This is an optimization exercise on Yosys and OpenROAD, whose aim is small area, not a production implementation. Function was checked by simulation only, so behaviour that the tests miss may differ from the original. Not every run is shown, and edits may drop behaviour that the tests do not exercise. Power and IR drop assume default switching activity.

### flow/design.v
module usb3_crc_cw(
input 	wire	[10:0] 	di,
output 	wire	[4:0] 	crc_out
);
wire	[10:0]	d = { 	di[0], di[1], di[2], di[3], di[4], 
						di[5], di[6], di[7], di[8], di[9], 
						di[10] };
wire	[4:0]	c = 5'h1F;						
wire	[4:0]	q = {	^d[10:9] ^ ^d[6:5] ^ d[3] ^ d[0] ^ c[0] ^ ^c[4:3],
						d[10] ^ ^d[7:6] ^ d[4] ^ d[1] ^ ^c[1:0] ^ c[4],
						^d[10:7] ^ d[6] ^ ^d[3:2] ^ d[0] ^ ^c[4:0],
						^d[10:7] ^^ d[4:3] ^ d[1] ^ ^c[4:1],
						^d[10:8] ^ ^d[5:4] ^ d[2] ^ ^c[4:2]	};
assign	crc_out = ~q;
endmodule
module usb3_crc_hp(
input	wire	[31:0] 	di,
input	wire			crc_en,
output	wire	[15:0] 	crc_out,
output	wire	[15:0] 	crc_next_out,	 
input	wire			rst,
input	wire			clk
);
reg [15:0]	q;
wire [15:0]	c;
wire [31:0] d = {	di[0 ],di[1 ],di[2 ],di[3 ],di[4 ],di[5 ],di[6 ],di[7],
					di[8 ],di[9 ],di[10],di[11],di[12],di[13],di[14],di[15],
					di[16],di[17],di[18],di[19],di[20],di[21],di[22],di[23],
					di[24],di[25],di[26],di[27],di[28],di[29],di[30],di[31]};
wire [31:0] x = d ^ {q, 16'h0};
assign crc_out = ~{	q[0], q[1], q[2], q[3], q[4], q[5], q[6], q[7], 
					q[8], q[9], q[10],q[11],q[12],q[13],q[14],q[15]};
assign crc_next_out = ~{	c[0], c[1], c[2], c[3], c[4], c[5], c[6], c[7], 
					c[8], c[9], c[10],c[11],c[12],c[13],c[14],c[15]};
wire hx_0 = x[12] ^ x[20];
wire hx_1 = x[15] ^ x[23];
wire hx_2 = x[17] ^ x[25];
wire hx_3 = x[16] ^ x[24];
wire hx_4 = x[18] ^ x[19];
wire hx_5 = x[27] ^ x[28];
wire hx_6 = x[8] ^ x[22];
wire hx_7 = x[13] ^ x[21];
wire hx_8 = x[9] ^ hx_2;
wire hx_9 = x[26] ^ hx_4;
wire hx_10 = x[14] ^ hx_3;
wire hx_11 = hx_0 ^ hx_6;
wire hx_12 = x[6] ^ x[10];
wire hx_13 = x[11] ^ x[30];
wire hx_14 = x[31] ^ hx_1;
wire hx_15 = hx_10 ^ hx_11;
wire hx_16 = x[5] ^ hx_8;
wire hx_17 = x[29] ^ hx_7;
wire hx_18 = x[7] ^ hx_5;
wire hx_19 = hx_9 ^ hx_12;
wire hx_20 = x[4] ^ hx_15;
wire hx_21 = hx_14 ^ hx_17;
wire hx_22 = hx_13 ^ hx_18;
wire hx_23 = hx_1 ^ hx_16;
wire hx_24 = x[1] ^ hx_16;
wire hx_25 = x[3] ^ hx_7;
wire hx_26 = x[9] ^ x[30];
wire hx_27 = hx_5 ^ hx_26;
wire hx_28 = x[0] ^ x[26];
wire hx_29 = hx_3 ^ hx_5;
wire hx_30 = x[27] ^ hx_19;
wire hx_31 = x[31] ^ hx_0;
wire hx_32 = hx_9 ^ hx_14;
wire hx_33 = x[14] ^ x[22];
wire hx_34 = x[2] ^ hx_12;
wire hx_35 = x[11] ^ hx_25;
wire hx_36 = x[4] ^ hx_6;
wire hx_37 = x[10] ^ x[29];
wire hx_38 = x[0] ^ hx_13;
wire hx_39 = hx_2 ^ hx_20;
wire hx_40 = x[2] ^ hx_30;
wire hx_41 = x[28] ^ hx_37;
wire hx_42 = hx_18 ^ hx_19;
wire hx_43 = hx_22 ^ hx_33;
wire hx_44 = hx_10 ^ hx_35;
wire hx_45 = x[4] ^ x[8];
wire hx_46 = x[28] ^ hx_0;
wire hx_47 = hx_21 ^ hx_28;
wire hx_48 = hx_45 ^ hx_46;
wire hx_49 = hx_47 ^ hx_48;
wire hx_50 = x[1] ^ x[5];
wire hx_51 = hx_14 ^ hx_20;
wire hx_52 = hx_27 ^ hx_28;
wire hx_53 = hx_50 ^ hx_51;
wire hx_54 = hx_52 ^ hx_53;
wire hx_55 = hx_21 ^ hx_24;
wire hx_56 = hx_29 ^ hx_34;
wire hx_57 = hx_55 ^ hx_56;
wire hx_58 = x[7] ^ x[18];
wire hx_59 = hx_14 ^ hx_25;
wire hx_60 = hx_34 ^ hx_38;
wire hx_61 = hx_39 ^ hx_58;
wire hx_62 = hx_59 ^ hx_60;
wire hx_63 = hx_61 ^ hx_62;
wire hx_64 = x[7] ^ x[12];
wire hx_65 = hx_24 ^ hx_32;
wire hx_66 = hx_36 ^ hx_44;
wire hx_67 = hx_64 ^ hx_65;
wire hx_68 = hx_66 ^ hx_67;
wire hx_69 = x[13] ^ hx_20;
wire hx_70 = hx_23 ^ hx_40;
wire hx_71 = hx_69 ^ hx_70;
wire hx_72 = x[20] ^ hx_23;
wire hx_73 = hx_42 ^ hx_44;
wire hx_74 = hx_72 ^ hx_73;
wire hx_75 = x[11] ^ x[15];
wire hx_76 = x[21] ^ x[29];
wire hx_77 = hx_39 ^ hx_42;
wire hx_78 = hx_75 ^ hx_76;
wire hx_79 = hx_77 ^ hx_78;
wire hx_80 = x[16] ^ hx_9;
wire hx_81 = hx_11 ^ hx_17;
wire hx_82 = hx_22 ^ hx_23;
wire hx_83 = hx_80 ^ hx_81;
wire hx_84 = hx_82 ^ hx_83;
wire hx_85 = x[17] ^ x[23];
wire hx_86 = x[31] ^ hx_15;
wire hx_87 = hx_17 ^ hx_19;
wire hx_88 = hx_27 ^ hx_85;
wire hx_89 = hx_86 ^ hx_87;
wire hx_90 = hx_88 ^ hx_89;
wire hx_91 = x[10] ^ x[20];
wire hx_92 = x[24] ^ hx_4;
wire hx_93 = hx_8 ^ hx_21;
wire hx_94 = hx_43 ^ hx_91;
wire hx_95 = hx_92 ^ hx_93;
wire hx_96 = hx_94 ^ hx_95;
wire hx_97 = x[21] ^ x[25];
wire hx_98 = hx_13 ^ hx_15;
wire hx_99 = hx_32 ^ hx_41;
wire hx_100 = hx_97 ^ hx_98;
wire hx_101 = hx_99 ^ hx_100;
wire hx_102 = x[19] ^ hx_8;
wire hx_103 = hx_29 ^ hx_36;
wire hx_104 = hx_38 ^ hx_102;
wire hx_105 = hx_103 ^ hx_104;
wire hx_106 = x[18] ^ x[23];
wire hx_107 = x[26] ^ hx_24;
wire hx_108 = hx_31 ^ hx_41;
wire hx_109 = hx_106 ^ hx_107;
wire hx_110 = hx_108 ^ hx_109;
wire hx_111 = x[24] ^ hx_13;
wire hx_112 = hx_17 ^ hx_40;
wire hx_113 = hx_111 ^ hx_112;
wire hx_114 = x[3] ^ x[19];
wire hx_115 = x[25] ^ hx_31;
wire hx_116 = hx_43 ^ hx_114;
wire hx_117 = hx_115 ^ hx_116;
assign c[0] = hx_49;
assign c[1] = hx_54;
assign c[2] = hx_57;
assign c[3] = hx_63;
assign c[4] = hx_68;
assign c[5] = hx_71;
assign c[6] = hx_74;
assign c[7] = hx_79;
assign c[8] = hx_84;
assign c[9] = hx_90;
assign c[10] = hx_96;
assign c[11] = hx_101;
assign c[12] = hx_105;
assign c[13] = hx_110;
assign c[14] = hx_113;
assign c[15] = hx_117;
always @(posedge clk, posedge rst) begin
	if(rst) begin
		q <= {16{1'b1}};
	end
	else begin
		q <= crc_en ? c : q;
	end
end
endmodule
module usb3_crc_hprx(
input	wire	[31:0] 	di,
input	wire			en,
input	wire			set,
output	wire	[15:0] 	crc_out,
input	wire			clk
);
reg [15:0]	q;
wire [15:0]	c;
wire [31:0] d = {	di[0 ],di[1 ],di[2 ],di[3 ],di[4 ],di[5 ],di[6 ],di[7],
					di[8 ],di[9 ],di[10],di[11],di[12],di[13],di[14],di[15],
					di[16],di[17],di[18],di[19],di[20],di[21],di[22],di[23],
					di[24],di[25],di[26],di[27],di[28],di[29],di[30],di[31]};
wire [31:0] x = d ^ {q, 16'h0};
assign crc_out = ~{	q[0], q[1], q[2], q[3], q[4], q[5], q[6], q[7], 
					q[8], q[9], q[10],q[11],q[12],q[13],q[14],q[15]};
wire hx_0 = x[12] ^ x[20];
wire hx_1 = x[15] ^ x[23];
wire hx_2 = x[17] ^ x[25];
wire hx_3 = x[16] ^ x[24];
wire hx_4 = x[18] ^ x[19];
wire hx_5 = x[27] ^ x[28];
wire hx_6 = x[8] ^ x[22];
wire hx_7 = x[13] ^ x[21];
wire hx_8 = x[9] ^ hx_2;
wire hx_9 = x[26] ^ hx_4;
wire hx_10 = x[14] ^ hx_3;
wire hx_11 = hx_0 ^ hx_6;
wire hx_12 = x[6] ^ x[10];
wire hx_13 = x[11] ^ x[30];
wire hx_14 = x[31] ^ hx_1;
wire hx_15 = hx_10 ^ hx_11;
wire hx_16 = x[5] ^ hx_8;
wire hx_17 = x[29] ^ hx_7;
wire hx_18 = x[7] ^ hx_5;
wire hx_19 = hx_9 ^ hx_12;
wire hx_20 = x[4] ^ hx_15;
wire hx_21 = hx_14 ^ hx_17;
wire hx_22 = hx_13 ^ hx_18;
wire hx_23 = hx_1 ^ hx_16;
wire hx_24 = x[1] ^ hx_16;
wire hx_25 = x[3] ^ hx_7;
wire hx_26 = x[9] ^ x[30];
wire hx_27 = hx_5 ^ hx_26;
wire hx_28 = x[0] ^ x[26];
wire hx_29 = hx_3 ^ hx_5;
wire hx_30 = x[27] ^ hx_19;
wire hx_31 = x[31] ^ hx_0;
wire hx_32 = hx_9 ^ hx_14;
wire hx_33 = x[14] ^ x[22];
wire hx_34 = x[2] ^ hx_12;
wire hx_35 = x[11] ^ hx_25;
wire hx_36 = x[4] ^ hx_6;
wire hx_37 = x[10] ^ x[29];
wire hx_38 = x[0] ^ hx_13;
wire hx_39 = hx_2 ^ hx_20;
wire hx_40 = x[2] ^ hx_30;
wire hx_41 = x[28] ^ hx_37;
wire hx_42 = hx_18 ^ hx_19;
wire hx_43 = hx_22 ^ hx_33;
wire hx_44 = hx_10 ^ hx_35;
wire hx_45 = x[4] ^ x[8];
wire hx_46 = x[28] ^ hx_0;
wire hx_47 = hx_21 ^ hx_28;
wire hx_48 = hx_45 ^ hx_46;
wire hx_49 = hx_47 ^ hx_48;
wire hx_50 = x[1] ^ x[5];
wire hx_51 = hx_14 ^ hx_20;
wire hx_52 = hx_27 ^ hx_28;
wire hx_53 = hx_50 ^ hx_51;
wire hx_54 = hx_52 ^ hx_53;
wire hx_55 = hx_21 ^ hx_24;
wire hx_56 = hx_29 ^ hx_34;
wire hx_57 = hx_55 ^ hx_56;
wire hx_58 = x[7] ^ x[18];
wire hx_59 = hx_14 ^ hx_25;
wire hx_60 = hx_34 ^ hx_38;
wire hx_61 = hx_39 ^ hx_58;
wire hx_62 = hx_59 ^ hx_60;
wire hx_63 = hx_61 ^ hx_62;
wire hx_64 = x[7] ^ x[12];
wire hx_65 = hx_24 ^ hx_32;
wire hx_66 = hx_36 ^ hx_44;
wire hx_67 = hx_64 ^ hx_65;
wire hx_68 = hx_66 ^ hx_67;
wire hx_69 = x[13] ^ hx_20;
wire hx_70 = hx_23 ^ hx_40;
wire hx_71 = hx_69 ^ hx_70;
wire hx_72 = x[20] ^ hx_23;
wire hx_73 = hx_42 ^ hx_44;
wire hx_74 = hx_72 ^ hx_73;
wire hx_75 = x[11] ^ x[15];
wire hx_76 = x[21] ^ x[29];
wire hx_77 = hx_39 ^ hx_42;
wire hx_78 = hx_75 ^ hx_76;
wire hx_79 = hx_77 ^ hx_78;
wire hx_80 = x[16] ^ hx_9;
wire hx_81 = hx_11 ^ hx_17;
wire hx_82 = hx_22 ^ hx_23;
wire hx_83 = hx_80 ^ hx_81;
wire hx_84 = hx_82 ^ hx_83;
wire hx_85 = x[17] ^ x[23];
wire hx_86 = x[31] ^ hx_15;
wire hx_87 = hx_17 ^ hx_19;
wire hx_88 = hx_27 ^ hx_85;
wire hx_89 = hx_86 ^ hx_87;
wire hx_90 = hx_88 ^ hx_89;
wire hx_91 = x[10] ^ x[20];
wire hx_92 = x[24] ^ hx_4;
wire hx_93 = hx_8 ^ hx_21;
wire hx_94 = hx_43 ^ hx_91;
wire hx_95 = hx_92 ^ hx_93;
wire hx_96 = hx_94 ^ hx_95;
wire hx_97 = x[21] ^ x[25];
wire hx_98 = hx_13 ^ hx_15;
wire hx_99 = hx_32 ^ hx_41;
wire hx_100 = hx_97 ^ hx_98;
wire hx_101 = hx_99 ^ hx_100;
wire hx_102 = x[19] ^ hx_8;
wire hx_103 = hx_29 ^ hx_36;
wire hx_104 = hx_38 ^ hx_102;
wire hx_105 = hx_103 ^ hx_104;
wire hx_106 = x[18] ^ x[23];
wire hx_107 = x[26] ^ hx_24;
wire hx_108 = hx_31 ^ hx_41;
wire hx_109 = hx_106 ^ hx_107;
wire hx_110 = hx_108 ^ hx_109;
wire hx_111 = x[24] ^ hx_13;
wire hx_112 = hx_17 ^ hx_40;
wire hx_113 = hx_111 ^ hx_112;
wire hx_114 = x[3] ^ x[19];
wire hx_115 = x[25] ^ hx_31;
wire hx_116 = hx_43 ^ hx_114;
wire hx_117 = hx_115 ^ hx_116;
assign c[0] = hx_49;
assign c[1] = hx_54;
assign c[2] = hx_57;
assign c[3] = hx_63;
assign c[4] = hx_68;
assign c[5] = hx_71;
assign c[6] = hx_74;
assign c[7] = hx_79;
assign c[8] = hx_84;
assign c[9] = hx_90;
assign c[10] = hx_96;
assign c[11] = hx_101;
assign c[12] = hx_105;
assign c[13] = hx_110;
assign c[14] = hx_113;
assign c[15] = hx_117;
always @(posedge clk) begin
	if(set)
		q <= {16{1'b1}};
	else if(en)
		q <= c;
end
endmodule
module usb3_crc_dpptx(
input	wire	[31:0]	di,
input	wire	[1:0]	part,
input	wire			hold,
output	wire	[31:0]	crc_out,
output	wire	[31:0]	crc_q,
input	wire			set,
input	wire			set_next,
input	wire			clk
);
reg [31:0] q;
wire [31:0] p;
wire [31:0] d = {	di[0 ],di[1 ],di[2 ],di[3 ],di[4 ],di[5 ],di[6 ],di[7],
					di[8 ],di[9 ],di[10],di[11],di[12],di[13],di[14],di[15],
					di[16],di[17],di[18],di[19],di[20],di[21],di[22],di[23],
					di[24],di[25],di[26],di[27],di[28],di[29],di[30],di[31]};
wire [31:0] xs = q ^ d;
wire [31:0] y = xs >> {part, 3'b000};
wire [31:0] qs = (part == 2'd1) ? {q[7:0], 24'h0} :
				 (part == 2'd2) ? {q[15:0], 16'h0} :
				 (part == 2'd3) ? {q[23:0], 8'h0} : 32'h0;
wire [31:0] r = (part == 2'd0) ? q : (p ^ qs);
assign crc_out = ~{	r[0],  r[1],  r[2],  r[3],  r[4],  r[5],  r[6],  r[7], 
					r[8],  r[9],  r[10], r[11], r[12], r[13], r[14], r[15],
					r[16], r[17], r[18], r[19], r[20], r[21], r[22], r[23], 
					r[24], r[25], r[26], r[27], r[28], r[29], r[30], r[31]};
assign crc_q = ~{	q[0],  q[1],  q[2],  q[3],  q[4],  q[5],  q[6],  q[7], 
					q[8],  q[9],  q[10], q[11], q[12], q[13], q[14], q[15],
					q[16], q[17], q[18], q[19], q[20], q[21], q[22], q[23], 
					q[24], q[25], q[26], q[27], q[28], q[29], q[30], q[31]};
wire mx_0 = y[24] ^ y[29];
wire mx_1 = y[9] ^ y[31];
wire mx_2 = y[25] ^ y[28];
wire mx_3 = y[27] ^ mx_1;
wire mx_4 = y[8] ^ y[30];
wire mx_5 = y[6] ^ y[7];
wire mx_6 = y[4] ^ y[20];
wire mx_7 = y[0] ^ y[16];
wire mx_8 = y[2] ^ y[18];
wire mx_9 = y[1] ^ y[17];
wire mx_10 = y[5] ^ y[21];
wire mx_11 = y[19] ^ y[26];
wire mx_12 = y[3] ^ y[15];
wire mx_13 = y[11] ^ mx_0;
wire mx_14 = y[22] ^ y[23];
wire mx_15 = y[10] ^ mx_0;
wire mx_16 = y[13] ^ mx_5;
wire mx_17 = y[8] ^ mx_12;
wire mx_18 = y[12] ^ y[24];
wire mx_19 = y[26] ^ mx_2;
wire mx_20 = y[7] ^ y[27];
wire mx_21 = mx_3 ^ mx_9;
wire mx_22 = y[14] ^ mx_11;
wire mx_23 = y[4] ^ y[12];
wire mx_24 = y[14] ^ mx_8;
wire mx_25 = y[10] ^ y[31];
wire mx_26 = mx_4 ^ mx_10;
wire mx_27 = y[5] ^ y[13];
wire mx_28 = y[23] ^ mx_13;
wire mx_29 = y[18] ^ mx_3;
wire mx_30 = y[1] ^ mx_6;
wire mx_31 = y[28] ^ mx_9;
wire mx_32 = y[2] ^ mx_22;
wire mx_33 = y[3] ^ mx_14;
wire mx_34 = mx_1 ^ mx_7;
wire mx_35 = y[6] ^ y[30];
wire mx_36 = y[16] ^ mx_20;
wire mx_37 = y[17] ^ y[22];
wire mx_38 = y[11] ^ y[29];
wire mx_39 = mx_6 ^ mx_12;
wire mx_40 = y[19] ^ y[25];
wire mx_41 = y[27] ^ mx_18;
wire mx_42 = y[25] ^ mx_30;
wire mx_43 = y[11] ^ mx_31;
wire mx_44 = y[2] ^ mx_26;
wire mx_45 = y[10] ^ mx_24;
wire mx_46 = y[21] ^ mx_19;
wire mx_47 = y[13] ^ mx_21;
wire mx_48 = y[0] ^ mx_23;
wire mx_49 = y[28] ^ mx_15;
wire mx_50 = y[7] ^ mx_17;
wire mx_51 = y[26] ^ mx_4;
wire mx_52 = mx_17 ^ mx_38;
wire mx_53 = mx_27 ^ mx_29;
wire mx_54 = y[3] ^ y[19];
wire mx_55 = y[6] ^ y[20];
wire mx_56 = mx_18 ^ mx_39;
wire mx_57 = y[21] ^ y[28];
wire mx_58 = y[0] ^ mx_10;
wire mx_59 = y[17] ^ y[23];
wire mx_60 = y[22] ^ mx_44;
wire mx_61 = y[31] ^ mx_8;
wire mx_62 = y[0] ^ y[6];
wire mx_63 = y[5] ^ mx_2;
wire mx_64 = y[20] ^ y[25];
wire mx_65 = mx_16 ^ mx_24;
wire mx_66 = mx_25 ^ mx_33;
wire mx_67 = y[15] ^ mx_47;
wire mx_68 = mx_5 ^ mx_32;
wire mx_69 = y[14] ^ mx_14;
wire mx_70 = y[9] ^ mx_23;
wire mx_71 = y[12] ^ mx_15;
wire mx_72 = mx_19 ^ mx_34;
wire mx_73 = mx_35 ^ mx_71;
wire mx_74 = mx_72 ^ mx_73;
wire mx_75 = y[9] ^ mx_7;
wire mx_76 = mx_16 ^ mx_41;
wire mx_77 = mx_43 ^ mx_75;
wire mx_78 = mx_76 ^ mx_77;
wire mx_79 = y[24] ^ mx_9;
wire mx_80 = mx_34 ^ mx_51;
wire mx_81 = mx_65 ^ mx_79;
wire mx_82 = mx_80 ^ mx_81;
wire mx_83 = mx_21 ^ mx_40;
wire mx_84 = mx_45 ^ mx_50;
wire mx_85 = mx_83 ^ mx_84;
wire mx_86 = y[12] ^ mx_4;
wire mx_87 = mx_13 ^ mx_39;
wire mx_88 = mx_40 ^ mx_61;
wire mx_89 = mx_62 ^ mx_86;
wire mx_90 = mx_87 ^ mx_88;
wire mx_91 = mx_89 ^ mx_90;
wire mx_92 = mx_16 ^ mx_30;
wire mx_93 = mx_49 ^ mx_54;
wire mx_94 = mx_58 ^ mx_92;
wire mx_95 = mx_93 ^ mx_94;
wire mx_96 = y[14] ^ mx_5;
wire mx_97 = mx_38 ^ mx_42;
wire mx_98 = mx_60 ^ mx_96;
wire mx_99 = mx_97 ^ mx_98;
wire mx_100 = y[2] ^ mx_2;
wire mx_101 = mx_7 ^ mx_10;
wire mx_102 = mx_14 ^ mx_15;
wire mx_103 = mx_50 ^ mx_100;
wire mx_104 = mx_101 ^ mx_102;
wire mx_105 = mx_103 ^ mx_104;
wire mx_106 = y[8] ^ mx_43;
wire mx_107 = mx_48 ^ mx_66;
wire mx_108 = mx_106 ^ mx_107;
wire mx_109 = y[1] ^ mx_8;
wire mx_110 = mx_27 ^ mx_28;
wire mx_111 = mx_70 ^ mx_109;
wire mx_112 = mx_110 ^ mx_111;
wire mx_113 = y[3] ^ y[28];
wire mx_114 = y[29] ^ mx_27;
wire mx_115 = mx_32 ^ mx_34;
wire mx_116 = mx_113 ^ mx_114;
wire mx_117 = mx_115 ^ mx_116;
wire mx_118 = y[14] ^ mx_7;
wire mx_119 = mx_19 ^ mx_21;
wire mx_120 = mx_56 ^ mx_118;
wire mx_121 = mx_119 ^ mx_120;
wire mx_122 = y[4] ^ mx_8;
wire mx_123 = mx_18 ^ mx_35;
wire mx_124 = mx_58 ^ mx_67;
wire mx_125 = mx_122 ^ mx_123;
wire mx_126 = mx_124 ^ mx_125;
wire mx_127 = y[1] ^ y[16];
wire mx_128 = y[22] ^ mx_25;
wire mx_129 = mx_54 ^ mx_63;
wire mx_130 = mx_65 ^ mx_127;
wire mx_131 = mx_128 ^ mx_129;
wire mx_132 = mx_130 ^ mx_131;
wire mx_133 = mx_6 ^ mx_52;
wire mx_134 = mx_59 ^ mx_68;
wire mx_135 = mx_133 ^ mx_134;
wire mx_136 = y[9] ^ y[18];
wire mx_137 = mx_26 ^ mx_36;
wire mx_138 = mx_56 ^ mx_136;
wire mx_139 = mx_137 ^ mx_138;
wire mx_140 = y[13] ^ mx_0;
wire mx_141 = mx_11 ^ mx_26;
wire mx_142 = mx_37 ^ mx_48;
wire mx_143 = mx_140 ^ mx_141;
wire mx_144 = mx_142 ^ mx_143;
wire mx_145 = y[1] ^ mx_35;
wire mx_146 = mx_53 ^ mx_64;
wire mx_147 = mx_69 ^ mx_145;
wire mx_148 = mx_146 ^ mx_147;
wire mx_149 = y[15] ^ y[23];
wire mx_150 = y[24] ^ mx_25;
wire mx_151 = mx_57 ^ mx_68;
wire mx_152 = mx_149 ^ mx_150;
wire mx_153 = mx_151 ^ mx_152;
wire mx_154 = y[22] ^ mx_13;
wire mx_155 = mx_17 ^ mx_36;
wire mx_156 = mx_64 ^ mx_154;
wire mx_157 = mx_155 ^ mx_156;
wire mx_158 = y[16] ^ mx_4;
wire mx_159 = mx_46 ^ mx_59;
wire mx_160 = mx_70 ^ mx_158;
wire mx_161 = mx_159 ^ mx_160;
wire mx_162 = y[26] ^ mx_15;
wire mx_163 = mx_37 ^ mx_53;
wire mx_164 = mx_162 ^ mx_163;
wire mx_165 = y[12] ^ mx_7;
wire mx_166 = mx_22 ^ mx_28;
wire mx_167 = mx_29 ^ mx_165;
wire mx_168 = mx_166 ^ mx_167;
wire mx_169 = y[29] ^ mx_7;
wire mx_170 = mx_11 ^ mx_55;
wire mx_171 = mx_67 ^ mx_169;
wire mx_172 = mx_170 ^ mx_171;
wire mx_173 = y[20] ^ y[21];
wire mx_174 = y[30] ^ mx_31;
wire mx_175 = mx_36 ^ mx_45;
wire mx_176 = mx_173 ^ mx_174;
wire mx_177 = mx_175 ^ mx_176;
wire mx_178 = y[19] ^ mx_37;
wire mx_179 = mx_52 ^ mx_57;
wire mx_180 = mx_61 ^ mx_178;
wire mx_181 = mx_179 ^ mx_180;
wire mx_182 = y[18] ^ y[24];
wire mx_183 = mx_2 ^ mx_6;
wire mx_184 = mx_11 ^ mx_62;
wire mx_185 = mx_66 ^ mx_182;
wire mx_186 = mx_183 ^ mx_184;
wire mx_187 = mx_185 ^ mx_186;
wire mx_188 = mx_10 ^ mx_11;
wire mx_189 = mx_20 ^ mx_28;
wire mx_190 = mx_42 ^ mx_188;
wire mx_191 = mx_189 ^ mx_190;
wire mx_192 = mx_19 ^ mx_41;
wire mx_193 = mx_55 ^ mx_60;
wire mx_194 = mx_192 ^ mx_193;
wire mx_195 = y[29] ^ mx_3;
wire mx_196 = mx_16 ^ mx_33;
wire mx_197 = mx_46 ^ mx_195;
wire mx_198 = mx_196 ^ mx_197;
wire mx_199 = y[4] ^ mx_20;
wire mx_200 = mx_49 ^ mx_51;
wire mx_201 = mx_69 ^ mx_199;
wire mx_202 = mx_200 ^ mx_201;
wire mx_203 = y[15] ^ mx_3;
wire mx_204 = mx_4 ^ mx_28;
wire mx_205 = mx_63 ^ mx_203;
wire mx_206 = mx_204 ^ mx_205;
assign p[0] = mx_74;
assign p[1] = mx_78;
assign p[2] = mx_82;
assign p[3] = mx_85;
assign p[4] = mx_91;
assign p[5] = mx_95;
assign p[6] = mx_99;
assign p[7] = mx_105;
assign p[8] = mx_108;
assign p[9] = mx_112;
assign p[10] = mx_117;
assign p[11] = mx_121;
assign p[12] = mx_126;
assign p[13] = mx_132;
assign p[14] = mx_135;
assign p[15] = mx_139;
assign p[16] = mx_144;
assign p[17] = mx_148;
assign p[18] = mx_153;
assign p[19] = mx_157;
assign p[20] = mx_161;
assign p[21] = mx_164;
assign p[22] = mx_168;
assign p[23] = mx_172;
assign p[24] = mx_177;
assign p[25] = mx_181;
assign p[26] = mx_187;
assign p[27] = mx_191;
assign p[28] = mx_194;
assign p[29] = mx_198;
assign p[30] = mx_202;
assign p[31] = mx_206;
always @(posedge clk) begin
	if(set_next || (set && !hold)) begin
		q <= {32{1'b1}};
	end
	else begin
		q <= hold ? r : p;
	end
end
endmodule
module usb3_link (
input	wire			local_clk,
input	wire			reset_n,
input	wire	[4:0]	ltssm_state,
input	wire			ltssm_hot_reset,
output	reg				ltssm_go_disabled,
output	reg		[2:0]	ltssm_go_u,
output	reg				ltssm_go_recovery,
input	wire	[31:0]	in_data,
input	wire	[3:0]	in_datak,
input	wire			in_active,
output	reg		[31:0]	outp_data,
output	reg		[3:0]	outp_datak,
output	reg				outp_active,
input	wire			out_stall,
input	wire	[1:0]	endp_mode_rx,
input	wire	[1:0]	endp_mode_tx,
input	wire	[6:0]	dev_addr,
output	reg				prot_rx_tp,
output	reg				prot_rx_tp_hosterr,
output	reg				prot_rx_tp_retry,
output	reg				prot_rx_tp_pktpend,
output	reg		[3:0]	prot_rx_tp_subtype,
output	reg		[3:0]	prot_rx_tp_endp,
output	reg		[4:0]	prot_rx_tp_nump,
output	reg		[4:0]	prot_rx_tp_seq,
output	reg		[15:0]	prot_rx_tp_stream,
output	reg				prot_rx_dph,
output	reg				prot_rx_dph_eob,
output	reg				prot_rx_dph_setup,
output	reg				prot_rx_dph_pktpend,
output	reg		[3:0]	prot_rx_dph_endp,
output	reg		[4:0]	prot_rx_dph_seq,
output	reg		[15:0]	prot_rx_dph_len,
output	reg				prot_rx_dpp_start,
output	reg				prot_rx_dpp_done,
output	reg				prot_rx_dpp_crcgood,
input	wire			prot_tx_tp_a,
input	wire			prot_tx_tp_a_retry,
input	wire			prot_tx_tp_a_dir,
input	wire	[3:0]	prot_tx_tp_a_subtype,
input	wire	[3:0]	prot_tx_tp_a_endp,
input	wire	[4:0]	prot_tx_tp_a_nump,
input	wire	[4:0]	prot_tx_tp_a_seq,
input	wire	[15:0]	prot_tx_tp_a_stream,
output	reg				prot_tx_tp_a_ack,
input	wire			prot_tx_tp_b,
input	wire			prot_tx_tp_b_retry,
input	wire			prot_tx_tp_b_dir,
input	wire	[3:0]	prot_tx_tp_b_subtype,
input	wire	[3:0]	prot_tx_tp_b_endp,
input	wire	[4:0]	prot_tx_tp_b_nump,
input	wire	[4:0]	prot_tx_tp_b_seq,
input	wire	[15:0]	prot_tx_tp_b_stream,
output	reg				prot_tx_tp_b_ack,
input	wire			prot_tx_tp_c,
input	wire			prot_tx_tp_c_retry,
input	wire			prot_tx_tp_c_dir,
input	wire	[3:0]	prot_tx_tp_c_subtype,
input	wire	[3:0]	prot_tx_tp_c_endp,
input	wire	[4:0]	prot_tx_tp_c_nump,
input	wire	[4:0]	prot_tx_tp_c_seq,
input	wire	[15:0]	prot_tx_tp_c_stream,
output	reg				prot_tx_tp_c_ack,
input	wire			prot_tx_dph,
input	wire			prot_tx_dph_eob,
input	wire			prot_tx_dph_dir,
input	wire	[3:0]	prot_tx_dph_endp,
input	wire	[4:0]	prot_tx_dph_seq,
input	wire	[15:0]	prot_tx_dph_len,
output	reg				prot_tx_dpp_ack,
output	reg				prot_tx_dpp_done,
output	reg		[8:0]	buf_in_addr,
output	reg		[31:0]	buf_in_data,
output	reg				buf_in_wren,
input	wire			buf_in_ready,
output	reg				buf_in_commit,
output	reg		[10:0]	buf_in_commit_len,
input	wire			buf_in_commit_ack,
output	reg		[9:0]	buf_out_addr,
input	wire	[31:0]	buf_out_q,
input	wire	[10:0]	buf_out_len,
input	wire			buf_out_hasdata,
output	reg				buf_out_arm,
input	wire			buf_out_arm_ack,
output	reg				err_lbad,
output	reg				err_lbad_recv,
output	reg				err_stuck_hpseq,
output	reg				err_lcmd_undefined,
output	reg				err_lcrd_mismatch,
output	reg				err_lgood_order,
output	reg				err_lgood_missed,
output	reg				err_pending_hp,
output	reg				err_credit_hp,
output	reg				err_hp_crc,
output	reg				err_hp_seq,
output	reg				err_hp_type,
output	reg				err_dpp_len_mismatch
);
parameter	[4:0]	LT_SS_DISABLED			= 'd01,
					LT_SS_INACTIVE			= 'd02,
					LT_SS_INACTIVE_QUIET 	= 'd03,
					LT_SS_INACTIVE_DETECT_0	= 'd04,
					LT_SS_INACTIVE_DETECT_1	= 'd05,
					LT_RX_DETECT_RESET		= 'd06,
					LT_RX_DETECT_ACTIVE_0	= 'd07,
					LT_RX_DETECT_ACTIVE_1	= 'd08,
					LT_RX_DETECT_QUIET		= 'd09,
					LT_POLLING_LFPS			= 'd10,
					LT_POLLING_RXEQ_0		= 'd11,
					LT_POLLING_RXEQ_1		= 'd12,
					LT_POLLING_ACTIVE		= 'd13,
					LT_POLLING_CONFIG		= 'd14,
					LT_POLLING_IDLE			= 'd15,
					LT_U0					= 'd16,
					LT_U1					= 'd17,
					LT_U2					= 'd18,
					LT_U3					= 'd19,
					LT_COMPLIANCE			= 'd20,
					LT_LOOPBACK				= 'd21,
					LT_HOTRESET				= 'd22,
					LT_HOTRESET_ACTIVE		= 'd23,
					LT_HOTRESET_EXIT		= 'd24,
					LT_RECOVERY				= 'd25,
					LT_RECOVERY_WAIT		= 'd26,
					LT_RECOVERY_ACTIVE		= 'd27,
					LT_RECOVERY_CONFIG		= 'd28,
					LT_RECOVERY_IDLE		= 'd29,
					LT_RESET				= 'd30,
					LT_LAST					= 'b11111;
parameter	[4:0]	LFPS_RESET			= 'h00,
					LFPS_IDLE			= 'h01,
					LFPS_RECV_1			= 'h02,
					LFPS_RECV_2			= 'h03,
					LFPS_RECV_3			= 'h04,
					LFPS_SEND_1			= 'h05,
					LFPS_SEND_2			= 'h06,
					LFPS_SEND_3			= 'h07,
					LFPS_0				= 'h08,
					LFPS_LAST			= 'b11111;
parameter	[23:0]	LFPS_POLLING_MIN	= 'd37;			 
parameter	[23:0]	LFPS_POLLING_NOM	= 'd62;			 
parameter	[23:0]	LFPS_POLLING_MAX	= 'd87;			 
parameter	[23:0]	LFPS_PING_MIN		= 'd2;			 
parameter	[23:0]	LFPS_PING_NOM		= 'd6;			 
parameter	[23:0]	LFPS_PING_MAX		= 'd12;			 
parameter	[23:0]	LFPS_RESET_MIN		= 'd5000000;	 
parameter	[23:0]	LFPS_RESET_DELAY	= 'd1875000;	 
parameter	[23:0]	LFPS_RESET_MAX		= 'd7500000;	 
parameter	[23:0]	LFPS_U1EXIT_MIN		= 'd36;			 
parameter	[23:0]	LFPS_U1EXIT_NOM		= 'd42;			 
parameter	[23:0]	LFPS_U1EXIT_MAX		= 'd125000;		 
parameter	[23:0]	LFPS_U2LBEXIT_MIN	= 'd5100;		 
parameter	[23:0]	LFPS_U2LBEXIT_NOM	= 'd6250;		 
parameter	[23:0]	LFPS_U2LBEXIT_MAX	= 'd125000+62500;		 
parameter	[23:0]	LFPS_U3WAKEUP_MIN	= 'd5000;		 
parameter	[23:0]	LFPS_U3WAKEUP_NOM	= 'd62500;		 
parameter	[23:0]	LFPS_U3WAKEUP_MAX	= 'd625000;		 
parameter	[23:0]	LFPS_BURST_POLL_MIN	= 'd375;		 
parameter	[23:0]	LFPS_BURST_POLL_NOM	= 'd625;		 
parameter	[23:0]	LFPS_BURST_POLL_MAX	= 'd875;		 
parameter	[23:0]	LFPS_BURST_PING_MIN	= 'd10000000;	 
parameter	[23:0]	LFPS_BURST_PING_NOM	= 'd12500000;	 
parameter	[23:0]	LFPS_BURST_PING_MAX	= 'd15000000;	 
parameter	[24:0]	T_SS_INACTIVE_QUIET	= 'd750000;		 
parameter	[24:0]	T_RX_DETECT_QUIET	= 'd7500000;	 
parameter	[24:0]	T_POLLING_LFPS		= 'd22500000;	 
parameter	[24:0]	T_POLLING_ACTIVE	= 'd750000;		 
parameter	[24:0]	T_POLLING_CONFIG	= 'd750000;		 
parameter	[24:0]	T_POLLING_IDLE		= 'd125000;		 
parameter	[24:0]	T_U0_RECOVERY		= 'd125000;		 
parameter	[24:0]	T_U0L_TIMEOUT		= 'd1250;		 
parameter	[24:0]	T_PENDING_HP		= 'd376;		 
parameter	[24:0]	T_CREDIT_HP			= 'd625000;		 
parameter	[24:0]	T_NOLFPS_U1			= 'd125000;		 
parameter	[24:0]	T_U1_PING			= 'd18750000;	 
parameter	[24:0]	T_NOLFPS_U2			= 'd125000;		 
parameter	[24:0]	T_NOLFPS_U3			= 'd625000;		 
parameter	[24:0]	T_RECOV_ACTIVE		= 'd750000;		 
parameter	[24:0]	T_RECOV_CONFIG		= 'd375000;		 
parameter	[24:0]	T_RECOV_IDLE		= 'd125000;		 
parameter	[24:0]	T_LOOPBACK_EXIT		= 'd125000;		 
parameter	[24:0]	T_PM_LC				= 'd376;		 
parameter	[24:0]	T_PM_ENTRY			= 'd752;		 
parameter	[24:0]	T_UX_EXIT			= 'd750000;		 
parameter	[24:0]	T_PORT_CONFIG		= 'd2550;		 
parameter	[1:0]	POWERDOWN_0			= 2'd0,		 
					POWERDOWN_1			= 2'd1,		 
					POWERDOWN_2			= 2'd2,		 
					POWERDOWN_3			= 2'd3;		 
parameter			SWING_FULL			= 1'b0,		 
					SWING_HALF			= 1'b1;
parameter			ELASBUF_HALF		= 1'b0,		 
					ELASBUF_EMPTY		= 1'b1;
parameter	[2:0]	MARGIN_A			= 3'b000,	 
					MARGIN_B			= 3'b001,	 
					MARGIN_C			= 3'b010,	 
					MARGIN_D			= 3'b011,
					MARGIN_E			= 3'b100;			
parameter	[1:0]	DEEMPH_6_0_DB		= 2'b00,	 
					DEEMPH_3_5_DB		= 2'b01,	 
					DEEMPH_NONE			= 2'b10,	 
					DEEMPH_RESVD		= 2'b11;	
parameter	[10:0]	LCMD_LGOOD			= 'b00_00_000_0_xxx,
					LCMD_LGOOD_0		= 'b00_00_000_0_000,
					LCMD_LGOOD_1		= 'b00_00_000_0_001,
					LCMD_LGOOD_2		= 'b00_00_000_0_010,
					LCMD_LGOOD_3		= 'b00_00_000_0_011,
					LCMD_LGOOD_4		= 'b00_00_000_0_100,
					LCMD_LGOOD_5		= 'b00_00_000_0_101,
					LCMD_LGOOD_6		= 'b00_00_000_0_110,
					LCMD_LGOOD_7		= 'b00_00_000_0_111;
parameter	[10:0]	LCMD_LCRD			= 'b00_01_000_00_xx,
					LCMD_LCRD_A			= 'b00_01_000_00_00,
					LCMD_LCRD_B			= 'b00_01_000_00_01,
					LCMD_LCRD_C			= 'b00_01_000_00_10,
					LCMD_LCRD_D			= 'b00_01_000_00_11;
parameter	[10:0]	LCMD_LRTY			= 'b00_10_000_0000,
					LCMD_LBAD			= 'b00_11_000_0000;
parameter	[10:0]	LCMD_LGO			= 'b01_00_000_00xx,
					LCMD_LGO_U1			= 'b01_00_000_0001,
					LCMD_LGO_U2			= 'b01_00_000_0010,
					LCMD_LGO_U3			= 'b01_00_000_0011;
parameter	[10:0]	LCMD_LAU			= 'b01_01_000_0000,
					LCMD_LXU			= 'b01_10_000_0000,
					LCMD_LPMA			= 'b01_11_000_0000;
parameter	[10:0]	LCMD_LDN			= 'b10_11_000_0000,
					LCMD_LUP			= 'b10_00_000_0000;
parameter	[4:0]	LP_TYPE_LMP			= 'b00000,				
					LP_TYPE_TP			= 'b00100,
					LP_TYPE_DP			= 'b01000,
					LP_TYPE_ITP			= 'b01100;
parameter	[3:0]	LP_LMP_SUB_RSVD			= 'b0000,
					LP_LMP_SUB_SETLINK		= 'b0001,
					LP_LMP_SUB_U2INACT		= 'b0010,
					LP_LMP_SUB_VENDTEST		= 'b0011,
					LP_LMP_SUB_PORTCAP		= 'b0100,
					LP_LMP_SUB_PORTCFG		= 'b0101,
					LP_LMP_SUB_PORTCFGRSP	= 'b0110;
parameter	[6:0]	LP_LMP_SPEED_5GBPS		= 'b000000_1;
parameter	[6:0]	LP_LMP_SPEED_DECLINE	= 'b000000_0;
parameter	[6:0]	LP_LMP_SPEED_ACCEPT		= 'b000000_1;
parameter	[7:0]	LP_LMP_NUM_HP_4			= 'd4;
parameter	[1:0]	LP_LMP_DIR_DOWN			= 'b01;
parameter	[1:0]	LP_LMP_DIR_UP			= 'b10;
parameter	[0:0]	LP_LMP_OTG_INCAPABLE	= 'b0;
parameter	[0:0]	LP_LMP_OTG_CAPABLE		= 'b1;
parameter	[3:0]	LP_LMP_TIEBREAK			= 'b0000;
parameter	[3:0]	LP_TP_SUB_RSVD			= 'b0000,
					LP_TP_SUB_ACK			= 'b0001,
					LP_TP_SUB_NRDY			= 'b0010,
					LP_TP_SUB_ERDY			= 'b0011,
					LP_TP_SUB_STATUS		= 'b0100,
					LP_TP_SUB_STALL			= 'b0101,
					LP_TP_SUB_DEVNOTIFY		= 'b0110,
					LP_TP_SUB_PING			= 'b0111,
					LP_TP_SUB_PINGRSP		= 'b1000;
parameter	[19:0]	LP_TP_ROUTE0			= 'b0;
parameter	[0:0]	LP_TP_NORETRY			= 'b0,
					LP_TP_RETRY				= 'b1;
parameter	[0:0]	LP_TP_HOSTTODEVICE		= 'b0,
					LP_TP_DEVICETOHOST		= 'b1;
parameter	[15:0]	LP_TP_STREAMID			= 'h0;
parameter	[0:0]	LP_TP_SSI_NO			= 'b0,	 
					LP_TP_SSI_YES			= 'b1;
parameter	[0:0]	LP_TP_WPA_NO			= 'b0,	 
					LP_TP_WPA_YES			= 'b1;
parameter	[0:0]	LP_TP_DBI_NO			= 'b0,	 
					LP_TP_DBI_YES			= 'b1;
parameter	[0:0]	LP_TP_PPEND_NO			= 'b0,	 
					LP_TP_PPEND_YES			= 'b1;
parameter	[3:0]	LP_TP_NBI_0				= 'b0;	 
parameter	[3:0]	LP_TP_DN_FUNC_AWAKE		= 'b0001,
					LP_TP_DN_LAT_TOL_MSG	= 'b0010,
					LP_TP_DN_BUS_INTER_ADJ	= 'b0011,
					LP_TP_DN_HOST_ROLE_REQ	= 'b0100;
parameter	[0:0]	LP_DP_EOB_LPF_NO		= 1'b0,
					LP_DP_EOB_LPF_YES		= 1'b1;
function	[15:0]	swap16;
	input	[15:0]	i;
	swap16 = {i[7:0], i[15:8]};
endfunction
function	[31:0]	swap32;
	input	[31:0]	i;
	swap32 = {i[7:0], i[15:8], i[23:16], i[31:24]};
endfunction
function	[2:0]	len_code;
	input	[15:0]	i;
	len_code = (i > 16'd4) ? 3'd7 : i[2:0];
endfunction
function	[46:0]	ohp_pack;
	input	[95:0]	p;
	ohp_pack = {p[95:89], p[73], p[70], p[67], p[66], p[57:48], p[43:38], p[35:32], p[15:0]};
endfunction
function	[95:0]	ohp_unpack;
	input	[46:0]	p;
	ohp_unpack = {p[46:40], 15'h0, p[39], 1'b0, p[39], p[38], 2'b0, p[37], p[36], 2'b0,
				6'h0, p[35:26], 4'h0, p[25:20], 2'b0, p[19:16],
				16'h0, p[15:0]};
endfunction
function	[6:0]	lc7;
	input	[10:0]	i;
	lc7 = {i[10:7], i[2:0]};
endfunction
localparam	[2:0]	LC_OTHER = 3'd0, LC_LGOOD = 3'd1, LC_LCRD = 3'd2, LC_LGO = 3'd3,
					LC_LPMA = 3'd4, LC_LRTY = 3'd5, LC_LBAD = 3'd6;
function	[5:0]	lcmd_dec;
	input	[10:0]	i;
	if(i[10:3] == LCMD_LGOOD_0[10:3])	lcmd_dec = {LC_LGOOD, i[2:0]};
	else if(i[10:2] == LCMD_LCRD_A[10:2])	lcmd_dec = {LC_LCRD, 1'b0, i[1:0]};
	else if(i[10:2] == LCMD_LGO_U1[10:2])	lcmd_dec = {LC_LGO, 1'b0, i[1:0]};
	else if(i == LCMD_LPMA)	lcmd_dec = {LC_LPMA, 3'd0};
	else if(i == LCMD_LRTY)	lcmd_dec = {LC_LRTY, 3'd0};
	else if(i == LCMD_LBAD)	lcmd_dec = {LC_LBAD, 3'd0};
	else					lcmd_dec = {LC_OTHER, 3'd0};
endfunction
	reg		[2:0]	send_state;
parameter	[2:0]	LINK_SEND_RESET		= 'd0,
					LINK_SEND_IDLE		= 'd1,
					LINK_SEND_CMDW_0	= 'd2,
					LINK_SEND_HP_RTY	= 'd3,
					LINK_SEND_HP_0		= 'd4,
					LINK_SEND_HP_1		= 'd5,
					LINK_SEND_HP_2		= 'd6;
	reg		[2:0]	recv_state;
parameter	[2:0]	LINK_RECV_RESET		= 'd0,
					LINK_RECV_IDLE		= 'd1,
					LINK_RECV_HP_0		= 'd2,
					LINK_RECV_HP_1		= 'd3,
					LINK_RECV_CMDW_0	= 'd4;
	reg		[2:0]	read_dpp_state;
parameter	[2:0]	READ_DPP_RESET		= 'd0,
					READ_DPP_IDLE		= 'd1,
					READ_DPP_0			= 'd2,
					READ_DPP_1			= 'd3,
					READ_DPP_2			= 'd4,
					READ_DPP_3			= 'd5;
	reg		[3:0]	write_dpp_state;
parameter	[3:0]	WRITE_DPP_RESET		= 'd0,
					WRITE_DPP_IDLE		= 'd1,
					WRITE_DPP_0			= 'd2,
					WRITE_DPP_1			= 'd3,
					WRITE_DPP_2			= 'd4,
					WRITE_DPP_3			= 'd5,
					WRITE_DPP_4			= 'd6,
					WRITE_DPP_5			= 'd7,
					WRITE_DPP_6			= 'd8,
					WRITE_DPP_7			= 'd9,
					WRITE_DPP_8			= 'd10,
					WRITE_DPP_9			= 'd11,
					WRITE_DPP_10		= 'd12,
					WRITE_DPP_11		= 'd13,
					WRITE_DPP_12		= 'd14,
					WRITE_DPP_13		= 'd15;
	reg		[1:0]	check_hp_state;
parameter	[1:0]	CHECK_HP_RESET		= 'd0,
					CHECK_HP_IDLE		= 'd1,
					CHECK_HP_0			= 'd2,
					CHECK_HP_1			= 'd3;
	reg		[1:0]	expect_state;
parameter	[1:0]	LINK_EXPECT_RESET		= 'd0,
					LINK_EXPECT_IDLE		= 'd1,
					LINK_EXPECT_HDR_SEQ_AD	= 'd2;
	reg		[3:0]	queue_state;
parameter	[3:0]	LINK_QUEUE_RESET		= 'd0,
					LINK_QUEUE_IDLE			= 'd1,
					LINK_QUEUE_HDR_SEQ_AD	= 'd2,
					LINK_QUEUE_PORTCAP		= 'd3,
					LINK_QUEUE_PORTCFGRSP	= 'd4,
					LINK_QUEUE_RTY_HP		= 'd5,
					LINK_QUEUE_TP_A			= 'd6,
					LINK_QUEUE_TP_B			= 'd7,
					LINK_QUEUE_TP_C			= 'd8,
					LINK_QUEUE_DP			= 'd9;
	reg		[1:0]	rd_hp_state;
parameter	[1:0]	RD_HP_RESET			= 'd0,
					RD_HP_IDLE			= 'd1,
					RD_HP_0				= 'd2;
	reg		[1:0]	rd_lcmd_state;
parameter	[1:0]	RD_LCMD_RESET		= 'd0,
					RD_LCMD_IDLE		= 'd1,
					RD_LCMD_0			= 'd2;
	reg		[1:0]	wr_lcmd_state;
parameter	[1:0]	WR_LCMD_RESET		= 'd0,
					WR_LCMD_IDLE		= 'd1,
					WR_LCMD_0			= 'd2,
					WR_LCMD_1			= 'd3;
	reg		[2:0]	wr_hp_state;
parameter	[2:0]	WR_HP_RESET		= 'd0,
					WR_HP_IDLE		= 'd1,
					WR_HP_0			= 'd2,
					WR_HP_1			= 'd3,
					WR_HP_2			= 'd4,
					WR_HP_3			= 'd5,
					WR_HP_4			= 'd6,
					WR_HP_5			= 'd7;
	reg		[4:0]	ltssm_last;
	reg				ltssm_stored_init;	 
	reg				ltssm_changed  ;
	reg				ltssm_go_recovery_1;
	reg		[2:0]	ltssm_go_u_1;
	reg		[1:0]	dc;		 
	reg		[10:0]	u0l_timeout;			 
	reg		[16:0]	u0_recovery_timeout;	 
	reg		[7:0]	u2_timeout_hi;			 
	reg		[14:0]	u2_timeout_lo;			 
	reg		[8:0]	pending_hp_timer;		 
	reg		[19:0]	credit_hp_timer;		 
	reg		[7:0]	link_error_count;
	reg				force_linkpm_accept;
	reg		[24:0]	pm_lc_timer;									 
	reg		[9:0]	pm_entry_timer;			 
	reg		[24:0]	ux_exit_timer;		 
	reg				pm_waiting_for_ack;
	reg		[11:0]	port_config_timeout;	 
	reg		[7:0]	T_PORT_U2_TIMEOUT;		 
	reg		[2:0]	tx_hdr_seq_num  ;			 
	reg		[2:0]	last_hdr_seq_num  ;
	reg		[2:0]	ack_tx_hdr_seq_num  ;		 
	reg		[2:0]	rty_tx_hdr_seq_num  ;		 
	reg		[2:0]	rx_hdr_seq_num  ;			 
	wire	[2:0]	rx_hdr_seq_num_dec = rx_hdr_seq_num - 3'h1;
	reg				rx_hdr_seq_ignore;								 
	reg		[2:0]	local_rx_cred_count  ;	 
	reg		[2:0]	remote_rx_cred_count  ;	 
	reg				remote_rx_cred_count_inc;
	reg				remote_rx_cred_count_dec;
	reg		[1:0]	tx_cred_idx  ;	
	reg		[1:0]	rx_cred_idx  ;
	reg		[1:0]	rx_cred_idx_cache;
	reg		[3:0]	in_header_pkt_queued;
	reg		[1:0]	in_header_pkt_pick;
	reg		[31:0]	ihw2_a, ihw2_b, ihw2_c, ihw2_d;
	reg		[31:0]	ihw1_a, ihw1_b, ihw1_c, ihw1_d;
	reg		[16:0]	ihw0_a, ihw0_b, ihw0_c, ihw0_d;
	reg		[2:0]	ihz_a, ihz_b, ihz_c, ihz_d;
	wire	[31:0]	ih_w2 = in_header_pkt_pick == 3 ? ihw2_a : in_header_pkt_pick == 2 ? ihw2_b : in_header_pkt_pick == 1 ? ihw2_c : ihw2_d;
	wire	[31:0]	ih_w1 = in_header_pkt_pick == 3 ? ihw1_a : in_header_pkt_pick == 2 ? ihw1_b : in_header_pkt_pick == 1 ? ihw1_c : ihw1_d;
	wire	[16:0]	ih_w0 = in_header_pkt_pick == 3 ? ihw0_a : in_header_pkt_pick == 2 ? ihw0_b : in_header_pkt_pick == 1 ? ihw0_c : ihw0_d;
	wire	[2:0]	ih_z  = in_header_pkt_pick == 3 ? ihz_a  : in_header_pkt_pick == 2 ? ihz_b  : in_header_pkt_pick == 1 ? ihz_c  : ihz_d;
	wire	[95:0]	in_header_pkt_mux = {ih_w2 & {32{~ih_z[2]}}, ih_w1 & {32{~ih_z[1]}}, 15'h0, ih_w0 & {17{~ih_z[0]}}};
	reg		[1:0]	out_header_pkt_pick;
	reg		[46:0]	ohp_a, ohp_b, ohp_c, ohp_d;
	reg				ohz_a, ohz_b, ohz_c, ohz_d;
	wire	[46:0]	ohp_sel = out_header_pkt_pick == 0 ? ohp_a : out_header_pkt_pick == 1 ? ohp_b : out_header_pkt_pick == 2 ? ohp_c : ohp_d;
	wire			ohz_sel = out_header_pkt_pick == 0 ? ohz_a : out_header_pkt_pick == 1 ? ohz_b : out_header_pkt_pick == 2 ? ohz_c : ohz_d;
	wire	[95:0]	out_header_pkt_mux = ohp_unpack(ohp_sel & {47{~ohz_sel}});
	wire	[46:0]	tx_hp_packed = ohp_pack({tx_hp_word_0, tx_hp_word_1, tx_hp_word_2});
	wire			out_hp_isdp = out_header_pkt_mux[64+3];
	wire	[31:0]	out_hp_w1 = {out_hp_isdp ? out_header_pkt_mux[5:0] : out_header_pkt_mux[63:58],
								out_header_pkt_mux[57:37],
								out_hp_isdp ? out_header_pkt_mux[6] : out_header_pkt_mux[36],
								out_header_pkt_mux[35:32]};
	wire	[31:0]	out_hp_w2 = out_hp_isdp ? 32'h0 : out_header_pkt_mux[31:0];
	reg		[31:0]	out_data;
	reg		[3:0]	out_datak;
	reg				out_active;
	reg		[31:0]	out_data_1, out_data_2;
	reg		[3:0]	out_datak_1, out_datak_2;
	reg				out_active_1, out_active_2;
	reg		[10:0]	out_header_cw;
	reg		[2:0]	in_header_seq;		 
	reg				in_header_cw_ok;	 
	reg				in_header_crc_ok;	 
	reg		[1:0]	in_header_err_count;
	reg				out_header_first_since_entry;
	reg		[5:0]	in_link_command;		 
	reg				in_link_command_ok;		 
	reg				in_link_command_act  ;
	wire	[31:0]	in_data_swap16 = {in_data[23:16], in_data[31:24], in_data[7:0], in_data[15:8]};
	wire	[31:0]	in_data_swap32 = {in_data[7:0], in_data[15:8], in_data[23:16], in_data[31:24]};
	reg		[31:0]	in_data_1, in_data_2, in_data_3;
	reg		[31:0]	in_data_4, in_data_5, in_data_6;
	reg				in_dpps_1, in_dpps_2, in_dpps_3, in_dpps_4, in_dpps_5, in_dpps_6;
	reg				in_dppe_1, in_dppe_2, in_dppe_3, in_dppe_4, in_dppe_5, in_dppe_6;
	reg				in_active_1, in_active_2, in_active_3;
	reg				in_active_4, in_active_5, in_active_6;
	reg		[15:0]	in_dpp_length  ;
	reg		[15:0]	in_dpp_length_expect  ;
	reg				in_dpp_wasready;
	reg		[15:0]	out_dpp_length  ;
	reg		[15:0]	out_dpp_length_remain  ;
	reg		[2:0]	out_dpp_length_remain_1;	 
	reg		[95:0]	out_dpp_end;
	reg		[11:0]	out_dpp_endk;
	reg				buf_in_ready_1;
	reg		[5:0]	rx_lcmd;		 
	reg				rx_lcmd_act   ;
	reg		[6:0]	tx_lcmd_v;		 
	wire	[10:0]	tx_lcmd = {tx_lcmd_v[6:3], 4'b0000, tx_lcmd_v[2:0]};
	reg				tx_lcmd_act   ;
	reg				tx_lcmd_act_1;
	reg				tx_lcmd_queue;
	wire			tx_lcmd_do = (tx_lcmd_act & ~tx_lcmd_act_1) | tx_lcmd_queue;
	reg		[6:0]	tx_lcmd_latch_v;
	wire	[10:0]	tx_lcmd_latch = {tx_lcmd_latch_v[6:3], 4'b0000, tx_lcmd_latch_v[2:0]};
	reg		[6:0]	tx_lcmd_out_v;
	wire	[10:0]	tx_lcmd_out = {tx_lcmd_out_v[6:3], 4'b0000, tx_lcmd_out_v[2:0]};
	reg				tx_lcmd_done   ;
	reg		[6:0]	local_dev_addr;
	reg		[31:0]	tx_hp_word_0;
	reg		[31:0]	tx_hp_word_1;
	reg		[31:0]	tx_hp_word_2;	
	reg				tx_hp_act   ;
	reg				tx_hp_act_1;
	reg				tx_hp_queue;
	wire			tx_hp_do = (tx_hp_act & ~tx_hp_act_1) | tx_hp_queue;
	reg		[10:0]	tx_hp_latch;
	reg				tx_hp_done   ;
	reg				tx_hp_dph;
	reg				tx_hp_retry;
	reg				queue_hp_retry;
	reg				tx_queue_open;
	reg				tx_queue_lup;
	reg		[2:0]	tx_queue_lcred;	 
	reg		[3:0]	tx_queue_lgood;	 
	reg				send_port_cfg_resp;
	reg		[1:0]	recv_port_cmdcfg;
	reg		[2:0]	qc;		 
	reg				queue_send_u0_adv;
	reg				sent_u0_adv;
	reg				queue_send_u0_portcap;
	reg				sent_u0_portcap;
	reg				recv_u0_adv;
	reg		[1:0]	rc;		 
	reg		[1:0]	sc;		 
always @(posedge local_clk) begin
	ltssm_last <= ltssm_state;
	ltssm_changed <= 0;
	ltssm_go_recovery_1 <= ltssm_go_recovery;
	ltssm_go_u_1 <= ltssm_go_u_1;
	outp_data <= out_data;
	outp_datak <= out_datak;
	outp_active <= out_active;
	out_data <= 32'h0;
	out_data_1 <= 32'h0;
	out_data_2 <= 32'h0;
	out_datak <= 4'b0000;
	out_datak_1 <= 4'b0000;
	out_datak_2 <= 4'b0000;
	out_active <= 1'b0;
	out_active_1 <= 1'b0;
	out_active_2 <= 1'b0;
	{in_data_6, in_data_5,  in_data_4,  in_data_3,  in_data_2,  in_data_1}  <= 
		{in_data_5, in_data_4,  in_data_3,  in_data_2,  in_data_1,  in_data};
	{in_dpps_6, in_dpps_5, in_dpps_4, in_dpps_3, in_dpps_2, in_dpps_1} <= 
		{in_dpps_5, in_dpps_4, in_dpps_3, in_dpps_2, in_dpps_1, {in_data, in_datak} == {32'h5C5C5CF7, 4'b1111}};
	{in_dppe_6, in_dppe_5, in_dppe_4, in_dppe_3, in_dppe_2, in_dppe_1} <= 
		{in_dppe_5, in_dppe_4, in_dppe_3, in_dppe_2, in_dppe_1, {in_data, in_datak} == {32'hFDFDFDF7, 4'b1111}};
	{in_active_6, in_active_5,  in_active_4,  in_active_3,  in_active_2,  in_active_1}  <= 
		{in_active_5, in_active_4,  in_active_3,  in_active_2,  in_active_1,  in_active};
	tx_lcmd_act <= 0;
	tx_lcmd_act_1 <= tx_lcmd_act;
	tx_lcmd_done <= 0;
	if(tx_lcmd_do) tx_lcmd_queue <= 1;
	tx_hp_act <= 0;
	tx_hp_act_1 <= tx_hp_act;
	tx_hp_done <= 0;
	tx_hp_queue <= tx_hp_do;	 
	rx_lcmd_act <= 0;
	crc_hptx_rst <= 0;
	crc_dpptx_rst <= 0;
	buf_in_wren <= 0;
	buf_in_commit <= 0;
	buf_out_arm <= 0;
	buf_in_ready_1 <= buf_in_ready;
	prot_rx_tp <= 0;
	prot_rx_dph <= 0;
	prot_tx_tp_a_ack <= 0;
	prot_tx_tp_b_ack <= 0;
	prot_tx_tp_c_ack <= 0;
	prot_tx_dpp_ack <= 0;
	if(in_data == 32'h0 && !dc[1]) dc<=dc+1'b1;
	rc<=rc+1'b1;
	sc<=sc+1'b1;
	remote_rx_cred_count_inc <= 0;
	remote_rx_cred_count_dec <= 0;
	remote_rx_cred_count <= remote_rx_cred_count + 
							(remote_rx_cred_count_inc ? 1 : 0) - 
							(remote_rx_cred_count_dec ? 1 : 0);
	if(ltssm_last != ltssm_state) begin
		ltssm_changed <= 1;
		ltssm_stored_init <= (ltssm_last == LT_POLLING_IDLE || ltssm_last == LT_HOTRESET_EXIT);
	end	
	if(ltssm_go_recovery & ~ltssm_go_recovery_1) begin
		link_error_count<=link_error_count+1'b1;
	end
	case(ltssm_state)
	LT_U0: begin
		pending_hp_timer<=pending_hp_timer+1'b1;
		credit_hp_timer<=credit_hp_timer+1'b1;
		pm_entry_timer<=pm_entry_timer+1'b1;
		ux_exit_timer<=ux_exit_timer+1'b1;
		port_config_timeout<=port_config_timeout+1'b1;
		if(u0l_timeout != T_U0L_TIMEOUT) 	 
			u0l_timeout<=u0l_timeout+1'b1;
		if(u0_recovery_timeout != T_U0_RECOVERY)	 
			u0_recovery_timeout<=u0_recovery_timeout+1'b1;
		if(u0l_timeout == T_U0L_TIMEOUT) begin
			tx_queue_lup <= 1;
			u0l_timeout <= 0;
		end
		if(u0_recovery_timeout == T_U0_RECOVERY) begin
			ltssm_go_recovery <= 1;
		end
		u2_timeout_hi <= 0;
		u2_timeout_lo <= 0;
		if(remote_rx_cred_count == 4) credit_hp_timer <= 0;
		if(credit_hp_timer == T_CREDIT_HP) begin
			credit_hp_timer <= T_CREDIT_HP;
			if(wr_hp_state == WR_HP_IDLE) begin
				err_credit_hp <= 1;
				ltssm_go_recovery <= 1;
			end
		end
		if(remote_rx_cred_count == 4 && recv_u0_adv) pending_hp_timer <= 0;
		if(pending_hp_timer == T_PENDING_HP) begin
			pending_hp_timer <= T_PENDING_HP;
			if(wr_hp_state == WR_HP_IDLE) begin
				err_pending_hp <= 1;
				ltssm_go_recovery <= 1;
			end
		end
		if(!pm_waiting_for_ack) pm_entry_timer <= 0;
		if(pm_entry_timer == T_PM_ENTRY) begin
			pm_entry_timer <= T_PM_ENTRY;
			if(pm_waiting_for_ack) begin
				ltssm_go_u[2] <= 1'b1;
				pm_waiting_for_ack <= 0;
			end
		end
		if(recv_port_cmdcfg == 2'b11) port_config_timeout <= 0;
		if(port_config_timeout == T_PORT_CONFIG) begin
			port_config_timeout <= T_PORT_CONFIG;
			if(recv_port_cmdcfg != 2'b11) begin
				ltssm_go_disabled <= 1;
			end
		end
	end
	LT_U1: begin
		if(u2_timeout_hi < T_PORT_U2_TIMEOUT) begin
			if(u2_timeout_lo == 15'd31999) begin
				u2_timeout_lo <= 0;
				u2_timeout_hi<=u2_timeout_hi+1'b1;
			end else
				u2_timeout_lo<=u2_timeout_lo+1'b1;
		end
		if(u2_timeout_hi == T_PORT_U2_TIMEOUT && u2_timeout_lo == 0)
			ltssm_go_u[2:0] <= {1'b1, 2'd2};
	end
	default: begin  
		u0l_timeout <= 0;
		u0_recovery_timeout <= 0;
		pending_hp_timer <= 0;
		credit_hp_timer <= 0;
		pm_lc_timer <= 0;
		pm_entry_timer <= 0;
		ux_exit_timer <= 0;
		port_config_timeout <= 0;
		ltssm_go_disabled <= 0;
	end
	endcase
	if(ltssm_state != LT_U0) begin
		recv_u0_adv <= 0;
		sent_u0_adv <= 0;
		sent_u0_portcap <= 0;
	end
	if(ltssm_changed) begin
		ltssm_go_u <= 0;
		case(ltssm_state) 
		LT_U0: begin
			if(ltssm_stored_init) begin
				tx_hdr_seq_num <= 0;
				rx_hdr_seq_num <= 0;
				rx_hdr_seq_ignore <= 0;
				queue_hp_retry <= 0;
				rty_tx_hdr_seq_num <= 0;
				last_hdr_seq_num <= 7;
				local_rx_cred_count <= 4;
				in_header_pkt_queued <= 4'b0000;
				{ihz_a, ihz_b, ihz_c, ihz_d} <= 12'hFFF;
				link_error_count <= 0;
			end
			if(ltssm_stored_init) begin
				queue_send_u0_portcap <= 1;
				recv_port_cmdcfg <= 2'h0;
			end else begin
			end
			queue_send_u0_adv <= 1;
			tx_cred_idx <= 0;  
			rx_cred_idx <= 0;  
			remote_rx_cred_count <= 0;
			dc <= 0;
			force_linkpm_accept <= 0;
			pm_waiting_for_ack <= 0;
			tx_queue_lup <= 0;
			tx_queue_lcred <= 0;
			tx_queue_lgood <= 0;
			tx_queue_open <= 1;
			tx_lcmd_act <= 0;
			tx_lcmd_queue <= 0;  
			send_port_cfg_resp <= 0;
			out_header_first_since_entry <= 1;
			in_header_err_count <= 0;
			queue_state <= LINK_QUEUE_RESET;
			read_dpp_state <= READ_DPP_RESET;
			rd_hp_state <= RD_HP_RESET;
			check_hp_state <= CHECK_HP_RESET;
		end
		LT_RECOVERY_IDLE: begin
			ltssm_go_recovery <= 0;
			rx_hdr_seq_ignore <= 0;
		end
		default: begin
			ltssm_go_recovery <= 0;
		end
		endcase	
	end
	in_link_command_act <= 0;
	case(recv_state)
	LINK_RECV_RESET: begin
		recv_state <= LINK_RECV_IDLE;
	end
	LINK_RECV_IDLE: begin
		if(ltssm_state == LT_U0 && in_active) begin
			if({in_data, in_datak} == {32'hFEFEFEF7, 4'b1111}) begin
				u0_recovery_timeout <= 0;
				recv_state <= LINK_RECV_CMDW_0;
			end
			if({in_data, in_datak} == {32'hFBFBFBF7, 4'b1111}) begin
				rc <= 0;
				recv_state <= LINK_RECV_HP_0;
			end
		end
	end
	LINK_RECV_HP_0: begin
		if(in_active) begin
			case(rx_cred_idx)
			0: begin {ihw2_a, ihw1_a, ihw0_a} <= {swap32(in_data), ihw2_a, ihw1_a[16:0]}; ihz_a <= {1'b0, ihz_a[2:1]}; end
			1: begin {ihw2_b, ihw1_b, ihw0_b} <= {swap32(in_data), ihw2_b, ihw1_b[16:0]}; ihz_b <= {1'b0, ihz_b[2:1]}; end
			2: begin {ihw2_c, ihw1_c, ihw0_c} <= {swap32(in_data), ihw2_c, ihw1_c[16:0]}; ihz_c <= {1'b0, ihz_c[2:1]}; end
			3: begin {ihw2_d, ihw1_d, ihw0_d} <= {swap32(in_data), ihw2_d, ihw1_d[16:0]}; ihz_d <= {1'b0, ihz_d[2:1]}; end
			endcase
			if(rc == 2) recv_state <= LINK_RECV_HP_1;
		end else rc <= rc;
	end
	LINK_RECV_HP_1: begin
		if(in_active) begin
			in_header_crc_ok <= (crc_hprx_out == in_data_swap16[31:16]);
			in_header_seq <= in_data_swap16[2:0];
			in_header_cw_ok <= (crc_in_cw_out == in_data_swap16[15:11]);
			recv_state <= LINK_RECV_IDLE;
			if(!rx_hdr_seq_ignore) begin
				check_hp_state <= CHECK_HP_0;
			end
		end
	end
	LINK_RECV_CMDW_0: begin
		if(in_active) begin
			in_link_command <= lcmd_dec(in_data_swap16[10:0]);
			in_link_command_ok <= in_data_swap16[10:0] == in_data_swap16[26:16] &&
								crc_in_cw_out == in_data_swap16[31:27] &&
								crc_in_cw_out == in_data_swap16[15:11];
			in_link_command_act <= 1;
			recv_state <= LINK_RECV_IDLE;
		end
	end
	endcase
	case(expect_state)
	LINK_EXPECT_RESET: expect_state <= LINK_EXPECT_IDLE;
	LINK_EXPECT_IDLE: begin
		if(ltssm_state == LT_POLLING_IDLE || ltssm_state == LT_RECOVERY_IDLE) begin
			expect_state <= LINK_EXPECT_HDR_SEQ_AD;
		end
	end
	LINK_EXPECT_HDR_SEQ_AD: begin
		if(ltssm_state == LT_U0) begin
			case({rx_lcmd, rx_lcmd_act})
			{LC_LGOOD, 3'd0, 1'b1}: ack_tx_hdr_seq_num <= 1;
			{LC_LGOOD, 3'd1, 1'b1}: ack_tx_hdr_seq_num <= 2;
			{LC_LGOOD, 3'd2, 1'b1}: ack_tx_hdr_seq_num <= 3;
			{LC_LGOOD, 3'd3, 1'b1}: ack_tx_hdr_seq_num <= 4;
			{LC_LGOOD, 3'd4, 1'b1}: ack_tx_hdr_seq_num <= 5;
			{LC_LGOOD, 3'd5, 1'b1}: ack_tx_hdr_seq_num <= 6;
			{LC_LGOOD, 3'd6, 1'b1}: ack_tx_hdr_seq_num <= 7;
			{LC_LGOOD, 3'd7, 1'b1}: ack_tx_hdr_seq_num <= 0;
			{LC_LCRD, 3'd0, 1'b1}: begin 
				remote_rx_cred_count_inc <= 1;
				rx_cred_idx<=rx_cred_idx+1'b1;
			end
			{LC_LCRD, 3'd1, 1'b1}: begin 
				remote_rx_cred_count_inc <= 1;
				rx_cred_idx<=rx_cred_idx+1'b1;
			end
			{LC_LCRD, 3'd2, 1'b1}: begin 
				remote_rx_cred_count_inc <= 1;
				rx_cred_idx<=rx_cred_idx+1'b1;
			end
			{LC_LCRD, 3'd3, 1'b1}: begin 
				remote_rx_cred_count_inc <= 1;
				rx_cred_idx<=rx_cred_idx+1'b1;
				pending_hp_timer <= 0;
				credit_hp_timer <= 0;
				recv_u0_adv <= 1;
				expect_state <= LINK_EXPECT_IDLE;
			end
			endcase 
		end
	end
	endcase
	case(read_dpp_state)
	READ_DPP_RESET: read_dpp_state <= READ_DPP_IDLE;
	READ_DPP_IDLE: begin
		if(ltssm_state == LT_U0 && in_active_6) begin
			read_dpp_state <= READ_DPP_0;
			buf_in_wren <= 0;
		end
	end
	READ_DPP_0: begin
		buf_in_addr <= -1;
		buf_in_wren <= 0;
		in_dpp_length <= 0;
		in_dpp_wasready <= 0;
		buf_in_commit_len <= in_dpp_length_expect;
		if(in_dpps_6 && in_active_6) begin
			read_dpp_state <= READ_DPP_1;
			prot_rx_dpp_start <= 1;
			in_dpp_wasready <= buf_in_ready;
		end
		if(ltssm_state != LT_U0) read_dpp_state <= READ_DPP_RESET;
	end
	READ_DPP_1: begin
		if(in_active_6) begin
			if(in_dppe_6) begin
				read_dpp_state <= READ_DPP_IDLE;
				err_dpp_len_mismatch <= 1;
			end else begin
				in_dpp_length <= in_dpp_length + 3'h4;
				buf_in_addr<=buf_in_addr+1'b1;
				buf_in_data <= in_data_6;
				buf_in_wren <= in_dpp_wasready;
				if((in_dpp_length + 3'h4) >= in_dpp_length_expect) begin
					read_dpp_state <= READ_DPP_2;
				end
			end
		end
	end
	READ_DPP_2: begin
		if(in_active_6) begin
			read_dpp_state <= READ_DPP_3;
		end
	end
	READ_DPP_3: begin
		prot_rx_dpp_done <= 1;
		prot_rx_dpp_crcgood <= 1;
		buf_in_commit <= 1;
		read_dpp_state <= READ_DPP_IDLE;
	end
	endcase
	case(check_hp_state)
	CHECK_HP_RESET: check_hp_state <= CHECK_HP_IDLE;
	CHECK_HP_IDLE: begin
	end
	CHECK_HP_0: begin
		if(in_header_crc_ok && in_header_cw_ok) begin
			if(in_header_seq == rx_hdr_seq_num && local_rx_cred_count > 0) begin
				check_hp_state <= CHECK_HP_1;
			end else begin
				err_hp_seq <= 1;
				check_hp_state <= CHECK_HP_IDLE;
				ltssm_go_recovery <= 1;
			end
		end else begin
			err_lbad <= 1;
			tx_lcmd_v <= lc7(LCMD_LBAD);
			tx_lcmd_act <= 1;
			err_hp_crc <= 1;
			in_header_err_count<=in_header_err_count+1'b1;
			rx_hdr_seq_ignore <= 1;
			check_hp_state <= CHECK_HP_IDLE;
			if(in_header_err_count >= 2) begin
				tx_lcmd_act <= 0;
				ltssm_go_recovery <= 1;
			end
		end
	end
	CHECK_HP_1: begin
		in_header_err_count <= 0;
		local_rx_cred_count<=local_rx_cred_count-1'b1;
		rx_hdr_seq_num<=rx_hdr_seq_num+1'b1;
		in_header_pkt_queued[3-rx_cred_idx] <= 1;
		rx_cred_idx_cache <= rx_cred_idx;
		rx_cred_idx<=rx_cred_idx+1'b1;  
		tx_queue_lgood <= {1'b1, rx_hdr_seq_num[2:0]};
		check_hp_state <= CHECK_HP_IDLE;
	end
	endcase
	case(rd_hp_state)
	RD_HP_RESET: rd_hp_state <= RD_HP_IDLE;
	RD_HP_IDLE: begin
		case(rx_cred_idx_cache)
		0: begin
			if(in_header_pkt_queued[3]) in_header_pkt_pick <= 3; else
			if(in_header_pkt_queued[2]) in_header_pkt_pick <= 2; else
			if(in_header_pkt_queued[1]) in_header_pkt_pick <= 1; else
			if(in_header_pkt_queued[0]) in_header_pkt_pick <= 0; end
		1: begin
			if(in_header_pkt_queued[2]) in_header_pkt_pick <= 2; else
			if(in_header_pkt_queued[1]) in_header_pkt_pick <= 1; else
			if(in_header_pkt_queued[0]) in_header_pkt_pick <= 0; else
			if(in_header_pkt_queued[3]) in_header_pkt_pick <= 3; end
		2: begin
			if(in_header_pkt_queued[1]) in_header_pkt_pick <= 1; else
			if(in_header_pkt_queued[0]) in_header_pkt_pick <= 0; else
			if(in_header_pkt_queued[3]) in_header_pkt_pick <= 3; else
			if(in_header_pkt_queued[2]) in_header_pkt_pick <= 2; end
		3: begin
			if(in_header_pkt_queued[0]) in_header_pkt_pick <= 0; else
			if(in_header_pkt_queued[3]) in_header_pkt_pick <= 3; else
			if(in_header_pkt_queued[2]) in_header_pkt_pick <= 2; else
			if(in_header_pkt_queued[1]) in_header_pkt_pick <= 1; end
		endcase
		if(|in_header_pkt_queued) rd_hp_state <= RD_HP_0;
	end
	RD_HP_0: begin
		case(in_header_pkt_mux[4:0])
		LP_TYPE_LMP: begin
			case(in_header_pkt_mux[8:5])
			LP_LMP_SUB_SETLINK: force_linkpm_accept <= in_header_pkt_mux[10];
			LP_LMP_SUB_U2INACT: T_PORT_U2_TIMEOUT <= in_header_pkt_mux[16:9];  
			LP_LMP_SUB_VENDTEST: begin end
			LP_LMP_SUB_PORTCAP: begin 
				recv_port_cmdcfg[1] <= 1'b1;
			end
			LP_LMP_SUB_PORTCFG: begin
				send_port_cfg_resp <= 1;
				recv_port_cmdcfg[0] <= 1'b1;
			end
			LP_LMP_SUB_PORTCFGRSP: begin 
			end
			endcase		
		end
		LP_TYPE_TP: begin
			prot_rx_tp <= 1;
			prot_rx_tp_hosterr	<= in_header_pkt_mux[(15+32)];
			prot_rx_tp_retry	<= in_header_pkt_mux[( 6+32)];
			prot_rx_tp_pktpend	<= in_header_pkt_mux[(27+64)];
			prot_rx_tp_subtype	<= in_header_pkt_mux[( 3+32):( 0+32)];
			prot_rx_tp_endp		<= in_header_pkt_mux[(11+32):( 8+32)];
			prot_rx_tp_nump		<= in_header_pkt_mux[(20+32):(16+32)];
			prot_rx_tp_seq		<= in_header_pkt_mux[(25+32):(21+32)];
			prot_rx_tp_stream	<= in_header_pkt_mux[79:64];
		end		
		LP_TYPE_DP: begin
			in_dpp_length_expect	<= in_header_pkt_mux[(31+32):(16+32)];
			prot_rx_dph <= 1;
			prot_rx_dph_eob		<= in_header_pkt_mux[( 6+32)];
			prot_rx_dph_setup	<= in_header_pkt_mux[(15+32)];
			prot_rx_dph_pktpend	<= in_header_pkt_mux[(27+64)];
			prot_rx_dph_endp	<= in_header_pkt_mux[(11+32):( 8+32)];
			prot_rx_dph_seq		<= in_header_pkt_mux[( 4+32):( 0+32)];
			prot_rx_dph_len		<= in_header_pkt_mux[(31+32):(16+32)];
			prot_rx_dpp_start	<= 0;
			prot_rx_dpp_done	<= 0;
		end
		LP_TYPE_ITP: begin
		end
		default: err_hp_type <= 1;
		endcase
		in_header_pkt_queued[in_header_pkt_pick] <= 0;
		tx_queue_lcred[2:0] <= {1'b1, rx_cred_idx_cache[1:0]};
		local_rx_cred_count<=local_rx_cred_count+1'b1;
		rd_hp_state <= RD_HP_IDLE;
	end
	endcase
	case(rd_lcmd_state) 
	RD_LCMD_RESET: rd_lcmd_state <= RD_LCMD_IDLE;
	RD_LCMD_IDLE: begin
		if(in_link_command_act) begin
			if(in_link_command_ok) begin
				rd_lcmd_state <= RD_LCMD_0;
			end
		end
	end 
	RD_LCMD_0: begin
		rd_lcmd_state <= RD_LCMD_IDLE;
		rx_lcmd <= in_link_command;
		rx_lcmd_act <= 1;
	end
	endcase
	if(rx_lcmd_act) begin
		if(rx_lcmd[5:3] == LC_LGOOD && sent_u0_adv && recv_u0_adv) begin
			if(ack_tx_hdr_seq_num != rx_lcmd[2:0]) begin
				err_lgood_order <= 1;
				ltssm_go_recovery <= 1;
			end else begin
				ack_tx_hdr_seq_num<=ack_tx_hdr_seq_num+1'b1;
				pending_hp_timer <= 0;
			end
		end else
		if(rx_lcmd[5:3] == LC_LCRD && sent_u0_adv && recv_u0_adv) begin
			if(remote_rx_cred_count > 3) begin
				err_lcrd_mismatch <= 1;
				ltssm_go_recovery <= 1;
			end else if(tx_cred_idx != rx_lcmd[1:0]) begin
				err_lcrd_mismatch <= 1;
				ltssm_go_recovery <= 1;
			end else if (0) begin  
				err_lgood_missed <= 1;
				ltssm_go_recovery <= 1;
			end else begin
				tx_cred_idx<=tx_cred_idx+1'b1;
				remote_rx_cred_count_inc <= 1;
				credit_hp_timer <= 0;
			end
		end else
		if(rx_lcmd[5:3] == LC_LGO) begin
			ltssm_go_u[1:0] <= rx_lcmd[1:0];
			if(local_rx_cred_count < 4 && !force_linkpm_accept) begin  
				tx_lcmd_v <= lc7(LCMD_LXU);
			end else begin
				tx_lcmd_v <= lc7(LCMD_LAU);	 
				pm_waiting_for_ack <= 1;
			end
			tx_lcmd_act <= 1;
		end else
		if(rx_lcmd[5:3] == LC_LPMA) begin
			ltssm_go_u[2] <= 1'b1;
			pm_waiting_for_ack <= 0;
		end else
		if(rx_lcmd[5:3] == LC_LRTY) begin
			rx_hdr_seq_ignore <= 0;
		end else
		if(rx_lcmd[5:3] == LC_LBAD) begin
			queue_hp_retry <= 1;
			rty_tx_hdr_seq_num <= ack_tx_hdr_seq_num;
			err_lbad_recv <= 1;
		end
	end
	case(queue_state)
	LINK_QUEUE_RESET: queue_state <= LINK_QUEUE_IDLE;
	LINK_QUEUE_IDLE: begin
		qc <= 0;
		if(queue_send_u0_adv && (recv_u0_adv||1) && dc > 1) begin
			queue_state <= LINK_QUEUE_HDR_SEQ_AD;
			queue_send_u0_adv <= 0;
		end else if( send_state == LINK_SEND_IDLE && !tx_hp_do) begin 
			if(queue_send_u0_portcap && sent_u0_adv) begin
				queue_state <= LINK_QUEUE_PORTCAP;
				queue_send_u0_portcap <= 0;
			end else
			if(!sent_u0_adv || !recv_u0_adv) begin
			end else
			if(send_port_cfg_resp) begin
				queue_state <= LINK_QUEUE_PORTCFGRSP;
				send_port_cfg_resp <= 0;
			end else
			if(queue_hp_retry) begin
				queue_state <= LINK_QUEUE_RTY_HP;
			end else
			if(prot_tx_tp_c) begin
				queue_state <= LINK_QUEUE_TP_C;
			end else
			if(prot_tx_tp_b) begin
				queue_state <= LINK_QUEUE_TP_B;
			end else
			if(prot_tx_tp_a) begin
				queue_state <= LINK_QUEUE_TP_A;
			end else
			if(prot_tx_dph) begin
				queue_state <= LINK_QUEUE_DP;
			end
		end
	end
	LINK_QUEUE_HDR_SEQ_AD: begin
		if(tx_lcmd_done) qc<=qc+1'b1;
		else
		case(qc)
		0: begin
			tx_lcmd_v <= lc7({LCMD_LGOOD_0[10:3], rx_hdr_seq_num_dec[2:0]});
			tx_lcmd_act <= 1;
		end
		1: begin
			begin tx_lcmd_v <= lc7(LCMD_LCRD_A); tx_lcmd_act <= 1'b1; end
			if(local_rx_cred_count == 1) qc <= 5; 	 
		end
		2: begin
			begin tx_lcmd_v <= lc7(LCMD_LCRD_B); tx_lcmd_act <= 1'b1; end
			if(local_rx_cred_count == 2) qc <= 5;	 
		end
		3: begin
			begin tx_lcmd_v <= lc7(LCMD_LCRD_C); tx_lcmd_act <= 1'b1; end
			if(local_rx_cred_count == 3) qc <= 5;	 
		end
		4: begin
			begin tx_lcmd_v <= lc7(LCMD_LCRD_D); tx_lcmd_act <= 1'b1; end
		end
		5: begin 
			sent_u0_adv <= 1; 
			queue_state <= LINK_QUEUE_IDLE; 
		end
		default: queue_state <= LINK_QUEUE_IDLE;
		endcase
	end
	LINK_QUEUE_PORTCAP: begin
		case(qc)
		0: begin
			tx_hp_word_0 <= {16'h0, LP_LMP_SPEED_5GBPS, LP_LMP_SUB_PORTCAP, LP_TYPE_LMP};
			tx_hp_word_1 <= {8'h0, LP_LMP_TIEBREAK, 1'b0, LP_LMP_OTG_INCAPABLE, LP_LMP_DIR_UP, 8'b0, LP_LMP_NUM_HP_4};
			tx_hp_word_2 <= {32'h0};
			tx_hp_act <= 1;
			qc <= 1;
		end
		1: begin
			sent_u0_portcap <= 1;
			queue_state <= LINK_QUEUE_IDLE;
		end		
		endcase
	end
	LINK_QUEUE_PORTCFGRSP: begin
		case(qc)
		0: begin
			tx_hp_word_0 <= {16'h0, LP_LMP_SPEED_ACCEPT, LP_LMP_SUB_PORTCFGRSP, LP_TYPE_LMP};
			tx_hp_word_1 <= {32'h0};
			tx_hp_word_2 <= {32'h0};
			tx_hp_act <= 1;
			qc <= 1;
		end
		1: queue_state <= LINK_QUEUE_IDLE;
		endcase
	end
	LINK_QUEUE_RTY_HP: begin
		tx_hp_retry <= 1;
		if(tx_lcmd_done) qc<=qc+1'b1;
		else
		case(qc)
		0: begin
			tx_lcmd_v <= lc7(LCMD_LRTY);
			tx_lcmd_act <= 1;
		end
		1: begin
			if(tx_hp_done) begin
				queue_state <= LINK_QUEUE_IDLE;
				queue_hp_retry <= 0;
			end
		end		
		default: queue_state <= LINK_QUEUE_IDLE;
		endcase
	end
	LINK_QUEUE_TP_A: begin
		tx_hp_word_0 <= {	local_dev_addr, LP_TP_ROUTE0, LP_TYPE_TP};
		tx_hp_word_1 <= {	6'h0, prot_tx_tp_a_seq, prot_tx_tp_a_nump, 
							1'b0, 3'h0, prot_tx_tp_a_endp, prot_tx_tp_a_dir, prot_tx_tp_a_retry, 2'h0, prot_tx_tp_a_subtype};
		tx_hp_word_2 <= {	LP_TP_NBI_0, LP_TP_PPEND_NO, LP_TP_DBI_NO, LP_TP_WPA_NO, LP_TP_SSI_NO, 8'h0, prot_tx_tp_a_stream};
		tx_hp_act <= 1;
		prot_tx_tp_a_ack <= 1;
		queue_state <= LINK_QUEUE_IDLE;
	end
	LINK_QUEUE_TP_B: begin
		tx_hp_word_0 <= {	local_dev_addr, LP_TP_ROUTE0, LP_TYPE_TP};
		tx_hp_word_1 <= {	6'h0, prot_tx_tp_b_seq, prot_tx_tp_b_nump, 
							1'b0, 3'h0, prot_tx_tp_b_endp, prot_tx_tp_b_dir, prot_tx_tp_b_retry, 2'h0, prot_tx_tp_b_subtype};
		tx_hp_word_2 <= {	LP_TP_NBI_0, LP_TP_PPEND_NO, LP_TP_DBI_NO, LP_TP_WPA_NO, LP_TP_SSI_NO, 8'h0, prot_tx_tp_b_stream};
		tx_hp_act <= 1;
		local_dev_addr <= dev_addr;
		prot_tx_tp_b_ack <= 1;
		queue_state <= LINK_QUEUE_IDLE;
	end
	LINK_QUEUE_TP_C: begin
		tx_hp_word_0 <= {	local_dev_addr, LP_TP_ROUTE0, LP_TYPE_TP};
		tx_hp_word_1 <= {	6'h0, prot_tx_tp_c_seq, prot_tx_tp_c_nump, 
							1'b0, 3'h0, prot_tx_tp_c_endp, prot_tx_tp_c_dir, prot_tx_tp_c_retry, 2'h0, prot_tx_tp_c_subtype};
		tx_hp_word_2 <= {	LP_TP_NBI_0, LP_TP_PPEND_NO, LP_TP_DBI_NO, LP_TP_WPA_NO, LP_TP_SSI_NO, 8'h0, prot_tx_tp_c_stream};
		tx_hp_act <= 1;
		local_dev_addr <= dev_addr;
		prot_tx_tp_c_ack <= 1;
		queue_state <= LINK_QUEUE_IDLE;
	end
	LINK_QUEUE_DP: begin
		case(qc)
		0: begin
			if(send_state == LINK_SEND_IDLE) begin
			tx_hp_word_0 <= {	local_dev_addr, LP_TP_ROUTE0, LP_TYPE_DP};
			tx_hp_word_1 <= {	6'h0, prot_tx_dph_len[9:0], 1'b0, 3'b0, prot_tx_dph_endp, prot_tx_dph_dir, prot_tx_dph_eob, 1'b0, 1'b0, prot_tx_dph_seq[3:0]};
			tx_hp_word_2 <= {	25'h0, prot_tx_dph_seq[4], prot_tx_dph_len[15:10]};
			tx_hp_act <= 1;
			tx_hp_dph <= 1;
			out_dpp_length <= prot_tx_dph_len;
			prot_tx_dpp_ack <= 1;
			prot_tx_dpp_done <= 0;
			qc <= 1;
			end
		end
		1: begin
			queue_state <= LINK_QUEUE_IDLE;
		end
		endcase
	end
	endcase
	case(send_state)
	LINK_SEND_RESET: begin
		send_state <= LINK_SEND_IDLE;
	end
	LINK_SEND_IDLE: begin
		tx_queue_open <= 1;
		if(sent_u0_adv == 0) begin
			tx_queue_open <= 0;
		end
		if(ltssm_state != LT_U0 || (pm_waiting_for_ack && tx_lcmd != LCMD_LAU)) begin
			tx_queue_open <= 0;
		end else
		if(tx_lcmd_do) begin
			tx_lcmd_queue <= 0;
			tx_queue_open <= 0;
			send_state <= LINK_SEND_CMDW_0;
		end else 
		if(|tx_queue_lgood) begin
			tx_queue_lgood <= 0;
			tx_queue_open <= 0;
			tx_lcmd_v <= lc7({LCMD_LGOOD_0[10:3], tx_queue_lgood[2:0]});
			send_state <= LINK_SEND_CMDW_0;
		end else
		if(|tx_queue_lcred) begin
			tx_queue_lcred <= 0;
			tx_queue_open <= 0;
			tx_lcmd_v <= lc7({LCMD_LCRD_A[10:2], tx_queue_lcred[1:0]});
			send_state <= LINK_SEND_CMDW_0;
		end else 
		if(tx_hp_do && remote_rx_cred_count > 0) begin
			tx_queue_open <= 0;
			tx_hp_queue <= 0;
			send_state <= LINK_SEND_HP_0;
		end else
		if(tx_hp_retry && remote_rx_cred_count > 0 && qc > 0) begin
			tx_queue_open <= 0;
			send_state <= LINK_SEND_HP_RTY;
		end else
		if(tx_queue_lup) begin
			tx_queue_lup <= 0;
			tx_queue_open <= 0;
			tx_lcmd_v <= lc7(LCMD_LUP);
			send_state <= LINK_SEND_CMDW_0;
		end
	end
	LINK_SEND_CMDW_0: begin
		if(wr_lcmd_state != WR_LCMD_0) begin
			tx_lcmd_latch_v <= tx_lcmd_v;
			wr_lcmd_state <= WR_LCMD_0;
			u0l_timeout <= 0;
			send_state <= LINK_SEND_IDLE;
		end
	end
	LINK_SEND_HP_RTY: begin
		out_header_pkt_pick <= tx_cred_idx;
		send_state <= LINK_SEND_HP_1;
	end
	LINK_SEND_HP_0: begin
		case(tx_cred_idx)
		0: begin ohp_a <= tx_hp_packed; ohz_a <= 0; end
		1: begin ohp_b <= tx_hp_packed; ohz_b <= 0; end
		2: begin ohp_c <= tx_hp_packed; ohz_c <= 0; end
		3: begin ohp_d <= tx_hp_packed; ohz_d <= 0; end
		endcase	
		out_header_pkt_pick <= tx_cred_idx;
		send_state <= LINK_SEND_HP_1;
	end
	LINK_SEND_HP_1: begin
		if(wr_hp_state == WR_HP_IDLE) begin
			wr_hp_state <= WR_HP_0;
			send_state <= LINK_SEND_HP_2;
		end
	end
	LINK_SEND_HP_2: begin
		if(wr_hp_state == WR_HP_IDLE) begin
			tx_hp_retry <= 0;
			send_state <= LINK_SEND_IDLE;
		end
	end
	endcase	
	if(ltssm_state != LT_U0) send_state <= LINK_SEND_RESET;
	case(wr_lcmd_state) 
	WR_LCMD_RESET: wr_lcmd_state <= WR_LCMD_IDLE;
	WR_LCMD_IDLE: begin
	end
	WR_LCMD_0: begin
		{out_data, out_datak} <= {32'hFEFEFEF7, 4'b1111};
		out_active <= 1;
		tx_lcmd_out_v <= tx_lcmd_latch_v;	 
		wr_lcmd_state <= WR_LCMD_1;
	end
	WR_LCMD_1: begin
		{out_data, out_datak} <= {{2{tx_lcmd_out[7:0], crc_lcmd_out[4:0], tx_lcmd_out[10:8]}}, 4'b00};
		out_active <= 1;
		if(send_state == LINK_SEND_CMDW_0) 	 
			wr_lcmd_state <= WR_LCMD_0;		 
		else	
			wr_lcmd_state <= WR_LCMD_IDLE;	 
		tx_lcmd_done <= 1;
	end
	endcase
	if(wr_hp_state != WR_HP_IDLE) begin
		{out_data, out_data_1} <= {out_data_1, out_data_2} ; 
		{out_datak, out_datak_1} <= {out_datak_1, out_datak_2} ; 
		{out_active, out_active_1} <= {out_active_1, out_active_2} ; 
	end	
	case(wr_hp_state) 
	WR_HP_RESET: wr_hp_state <= WR_HP_IDLE;
	WR_HP_IDLE: begin
	end
	WR_HP_0: begin
		crc_hptx_rst <= 1;
		if(!tx_hp_retry) remote_rx_cred_count_dec <= 1;
		{out_data_2, out_datak_2} <= {32'hFBFBFBF7, 4'b1111};	 
		out_active_2 <= 1;
		sc <= 0;
		wr_hp_state <= WR_HP_1;
	end
	WR_HP_1: begin
		case(sc)
		0: out_data_2 <= swap32(out_header_pkt_mux[95:64]);
		1: out_data_2 <= swap32(out_hp_w1);
		2: out_data_2 <= swap32(out_hp_w2);
		endcase		
		if(sc == 0) begin
			last_hdr_seq_num <= tx_hdr_seq_num;
			if(tx_hdr_seq_num == last_hdr_seq_num && !tx_hp_retry) err_stuck_hpseq <= 1;
		end
		out_header_cw <= {1'b0, tx_hp_retry, 6'b0, tx_hdr_seq_num};
		out_active_2 <= 1;
		if(sc == 2) wr_hp_state <= WR_HP_2;
	end
	WR_HP_2: begin
		wr_hp_state <= WR_HP_3;
		if(tx_hp_dph) begin
			write_dpp_state <= WRITE_DPP_0;
		end
	end
	WR_HP_3: begin
		out_data_1 <= swap32({crc_cw4_out, out_header_cw, crc_hptx_out});
		out_active_1 <= 1;
		wr_hp_state <= WR_HP_4;
	end
	WR_HP_4: begin
		if(!tx_hp_retry) tx_hdr_seq_num<=tx_hdr_seq_num+1'b1;
		if(out_header_first_since_entry) begin
			out_header_first_since_entry <= 0;
		end
		if(tx_hp_dph) begin
			wr_hp_state <= WR_HP_5;
		end else begin
			tx_hp_done <= 1;
			wr_hp_state <= WR_HP_IDLE;
		end
	end
	WR_HP_5: begin
		if(write_dpp_state == WRITE_DPP_IDLE) begin
			buf_out_arm <= 1;
			tx_hp_done <= 1;
			prot_tx_dpp_done <= 1;
			wr_hp_state <= WR_HP_IDLE;
		end
	end
	endcase
	case(write_dpp_state)
	WRITE_DPP_RESET: write_dpp_state <= WRITE_DPP_IDLE;
	WRITE_DPP_IDLE: begin
		buf_out_addr <= 0;
	end
	WRITE_DPP_0: begin
		buf_out_addr<=buf_out_addr+1'b1;
		write_dpp_state <= WRITE_DPP_1;
	end
	WRITE_DPP_1: begin
		buf_out_addr<=buf_out_addr+1'b1;
		{out_data_1, out_datak_1} <= {32'h5C5C5CF7, 4'b1111};	 
		out_active_1 <= 1;
		out_dpp_length_remain <= out_dpp_length;
		out_dpp_length_remain_1 <= len_code(out_dpp_length);
		crc_dpptx_rst <= 1;
		write_dpp_state <= WRITE_DPP_2;
	end
	WRITE_DPP_2: begin
		case(out_dpp_length_remain_1)
		3'd3: begin
			{out_data, out_datak} <= {out_data_1[31:8], crc_dpptx_out[31:24], 4'b0000};
			write_dpp_state <= WRITE_DPP_6;
		end
		3'd2: begin
			{out_data, out_datak} <= {out_data_1[31:16], crc_dpptx_out[31:16], 4'b0000};
			write_dpp_state <= WRITE_DPP_7;
		end
		3'd1: begin
			{out_data, out_datak} <= {out_data_1[31:24], crc_dpptx_out[31:8], 4'b0000};
			write_dpp_state <= WRITE_DPP_8;
		end
		3'd0: begin
			{out_data, out_datak} <= {out_data_1, 4'b0000};
			write_dpp_state <= WRITE_DPP_5;
		end
		default: begin
			{out_data_1, out_datak_1} <= {buf_out_q, 4'b0000};
		end
		endcase
		if(out_dpp_length_remain_1 == 3'd4 )
		if(out_dpp_length == 4) write_dpp_state <= WRITE_DPP_4; else begin
			{out_data_1, out_datak_1} <= {buf_out_q, 4'b0000};
			write_dpp_state <= WRITE_DPP_9;
		end
		if(out_dpp_length_remain > 4)
			out_dpp_length_remain <= out_dpp_length_remain - 16'h4;
		else
			out_dpp_length_remain <= 0;
		out_dpp_length_remain_1 <= len_code(out_dpp_length_remain);
		buf_out_addr<=buf_out_addr+1'b1;
		crc_dpptx_in <= swap32(buf_out_q);
		out_active_1 <= 1;
	end
	WRITE_DPP_3: begin
		tx_hp_dph <= 0;
		write_dpp_state <= WRITE_DPP_IDLE;
	end
	WRITE_DPP_4: begin
		 write_dpp_state <= WRITE_DPP_9;
	end
	WRITE_DPP_5: begin
		{out_data, out_datak, out_active} <= {crc_dpptx_out_1, 4'b0000, 1'b1}; write_dpp_state <= WRITE_DPP_10;
	end
	WRITE_DPP_6: begin
		{out_data, out_datak, out_active} <= {crc_dpptx_out_1[23:0], 8'hFD, 4'b0001, 1'b1}; write_dpp_state <= WRITE_DPP_11;
	end
	WRITE_DPP_7: begin 
		{out_data, out_datak, out_active} <= {crc_dpptx_out_1[15:0], 16'hFDFD, 4'b0011, 1'b1}; write_dpp_state <= WRITE_DPP_12;
	end
	WRITE_DPP_8: begin
		{out_data, out_datak, out_active} <= {crc_dpptx_out_1[7:0], 24'hFDFDFD, 4'b0111, 1'b1}; write_dpp_state <= WRITE_DPP_13;
	end
	WRITE_DPP_9: begin
		{out_data, out_datak, out_active} <= {crc_dpptx_out, 4'b0000, 1'b1};
		{out_data_1, out_datak_1, out_active_1} <= {32'hFDFDFDF7, 4'b1111, 1'b1}; write_dpp_state <= WRITE_DPP_3;
	end
	WRITE_DPP_10: begin
		{out_data, out_datak, out_active} <= {32'hFDFDFDF7, 4'b1111, 1'b1}; write_dpp_state <= WRITE_DPP_3;
	end
	WRITE_DPP_11: begin
		{out_data, out_datak, out_active} <= {32'hFDFDF700, 4'b1110, 1'b1}; write_dpp_state <= WRITE_DPP_3;
	end
	WRITE_DPP_12: begin 
		{out_data, out_datak, out_active} <= {32'hFDF70000, 4'b1100, 1'b1}; write_dpp_state <= WRITE_DPP_3;
	end
	WRITE_DPP_13: begin
		{out_data, out_datak, out_active} <= {32'hF7000000, 4'b1000, 1'b1}; write_dpp_state <= WRITE_DPP_3;
	end
	endcase
	if(~reset_n) begin
		ltssm_go_disabled <= 0;
		ltssm_go_u <= 0;
		ltssm_go_recovery <= 0;
		outp_data <= 0;
		outp_datak <= 0;
		outp_active <= 0;
		prot_rx_tp <= 0;
		prot_rx_tp_hosterr <= 0;
		prot_rx_tp_retry <= 0;
		prot_rx_tp_pktpend <= 0;
		prot_rx_tp_subtype <= 0;
		prot_rx_tp_endp <= 0;
		prot_rx_tp_nump <= 0;
		prot_rx_tp_seq <= 0;
		prot_rx_tp_stream <= 0;
		prot_rx_dph <= 0;
		prot_rx_dph_eob <= 0;
		prot_rx_dph_setup <= 0;
		prot_rx_dph_pktpend <= 0;
		prot_rx_dph_endp <= 0;
		prot_rx_dph_seq <= 0;
		prot_rx_dph_len <= 0;
		prot_rx_dpp_start <= 0;
		prot_rx_dpp_done <= 0;
		prot_rx_dpp_crcgood <= 0;
		prot_tx_tp_a_ack <= 0;
		prot_tx_tp_b_ack <= 0;
		prot_tx_tp_c_ack <= 0;
		prot_tx_dpp_ack <= 0;
		prot_tx_dpp_done <= 0;
		buf_in_addr <= 0;
		buf_in_data <= 0;
		buf_in_wren <= 0;
		buf_in_commit <= 0;
		buf_in_commit_len <= 0;
		buf_out_addr <= 0;
		buf_out_arm <= 0;
		err_lbad <= 0;
		err_lbad_recv <= 0;
		err_stuck_hpseq <= 0;
		err_lcmd_undefined <= 0;
		err_lcrd_mismatch <= 0;
		err_lgood_order <= 0;
		err_lgood_missed <= 0;
		err_pending_hp <= 0;
		err_credit_hp <= 0;
		err_hp_crc <= 0;
		err_hp_seq <= 0;
		err_hp_type <= 0;
		send_state <= 0;
		recv_state <= 0;
		read_dpp_state <= 0;
		write_dpp_state <= 0;
		check_hp_state <= 0;
		expect_state <= 0;
		queue_state <= 0;
		rd_hp_state <= 0;
		rd_lcmd_state <= 0;
		wr_lcmd_state <= 0;
		wr_hp_state <= 0;
		ltssm_last <= 0;
		ltssm_stored_init <= 0;
		ltssm_changed <= 0;
		ltssm_go_recovery_1 <= 0;
		ltssm_go_u_1 <= 0;
		dc <= 0;
		u0l_timeout <= 0;
		u0_recovery_timeout <= 0;
		u2_timeout_hi <= 0;
		u2_timeout_lo <= 0;
		pending_hp_timer <= 0;
		credit_hp_timer <= 0;
		link_error_count <= 0;
		force_linkpm_accept <= 0;
		pm_lc_timer <= 0;
		pm_entry_timer <= 0;
		ux_exit_timer <= 0;
		pm_waiting_for_ack <= 0;
		port_config_timeout <= 0;
		T_PORT_U2_TIMEOUT <= 0;
		tx_hdr_seq_num <= 0;
		last_hdr_seq_num <= 0;
		ack_tx_hdr_seq_num <= 0;
		rty_tx_hdr_seq_num <= 0;
		rx_hdr_seq_num <= 0;
		rx_hdr_seq_ignore <= 0;
		local_rx_cred_count <= 0;
		remote_rx_cred_count <= 0;
		remote_rx_cred_count_inc <= 0;
		remote_rx_cred_count_dec <= 0;
		tx_cred_idx <= 0;
		rx_cred_idx <= 0;
		rx_cred_idx_cache <= 0;
		in_header_pkt_queued <= 0;
		{ihz_a, ihz_b, ihz_c, ihz_d} <= 12'hFFF;
		{ohz_a, ohz_b, ohz_c, ohz_d} <= 4'hF;
		out_data <= 0;
		out_datak <= 0;
		out_active <= 0;
		out_data_1 <= 0;
		out_datak_1 <= 0;
		out_active_1 <= 0;
		in_header_err_count <= 0;
		out_header_first_since_entry <= 0;
		in_link_command_act <= 0;
		{in_dpps_6, in_dpps_5, in_dpps_4, in_dpps_3, in_dpps_2, in_dpps_1} <= 0;
		{in_dppe_6, in_dppe_5, in_dppe_4, in_dppe_3, in_dppe_2, in_dppe_1} <= 0;
		in_active_1 <= 0;
		in_active_2 <= 0;
		in_active_3 <= 0;
		in_active_4 <= 0;
		in_active_5 <= 0;
		in_active_6 <= 0;
		in_dpp_length_expect <= 0;
		out_dpp_end <= 0;
		out_dpp_endk <= 0;
		buf_in_ready_1 <= 0;
		rx_lcmd_act <= 0;
		tx_lcmd_v <= 0;
		tx_lcmd_act <= 0;
		tx_lcmd_act_1 <= 0;
		tx_lcmd_queue <= 0;
		tx_lcmd_done <= 0;
		local_dev_addr <= 0;
		tx_hp_act <= 0;
		tx_hp_act_1 <= 0;
		tx_hp_queue <= 0;
		tx_hp_latch <= 0;
		tx_hp_done <= 0;
		tx_hp_dph <= 0;
		tx_hp_retry <= 0;
		queue_hp_retry <= 0;
		tx_queue_open <= 0;
		tx_queue_lup <= 0;
		tx_queue_lcred <= 0;
		tx_queue_lgood <= 0;
		send_port_cfg_resp <= 0;
		recv_port_cmdcfg <= 0;
		qc <= 0;
		queue_send_u0_adv <= 0;
		sent_u0_adv <= 0;
		queue_send_u0_portcap <= 0;
		sent_u0_portcap <= 0;
		recv_u0_adv <= 0;
		rc <= 0;
		sc <= 0;
		crc_dpptx_rst <= 0;
		crc_dpptx_in <= 0;
		crc_hptx_rst <= 0;
		send_state <= LINK_SEND_RESET;
		recv_state <= LINK_RECV_RESET;
		expect_state <= LINK_EXPECT_RESET;
		queue_state <= LINK_QUEUE_RESET;
		rd_lcmd_state <= RD_LCMD_RESET;
		rd_hp_state <= RD_HP_RESET;
		wr_lcmd_state <= WR_LCMD_RESET;
		wr_hp_state <= WR_HP_RESET;
		check_hp_state <= CHECK_HP_RESET;
		err_lcmd_undefined <= 0;
		err_lcrd_mismatch <= 0;
		err_lgood_order <= 0;
		err_lgood_missed <= 0;
		err_pending_hp <= 0;
		err_credit_hp <= 0;
		err_hp_crc <= 0;
		err_hp_seq <= 0;
		err_hp_type <= 0;
		err_dpp_len_mismatch <= 0;
		err_lbad <= 0;
		err_lbad_recv <= 0;
		err_stuck_hpseq <= 0;
		link_error_count <= 0;
		ltssm_go_recovery <= 0;
		ltssm_go_u <= 0;
		queue_send_u0_adv <= 0;
		local_dev_addr <= 0;
		tx_hp_dph <= 0;
		tx_hp_retry <= 0;
		prot_rx_dpp_done <= 0;
		prot_tx_dpp_done <= 0;
	end
end
	wire	[1:0]	crc_dpptx_part = (out_dpp_length_remain_1[2] == 1'b0) ? 2'd0 - out_dpp_length_remain_1[1:0] : 2'd0;
	wire	[31:0]	crc_dpptx_out_r;
	wire	[31:0]	crc_dpptx_out = swap32(crc_dpptx_out_r);
	wire	[31:0]	crc_dpptx_q;
	wire	[31:0]	crc_dpptx_out_1 = swap32(crc_dpptx_q);
	reg				crc_dpptx_rst;
	reg		[31:0]	crc_dpptx_in;
usb3_crc_dpptx iu3cdptx (
	.clk		( local_clk ),
	.set		( crc_dpptx_rst ),
	.set_next	( write_dpp_state == WRITE_DPP_1 && reset_n ),
	.di			( crc_dpptx_in ),
	.part		( crc_dpptx_part ),
	.hold		( write_dpp_state == WRITE_DPP_2 && ~out_dpp_length_remain_1[2] ),
	.crc_out	( crc_dpptx_out_r ),
	.crc_q		( crc_dpptx_q )
);
	wire	[15:0]	crc_hprx_out;
usb3_crc_hprx iu3chprx (
	.clk		( local_clk ),
	.set		( recv_state == LINK_RECV_IDLE && ltssm_state == LT_U0 && in_active &&
				  {in_data, in_datak} == {32'hFBFBFBF7, 4'b1111} ),
	.en			( recv_state == LINK_RECV_HP_0 && in_active ),
	.di			( swap32(in_data) ),
	.crc_out	( crc_hprx_out )
);
	reg				crc_hptx_rst;
	wire	[31:0]	crc_hptx_in = swap32(out_data_2);
	wire	[15:0]	crc_hptx_out;
usb3_crc_hp iu3chptx (
	.clk		( local_clk ),
	.rst		( crc_hptx_rst ),
	.crc_en		( 1'b1 ),
	.di			( crc_hptx_in ),
	.crc_out	( crc_hptx_out )
);
	wire	[4:0]	crc_in_cw_out;
usb3_crc_cw iu3ccwin (
	.di			( in_data_swap16[10:0] ),
	.crc_out	( crc_in_cw_out )
);
	wire	[10:0]	crc_cw4_in = out_header_cw[10:0];
	wire	[4:0]	crc_cw4_out;
usb3_crc_cw iu3ccw5 (
	.di			( crc_cw4_in ),
	.crc_out	( crc_cw4_out )
);
	wire	[10:0]	crc_lcmd_in = tx_lcmd_out;
	wire	[4:0]	crc_lcmd_out;
usb3_crc_cw iu3ccw4 (
	.di			( crc_lcmd_in ),
	.crc_out	( crc_lcmd_out )
);
endmodule
### flow/config.mk
export PLATFORM = sky130hd
export DESIGN_NAME = usb3_link
export DESIGN_NICKNAME = usb3_link
export VERILOG_FILES = /design/flow/design.v
export SDC_FILE = /design/flow/constraint.sdc
export NUM_CORES = 4
export LEC_CHECK = 0
export CAP_MARGIN = 10
export CORE_MARGIN = 2
export CORE_UTILIZATION = 55
export SLEW_MARGIN = 10
### flow/flow/area.abc
strash
dc2
&get -n
&st
&dch
&nf
&put
strash
&get -n
&st
&dc2
&syn2
&dch -f
&nf -a
&put
strash
&get -n
&st
&dc2
&syn2
&dch -f
&nf -a
&put
### flow/constraint.sdc
create_clock -name core_clock -period 8.0 [get_ports {local_clk}]
set_input_delay 1.6000 -clock core_clock [delete_from_list [all_inputs] [get_ports {local_clk}]]
set_output_delay 1.6000 -clock core_clock [all_outputs]
set_load 0.01 [all_outputs]
### flow/flow/run.sh
#!/bin/bash
# Own layout flow: the standard layout (standard.sh) with one change to
# synthesis. The synthesis is ORFS's synth.tcl run through synth_recipe.tcl as
# the standard flow runs it, except that the ABC technology-mapping step uses
# flow/area.abc (area-recovering mapping, no speed-driven buffering) instead of
# ORFS's abc_speed.script. Flip-flops are mapped by dfflibmap before ABC runs,
# so the registers, their names and their cell types are the standard ones.
# Each tool's output goes to its own log in this folder.
set -euo pipefail
W=$(pwd)

# synth.tcl with the ABC call replaced
sed 's|^  log_cmd abc {\*}\$abc_args$|  log_cmd abc -script '"$W"'/flow/area.abc {*}$lib_args {*}$lib_dont_use_args|' \
  "$FLOW_HOME/scripts/synth.tcl" > "$W/area_synth.tcl"
grep -q 'flow/area.abc' "$W/area_synth.tcl"
# The standard flow's synthesis wrapper, sourcing that synth.tcl
sed 's|source \$::env(SCRIPTS_DIR)/synth.tcl|source '"$W"'/area_synth.tcl|' \
  "$W/synth_recipe.tcl" > "$W/area_synth_recipe.tcl"
grep -q 'area_synth.tcl' "$W/area_synth_recipe.tcl"

# synthesis into the folder standard.sh uses, then the standard flow from there
make -C "$FLOW_HOME" DESIGN_CONFIG="$W/config.mk" WORK_HOME="$W/orfs" CLKGATE_MAP_FILE= \
  SYNTH_SCRIPT="$W/area_synth_recipe.tcl" synth > "$W/synth.log" 2>&1
# clock tree: sink clusters of up to 25 flip-flops under one clkbuf_16, and no
# dummy loads (they only balance an already small skew)
export CTS_ARGS="-sink_clustering_enable -repair_clock_nets -dont_use_dummy_load -sink_clustering_size 30 -sink_clustering_max_diameter 80 -buf_list sky130_fd_sc_hd__clkbuf_16"
# every input and output port still gets its own buffer, the smallest one
export BUFFER_PORTS_ARGS="-buffer_cell sky130_fd_sc_hd__buf_1"
bash "$W/standard.sh" > "$W/layout.log" 2>&1
test -f "$W/out/final.def"
### flow/standard.sh
#!/bin/bash
# synth_recipe.tcl (not shown) runs the flow's synth.tcl, then flattens the netlist and writes it again
# the make line also repeats each setting of config.mk as NAME=value (left out here)
make -C /OpenROAD-flow-scripts/flow DESIGN_CONFIG=/design/flow/config.mk WORK_HOME=/design/flow/orfs CLKGATE_MAP_FILE= SYNTH_SCRIPT=/design/flow/synth_recipe.tcl "${@:-finish}"
### Signal wires on met3, run 1

(1.5 px per um)
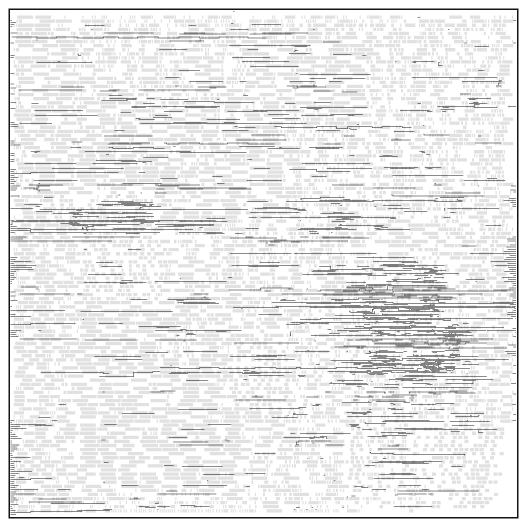
wire length on this layer: 15200 um
nets with wire on the layer: 665
share of all routed wire: 8.5%
longest straight run: 156 um

### Routing congestion map, run 1

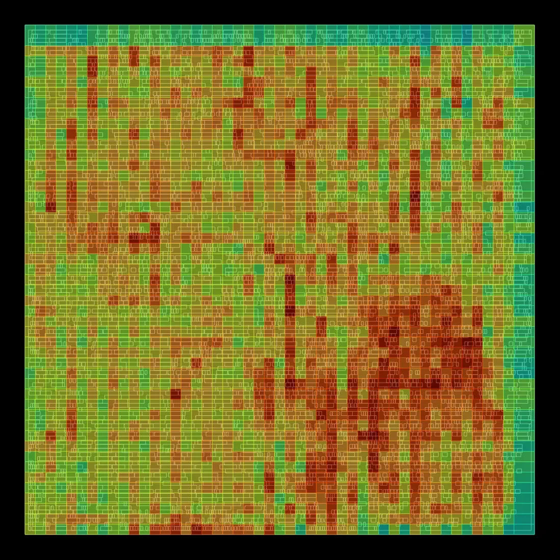
wire per inst: 24.0 um
met3 usage: 6.04%
GRT met1 Usage: 45.0%

### Nets reached from selected ports, run 1

(1.5 px per um)
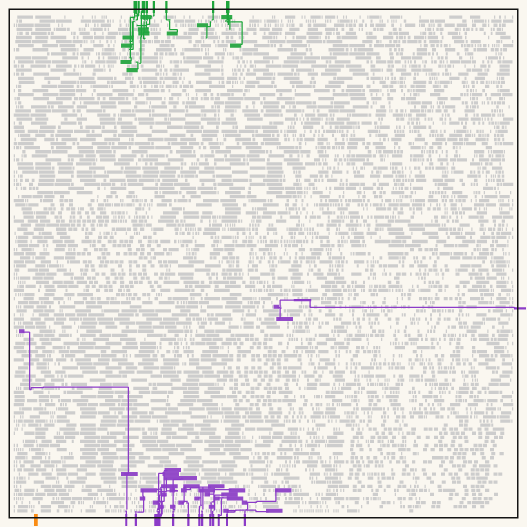
[prot_tx_dph_len] purple | direction: input | edge: 15 bottom, 1 right | end cells: 32 | buffers: 16 | wire: 833 um
[buf_in_commit_len] green | direction: output | edge: top | end cells: 11 | buffers: 11 | wire: 287 um
[endp_mode_tx] orange | direction: input | edge: bottom | end cells: 0 | buffers: 0

run 1: stage by stage:
step | worst slack [ps] | util (%) | total power [uW] | area [um^2]
finish | 1860 | 60.9 | 21400 | 67400
CTS | 2050 | 60.9 | 21300 | 67400
global placement | 2180 | 59.3 | 17500 | 65700
detailed placement | 2130 | 59.3 | 17600 | 65700
floorplan | 1930 | - | 15200 | 61300
global route | 1400 | 60.9 | 22400 | 67400
run 1: final cells by class:
| class | instances | area share [%] |
|---|---|---|
| antenna | 1 | 0.00371 |
| clock buffer | 69 | 2.56 |
| inverter | 151 | 0.854 |
| multi-input combinational | 3782 | 35.9 |
| sequential | 1503 | 54.4 |
| tap | 1488 | 2.76 |
| timing repair buffer | 521 | 3.50 |
run 1: flip-flops by register name (all words and copies together) (netlist names), 47 cells and up:
register  count
ohp_c        47
ohp_d        47
ohp_b        47
ohp_a        47
run 1: layout by cell type, fill, tap and decap left out, types with 14 or more instances in the layout:
| cell | instances |
|---|---|
| a211oi_1 | 48 |
| a21oi_1 | 298 |
| a221o_1 | 15 |
| a221oi_1 | 50 |
| a222oi_1 | 38 |
| a22o_1 | 14 |
| a22oi_1 | 55 |
| a311oi_1 | 14 |
| a31oi_1 | 48 |
| and2_0 | 93 |
| and3_1 | 46 |
| buf_1 | 414 |
| buf_4 | 106 |
| clkbuf_16 | 69 |
| clkinv_1 | 147 |
| dfstp_2 | 16 |
| dfxtp_1 | 838 |
| edfxtp_1 | 649 |
| ha_1 | 98 |
| mux2i_1 | 31 |
| mux4_2 | 41 |
| nand2_1 | 455 |
| nand2b_1 | 28 |
| nand3_1 | 113 |
| nand4_1 | 41 |
| nor2_1 | 580 |
| nor2b_1 | 35 |
| nor3_1 | 120 |
| nor4_1 | 25 |
| o211ai_1 | 29 |
| o21a_1 | 15 |
| o21ai_0 | 370 |
| o22ai_1 | 144 |
| o31ai_1 | 23 |
| or2_0 | 14 |
| or3_1 | 44 |
| xnor2_1 | 419 |
| xor2_1 | 220 |
run 1: worst paths after layout:
| path | to | slack, ps | cells after the start |
|---|---|---|---|
| max | out_data[7] | 1860 | 18 |
| min | in_data_2[19] | 330 | 0 |
| max reg2reg | out_data[7] | 1860 | 18 |
| min reg2reg | in_data_2[19] | 330 | 0 |
| max in group asynchronous | iu3chptx.q[6] | 7470 | 1 |
| min in group asynchronous | iu3chptx.q[8] | 470 | 1 |
==> notes.md, run 1 <==
DP HPWL -> 127000 um
Syn Std Cell Area -> 61300 um^2
Post-synth EDFFs -> 649
Grt ovf -> 0
P_int -> 13600 uW
FILL cells -> 9268
Worst setup SP type -> flop
Final Non-Filler Cells -> 7515
Most Frequent Cell on Critical Path -> xnor2_1
VDD IR max -> 486 uV
WS Path Type -> reg2reg
Simple-gate portion of the synthesized area -> 12.5%
Synth area leaders -> edfxtp_1, dfxtp_1, xnor2_1
Worst r2r src -> out_dpp_length_remain_1[0]
Met3 routed WL -> 15200 um
Worst rel slew slack -> 21.5%
Die width -> 338 um
Crit Path Max Fanout -> 22
Cell row count -> 122
Top Consumer -> combinational logic
CP Capture Type -> flop
Largest net degree at the start of global routing -> 87
Cts hold-fix bufs -> 0
Vias in the first global route -> 41500
Post-synthesis sequential area ratio -> 59.8%
TritonCTS clock tree -> built
Clk network pwr share -> 17.9%
Vias -> 45100
Main combinational cell family by area after synthesis -> compound AO/OA/AOI/OAI gates
Final Hold Viols -> 0
Comb power -> 8840 uW
Syn. warnings -> 4
Clock latency on the worst-skew pair -> 680 ps
Port-buffer cells -> 415
NetSw -> 7760 uW
Share of synthesized registers carrying an async set or reset -> 1.06%
Dpl cells -> 7445
Crit path largest cell delay -> 960 ps
# DRC -> 0
Initial antenna violation count -> 12
GP Congestion -> 0.977
Area taken by multi-input logic gates -> 24200 um^2
First-pass GRT wire length -> 266000 um
Count of state elements after synthesis -> 1503
Hold Crit Start -> in_data_1[19]
PwrDens -> 317 nW/um^2
Status -> finished clean
Antenna-violating nets left -> 0
WP data arrival -> 6690 ps
Commonest cells in the netlist -> dfxtp_1, edfxtp_1, nor2_1
Die area -> 114000 um^2
Period minus WS final -> 6140 ps
F_max -> 163 MHz
Share of layout cells above drive strength 1 -> 4.46%
Clock network power -> 3820 uW
GR peak layer -> met2
Hold Crit Class -> reg2reg
Mean Syn Cell Area -> 11.3 um^2
Sequential cell area -> 36700 um^2
Drt pass-1 iters -> 9
Post-CTS resize count -> 0
CTS Buf Count -> 69
CP Cell Sequence -> clkinv_1, ha_1, nand2b_1, nor2_2, buf_4, a221oi_2, xor2_1, xnor2_1, xnor2_1, xnor2_1, xor2_1, nor2_1, a21oi_1, buf_4, a21oi_1, a221oi_1, a2111oi_0, a211oi_1
Top Layer Used -> met5
Cell taking the most area after synthesis -> edfxtp_1
Req. time, crit path -> 8550 ps
Post-synthesis mux area share -> 2.21%
Core ar. -> 111000 um^2
Met2 Usage GRT -> 47.9%
Gate power share -> 41.3%
Most frequent cell after synthesis -> dfxtp_1
RSZ-0062 raised after global routing -> false
Clk slew on worst S/H paths -> 120 ps
WL final -> 180000 um
Setup_tns -> 0 ps
Total GRT Usage -> 31.0%
==> run 2, diff against run 1 <==
--- a/flow/flow/run.sh
+++ b/flow/flow/run.sh
@@ -24,5 +24,5 @@
 # clock tree: sink clusters of up to 25 flip-flops under one clkbuf_16, and no
 # dummy loads (they only balance an already small skew)
-export CTS_ARGS="-sink_clustering_enable -repair_clock_nets -dont_use_dummy_load -sink_clustering_size 30 -sink_clustering_max_diameter 80 -buf_list sky130_fd_sc_hd__clkbuf_16"
+export CTS_ARGS="-sink_clustering_enable -repair_clock_nets -dont_use_dummy_load -sink_clustering_size 25 -sink_clustering_max_diameter 100 -buf_list sky130_fd_sc_hd__clkbuf_16"
 # every input and output port still gets its own buffer, the smallest one
 export BUFFER_PORTS_ARGS="-buffer_cell sky130_fd_sc_hd__buf_1"
==> run 2 against run 1 <==
  * Sequential share of layout area about the same
  * Sequential power is essentially flat
  * Worst setup slack improved by 28 ps
  * Die area is the same
  * Non-clock buffer count unchanged
  * Critical path depth unchanged
  * Critical endpoint unchanged
==> notes.md, run 2 <==
Die Height -> 338 um (unchanged)
Max clock buf depth -> 3 (unchanged)
Synth Instances -> 5438 (unchanged)
NetSw -> 7800 uW (was 7760 uW)
Die width -> 338 um (unchanged)
RSZ-0062 raised after global routing -> false (unchanged)
First-pass GRT wire length -> 266000 um (about the same)
WP data arrival -> 6680 ps (was 6690 ps)
Post-synth EDFFs -> 649 (unchanged)
GP Congestion -> 0.977 (unchanged)
Commonest cells in the netlist -> dfxtp_1, edfxtp_1, nor2_1 (unchanged)
PwrDens -> 319 nW/um^2 (was 317 nW/um^2)
Grt ovf -> 0 (unchanged)
Wire per inst -> 24.0 um (about the same)
Total GRT Usage -> 31.1% (was 31.0%)
Initial drt markers -> 5178 (was 5249)
F_max -> 164 MHz (was 163 MHz)
Clk_skew -> 73.1 ps (was 93.8 ps)
Cell row count -> 122 (unchanged)
Status -> finished clean (unchanged)
TritonCTS clock tree -> built (unchanged)
Gate power share -> 41.2% (was 41.3%)
Final Setup Violations -> 0 (unchanged)
Max-cap check violation count -> 0 (unchanged)
Share of synthesized registers carrying an async set or reset -> 1.06% (unchanged)
CTS sink cnt -> 1503 (unchanged)
Most common cell after layout, fill and taps aside -> dfxtp_1 (unchanged)
Most Frequent Cell on Critical Path -> xnor2_1 (unchanged)
Antenna-violating nets left -> 0 (unchanged)
Dpl cells -> 7445 (unchanged)
Delay-heaviest family, CP -> compound AO/OA/AOI/OAI gates (unchanged)
Share of layout cells above drive strength 1 -> 4.50% (was 4.46%)
FILL cells -> 9245 (was 9268)
P_int -> 13700 uW (was 13600 uW)
CTS Buf Count -> 71 (was 69)
Most frequent cells in the layout -> dfxtp_1, edfxtp_1, nor2_1 (unchanged)
Most frequent cell after synthesis -> dfxtp_1 (unchanged)
Worst Max-Slew Pin Slew -> 1190 ps (was 1180 ps)
Clk slew on worst S/H paths -> 90 ps (was 120 ps)
Cell taking the most area after synthesis -> edfxtp_1 (unchanged)
CP Capture Type -> flop (unchanged)
Clk network pwr share -> 18.1% (was 17.9%)
WP buf/inv -> 3 (unchanged)
Post-CTS resize count -> 0 (unchanged)
Worst rel slew slack -> 20.5% (was 21.5%)
CP Cell Sequence -> clkinv_1, ha_1, nand2b_1, nor2_2, buf_4, a221oi_2, xor2_1, xnor2_1, xnor2_1, xnor2_1, xor2_1, nor2_1, a21oi_1, buf_4, a21oi_1, a221oi_1, a2111oi_0, a211oi_1 (unchanged)
I/O Pins -> 438 (unchanged)
Setup_tns -> 0 ps (unchanged)
Mean Syn Cell Area -> 11.3 um^2 (unchanged)
Yosys cell types -> 75 (unchanged)
Clock latency on the worst-skew pair -> 710 ps (was 680 ps)
Count of state elements after synthesis -> 1503 (unchanged)
Crit-path slowest cell -> a221oi_2 (unchanged)
Synth Flop Type -> dfxtp_1 (unchanged)
WS Path Type -> reg2reg (unchanged)
Vias -> 45200 (was 45100)
Synth top area share -> 31.8% (unchanged)
Pleak -> 0.0228 uW (about the same)
Final #Nets -> 6372 (was 6370)
# Post-CTS Setup Buffers -> 0 (unchanged)
Area post-placement -> 65700 um^2 (unchanged)
Cts hold-fix bufs -> 0 (unchanged)
Syn. warnings -> 4 (unchanged)
Seq pwr share -> 40.6% (was 40.8%)
Design area -> 67500 um^2 (was 67400 um^2)
VDD IR max -> 484 uV (was 486 uV)
Root Buffer -> clkbuf_16 (unchanged)
Sw Share -> 36.3% (about the same)
Drt pass-1 iters -> 10 (was 9)
Vias in the first global route -> 41600 (was 41500)
Post-synthesis sequential area ratio -> 59.8% (unchanged)
H-tree Lvls -> 3 (unchanged)
Via density -> 6.01 (about the same)
Port-buffer cells -> 415 (unchanged)
Syn Std Cell Area -> 61300 um^2 (unchanged)
Req. time, crit path -> 8570 ps (was 8550 ps)
Core ar. -> 111000 um^2 (unchanged)
DP HPWL -> 127000 um (unchanged)
Initial antenna violation count -> 11 (was 12)
Final Hold Viols -> 0 (unchanged)
Crit path largest cell delay -> 950 ps (was 960 ps)
Die area -> 114000 um^2 (unchanged)
# DRC -> 0 (unchanged)
Worst setup SP type -> flop (unchanged)
Period minus WS final -> 6110 ps (was 6140 ps)
Count of final max-slew check failures -> 0 (unchanged)
Largest net degree at the start of global routing -> 87 (unchanged)
Final Cycle Share -> 76.4% (was 76.8%)
Synth area leaders -> edfxtp_1, dfxtp_1, xnor2_1 (unchanged)
Layout area overhead -> 9.98% (was 9.90%)
WL final -> 180000 um (about the same)
Initial core utilization -> 55.4% (unchanged)
Crit Path Max Fanout -> 22 (unchanged)
Hold Crit Class -> reg2reg (unchanged)
run 2: area by class of cell:
class	instances	area, um^2	area share (%)
Tap cell	1488	1860	2.76
Sequential cell	1503	36700	54.4
Inverter	151	576	0.853
Timing Repair Buffer	521	2360	3.49
Antenna cell	1	2.50	0.00371
Clock buffer	71	1780	2.63
Multi-Input combinational cell	3782	24200	35.9
run 2: logic make-up after synthesis:
kind of cell / share of synthesized area, %
muxes: 2.21
DFF: 59.8
adders and majority gates: 2.03
and+or+nand+nor: 12.5
xor gates and xnor gates: 9.39
other: 0.00611
buffers and inverters: 0.961
AOI/OAI and AO/OA: 13.1
run 2: per-stage QoR:
stage               util, %  total power (uW)  worst slack (ps)  hold slack [ps]
detailed placement     59.3             17600              2130              312
global route           60.9             22400              1460              300
finish                 61.0             21500              1890              313
global placement       59.3             17500              2180              311
floorplan                 -             15200              1930              310
CTS                    60.9             21400              2090              306
run 2: path summary, 6_finish.rpt:
check | from | end | slack [ps] | depth (start not counted)
max | out_dpp_length_remain_1[0] | out_data[7] | 1890 | 18
min in group asynchronous | crc_hptx_rst | iu3chptx.q[9] | 500 | 1
max reg2reg | out_dpp_length_remain_1[0] | out_data[7] | 1890 | 18
min reg2reg | in_data_1[19] | in_data_2[19] | 310 | 0
min | in_data_1[19] | in_data_2[19] | 310 | 0
max in group asynchronous | crc_hptx_rst | iu3chptx.q[2] | 7450 | 1
run 2: routing by layer:
layer	vias to the layer above	track usage (%)	share of wire, %
li1	21000	-	-
met1	22000	45.1	44
met2	1898	47.8	45
met3	301	6.05	8.5
met4	12	8.33	2.8
met5	-	0	0.039
run 2: power groups by stage:
stage | clock network [uW] | registers, uW | logic (uW)
floorplan | 0 | 8690 | 6470
global placement | 0 | 8880 | 8620
detailed placement | 0 | 8880 | 8670
CTS | 3970 | 8710 | 8740
global route | 4220 | 8740 | 9470
finish | 3890 | 8730 | 8860
### Signal wires by layer, run 2

(1.5 px per um) Two of the layers only.
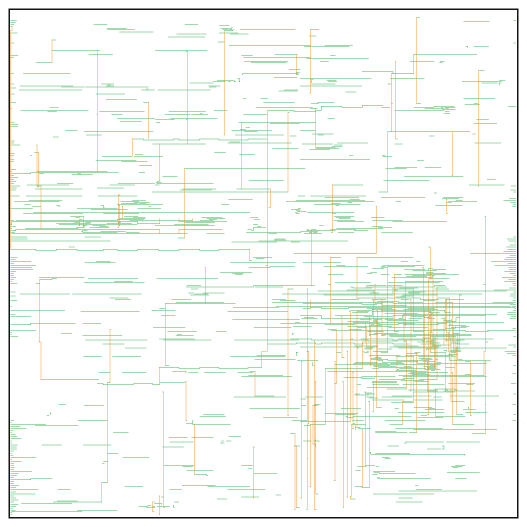
[met4] orange | wire length: 5050 um
[met3] green | wire length: 15300 um

### Metal 4, run 2

(1 px per um)
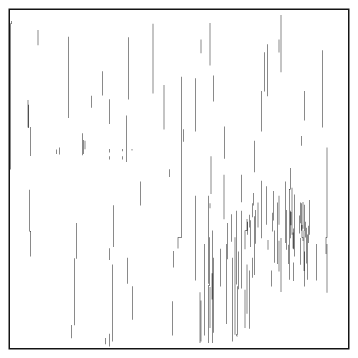
share of all routed wire: 2.8%
longest straight run: 161 um

### Finished layout with every layer on, run 2

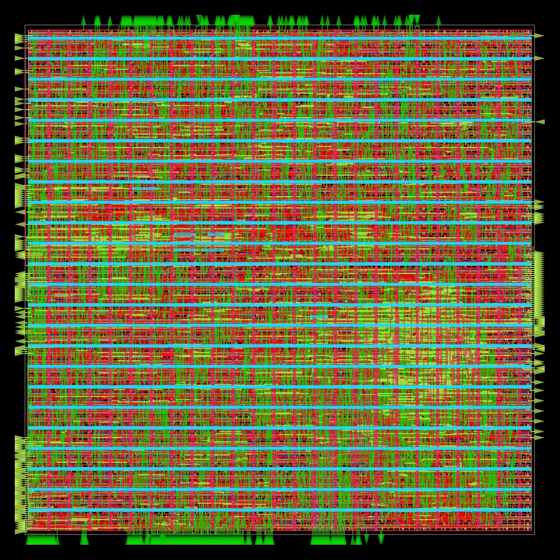
final core area utilization: 61.0%
Final Non-Filler Cells: 7517

==> run 3, diff against run 2 <==
--- a/flow/design.v
+++ b/flow/design.v
@@ -354,5 +354,5 @@
 				 (part == 2'd2) ? {q[15:0], 16'h0} :
 				 (part == 2'd3) ? {q[23:0], 8'h0} : 32'h0;
-wire [31:0] r = (part == 2'd0) ? q : (p ^ qs);
+wire [31:0] r = p ^ qs;
 assign crc_out = ~{	r[0],  r[1],  r[2],  r[3],  r[4],  r[5],  r[6],  r[7], 
 					r[8],  r[9],  r[10], r[11], r[12], r[13], r[14], r[15],
@@ -606,6 +606,6 @@
 		q <= {32{1'b1}};
 	end
-	else begin
-		q <= hold ? r : p;
+	else if(!(hold && part == 2'd0)) begin
+		q <= r;
 	end
 end
@@ -1084,8 +1084,6 @@
 	reg		[31:0]	in_data_1, in_data_2, in_data_3;
 	reg		[31:0]	in_data_4, in_data_5, in_data_6;
-	reg				in_dpps_1, in_dpps_2, in_dpps_3, in_dpps_4, in_dpps_5, in_dpps_6;
-	reg				in_dppe_1, in_dppe_2, in_dppe_3, in_dppe_4, in_dppe_5, in_dppe_6;
-	reg				in_active_1, in_active_2, in_active_3;
-	reg				in_active_4, in_active_5, in_active_6;
+	reg		[1:0]	in_stat_1, in_stat_2, in_stat_3, in_stat_4, in_stat_5, in_stat_6;
+	wire			in_active_6 = |in_stat_6;
 	reg		[15:0]	in_dpp_length  ;
 	reg		[15:0]	in_dpp_length_expect  ;
@@ -1107,6 +1105,5 @@
 	reg		[6:0]	tx_lcmd_latch_v;
 	wire	[10:0]	tx_lcmd_latch = {tx_lcmd_latch_v[6:3], 4'b0000, tx_lcmd_latch_v[2:0]};
-	reg		[6:0]	tx_lcmd_out_v;
-	wire	[10:0]	tx_lcmd_out = {tx_lcmd_out_v[6:3], 4'b0000, tx_lcmd_out_v[2:0]};
+	wire	[10:0]	tx_lcmd_out = tx_lcmd_latch;
 	reg				tx_lcmd_done   ;
 	reg		[6:0]	local_dev_addr;
@@ -1156,10 +1153,9 @@
 	{in_data_6, in_data_5,  in_data_4,  in_data_3,  in_data_2,  in_data_1}  <= 
 		{in_data_5, in_data_4,  in_data_3,  in_data_2,  in_data_1,  in_data};
-	{in_dpps_6, in_dpps_5, in_dpps_4, in_dpps_3, in_dpps_2, in_dpps_1} <= 
-		{in_dpps_5, in_dpps_4, in_dpps_3, in_dpps_2, in_dpps_1, {in_data, in_datak} == {32'h5C5C5CF7, 4'b1111}};
-	{in_dppe_6, in_dppe_5, in_dppe_4, in_dppe_3, in_dppe_2, in_dppe_1} <= 
-		{in_dppe_5, in_dppe_4, in_dppe_3, in_dppe_2, in_dppe_1, {in_data, in_datak} == {32'hFDFDFDF7, 4'b1111}};
-	{in_active_6, in_active_5,  in_active_4,  in_active_3,  in_active_2,  in_active_1}  <= 
-		{in_active_5, in_active_4,  in_active_3,  in_active_2,  in_active_1,  in_active};
+	{in_stat_6, in_stat_5, in_stat_4, in_stat_3, in_stat_2, in_stat_1} <= 
+		{in_stat_5, in_stat_4, in_stat_3, in_stat_2, in_stat_1,
+		 !in_active ? 2'd0 :
+		 {in_data, in_datak} == {32'h5C5C5CF7, 4'b1111} ? 2'd2 :
+		 {in_data, in_datak} == {32'hFDFDFDF7, 4'b1111} ? 2'd3 : 2'd1};
 	tx_lcmd_act <= 0;
 	tx_lcmd_act_1 <= tx_lcmd_act;
@@ -1435,5 +1431,5 @@
 		in_dpp_wasready <= 0;
 		buf_in_commit_len <= in_dpp_length_expect;
-		if(in_dpps_6 && in_active_6) begin
+		if(in_stat_6 == 2'd2) begin
 			read_dpp_state <= READ_DPP_1;
 			prot_rx_dpp_start <= 1;
@@ -1444,5 +1440,5 @@
 	READ_DPP_1: begin
 		if(in_active_6) begin
-			if(in_dppe_6) begin
+			if(in_stat_6 == 2'd3) begin
 				read_dpp_state <= READ_DPP_IDLE;
 				err_dpp_len_mismatch <= 1;
@@ -1898,5 +1894,4 @@
 		{out_data, out_datak} <= {32'hFEFEFEF7, 4'b1111};
 		out_active <= 1;
-		tx_lcmd_out_v <= tx_lcmd_latch_v;	 
 		wr_lcmd_state <= WR_LCMD_1;
 	end
@@ -2048,5 +2043,5 @@
 	end
 	WRITE_DPP_9: begin
-		{out_data, out_datak, out_active} <= {crc_dpptx_out, 4'b0000, 1'b1};
+		{out_data, out_datak, out_active} <= {crc_dpptx_out_1, 4'b0000, 1'b1};
 		{out_data_1, out_datak_1, out_active_1} <= {32'hFDFDFDF7, 4'b1111, 1'b1}; write_dpp_state <= WRITE_DPP_3;
 	end
@@ -2170,12 +2165,5 @@
 		out_header_first_since_entry <= 0;
 		in_link_command_act <= 0;
-		{in_dpps_6, in_dpps_5, in_dpps_4, in_dpps_3, in_dpps_2, in_dpps_1} <= 0;
-		{in_dppe_6, in_dppe_5, in_dppe_4, in_dppe_3, in_dppe_2, in_dppe_1} <= 0;
-		in_active_1 <= 0;
-		in_active_2 <= 0;
-		in_active_3 <= 0;
-		in_active_4 <= 0;
-		in_active_5 <= 0;
-		in_active_6 <= 0;
+		{in_stat_6, in_stat_5, in_stat_4, in_stat_3, in_stat_2, in_stat_1} <= 0;
 		in_dpp_length_expect <= 0;
 		out_dpp_end <= 0;
--- a/flow/config.mk
+++ b/flow/config.mk
@@ -6,6 +6,6 @@
 export NUM_CORES = 4
 export LEC_CHECK = 0
-export CAP_MARGIN = 10
+export CAP_MARGIN = 0
 export CORE_MARGIN = 2
 export CORE_UTILIZATION = 55
-export SLEW_MARGIN = 10
+export SLEW_MARGIN = 0
==> run 3 against run 2 <==
  * Still clean
  * Clock power down 1%
  * Final cell count fell by 2.8%
  * Routed wire length shrank 4.2%
  * Maximum frequency grew 6.9%
  * Non-clock buffer count shrank 4
  * Die area shrank 1.7%
  * Critical path depth is 6 lower
  * Critical endpoint is now out_data[9]
==> notes.md, run 3 <==
Status -> finished clean (unchanged)
Setup_tns -> 0 ps (unchanged)
Most frequent cells in the layout -> dfxtp_1, edfxtp_1, nor2_1 (unchanged)
Crit path largest cell delay -> 810 ps (was 950 ps)
CP Cell Sequence -> clkinv_1, ha_1, nor3b_1, a21oi_1, xnor2_1, xor2_1, xor2_1, xnor2_1, a221oi_1, a221oi_1, o21ai_0, a21oi_1 (was clkinv_1, ha_1, nand2b_1, nor2_2, buf_4, a221oi_2, xor2_1, xnor2_1, xnor2_1, xnor2_1, xor2_1, nor2_1, a21oi_1, buf_4, a21oi_1, a221oi_1, a2111oi_0, a211oi_1)
CP Capture Type -> flop (unchanged)
F_max -> 175 MHz (was 164 MHz)
Worst Max-Slew Pin Slew -> 1250 ps (was 1190 ps)
Clk_skew -> 80.5 ps (was 73.1 ps)
Post-CTS resize count -> 0 (unchanged)
Critical path origin -> out_dpp_length_remain_1[0] (unchanged)
# Post-CTS Setup Buffers -> 0 (unchanged)
Count of state elements after synthesis -> 1490 (was 1503)
Worst R2R Setup Slack -> 2280 ps (was 1890 ps)
WL final -> 173000 um (was 180000 um)
Initial core utilization -> 55.4% (about the same)
CP endpoint -> out_data[9] (was out_data[7])
Cell taking the most area after synthesis -> edfxtp_1 (unchanged)
Die Height -> 335 um (was 338 um)
Core ar. -> 109000 um^2 (was 111000 um^2)
DP HPWL -> 122000 um (was 127000 um)
Dpl cells -> 7231 (was 7445)
# DRC -> 0 (unchanged)
Drt pass-1 iters -> 8 (was 10)
Worst r2r src -> out_dpp_length_remain_1[0] (unchanged)
Final Setup Violations -> 0 (unchanged)
CTS sink cnt -> 1490 (was 1503)
R2R depth -> 12 (was 18)
Synth area leaders -> edfxtp_1, dfxtp_1, xnor2_1 (unchanged)
Grt ovf -> 0 (unchanged)
First-pass GRT wire length -> 258000 um (was 266000 um)
Syn. warnings -> 4 (unchanged)
Clk slew on worst S/H paths -> 100 ps (was 90 ps)
VDD IR max -> 561 uV (was 484 uV)
WP data arrival -> 6310 ps (was 6680 ps)
Synth Flop Type -> dfxtp_1 (unchanged)
Max-cap check violation count -> 0 (unchanged)
Most common cell after layout, fill and taps aside -> dfxtp_1 (unchanged)
Crit path depth -> 12 (was 18)
Reg2reg end -> out_data[9] (was out_data[7])
H-tree Lvls -> 3 (unchanged)
Initial antenna violation count -> 16 (was 11)
Yosys cell types -> 71 (was 75)
Worst setup SP type -> flop (unchanged)
Crit Path Max Fanout -> 20 (was 22)
Cts hold-fix bufs -> 0 (unchanged)
CTS Buf Count -> 72 (was 71)
Share of synthesized registers carrying an async set or reset -> 1.07% (was 1.06%)
Worst rel slew slack -> 16.3% (was 20.5%)
Final Hold Viols -> 0 (unchanged)
Commonest cells in the netlist -> dfxtp_1, edfxtp_1, nor2_1 (unchanged)
Initial drt markers -> 4593 (was 5178)
TritonCTS clock tree -> built (unchanged)
Vias in the first global route -> 40800 (was 41600)
Synth Instances -> 5302 (was 5438)
Largest net degree at the start of global routing -> 166 (was 87)
WS Path Type -> reg2reg (unchanged)
WP buf/inv -> 1 (was 3)
Period minus WS final -> 5720 ps (was 6110 ps)
Clock latency on the worst-skew pair -> 680 ps (was 710 ps)
Die area -> 112000 um^2 (was 114000 um^2)
Post-synth EDFFs -> 642 (was 649)
Count of final max-slew check failures -> 0 (unchanged)
-- run 3: cell count changes in the layout (fill, tap and decap cells not counted), sizes merged, moves of 12 or more --
cell	before	now
nor2	591	540
clkinv	150	138
nor3	123	82
xor2	220	200
nor4	26	40
nand2	457	473
xnor2	419	431
o21ai	374	342
-- run 3: cell families after synthesis --
kind of cell               Yosys count  share of synthesized area [%]
AOI/OAI and AO/OA                 1261                           13.1
xor gates and xnor gates           631                           9.17
adders and majority gates          102                           2.13
buffers and inverters              142                          0.903
DFF                               1490                           60.3
muxes                               70                           2.07
other                                1                        0.00622
and+or+nand+nor                   1605                           12.3
-- run 3: per-stage QoR --
stage / cell area, um^2 / hold slack, ps / total power (uW) / utilization (%) / setup slack [ps]
global placement: 64500 / 310 / 16900 / 59.3 / 2500
floorplan: 60300 / 310 / 14400 / - / 1960
detailed placement: 64500 / 312 / 16900 / 59.3 / 2440
global route: 66300 / 289 / 21700 / 61.0 / 1990
finish: 66300 / 295 / 20800 / 61.0 / 2280
CTS: 66300 / 284 / 20700 / 61.0 / 2400
-- run 3: routing by layer --
layer  routed length [um]  up-vias  global-route usage (%)  part of all wire [%]
li1                     -    20600                       -                     -
met1                80000    21300                    46.1                    46
met2                74900     1721                    44.9                    43
met3                13400      228                    5.05                   7.8
met4                 4350        8                    7.39                   2.5
met5                   54        -                       0                 0.031
-- run 3: how the worst min path moves through the flow --
| stage | from | end | slack, ps | cells after the start |
|---|---|---|---|---|
| after floorplan | in_data_1[0] | in_data_2[0] | 310 | 0 |
| after global placement | in_data_5[26] | in_data_6[26] | 310 | 0 |
| after detailed placement | in_data_1[9] | in_data_2[9] | 310 | 0 |
| after CTS | in_data_1[12] | in_data_2[12] | 280 | 0 |
| after global routing | in_data_1[12] | in_data_2[12] | 290 | 0 |
| final | in_data_1[12] | in_data_2[12] | 300 | 0 |
-- run 3: where the power goes --
part	switching (uW)	internal [uW]
sequential	353	8310
combinational	4980	3260
clock	2240	1610
total	7570	13200
-- run 3: layout make-up --
class / instances / area, um^2
fillers: 9238 / 42400
flip-flops and latches: 1490 / 36400
multi-input cells: 3671 / 23500
repair buffers: 517 / 2340
clock buffers: 72 / 1800
well taps: 1414 / 1770
inverters: 139 / 531
diodes: 6 / 15.0
### Metal 4, run 3

(1 px per um)
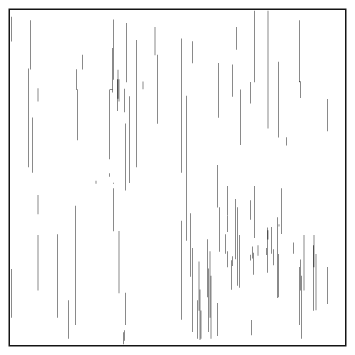
longest straight run: 145 um
wire length on this layer: 4350 um
main direction: vertical
nets with wire on the layer: 69
share of all routed wire: 2.5%

### Finished layout with every layer on, run 3

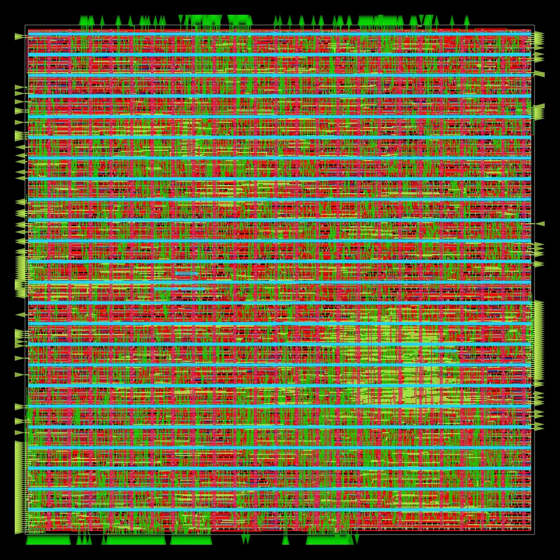
final core area utilization: 61.0%
cell row count: 121
I/O Pins: 438
Final Non-Filler Cells: 7309
design area: 66300 um^2

### Routing congestion map, run 3

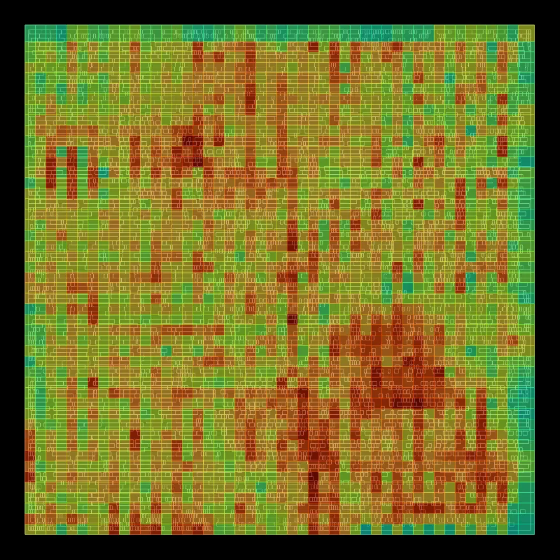
met3 usage: 5.05%
GRT met1 Usage: 46.1%
Total GRT Usage: 30.2%
met2 Usage GRT: 44.9%
wire per inst: 23.6 um

==> run 4, diff against run 3 <==
--- a/flow/config.mk
+++ b/flow/config.mk
@@ -6,6 +6,6 @@
 export NUM_CORES = 4
 export LEC_CHECK = 0
-export CAP_MARGIN = 0
+export CAP_MARGIN = 10
 export CORE_MARGIN = 2
 export CORE_UTILIZATION = 55
-export SLEW_MARGIN = 0
+export SLEW_MARGIN = 10
==> run 4 against run 3 <==
  * Sequential power about the same
  * Hold slack improved by 1.6 ps
  * Register-to-register slack got worse by 40 ps
  * Synthesized area unchanged
  * Non-clock buffer count increased by 1
  * Utilization about the same
  * Critical path depth unchanged
  * Clock skew decreased by 1.8 ps
  * Combinational power about the same
  * Worst setup slack got worse by 43 ps
  * Sequential share of layout area about the same
==> notes.md, run 4 <==
Status -> finished clean (unchanged)
Layout area overhead -> 9.99% (was 9.97%)
Final Non-Filler Cells -> 7310 (was 7309)
Clock latency on the worst-skew pair -> 680 ps (about the same)
R2R depth -> 12 (unchanged)
Drt pass-1 iters -> 7 (was 8)
WL final -> 173000 um (about the same)
Cell taking the most area after synthesis -> edfxtp_1 (unchanged)
H-tree Lvls -> 3 (unchanged)
Core ar. -> 109000 um^2 (unchanged)
F_max -> 174 MHz (was 175 MHz)
Worst Hold Path Cells -> 0 (unchanged)
Final setup margin -> 2240 ps (was 2280 ps)
Mean Syn Cell Area -> 11.4 um^2 (unchanged)
Most frequent cell after synthesis -> dfxtp_1 (unchanged)
Max clock buf depth -> 3 (unchanged)
Syn. warnings -> 4 (unchanged)
Most frequent cells in the layout -> dfxtp_1, edfxtp_1, nor2_1 (unchanged)
Synth top area share -> 32.0% (unchanged)
Area taken by multi-input logic gates -> 23500 um^2 (unchanged)
Worst R2R Setup Slack -> 2240 ps (was 2280 ps)
DP HPWL -> 122000 um (unchanged)
First-pass GRT wire length -> 258000 um (unchanged)
Sequential cell area -> 36400 um^2 (unchanged)
TritonCTS clock tree -> built (unchanged)
Cts hold-fix bufs -> 0 (unchanged)
Design area -> 66300 um^2 (about the same)
Share of synthesized registers carrying an async set or reset -> 1.07% (unchanged)
WP data arrival -> 6350 ps (was 6310 ps)
Count of final max-slew check failures -> 0 (unchanged)
RSZ-0062 raised after global routing -> false (unchanged)
Die area -> 112000 um^2 (unchanged)
# DRC -> 0 (unchanged)
Yosys cell types -> 71 (unchanged)
I/O Pins -> 438 (unchanged)
Dpl cells -> 7231 (unchanged)
GP Congestion -> 0.969 (unchanged)
Port-buffer cells -> 415 (unchanged)
Initial core utilization -> 55.4% (unchanged)
Initial drt markers -> 4724 (was 4593)
Total GRT Usage -> 30.2% (unchanged)
CP Cell Sequence -> clkinv_1, ha_1, nor3b_1, a21oi_1, xnor2_1, xor2_1, xor2_1, xnor2_1, a221oi_1, a221oi_1, o21ai_0, a21oi_1 (unchanged)
Final #Nets -> 6237 (was 6236)
Cell row count -> 121 (unchanged)
FILL cells -> 9238 (unchanged)
Root Buffer -> clkbuf_16 (unchanged)
Worst rel slew slack -> 18.8% (was 16.3%)
Req. time, crit path -> 8580 ps (was 8590 ps)
WS Path Type -> reg2reg (unchanged)
Count of state elements after synthesis -> 1490 (unchanged)
Crit-path slowest cell -> nor3b_1 (unchanged)
Hold EP -> in_data_2[12] (unchanged)
CTS sink cnt -> 1490 (unchanged)
Post-synthesis sequential area ratio -> 60.3% (unchanged)
Vias -> 43700 (was 43800)
Most common cell after layout, fill and taps aside -> dfxtp_1 (unchanged)
Worst setup SP type -> flop (unchanged)
VDD IR max -> 569 uV (was 561 uV)
Crit Path Max Fanout -> 20 (unchanged)
Hold Crit Start -> in_data_1[12] (unchanged)
Synth Flop Type -> dfxtp_1 (unchanged)
PwrDens -> 314 nW/um^2 (was 313 nW/um^2)
CP Capture Type -> flop (unchanged)
Share of layout cells above drive strength 1 -> 4.45% (was 4.43%)
Post-synth EDFFs -> 642 (unchanged)
Clk_skew -> 78.6 ps (was 80.5 ps)
Synth Instances -> 5302 (unchanged)
Antenna-violating nets left -> 0 (unchanged)
Clk slew on worst S/H paths -> 100 ps (about the same)
Commonest cells in the netlist -> dfxtp_1, edfxtp_1, nor2_1 (unchanged)
Area post-placement -> 64500 um^2 (unchanged)
Via density -> 5.98 (was 5.99)
CTS Buf Count -> 72 (unchanged)
Pleak -> 0.0228 uW (about the same)
Initial antenna violation count -> 16 (unchanged)
Max-cap check violation count -> 0 (unchanged)
Placement Setup Slack -> 2440 ps (unchanged)
Synth area leaders -> edfxtp_1, dfxtp_1, xnor2_1 (unchanged)
Largest net degree at the start of global routing -> 166 (unchanged)
Vias in the first global route -> 40800 (unchanged)
Reg2reg end -> out_data[9] (unchanged)
Worst Max-Slew Pin Slew -> 1210 ps (was 1250 ps)
Post-CTS resize count -> 0 (unchanged)
Syn Std Cell Area -> 60300 um^2 (unchanged)
Total chip power -> 20800 uW (about the same)
Worst r2r src -> out_dpp_length_remain_1[0] (unchanged)
# Post-CTS Setup Buffers -> 0 (unchanged)
Crit path largest cell delay -> 850 ps (was 810 ps)
Hold Crit Class -> reg2reg (unchanged)
Setup_tns -> 0 ps (unchanged)
Grt ovf -> 0 (unchanged)
Final Hold Viols -> 0 (unchanged)
Final Cycle Share -> 72.0% (was 71.5%)
Period minus WS final -> 5760 ps (was 5720 ps)
Final Setup Violations -> 0 (unchanged)
==> run 4: through the flow <==
stage                     utilization (%)  hold slack, ps
after CTS                            61.0             284
final                                61.0             297
after detailed placement             59.3             312
after global routing                 61.0             289
after floorplan                         -             310
after global placement               59.3             310
==> run 4: where the power goes <==
part	switching [uW]	internal (uW)
registers	355	8310
logic	5000	3260
clock network	2240	1610
==> run 4: kinds of logic after synthesis <==
family                   Yosys count  synth area share [%]
other                              1               0.00622
flip-flops                      1490                  60.3
buffers and inverters            142                 0.903
multiplexers                      70                  2.07
adder cells (fa/ha/maj)          102                  2.13
XOR/XNOR                         631                  9.17
AND/OR/NAND/NOR                 1605                  12.3
AO/OA/AOI/OAI                   1261                  13.1
==> run 4: area by class of cell <==
cell class                 count  share of cell area (%)
antenna                        6                  0.0227
tap                         1414                    2.67
clock buffer                  72                    2.72
inverter                     139                   0.800
timing repair buffer         518                    3.54
sequential                  1490                    54.8
multi-input combinational   3671                    35.4
==> run 4: worst max path at each step <==
stage | startpoint | to | depth (start not counted)
after floorplan | reset_n | prot_rx_tp_endp[2] | 3
after global placement | out_dpp_length_remain_1[0] | out_data[9] | 13
after detailed placement | out_dpp_length_remain_1[0] | out_data[9] | 12
after CTS | out_dpp_length_remain_1[0] | out_data[9] | 12
after global routing | out_dpp_length_remain_1[0] | out_data[9] | 12
final | out_dpp_length_remain_1[0] | out_data[9] | 12
==> run 4: routing by layer <==
metal	track usage (%)	up-vias	part of all wire, %
met2	44.9	1673	43
met3	5.05	226	7.7
met1	46.1	21200	46
met5	0	-	0.031
met4	7.39	8	2.5
li1	-	20600	-
==> run 4: critical path: cells and delay by family, from the launching register on <==
family / cells / cell delay, ps
flip-flops: 1 / 760
buffers and inverters: 1 / 310
XOR/XNOR: 4 / 1850
adder cells (fa/ha/maj): 1 / 590
AND/OR/NAND/NOR: 1 / 850
AO/OA/AOI/OAI: 5 / 1320
### Finished layout with every layer on, run 4

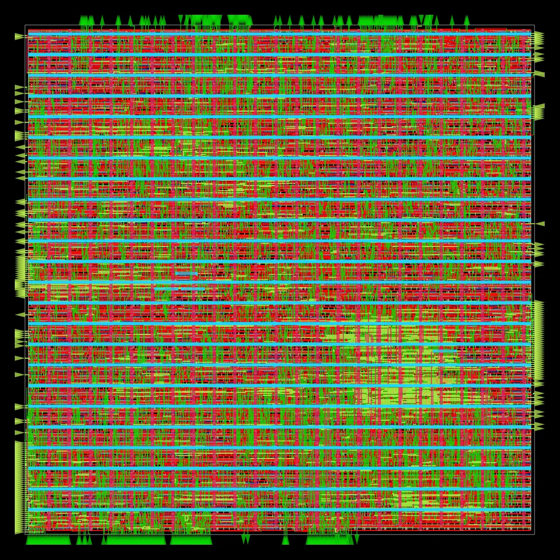
final core area utilization: 61.0%
die width: 335 um

### Signal wires by layer, run 4

(1.5 px per um) Two of the layers only.
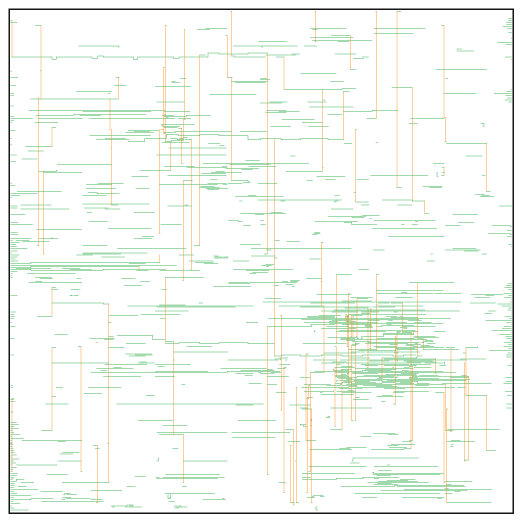
[met3] green | wire length: 13300 um
[met4] orange | wire length: 4360 um

### Routing congestion map, run 4

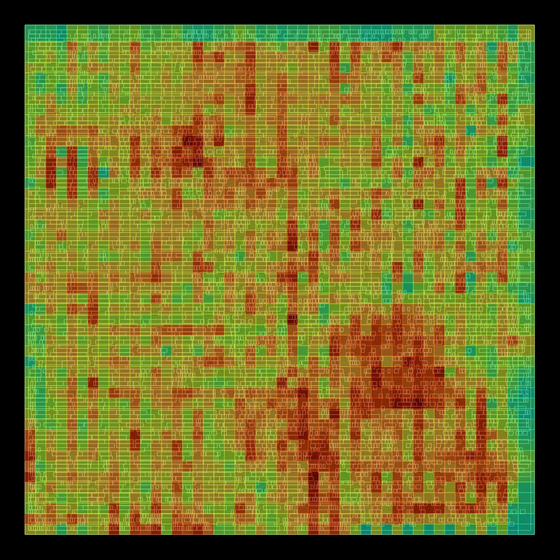
GR peak layer: met1
wire per inst: 23.6 um

==> run 5, diff against run 4 <==
--- a/flow/design.v
+++ b/flow/design.v
@@ -927,4 +927,44 @@
 	else					lcmd_dec = {LC_OTHER, 3'd0};
 endfunction
+function	[8:0]	lfsr_pend;	 
+	input	[8:0]	s;
+	lfsr_pend = {s[7:0], s[8] ^ s[4]};
+endfunction
+localparam	[8:0]	PEND_S0 = 9'h1, PEND_SLIM = 9'h10f;	 
+function	[9:0]	lfsr_pme;	 
+	input	[9:0]	s;
+	lfsr_pme = {s[8:0], s[9] ^ s[6]};
+endfunction
+localparam	[9:0]	PME_S0 = 10'h1, PME_SLIM = 10'ha2;	 
+function	[10:0]	lfsr_u0l;	 
+	input	[10:0]	s;
+	lfsr_u0l = {s[9:0], s[10] ^ s[8]};
+endfunction
+localparam	[10:0]	U0L_S0 = 11'h1, U0L_SLIM = 11'h19a;	 
+function	[11:0]	lfsr_pcfg;	 
+	input	[11:0]	s;
+	lfsr_pcfg = {s[10:0], s[11] ^ s[5] ^ s[3] ^ s[0]};
+endfunction
+localparam	[11:0]	PCFG_S0 = 12'h1, PCFG_SLIM = 12'hd32;	 
+function	[14:0]	lfsr_u2lo;	 
+	input	[14:0]	s;
+	lfsr_u2lo = {s[13:0], s[14] ^ s[13]};
+endfunction
+localparam	[14:0]	U2LO_S0 = 15'h1, U2LO_SLIM = 15'h2e5d;	 
+function	[16:0]	lfsr_u0r;	 
+	input	[16:0]	s;
+	lfsr_u0r = {s[15:0], s[16] ^ s[13]};
+endfunction
+localparam	[16:0]	U0R_S0 = 17'h1, U0R_SLIM = 17'h12718;	 
+function	[19:0]	lfsr_cred;	 
+	input	[19:0]	s;
+	lfsr_cred = {s[18:0], s[19] ^ s[16]};
+endfunction
+localparam	[19:0]	CRED_S0 = 20'h1, CRED_SLIM = 20'h5d4af;	 
+function	[24:0]	lfsr_dc;	 
+	input	[24:0]	s;
+	lfsr_dc = {s[23:0], s[24] ^ s[21] ^ (s[23:0] == 24'h0)};
+endfunction
+localparam	[24:0]	DC_S0 = 25'h0, DC_S1 = 25'h1;	 
 	reg		[2:0]	send_state;
 parameter	[2:0]	LINK_SEND_RESET		= 'd0,
@@ -1012,5 +1052,5 @@
 	reg				ltssm_go_recovery_1;
 	reg		[2:0]	ltssm_go_u_1;
-	reg		[1:0]	dc;		 
+	reg		[24:0]	dc;
 	reg		[10:0]	u0l_timeout;			 
 	reg		[16:0]	u0_recovery_timeout;	 
@@ -1179,5 +1219,5 @@
 	prot_tx_tp_c_ack <= 0;
 	prot_tx_dpp_ack <= 0;
-	if(in_data == 32'h0 && !dc[1]) dc<=dc+1'b1;
+	if(in_data == 32'h0) dc <= lfsr_dc(dc);
 	rc<=rc+1'b1;
 	sc<=sc+1'b1;
@@ -1196,25 +1236,25 @@
 	case(ltssm_state)
 	LT_U0: begin
-		pending_hp_timer<=pending_hp_timer+1'b1;
-		credit_hp_timer<=credit_hp_timer+1'b1;
-		pm_entry_timer<=pm_entry_timer+1'b1;
+		pending_hp_timer <= lfsr_pend(pending_hp_timer);
+		credit_hp_timer <= lfsr_cred(credit_hp_timer);
+		pm_entry_timer <= lfsr_pme(pm_entry_timer);
 		ux_exit_timer<=ux_exit_timer+1'b1;
-		port_config_timeout<=port_config_timeout+1'b1;
-		if(u0l_timeout != T_U0L_TIMEOUT) 	 
-			u0l_timeout<=u0l_timeout+1'b1;
-		if(u0_recovery_timeout != T_U0_RECOVERY)	 
-			u0_recovery_timeout<=u0_recovery_timeout+1'b1;
-		if(u0l_timeout == T_U0L_TIMEOUT) begin
+		port_config_timeout <= lfsr_pcfg(port_config_timeout);
+		if(u0l_timeout != U0L_SLIM) 	 
+			u0l_timeout <= lfsr_u0l(u0l_timeout);
+		if(u0_recovery_timeout != U0R_SLIM)	 
+			u0_recovery_timeout <= lfsr_u0r(u0_recovery_timeout);
+		if(u0l_timeout == U0L_SLIM) begin
 			tx_queue_lup <= 1;
-			u0l_timeout <= 0;
+			u0l_timeout <= U0L_S0;
 		end
-		if(u0_recovery_timeout == T_U0_RECOVERY) begin
+		if(u0_recovery_timeout == U0R_SLIM) begin
 			ltssm_go_recovery <= 1;
 		end
 		u2_timeout_hi <= 0;
-		u2_timeout_lo <= 0;
-		if(remote_rx_cred_count == 4) credit_hp_timer <= 0;
-		if(credit_hp_timer == T_CREDIT_HP) begin
-			credit_hp_timer <= T_CREDIT_HP;
+		u2_timeout_lo <= U2LO_S0;
+		if(remote_rx_cred_count == 4) credit_hp_timer <= CRED_S0;
+		if(credit_hp_timer == CRED_SLIM) begin
+			credit_hp_timer <= CRED_SLIM;
 			if(wr_hp_state == WR_HP_IDLE) begin
 				err_credit_hp <= 1;
@@ -1222,7 +1262,7 @@
 			end
 		end
-		if(remote_rx_cred_count == 4 && recv_u0_adv) pending_hp_timer <= 0;
-		if(pending_hp_timer == T_PENDING_HP) begin
-			pending_hp_timer <= T_PENDING_HP;
+		if(remote_rx_cred_count == 4 && recv_u0_adv) pending_hp_timer <= PEND_S0;
+		if(pending_hp_timer == PEND_SLIM) begin
+			pending_hp_timer <= PEND_SLIM;
 			if(wr_hp_state == WR_HP_IDLE) begin
 				err_pending_hp <= 1;
@@ -1230,7 +1270,7 @@
 			end
 		end
-		if(!pm_waiting_for_ack) pm_entry_timer <= 0;
-		if(pm_entry_timer == T_PM_ENTRY) begin
-			pm_entry_timer <= T_PM_ENTRY;
+		if(!pm_waiting_for_ack) pm_entry_timer <= PME_S0;
+		if(pm_entry_timer == PME_SLIM) begin
+			pm_entry_timer <= PME_SLIM;
 			if(pm_waiting_for_ack) begin
 				ltssm_go_u[2] <= 1'b1;
@@ -1238,7 +1278,7 @@
 			end
 		end
-		if(recv_port_cmdcfg == 2'b11) port_config_timeout <= 0;
-		if(port_config_timeout == T_PORT_CONFIG) begin
-			port_config_timeout <= T_PORT_CONFIG;
+		if(recv_port_cmdcfg == 2'b11) port_config_timeout <= PCFG_S0;
+		if(port_config_timeout == PCFG_SLIM) begin
+			port_config_timeout <= PCFG_SLIM;
 			if(recv_port_cmdcfg != 2'b11) begin
 				ltssm_go_disabled <= 1;
@@ -1248,22 +1288,22 @@
 	LT_U1: begin
 		if(u2_timeout_hi < T_PORT_U2_TIMEOUT) begin
-			if(u2_timeout_lo == 15'd31999) begin
-				u2_timeout_lo <= 0;
+			if(u2_timeout_lo == U2LO_SLIM) begin
+				u2_timeout_lo <= U2LO_S0;
 				u2_timeout_hi<=u2_timeout_hi+1'b1;
 			end else
-				u2_timeout_lo<=u2_timeout_lo+1'b1;
+				u2_timeout_lo <= lfsr_u2lo(u2_timeout_lo);
 		end
-		if(u2_timeout_hi == T_PORT_U2_TIMEOUT && u2_timeout_lo == 0)
+		if(u2_timeout_hi == T_PORT_U2_TIMEOUT && u2_timeout_lo == U2LO_S0)
 			ltssm_go_u[2:0] <= {1'b1, 2'd2};
 	end
 	default: begin  
-		u0l_timeout <= 0;
-		u0_recovery_timeout <= 0;
-		pending_hp_timer <= 0;
-		credit_hp_timer <= 0;
+		u0l_timeout <= U0L_S0;
+		u0_recovery_timeout <= U0R_S0;
+		pending_hp_timer <= PEND_S0;
+		credit_hp_timer <= CRED_S0;
 		pm_lc_timer <= 0;
-		pm_entry_timer <= 0;
+		pm_entry_timer <= PME_S0;
 		ux_exit_timer <= 0;
-		port_config_timeout <= 0;
+		port_config_timeout <= PCFG_S0;
 		ltssm_go_disabled <= 0;
 	end
@@ -1299,5 +1339,5 @@
 			rx_cred_idx <= 0;  
 			remote_rx_cred_count <= 0;
-			dc <= 0;
+			dc <= DC_S0;
 			force_linkpm_accept <= 0;
 			pm_waiting_for_ack <= 0;
@@ -1333,5 +1373,5 @@
 		if(ltssm_state == LT_U0 && in_active) begin
 			if({in_data, in_datak} == {32'hFEFEFEF7, 4'b1111}) begin
-				u0_recovery_timeout <= 0;
+				u0_recovery_timeout <= U0R_S0;
 				recv_state <= LINK_RECV_CMDW_0;
 			end
@@ -1408,6 +1448,6 @@
 				remote_rx_cred_count_inc <= 1;
 				rx_cred_idx<=rx_cred_idx+1'b1;
-				pending_hp_timer <= 0;
-				credit_hp_timer <= 0;
+				pending_hp_timer <= PEND_S0;
+				credit_hp_timer <= CRED_S0;
 				recv_u0_adv <= 1;
 				expect_state <= LINK_EXPECT_IDLE;
@@ -1604,5 +1644,5 @@
 			end else begin
 				ack_tx_hdr_seq_num<=ack_tx_hdr_seq_num+1'b1;
-				pending_hp_timer <= 0;
+				pending_hp_timer <= PEND_S0;
 			end
 		end else
@@ -1620,5 +1660,5 @@
 				tx_cred_idx<=tx_cred_idx+1'b1;
 				remote_rx_cred_count_inc <= 1;
-				credit_hp_timer <= 0;
+				credit_hp_timer <= CRED_S0;
 			end
 		end else
@@ -1650,5 +1690,5 @@
 	LINK_QUEUE_IDLE: begin
 		qc <= 0;
-		if(queue_send_u0_adv && (recv_u0_adv||1) && dc > 1) begin
+		if(queue_send_u0_adv && (recv_u0_adv||1) && dc != DC_S0 && dc != DC_S1) begin
 			queue_state <= LINK_QUEUE_HDR_SEQ_AD;
 			queue_send_u0_adv <= 0;
@@ -1855,5 +1895,5 @@
 			tx_lcmd_latch_v <= tx_lcmd_v;
 			wr_lcmd_state <= WR_LCMD_0;
-			u0l_timeout <= 0;
+			u0l_timeout <= U0L_S0;
 			send_state <= LINK_SEND_IDLE;
 		end
@@ -2125,18 +2165,18 @@
 		ltssm_go_recovery_1 <= 0;
 		ltssm_go_u_1 <= 0;
-		dc <= 0;
-		u0l_timeout <= 0;
-		u0_recovery_timeout <= 0;
+		dc <= DC_S0;
+		u0l_timeout <= U0L_S0;
+		u0_recovery_timeout <= U0R_S0;
 		u2_timeout_hi <= 0;
-		u2_timeout_lo <= 0;
-		pending_hp_timer <= 0;
-		credit_hp_timer <= 0;
+		u2_timeout_lo <= U2LO_S0;
+		pending_hp_timer <= PEND_S0;
+		credit_hp_timer <= CRED_S0;
 		link_error_count <= 0;
 		force_linkpm_accept <= 0;
 		pm_lc_timer <= 0;
-		pm_entry_timer <= 0;
+		pm_entry_timer <= PME_S0;
 		ux_exit_timer <= 0;
 		pm_waiting_for_ack <= 0;
-		port_config_timeout <= 0;
+		port_config_timeout <= PCFG_S0;
 		T_PORT_U2_TIMEOUT <= 0;
 		tx_hdr_seq_num <= 0;
--- a/flow/config.mk
+++ b/flow/config.mk
@@ -6,6 +6,6 @@
 export NUM_CORES = 4
 export LEC_CHECK = 0
-export CAP_MARGIN = 10
+export CAP_MARGIN = 0
 export CORE_MARGIN = 2
 export CORE_UTILIZATION = 55
-export SLEW_MARGIN = 10
+export SLEW_MARGIN = 0
==> run 5 against run 4 <==
  * Final area increased by 0.37%
  * Synthesized cell count down 1.2%
  * Clock power is 1% higher
  * Via count down 0.30%
  * Clock skew down 11 ps
  * Die area increased by 0.45%
  * Sequential cell count rose by 23
  * Global-route usage is 0.13 points higher
  * Routed wire length up 0.91%
  * Count of clock-buffer cells in the layout unchanged
  * First-iteration DRC count grew 1.5%
  * Sequential share of layout area increased by 0.49 points
==> notes.md, run 5 <==
Worst rel slew slack -> 10.5% (was 18.8%)
Worst Hold Path Cells -> 0 (unchanged)
Pleak -> 0.0227 uW (was 0.0228 uW)
Worst Max-Slew Pin Slew -> 1330 ps (was 1210 ps)
Final Setup Violations -> 0 (unchanged)
NetSw -> 6880 uW (was 7590 uW)
Mean Syn Cell Area -> 11.6 um^2 (was 11.4 um^2)
Most frequent cells in the layout -> dfxtp_1, edfxtp_1, nor2_1 (unchanged)
Final Hold Viols -> 0 (unchanged)
R2R depth -> 14 (was 12)
Crit Path Max Fanout -> 18 (was 20)
WP data arrival -> 6980 ps (was 6350 ps)
Share of synthesized registers carrying an async set or reset -> 1.06% (was 1.07%)
F_max -> 155 MHz (was 174 MHz)
Cell row count -> 121 (unchanged)
Worst setup SP type -> flop (unchanged)
Root Buffer -> clkbuf_16 (unchanged)
Setup_tns -> 0 ps (unchanged)
VDD IR max -> 562 uV (was 569 uV)
Core ar. -> 109000 um^2 (about the same)
Drt pass-1 iters -> 10 (was 7)
Final #Nets -> 6156 (was 6237)
CTS Buf Count -> 72 (unchanged)
Max clock buf depth -> 3 (unchanged)
Area post-placement -> 64700 um^2 (was 64500 um^2)
Total chip power -> 19800 uW (was 20800 uW)
Design area -> 66500 um^2 (was 66300 um^2)
Most common cell after layout, fill and taps aside -> dfxtp_1 (unchanged)
Seq pwr share -> 44.0% (was 41.7%)
# DRC -> 0 (unchanged)
# Post-CTS Setup Buffers -> 0 (unchanged)
Die area -> 113000 um^2 (was 112000 um^2)
Max-cap check violation count -> 0 (unchanged)
Antenna-violating nets left -> 0 (unchanged)
Largest net degree at the start of global routing -> 107 (was 166)
DP HPWL -> 123000 um (was 122000 um)
Share of layout cells above drive strength 1 -> 4.70% (was 4.45%)
Grt ovf -> 0 (unchanged)
First-pass GRT wire length -> 258000 um (about the same)
Die width -> 336 um (was 335 um)
Port-buffer cells -> 415 (unchanged)
WL final -> 174000 um (was 173000 um)
TritonCTS clock tree -> built (unchanged)
Post-synthesis sequential area ratio -> 60.8% (was 60.3%)
Synth area leaders -> edfxtp_1, dfxtp_1, xnor2_1 (unchanged)
GP Congestion -> 0.980 (was 0.969)
Period minus WS final -> 6450 ps (was 5760 ps)
Count of final max-slew check failures -> 0 (unchanged)
Synth Flop Type -> dfxtp_1 (unchanged)
FILL cells -> 9016 (was 9238)
Commonest cells in the netlist -> dfxtp_1, edfxtp_1, nor2_1 (unchanged)
Post-CTS resize count -> 0 (unchanged)
CP Capture Type -> flop (unchanged)
Vias in the first global route -> 40500 (was 40800)
H-tree Lvls -> 3 (unchanged)
Syn Std Cell Area -> 60500 um^2 (was 60300 um^2)
Die Height -> 336 um (was 335 um)
Cts hold-fix bufs -> 0 (unchanged)
Initial antenna violation count -> 11 (was 16)
Gate power share -> 36.3% (was 39.7%)
WS Path Type -> reg2reg (unchanged)
Initial drt markers -> 4796 (was 4724)
Layout area overhead -> 9.90% (was 9.99%)
Sw Share -> 34.8% (was 36.5%)
Yosys cell types -> 72 (was 71)
PwrDens -> 297 nW/um^2 (was 314 nW/um^2)
Req. time, crit path -> 8530 ps (was 8580 ps)
Clk_skew -> 67.9 ps (was 78.6 ps)
Count of state elements after synthesis -> 1513 (was 1490)
Syn. warnings -> 4 (unchanged)
Final Cycle Share -> 80.6% (was 72.0%)
Via density -> 6.02 (was 5.98)
Final core area utilization -> 61.0% (about the same)
Synth Instances -> 5239 (was 5302)
CTS sink cnt -> 1513 (was 1490)
Synth top area share -> 31.8% (was 32.0%)
RSZ-0062 raised after global routing -> false (unchanged)
Cell taking the most area after synthesis -> edfxtp_1 (unchanged)
Most frequent cell after synthesis -> dfxtp_1 (unchanged)
Clk slew on worst S/H paths -> 100 ps (about the same)
Clk network pwr share -> 19.7% (was 18.5%)
Status -> finished clean (unchanged)
Vias -> 43600 (was 43700)
Post-synth EDFFs -> 642 (unchanged)
P_int -> 12900 uW (was 13200 uW)
I/O Pins -> 438 (unchanged)
Initial core utilization -> 55.5% (was 55.4%)
Clock latency on the worst-skew pair -> 690 ps (was 680 ps)
Hold Crit Class -> reg2reg (unchanged)
run 5: routing by layer:
layer	share of wire (%)	global-route usage (%)	vias up
li1	-	-	20200
met2	43	45.4	1788
met4	2.3	6.85	8
met5	0.033	0	-
met3	8.3	4.91	226
met1	46	46.4	21300
run 5: worst max-delay path: stages (launching register included):
cell and delay, ps:
edfxtp_1 720, clkinv_1 430, ha_1 730, nand2b_1 540, nand2_1 640, o22ai_1 260
a21oi_1 660, xnor2_1 290, xnor2_1 500, xor2_1 240, xnor2_1 580, a22oi_1 140
nor2_1 130, o41ai_1 90, a21oi_1 360
run 5: power groups by stage:
stage          Sequential [uW]  Clock (uW)  Combinational [uW]
3_3_place_gp              8850           0                7000
5_1_grt                   8700        4260                7580
4_1_cts                   8670        3990                7070
3_5_place_dp              8850           0                7030
6_report                  8690        3900                7180
2_1_floorplan             8710           0                5050
run 5: worst paths after layout:
check / start / to / slack [ps]
hold / removal: in_data_4[14] / in_data_5[14] / 330
max in group asynchronous: crc_hptx_rst / iu3chptx.q[8] / 7480
setup / recovery: out_dpp_length_remain_1[0] / out_data[22] / 1550
hold reg to reg: in_data_4[14] / in_data_5[14] / 330
min in group asynchronous: crc_hptx_rst / iu3chptx.q[13] / 490
setup reg to reg: out_dpp_length_remain_1[0] / out_data[22] / 1550
run 5: cell type report:
type	count	area, um^2	share of cell area [%]
Antenna cell	1	2.50	0.00376
Clock buffer	72	1800	2.71
Inverter	113	433	0.651
Multi-Input combinational cell	3611	23400	35.2
Sequential cell	1513	36800	55.3
Tap cell	1414	1770	2.66
Timing Repair Buffer	515	2320	3.49
run 5: cells by family (layout without fill, tap and decap cells):
group,count (synthesis),in the layout,synth area share [%]
buffers and inverters,116,700,0.738
flip-flops,1513,1513,60.8
AND/OR/NAND/NOR,1608,1608,12.3
XOR/XNOR,602,602,8.76
other,1,3,0.00619
adder cells (fa/ha/maj),87,87,1.81
AO/OA/AOI/OAI,1190,1190,12.3
multiplexers,122,122,3.23
run 5: stage by stage:
step	setup WS (ps)	instances	hold WS (ps)
floorplan	1420	5240	310
global placement	1890	7166	310
detailed placement	1790	7166	312
CTS	1760	7238	329
global route	1240	7239	336
finish	1550	7239	325
### Routing congestion map, run 5

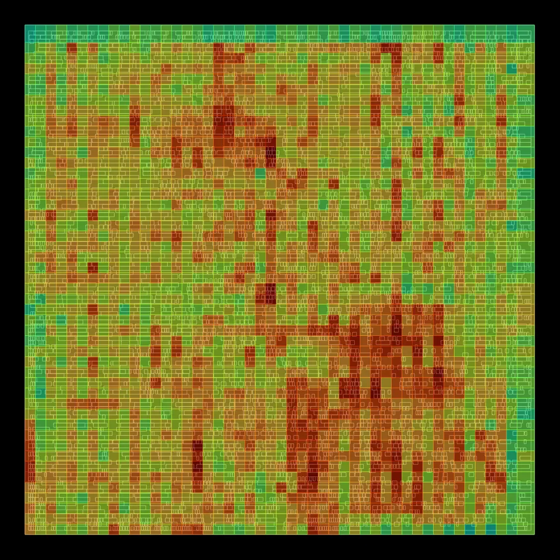
wire per inst: 24.1 um
GRT met1 Usage: 46.4%
Total GRT Usage: 30.4%

### Signal wires on met3, run 5

(1.5 px per um)
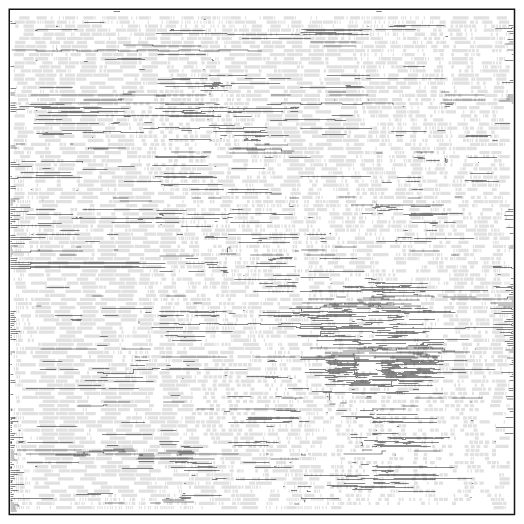
share of all routed wire: 8.3%
longest straight run: 117 um
wire length on this layer: 14400 um
main direction: horizontal
nets with wire on the layer: 660

### Signal wires by layer, run 5

(1.5 px per um) Two of the layers only.
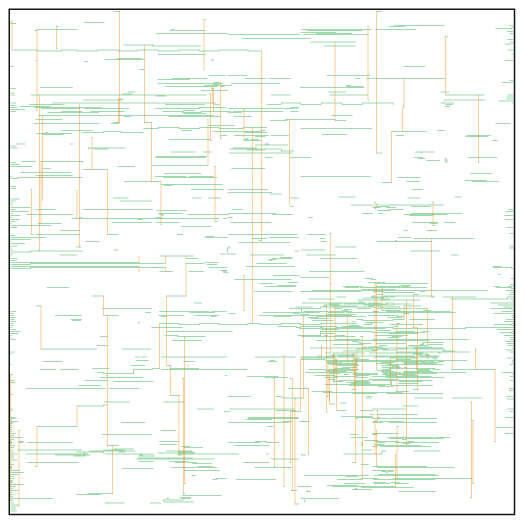
[met3] green | wire length: 14400 um
[met4] orange | wire length: 4050 um

==> run 6, diff against run 5 <==
--- a/flow/flow/run.sh
+++ b/flow/flow/run.sh
@@ -3,5 +3,6 @@
 # synthesis. The synthesis is ORFS's synth.tcl run through synth_recipe.tcl as
 # the standard flow runs it, except that the ABC technology-mapping step uses
-# flow/area.abc (area-recovering mapping, no speed-driven buffering) instead of
+# flow/area.abc (AIG restructuring with &deepsyn for at most 60 s, then
+# area-recovering mapping, no speed-driven buffering) instead of
 # ORFS's abc_speed.script. Flip-flops are mapped by dfflibmap before ABC runs,
 # so the registers, their names and their cell types are the standard ones.
--- a/flow/flow/area.abc
+++ b/flow/flow/area.abc
@@ -3,4 +3,5 @@
 &get -n
 &st
+&deepsyn -T 60
 &dch
 &nf
==> run 6 against run 5 <==
  * Still clean
  * Sequential cell count is the same
  * Critical path depth grew 1
  * Via count shrank 2.6%
  * Largest cell class unchanged
==> notes.md, run 6 <==
Final Cycle Share -> 77.3% (was 80.6%)
Mean Syn Cell Area -> 11.6 um^2 (about the same)
Die area -> 110000 um^2 (was 113000 um^2)
R2R depth -> 15 (was 14)
DP HPWL -> 122000 um (was 123000 um)
CP Capture Type -> flop (unchanged)
FILL cells -> 8973 (was 9016)
Initial core utilization -> 55.3% (was 55.5%)
VDD IR max -> 381 uV (was 562 uV)
Die width -> 332 um (was 336 um)
Post-synthesis sequential area ratio -> 62.2% (was 60.8%)
Initial antenna violation count -> 9 (was 11)
Max clock buf depth -> 3 (unchanged)
Port-buffer cells -> 415 (unchanged)
Cell taking the most area after synthesis -> edfxtp_1 (unchanged)
TritonCTS clock tree -> built (unchanged)
Area post-placement -> 63400 um^2 (was 64700 um^2)
PwrDens -> 325 nW/um^2 (was 297 nW/um^2)
GP Congestion -> 1.01 (was 0.980)
Layout area overhead -> 10.2% (was 9.90%)
Placement Setup Slack -> 2120 ps (was 1790 ps)
Final Hold Viols -> 0 (unchanged)
Commonest cells in the netlist -> dfxtp_1, edfxtp_1, nor2_1 (unchanged)
Crit path largest cell delay -> 700 ps (was 730 ps)
Root Buffer -> clkbuf_16 (unchanged)
CP Cell Sequence -> clkinv_1, ha_1, nand2b_1, nand2_1, o22ai_1, a21oi_1, xnor2_1, xnor2_1, xnor2_1, xnor2_1, o221ai_1, a21oi_1, a211oi_1, a2111oi_0, a211oi_1 (was clkinv_1, ha_1, nand2b_1, nand2_1, o22ai_1, a21oi_1, xnor2_1, xnor2_1, xor2_1, xnor2_1, a22oi_1, nor2_1, o41ai_1, a21oi_1)
Dpl cells -> 7004 (was 7166)
Synth Flop Type -> dfxtp_1 (unchanged)
Clock latency on the worst-skew pair -> 670 ps (was 690 ps)
Antenna-violating nets left -> 0 (unchanged)
Most frequent cell after synthesis -> dfxtp_1 (unchanged)
Worst Max-Slew Pin Slew -> 1220 ps (was 1330 ps)
Initial drt markers -> 3906 (was 4796)
Worst r2r src -> out_dpp_length_remain_1[0] (unchanged)
Crit Path Max Fanout -> 20 (was 18)
Max-cap check violation count -> 0 (unchanged)
Synth top area share -> 32.6% (was 31.8%)
Pleak -> 0.0231 uW (was 0.0227 uW)
Crit-path slowest cell -> a21oi_1 (was ha_1)
# Post-CTS Setup Buffers -> 0 (unchanged)
Reg2reg end -> out_data[1] (was out_data[22])
Crit path depth -> 15 (was 14)
WP data arrival -> 6670 ps (was 6980 ps)
Most Frequent Cell on Critical Path -> xnor2_1 (unchanged)
Count of state elements after synthesis -> 1513 (unchanged)
Synth area leaders -> edfxtp_1, dfxtp_1, xnor2_1 (unchanged)
Syn. warnings -> 4 (unchanged)
Setup_tns -> 0 ps (unchanged)
Cts hold-fix bufs -> 0 (unchanged)
Delay-heaviest family, CP -> compound AO/OA/AOI/OAI gates (was XOR/XNOR gates)
WL final -> 173000 um (was 174000 um)
I/O Pins -> 438 (unchanged)
Vias in the first global route -> 40900 (was 40500)
Worst setup SP type -> flop (unchanged)
Share of synthesized registers carrying an async set or reset -> 1.06% (unchanged)
F_max -> 162 MHz (was 155 MHz)
H-tree Lvls -> 3 (unchanged)
Final setup margin -> 1810 ps (was 1550 ps)
Largest net degree at the start of global routing -> 65 (was 107)
Total GRT Usage -> 30.9% (was 30.4%)
WS Path Type -> reg2reg (unchanged)
Via density -> 5.99 (was 6.02)
Final Non-Filler Cells -> 7079 (was 7239)
Clk slew on worst S/H paths -> 90 ps (was 100 ps)
Synth Instances -> 5081 (was 5239)
Critical path origin -> out_dpp_length_remain_1[0] (unchanged)
Yosys cell types -> 68 (was 72)
Grt ovf -> 0 (unchanged)
Vias -> 42400 (was 43600)
Final #Nets -> 6005 (was 6156)
Design area -> 65200 um^2 (was 66500 um^2)
Syn Std Cell Area -> 59100 um^2 (was 60500 um^2)
Drt pass-1 iters -> 8 (was 10)
Cell row count -> 120 (was 121)
Clk_skew -> 82.7 ps (was 67.9 ps)
Count of final max-slew check failures -> 0 (unchanged)
Req. time, crit path -> 8480 ps (was 8530 ps)
Wire per inst -> 24.5 um (was 24.1 um)
WP buf/inv -> 1 (unchanged)
Share of layout cells above drive strength 1 -> 3.95% (was 4.70%)
Die Height -> 332 um (was 336 um)
Worst rel slew slack -> 17.9% (was 10.5%)
Status -> finished clean (unchanged)
Post-CTS resize count -> 0 (unchanged)
[run 6: cell count changes after synthesis, sizes merged, moves of 27 or more]
| cell | before | now |
|---|---|---|
| nor2b | 88 | 43 |
| o22ai | 62 | 157 |
| mux4 | 58 | 0 |
| a211oi | 59 | 32 |
| o21ai | 353 | 230 |
| nor2 | 539 | 496 |
| a22oi | 114 | 54 |
| a22o | 15 | 115 |
[run 6: layout make-up]
cell class / instances / share of cell area [%]
Antenna cell: 3 / 0.0115
Clock buffer: 72 / 2.77
Inverter: 117 / 0.682
Multi-Input combinational cell: 3449 / 33.7
Sequential cell: 1513 / 56.5
Tap cell: 1403 / 2.69
Timing Repair Buffer: 522 / 3.63
[run 6: worst min-delay path by stage]
stage / end / slack [ps] / from / depth (start not counted)
global placement: in_data_2[16] / 310 / in_data_1[16] / 0
global route: in_data_5[2] / 280 / in_data_4[2] / 0
CTS: in_data_5[2] / 280 / in_data_4[2] / 0
floorplan: in_data_2[0] / 310 / in_data_1[0] / 0
detailed placement: in_data_2[11] / 310 / in_data_1[11] / 0
finish: in_data_5[2] / 270 / in_data_4[2] / 0
[run 6: layer usage]
layer  wire, um  global-route usage, %
met5         27                      0
met3      11200                   4.40
met1      70200                   39.5
met4       6750                   11.6
met2      85300                   53.4
[run 6: kinds of logic (layout without fill, tap and decap cells)]
family | count (synthesis) | count (layout) | share of synthesized area (%)
flip-flops | 1513 | 1513 | 62.2
AND/OR/NAND/NOR | 1483 | 1483 | 11.4
AO/OA/AOI/OAI | 1186 | 1186 | 13.3
XOR/XNOR | 612 | 612 | 9.06
buffers and inverters | 120 | 711 | 0.781
adder cells (fa/ha/maj) | 87 | 87 | 1.85
multiplexers | 79 | 79 | 1.34
other | 1 | 5 | 0.00634
[run 6: through the flow]
stage / total power [uW] / utilization, % / hold WS (ps)
global placement: 17200 / 59.3 / 310
CTS: 21000 / 60.9 / 277
floorplan: 14800 / - / 310
global route: 22000 / 60.9 / 282
finish: 21200 / 61.0 / 274
detailed placement: 17100 / 59.3 / 312
[run 6: power by group]
part	internal [uW]	switching (uW)	leakage (uW)	total (uW)
combinational	3490	4930	0.00929	8430
sequential	8490	328	0.0129	8820
clock	1620	2290	0.000887	3910
### Routing congestion map, run 6

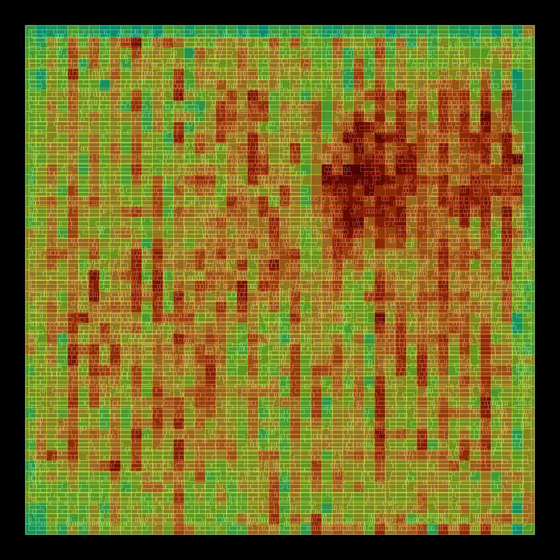
GRT met1 Usage: 39.5%
met2 Usage GRT: 53.4%
met3 usage: 4.40%

### Nets reached from selected ports, run 6

(1.5 px per um)
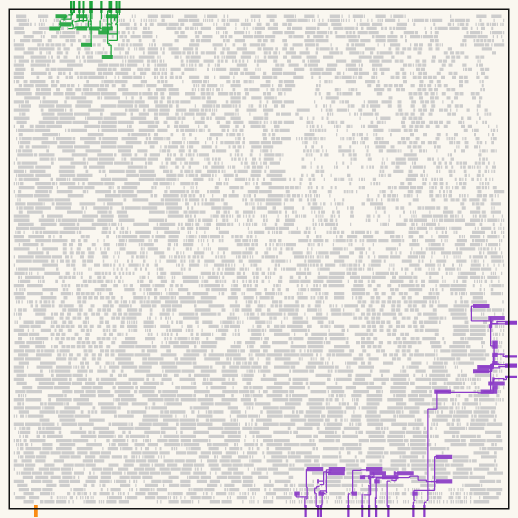
[buf_in_commit_len] green | direction: output | edge: top | end cells: 11 | buffers: 11 | wire: 214 um
[prot_tx_dph_len] purple | direction: input | edge: 10 bottom, 6 right | end cells: 32 | buffers: 16 | wire: 704 um
[endp_mode_tx] orange | direction: input | edge: bottom | end cells: 0 | buffers: 0

### Metal 4, run 6

(1 px per um)
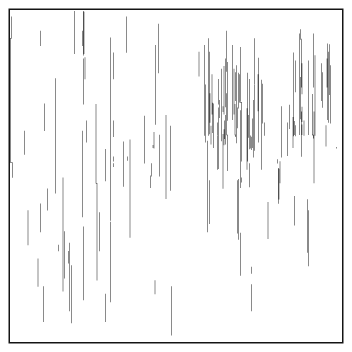
longest straight run: 183 um
share of all routed wire: 3.9%
main direction: vertical

==> run 7, diff against run 6 <==
--- a/flow/flow/run.sh
+++ b/flow/flow/run.sh
@@ -3,6 +3,6 @@
 # synthesis. The synthesis is ORFS's synth.tcl run through synth_recipe.tcl as
 # the standard flow runs it, except that the ABC technology-mapping step uses
-# flow/area.abc (AIG restructuring with &deepsyn for at most 60 s, then
-# area-recovering mapping, no speed-driven buffering) instead of
+# flow/area.abc (AIG restructuring with &deepsyn, twice for at most 120 s,
+# and area-recovering mapping, no speed-driven buffering) instead of
 # ORFS's abc_speed.script. Flip-flops are mapped by dfflibmap before ABC runs,
 # so the registers, their names and their cell types are the standard ones.
==> flow/flow/area.abc (replaced) <==
strash
dc2
&get -n
&st
&deepsyn -T 120
&dch
&nf
&put
strash
&get -n
&st
&dc2
&syn2
&dch -f
&nf -a
&put
strash
&get -n
&st
&dc2
&syn2
&dch -f
&nf -a
&put
strash
&get -n
&st
&deepsyn -T 120
&dch -f
&nf -a
&put
==> run 7 against run 6 <==
  * Routed wire length down 1.9%
  * Critical path type unchanged
  * Clock skew down 13 ps
  * First-iteration DRC count up 5.5%
  * Register-to-register slack better by 590 ps
  * Via count down 2.8%
  * Worst setup slack better by 590 ps
  * Sequential power up 2.9%
  * Utilization about the same
  * Sequential cell count unchanged
  * Largest power group unchanged
  * Final area down 1.7%
==> notes.md, run 7 <==
Status -> finished clean (unchanged)
Cell row count -> 119 (was 120)
WP buf/inv -> 1 (unchanged)
Wire per inst -> 25.2 um (was 24.5 um)
GP Congestion -> 0.983 (was 1.01)
Period minus WS final -> 5590 ps (was 6190 ps)
Crit Path Max Fanout -> 17 (was 20)
Clk network pwr share -> 17.8% (was 18.5%)
Drt pass-1 iters -> 9 (was 8)
Post-CTS resize count -> 0 (unchanged)
VDD IR max -> 857 uV (was 381 uV)
Grt ovf -> 0 (unchanged)
Root Buffer -> clkbuf_16 (unchanged)
NetSw -> 7940 uW (was 7550 uW)
Layout area overhead -> 10.2% (about the same)
FILL cells -> 8757 (was 8973)
Cts hold-fix bufs -> 0 (unchanged)
Synth area leaders -> edfxtp_1, dfxtp_1, xnor2_1 (unchanged)
Most frequent cells in the layout -> dfxtp_1, edfxtp_1, nand2_1 (was dfxtp_1, edfxtp_1, nor2_1)
Via density -> 6.10 (was 5.99)
Synth Flop Type -> dfxtp_1 (unchanged)
Max clock buf depth -> 3 (unchanged)
WS Path Type -> reg2reg (unchanged)
Clock latency on the worst-skew pair -> 670 ps (about the same)
Delay-heaviest family, CP -> XOR/XNOR gates (was compound AO/OA/AOI/OAI gates)
Syn. warnings -> 4 (unchanged)
Area post-placement -> 62300 um^2 (was 63400 um^2)
Post-synthesis sequential area ratio -> 63.3% (was 62.2%)
Crit-path slowest cell -> xnor2_1 (was a21oi_1)
Mean Syn Cell Area -> 12.1 um^2 (was 11.6 um^2)
Worst setup SP type -> flop (unchanged)
Share of layout cells above drive strength 1 -> 3.95% (about the same)
CP Cell Sequence -> clkinv_1, ha_1, nand2b_1, nand2_1, o22ai_1, nor2_1, xnor2_1, xnor2_1, xnor2_1, xnor2_1, a21oi_1, a221oi_1, nor2_1, a211oi_1 (was clkinv_1, ha_1, nand2b_1, nand2_1, o22ai_1, a21oi_1, xnor2_1, xnor2_1, xnor2_1, xnor2_1, o221ai_1, a21oi_1, a211oi_1, a2111oi_0, a211oi_1)
Initial drt markers -> 4120 (was 3906)
Antenna-violating nets left -> 0 (unchanged)
Count of final max-slew check failures -> 0 (unchanged)
WP data arrival -> 6120 ps (was 6670 ps)
DP HPWL -> 119000 um (was 122000 um)
Final #Nets -> 5698 (was 6005)
Hold Crit Class -> reg2reg (unchanged)
Vias in the first global route -> 39000 (was 40900)
Vias -> 41200 (was 42400)
Clk_skew -> 69.5 ps (was 82.7 ps)
Syn Std Cell Area -> 58100 um^2 (was 59100 um^2)
# DRC -> 0 (unchanged)
Share of synthesized registers carrying an async set or reset -> 1.06% (unchanged)
F_max -> 179 MHz (was 162 MHz)
H-tree Lvls -> 3 (unchanged)
Core ar. -> 105000 um^2 (was 107000 um^2)
N_diodes -> 0 (was 3)
Largest net degree at the start of global routing -> 70 (was 65)
Final Hold Viols -> 0 (unchanged)
First-pass GRT wire length -> 249000 um (was 258000 um)
Most frequent cell after synthesis -> dfxtp_1 (unchanged)
Pleak -> 0.0225 uW (was 0.0231 uW)
Final Setup Violations -> 0 (unchanged)
Die area -> 108000 um^2 (was 110000 um^2)
Total GRT Usage -> 30.7% (was 30.9%)
Initial antenna violation count -> 6 (was 9)
Seq pwr share -> 41.8% (was 41.7%)
Gate power share -> 40.4% (was 39.8%)
Commonest cells in the netlist -> dfxtp_1, edfxtp_1, nand2_1 (was dfxtp_1, edfxtp_1, nor2_1)
Dpl cells -> 6686 (was 7004)
CTS sink cnt -> 1513 (unchanged)
Count of state elements after synthesis -> 1513 (unchanged)
Die Height -> 329 um (was 332 um)
Max-cap check violation count -> 0 (unchanged)
Die width -> 329 um (was 332 um)
Setup_tns -> 0 ps (unchanged)
CP Capture Type -> flop (unchanged)
Worst Max-Slew Pin Slew -> 1340 ps (was 1220 ps)
Most common cell after layout, fill and taps aside -> dfxtp_1 (unchanged)
I/O Pins -> 438 (unchanged)
Crit path largest cell delay -> 700 ps (about the same)
# Post-CTS Setup Buffers -> 0 (unchanged)
Worst rel slew slack -> 10.6% (was 17.9%)
RSZ-0062 raised after global routing -> false (unchanged)
Final Non-Filler Cells -> 6757 (was 7079)
Post-synth EDFFs -> 642 (unchanged)
Worst R2R Setup Slack -> 2410 ps (was 1810 ps)
Synth top area share -> 33.2% (was 32.6%)
PwrDens -> 339 nW/um^2 (was 325 nW/um^2)
Design area -> 64100 um^2 (was 65200 um^2)
Yosys cell types -> 71 (was 68)
Sw Share -> 36.6% (was 35.7%)
Port-buffer cells -> 415 (unchanged)
P_int -> 13800 uW (was 13600 uW)
Initial core utilization -> 55.3% (about the same)
Final Cycle Share -> 69.9% (was 77.3%)
WL final -> 170000 um (was 173000 um)
Synth Instances -> 4786 (was 5081)
TritonCTS clock tree -> built (unchanged)
Most Frequent Cell on Critical Path -> xnor2_1 (unchanged)
Clk slew on worst S/H paths -> 90 ps (about the same)
Req. time, crit path -> 8530 ps (was 8480 ps)
Cell taking the most area after synthesis -> edfxtp_1 (unchanged)
CTS Buf Count -> 71 (was 72)
## run 7: cell count changes in the layout (fill, tap and decap cells not counted), sizes merged, moves of 24 or more
cell and delta:
a222oi +68, nand2 -40, mux2i -71, o22ai -62
nand3 -28, a22o +131, o21ai -57, a21oi -74
nor2 -158, xor2 -24
## run 7: worst paths after layout
kind | start | to | depth (start not counted)
setup / recovery | out_dpp_length_remain_1[0] | out_data[1] | 14
hold / removal | in_data_5[14] | in_data_6[14] | 0
setup reg to reg | out_dpp_length_remain_1[0] | out_data[1] | 14
hold reg to reg | in_data_5[14] | in_data_6[14] | 0
max in group asynchronous | crc_hptx_rst | iu3chptx.q[15] | 1
min in group asynchronous | crc_hptx_rst | iu3chptx.q[2] | 1
## run 7: through the flow
stage               hold slack, ps  util [%]  power [uW]  setup WS [ps]
CTS                            325      60.9       21600           2640
finish                         325      60.9       21700           2410
global route                   333      60.9       22500           2080
floorplan                      310         -       15200           2150
detailed placement             312      59.2       17700           2660
global placement               310      59.2       17700           2610
## run 7: cell families (layout without fill, tap and decap cells)
family                   Yosys count  count (layout)  synth area share [%]
AO/OA/AOI/OAI                   1182            1182                  14.8
XOR/XNOR                         565             565                  8.51
adder cells (fa/ha/maj)           87              87                  1.89
buffers and inverters            135             714                 0.891
flip-flops                      1513            1513                  63.3
multiplexers                       6               6                 0.105
other                              1               2               0.00645
AND/OR/NAND/NOR                 1297            1297                  10.5
## run 7: power groups by stage
stage | clock [uW] | sequential, uW | combinational [uW]
6_report | 3860 | 9080 | 8770
5_1_grt | 4190 | 9100 | 9210
4_1_cts | 3960 | 9060 | 8560
3_5_place_dp | 0 | 9230 | 8480
3_3_place_gp | 0 | 9220 | 8480
2_1_floorplan | 0 | 9040 | 6190
## run 7: layout make-up
class,count,area [um^2],share of cell area [%]
tap,1391,1740,2.72
multi-input combinational,3139,20900,32.7
sequential,1513,36800,57.5
inverter,132,498,0.777
timing repair buffer,511,2290,3.58
clock buffer,71,1780,2.77
## run 7: worst reg2reg max path: cells and delay by family (launching register included)
kind,cells,cell delay (ps)
buffers and inverters,1,250
adders and majority gates,1,390
and+or+nand+nor,4,1360
xor gates and xnor gates,4,1740
DFF,1,560
AOI/OAI and AO/OA,4,1200
## run 7: per-layer routing
layer	wire (um)	global-route usage, %	up-vias
li1	-	-	19000
met1	70200	41.0	20300
met2	82100	51.6	1639
met3	11700	4.15	301
met4	6120	10.9	2
met5	13	0	-
### Nets reached from selected ports, run 7

(1.5 px per um)
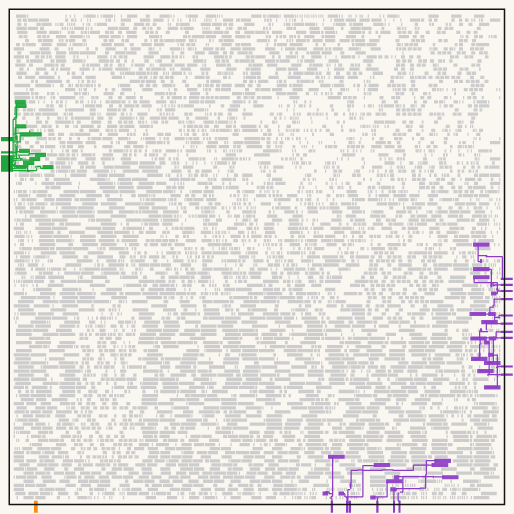
[buf_in_commit_len] green | direction: output | edge: left | end cells: 11 | buffers: 11 | wire: 305 um
[endp_mode_tx] orange | direction: input | edge: bottom | end cells: 0 | buffers: 0
[prot_tx_dph_len] purple | direction: input | edge: 10 right, 6 bottom | end cells: 32 | buffers: 16 | wire: 654 um

### Signal wires on met3, run 7

(1.5 px per um)
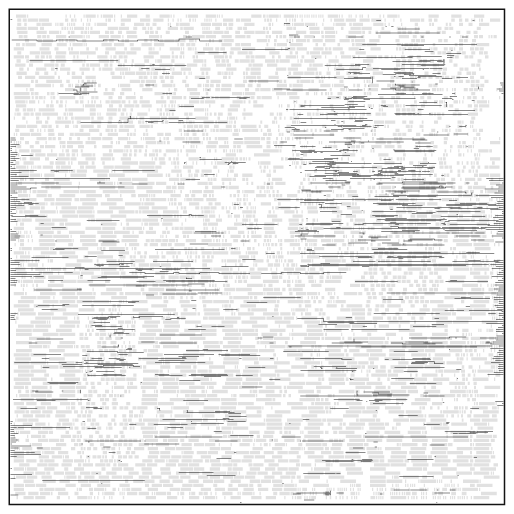
longest straight run: 136 um
wire length on this layer: 11700 um
main direction: horizontal
share of all routed wire: 6.9%

### Routing congestion map, run 7

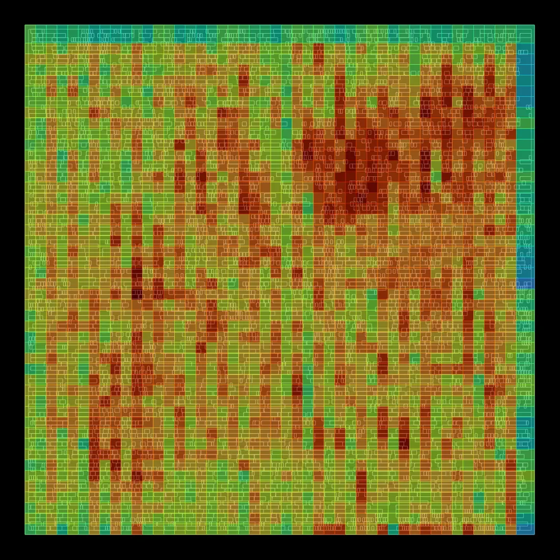
met2 Usage GRT: 51.6%
final core area utilization: 60.9%
GR peak layer: met2

==> run 8, diff against run 7 <==
--- a/flow/flow/run.sh
+++ b/flow/flow/run.sh
@@ -3,5 +3,5 @@
 # synthesis. The synthesis is ORFS's synth.tcl run through synth_recipe.tcl as
 # the standard flow runs it, except that the ABC technology-mapping step uses
-# flow/area.abc (AIG restructuring with &deepsyn, twice for at most 120 s,
+# flow/area.abc (AIG restructuring with &deepsyn, twice for at most 240 s,
 # and area-recovering mapping, no speed-driven buffering) instead of
 # ORFS's abc_speed.script. Flip-flops are mapped by dfflibmap before ABC runs,
==> flow/flow/area.abc (replaced) <==
strash
dc2
&get -n
&st
&deepsyn -T 240
&dch
&nf
&put
strash
&get -n
&st
&dc2
&syn2
&dch -f
&nf -a
&put
strash
&get -n
&st
&dc2
&syn2
&dch -f
&nf -a
&put
strash
&get -n
&st
&deepsyn -T 240
&dch -f
&nf -a
&put
==> run 8 against run 7 <==
  * Final area is 0.15% higher
  * Clock power is 1% higher
  * Sequential power barely moved
  * Synthesized area is essentially flat
  * Utilization is 0.094 points higher
  * First-iteration DRC count rose by 6.4%
  * Largest power group unchanged
  * Count of clock-buffer cells in the layout rose by 1
  * Maximum frequency is 6.3% higher
  * Still clean on timing, DRC and antenna
==> notes.md, run 8 <==
Most Frequent Cell on Critical Path -> xnor2_1 (unchanged)
Sw Share -> 35.9% (was 36.6%)
GP Congestion -> 0.992 (was 0.983)
TritonCTS clock tree -> built (unchanged)
Sequential cell area -> 36800 um^2 (unchanged)
CTS Buf Count -> 72 (was 71)
Final Setup Violations -> 0 (unchanged)
Final setup margin -> 2740 ps (was 2410 ps)
Syn. warnings -> 4 (unchanged)
Yosys cell types -> 70 (was 71)
Crit Path Max Fanout -> 15 (was 17)
Worst r2r src -> out_dpp_length_remain_1[0] (unchanged)
Antenna-violating nets left -> 0 (unchanged)
CP Capture Type -> flop (unchanged)
Initial core utilization -> 55.4% (was 55.3%)
Post-synthesis compound-gate area fraction -> 14.7% (was 14.8%)
Final Hold Viols -> 0 (unchanged)
Crit-path slowest cell -> xnor2_1 (unchanged)
Final Cycle Share -> 65.8% (was 69.9%)
Most frequent cell after synthesis -> dfxtp_1 (unchanged)
Xor/xnor share of the synthesized area -> 8.44% (was 8.51%)
Post-synthesis mux area share -> 0.245% (was 0.105%)
Post-synthesis sequential area ratio -> 63.3% (about the same)
Area taken by multi-input logic gates -> 21000 um^2 (was 20900 um^2)
Synth Instances -> 4794 (was 4786)
WL final -> 172000 um (was 170000 um)
FILL cells -> 8825 (was 8757)
Share of synthesized registers carrying an async set or reset -> 1.06% (unchanged)
H-tree Lvls -> 3 (unchanged)
Mean Syn Cell Area -> 12.1 um^2 (about the same)
I/O Pins -> 438 (unchanged)
Worst Max-Slew Pin Slew -> 1150 ps (was 1340 ps)
Main combinational cell family by area after synthesis -> compound AO/OA/AOI/OAI gates (unchanged)
Worst rel slew slack -> 23.2% (was 10.6%)
CP Cell Sequence -> clkinv_1, ha_1, nand2_1, nand2_1, o22ai_1, a21oi_1, xnor2_1, xor2_1, xor2_1, xnor2_1, xnor2_1, nor2_1, nor4_1, nor2_1 (was clkinv_1, ha_1, nand2b_1, nand2_1, o22ai_1, nor2_1, xnor2_1, xnor2_1, xnor2_1, xnor2_1, a21oi_1, a221oi_1, nor2_1, a211oi_1)
Die width -> 329 um (about the same)
Status -> finished clean (unchanged)
Final #Nets -> 5712 (was 5698)
Vias in the first global route -> 39400 (was 39000)
# Post-CTS Setup Buffers -> 0 (unchanged)
DP HPWL -> 121000 um (was 119000 um)
Crit path largest cell delay -> 640 ps (was 700 ps)
Root Buffer -> clkbuf_16 (unchanged)
Synth Flop Type -> dfxtp_1 (unchanged)
# DRC -> 0 (unchanged)
NetSw -> 7560 uW (was 7940 uW)
Most frequent cells in the layout -> dfxtp_1, edfxtp_1, buf_1 (was dfxtp_1, edfxtp_1, nand2_1)
Design area -> 64100 um^2 (about the same)
CTS sink cnt -> 1513 (unchanged)
Cell taking the most area after synthesis -> edfxtp_1 (unchanged)
Worst Hold Path Cells -> 0 (unchanged)
Placement Setup Slack -> 2460 ps (was 2660 ps)
WHS -> 296 ps (was 325 ps)
Clock latency on the worst-skew pair -> 670 ps (about the same)
Gate power share -> 38.3% (was 40.4%)
Max-cap check violation count -> 0 (unchanged)
Count of final max-slew check failures -> 0 (unchanged)
Post-Synth Adder-Cell Area -> 1.88% (was 1.89%)
Seq pwr share -> 43.2% (was 41.8%)
Setup_tns -> 0 ps (unchanged)
Grt ovf -> 0 (unchanged)
Cts hold-fix bufs -> 0 (unchanged)
P_int -> 13500 uW (was 13800 uW)
Via density -> 6.11 (was 6.10)
Area post-placement -> 62300 um^2 (about the same)
Clk network pwr share -> 18.5% (was 17.8%)
Syn Std Cell Area -> 58200 um^2 (was 58100 um^2)
Hold Crit Start -> in_data_4[6] (was in_data_5[14])
Post-synth EDFFs -> 642 (unchanged)
RSZ-0062 raised after global routing -> false (unchanged)
Simple-gate portion of the synthesized area -> 10.6% (was 10.5%)
Vias -> 41400 (was 41200)
Die Height -> 329 um (about the same)
Worst setup SP type -> flop (unchanged)
Req. time, crit path -> 8530 ps (about the same)
Most common cell after layout, fill and taps aside -> dfxtp_1 (unchanged)
Clk_skew -> 64.5 ps (was 69.5 ps)
Largest net degree at the start of global routing -> 58 (was 70)
Commonest cells in the netlist -> dfxtp_1, edfxtp_1, nand2_1 (unchanged)
Synth top area share -> 33.1% (was 33.2%)
Wire per inst -> 25.4 um (was 25.2 um)
R2R depth -> 14 (unchanged)
WS Path Type -> reg2reg (unchanged)
Layout area overhead -> 10.3% (was 10.2%)
Final Non-Filler Cells -> 6774 (was 6757)
PwrDens -> 329 nW/um^2 (was 339 nW/um^2)
Core ar. -> 105000 um^2 (unchanged)
Initial antenna violation count -> 4 (was 6)
[run 8: changes by cell type in the layout (fill, tap and decap cells not counted), moves of 8 or more]
cell      before  now
a21o_1        15    7
a21oi_1      221  189
a221o_1       26   11
a221oi_1      51   29
a222oi_1     107   87
a22o_1       246  232
a32oi_1        6   23
and3_1        47   36
nand2_1      434  408
nand3_1       58   92
o211ai_1       4   30
o21ai_0      172  157
o22ai_1       95  140
o31ai_1        5   30
[run 8: final timing paths]
| kind | end | slack [ps] |
|---|---|---|
| min in group asynchronous | iu3chptx.q[13] | 490 |
| hold / removal | in_data_5[6] | 300 |
| max in group asynchronous | iu3chptx.q[14] | 7470 |
| hold reg to reg | in_data_5[6] | 300 |
| setup reg to reg | out_data[7] | 2740 |
| setup / recovery | out_data[7] | 2740 |
[run 8: power by group through the flow]
stage / sequential [uW] / combinational, uW / clock, uW
final: 9100 / 8080 / 3910
after global placement: 9240 / 7850 / 0
after CTS: 9080 / 7930 / 3990
after global routing: 9120 / 8550 / 4240
after floorplan: 9030 / 5700 / 0
after detailed placement: 9250 / 7850 / 0
[run 8: layout make-up]
class	instances	area share, %
Antenna cell	3	0.0117
Clock buffer	72	2.81
Inverter	135	0.794
Multi-Input combinational cell	3144	32.7
Sequential cell	1513	57.4
Tap cell	1391	2.71
Timing Repair Buffer	516	3.62
[run 8: logic make-up (layout without fill, tap and decap cells)]
logic type | count (synthesis) | count (layout)
AO/OA/AOI/OAI | 1178 | 1178
XOR/XNOR | 561 | 561
adder cells (fa/ha/maj) | 87 | 87
buffers and inverters | 138 | 723
flip-flops | 1513 | 1513
multiplexers | 14 | 14
other | 1 | 5
AND/OR/NAND/NOR | 1302 | 1302
[run 8: worst max-delay path, delay by kind of cell (launching register included)]
family	cells	cell delay, ps
XOR/XNOR	5	1840
buffers and inverters	1	250
flip-flops	1	500
AND/OR/NAND/NOR	5	1390
AO/OA/AOI/OAI	2	700
adder cells (fa/ha/maj)	1	460
[run 8: layer usage]
layer	global-route usage, %	wire [um]	vias up
li1	-	-	19000
met1	40.9	70300	20400
met2	52.5	82900	1625
met3	3.60	11200	362
met4	12.4	7460	0
met5	0	0	-
### Signal wires on met3, run 8

(1.5 px per um)
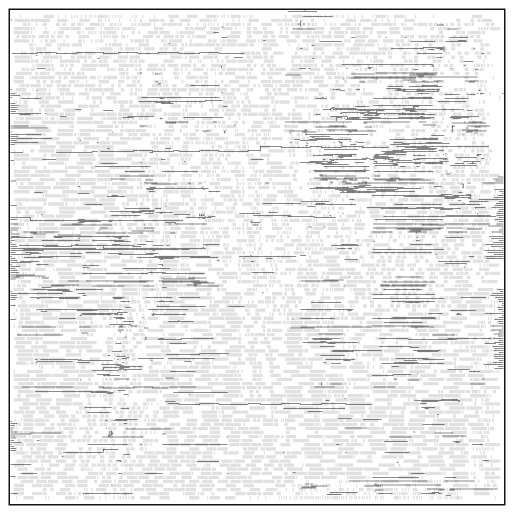
main direction: horizontal
wire length on this layer: 11200 um
share of all routed wire: 6.5%
longest straight run: 104 um

### Nets reached from selected ports, run 8

(1.5 px per um)
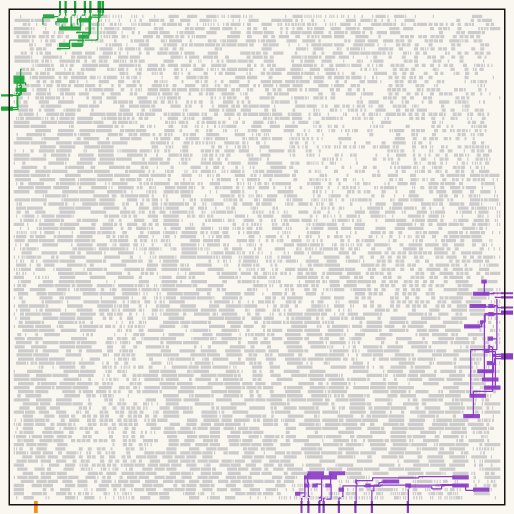
[buf_in_commit_len] green | direction: output | edge: 8 top, 3 left | end cells: 11 | buffers: 11 | wire: 300 um
[prot_tx_dph_len] purple | direction: input | edge: 8 right, 8 bottom | end cells: 32 | buffers: 16 | wire: 749 um
[endp_mode_tx] orange | direction: input | edge: bottom | end cells: 0 | buffers: 0

### Routing congestion map, run 8

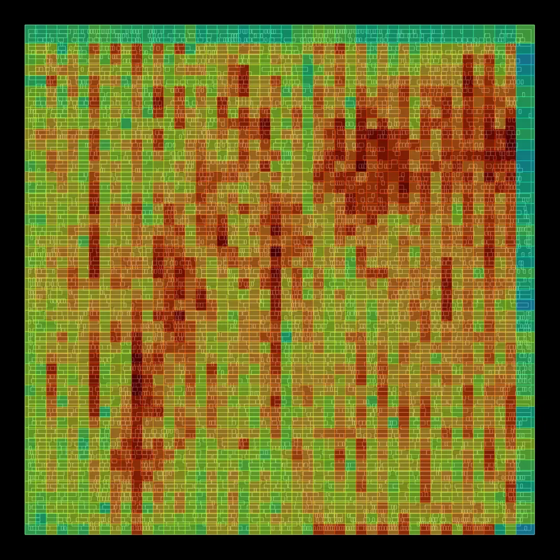
final core area utilization: 61.0%
met2 Usage GRT: 52.5%

==> static timing again, ports no longer ideal <==
The flow's constraints put no driver on any port. The routed layouts listed below were extracted and timed again, unchanged, in two steps. Step 1: set_driving_cell puts a clkbuf_16 on local_clk and a buf_2 on each other input, an assumption about the parent block. Step 2 moves the port delays by t, midway between the first and last clock arrival at a register: inputs arrive t later, outputs are due t later. That takes back most of the time a late clock gives input paths. Three values: ideal, step 1, step 2; two values: the first two.
run	t (ns)	setup WS [ns]	worst setup path at the end
run 1	0.723	1.859 / 1.859 / 1.859	register to register
run 2	0.738	1.887 / 1.887 / 1.887	register to register
run 3	0.729	2.281 / 2.281 / 2.281	register to register
run 4	0.729	2.238 / 2.238 / 2.238	register to register
run 5	0.732	1.554 / 1.554 / 1.554	register to register
run 6	0.724	1.814 / 1.814 / 1.814	register to register
run 7	0.723	2.406 / 2.406 / 2.406	register to register
run 8	0.727	2.736 / 2.736 / 2.476	input to register
After both steps every run listed still meets setup and hold. For run 8, which loses most, drivers alone change the setup slack by 0.000 ns; drivers and shift together by -0.260 ns.
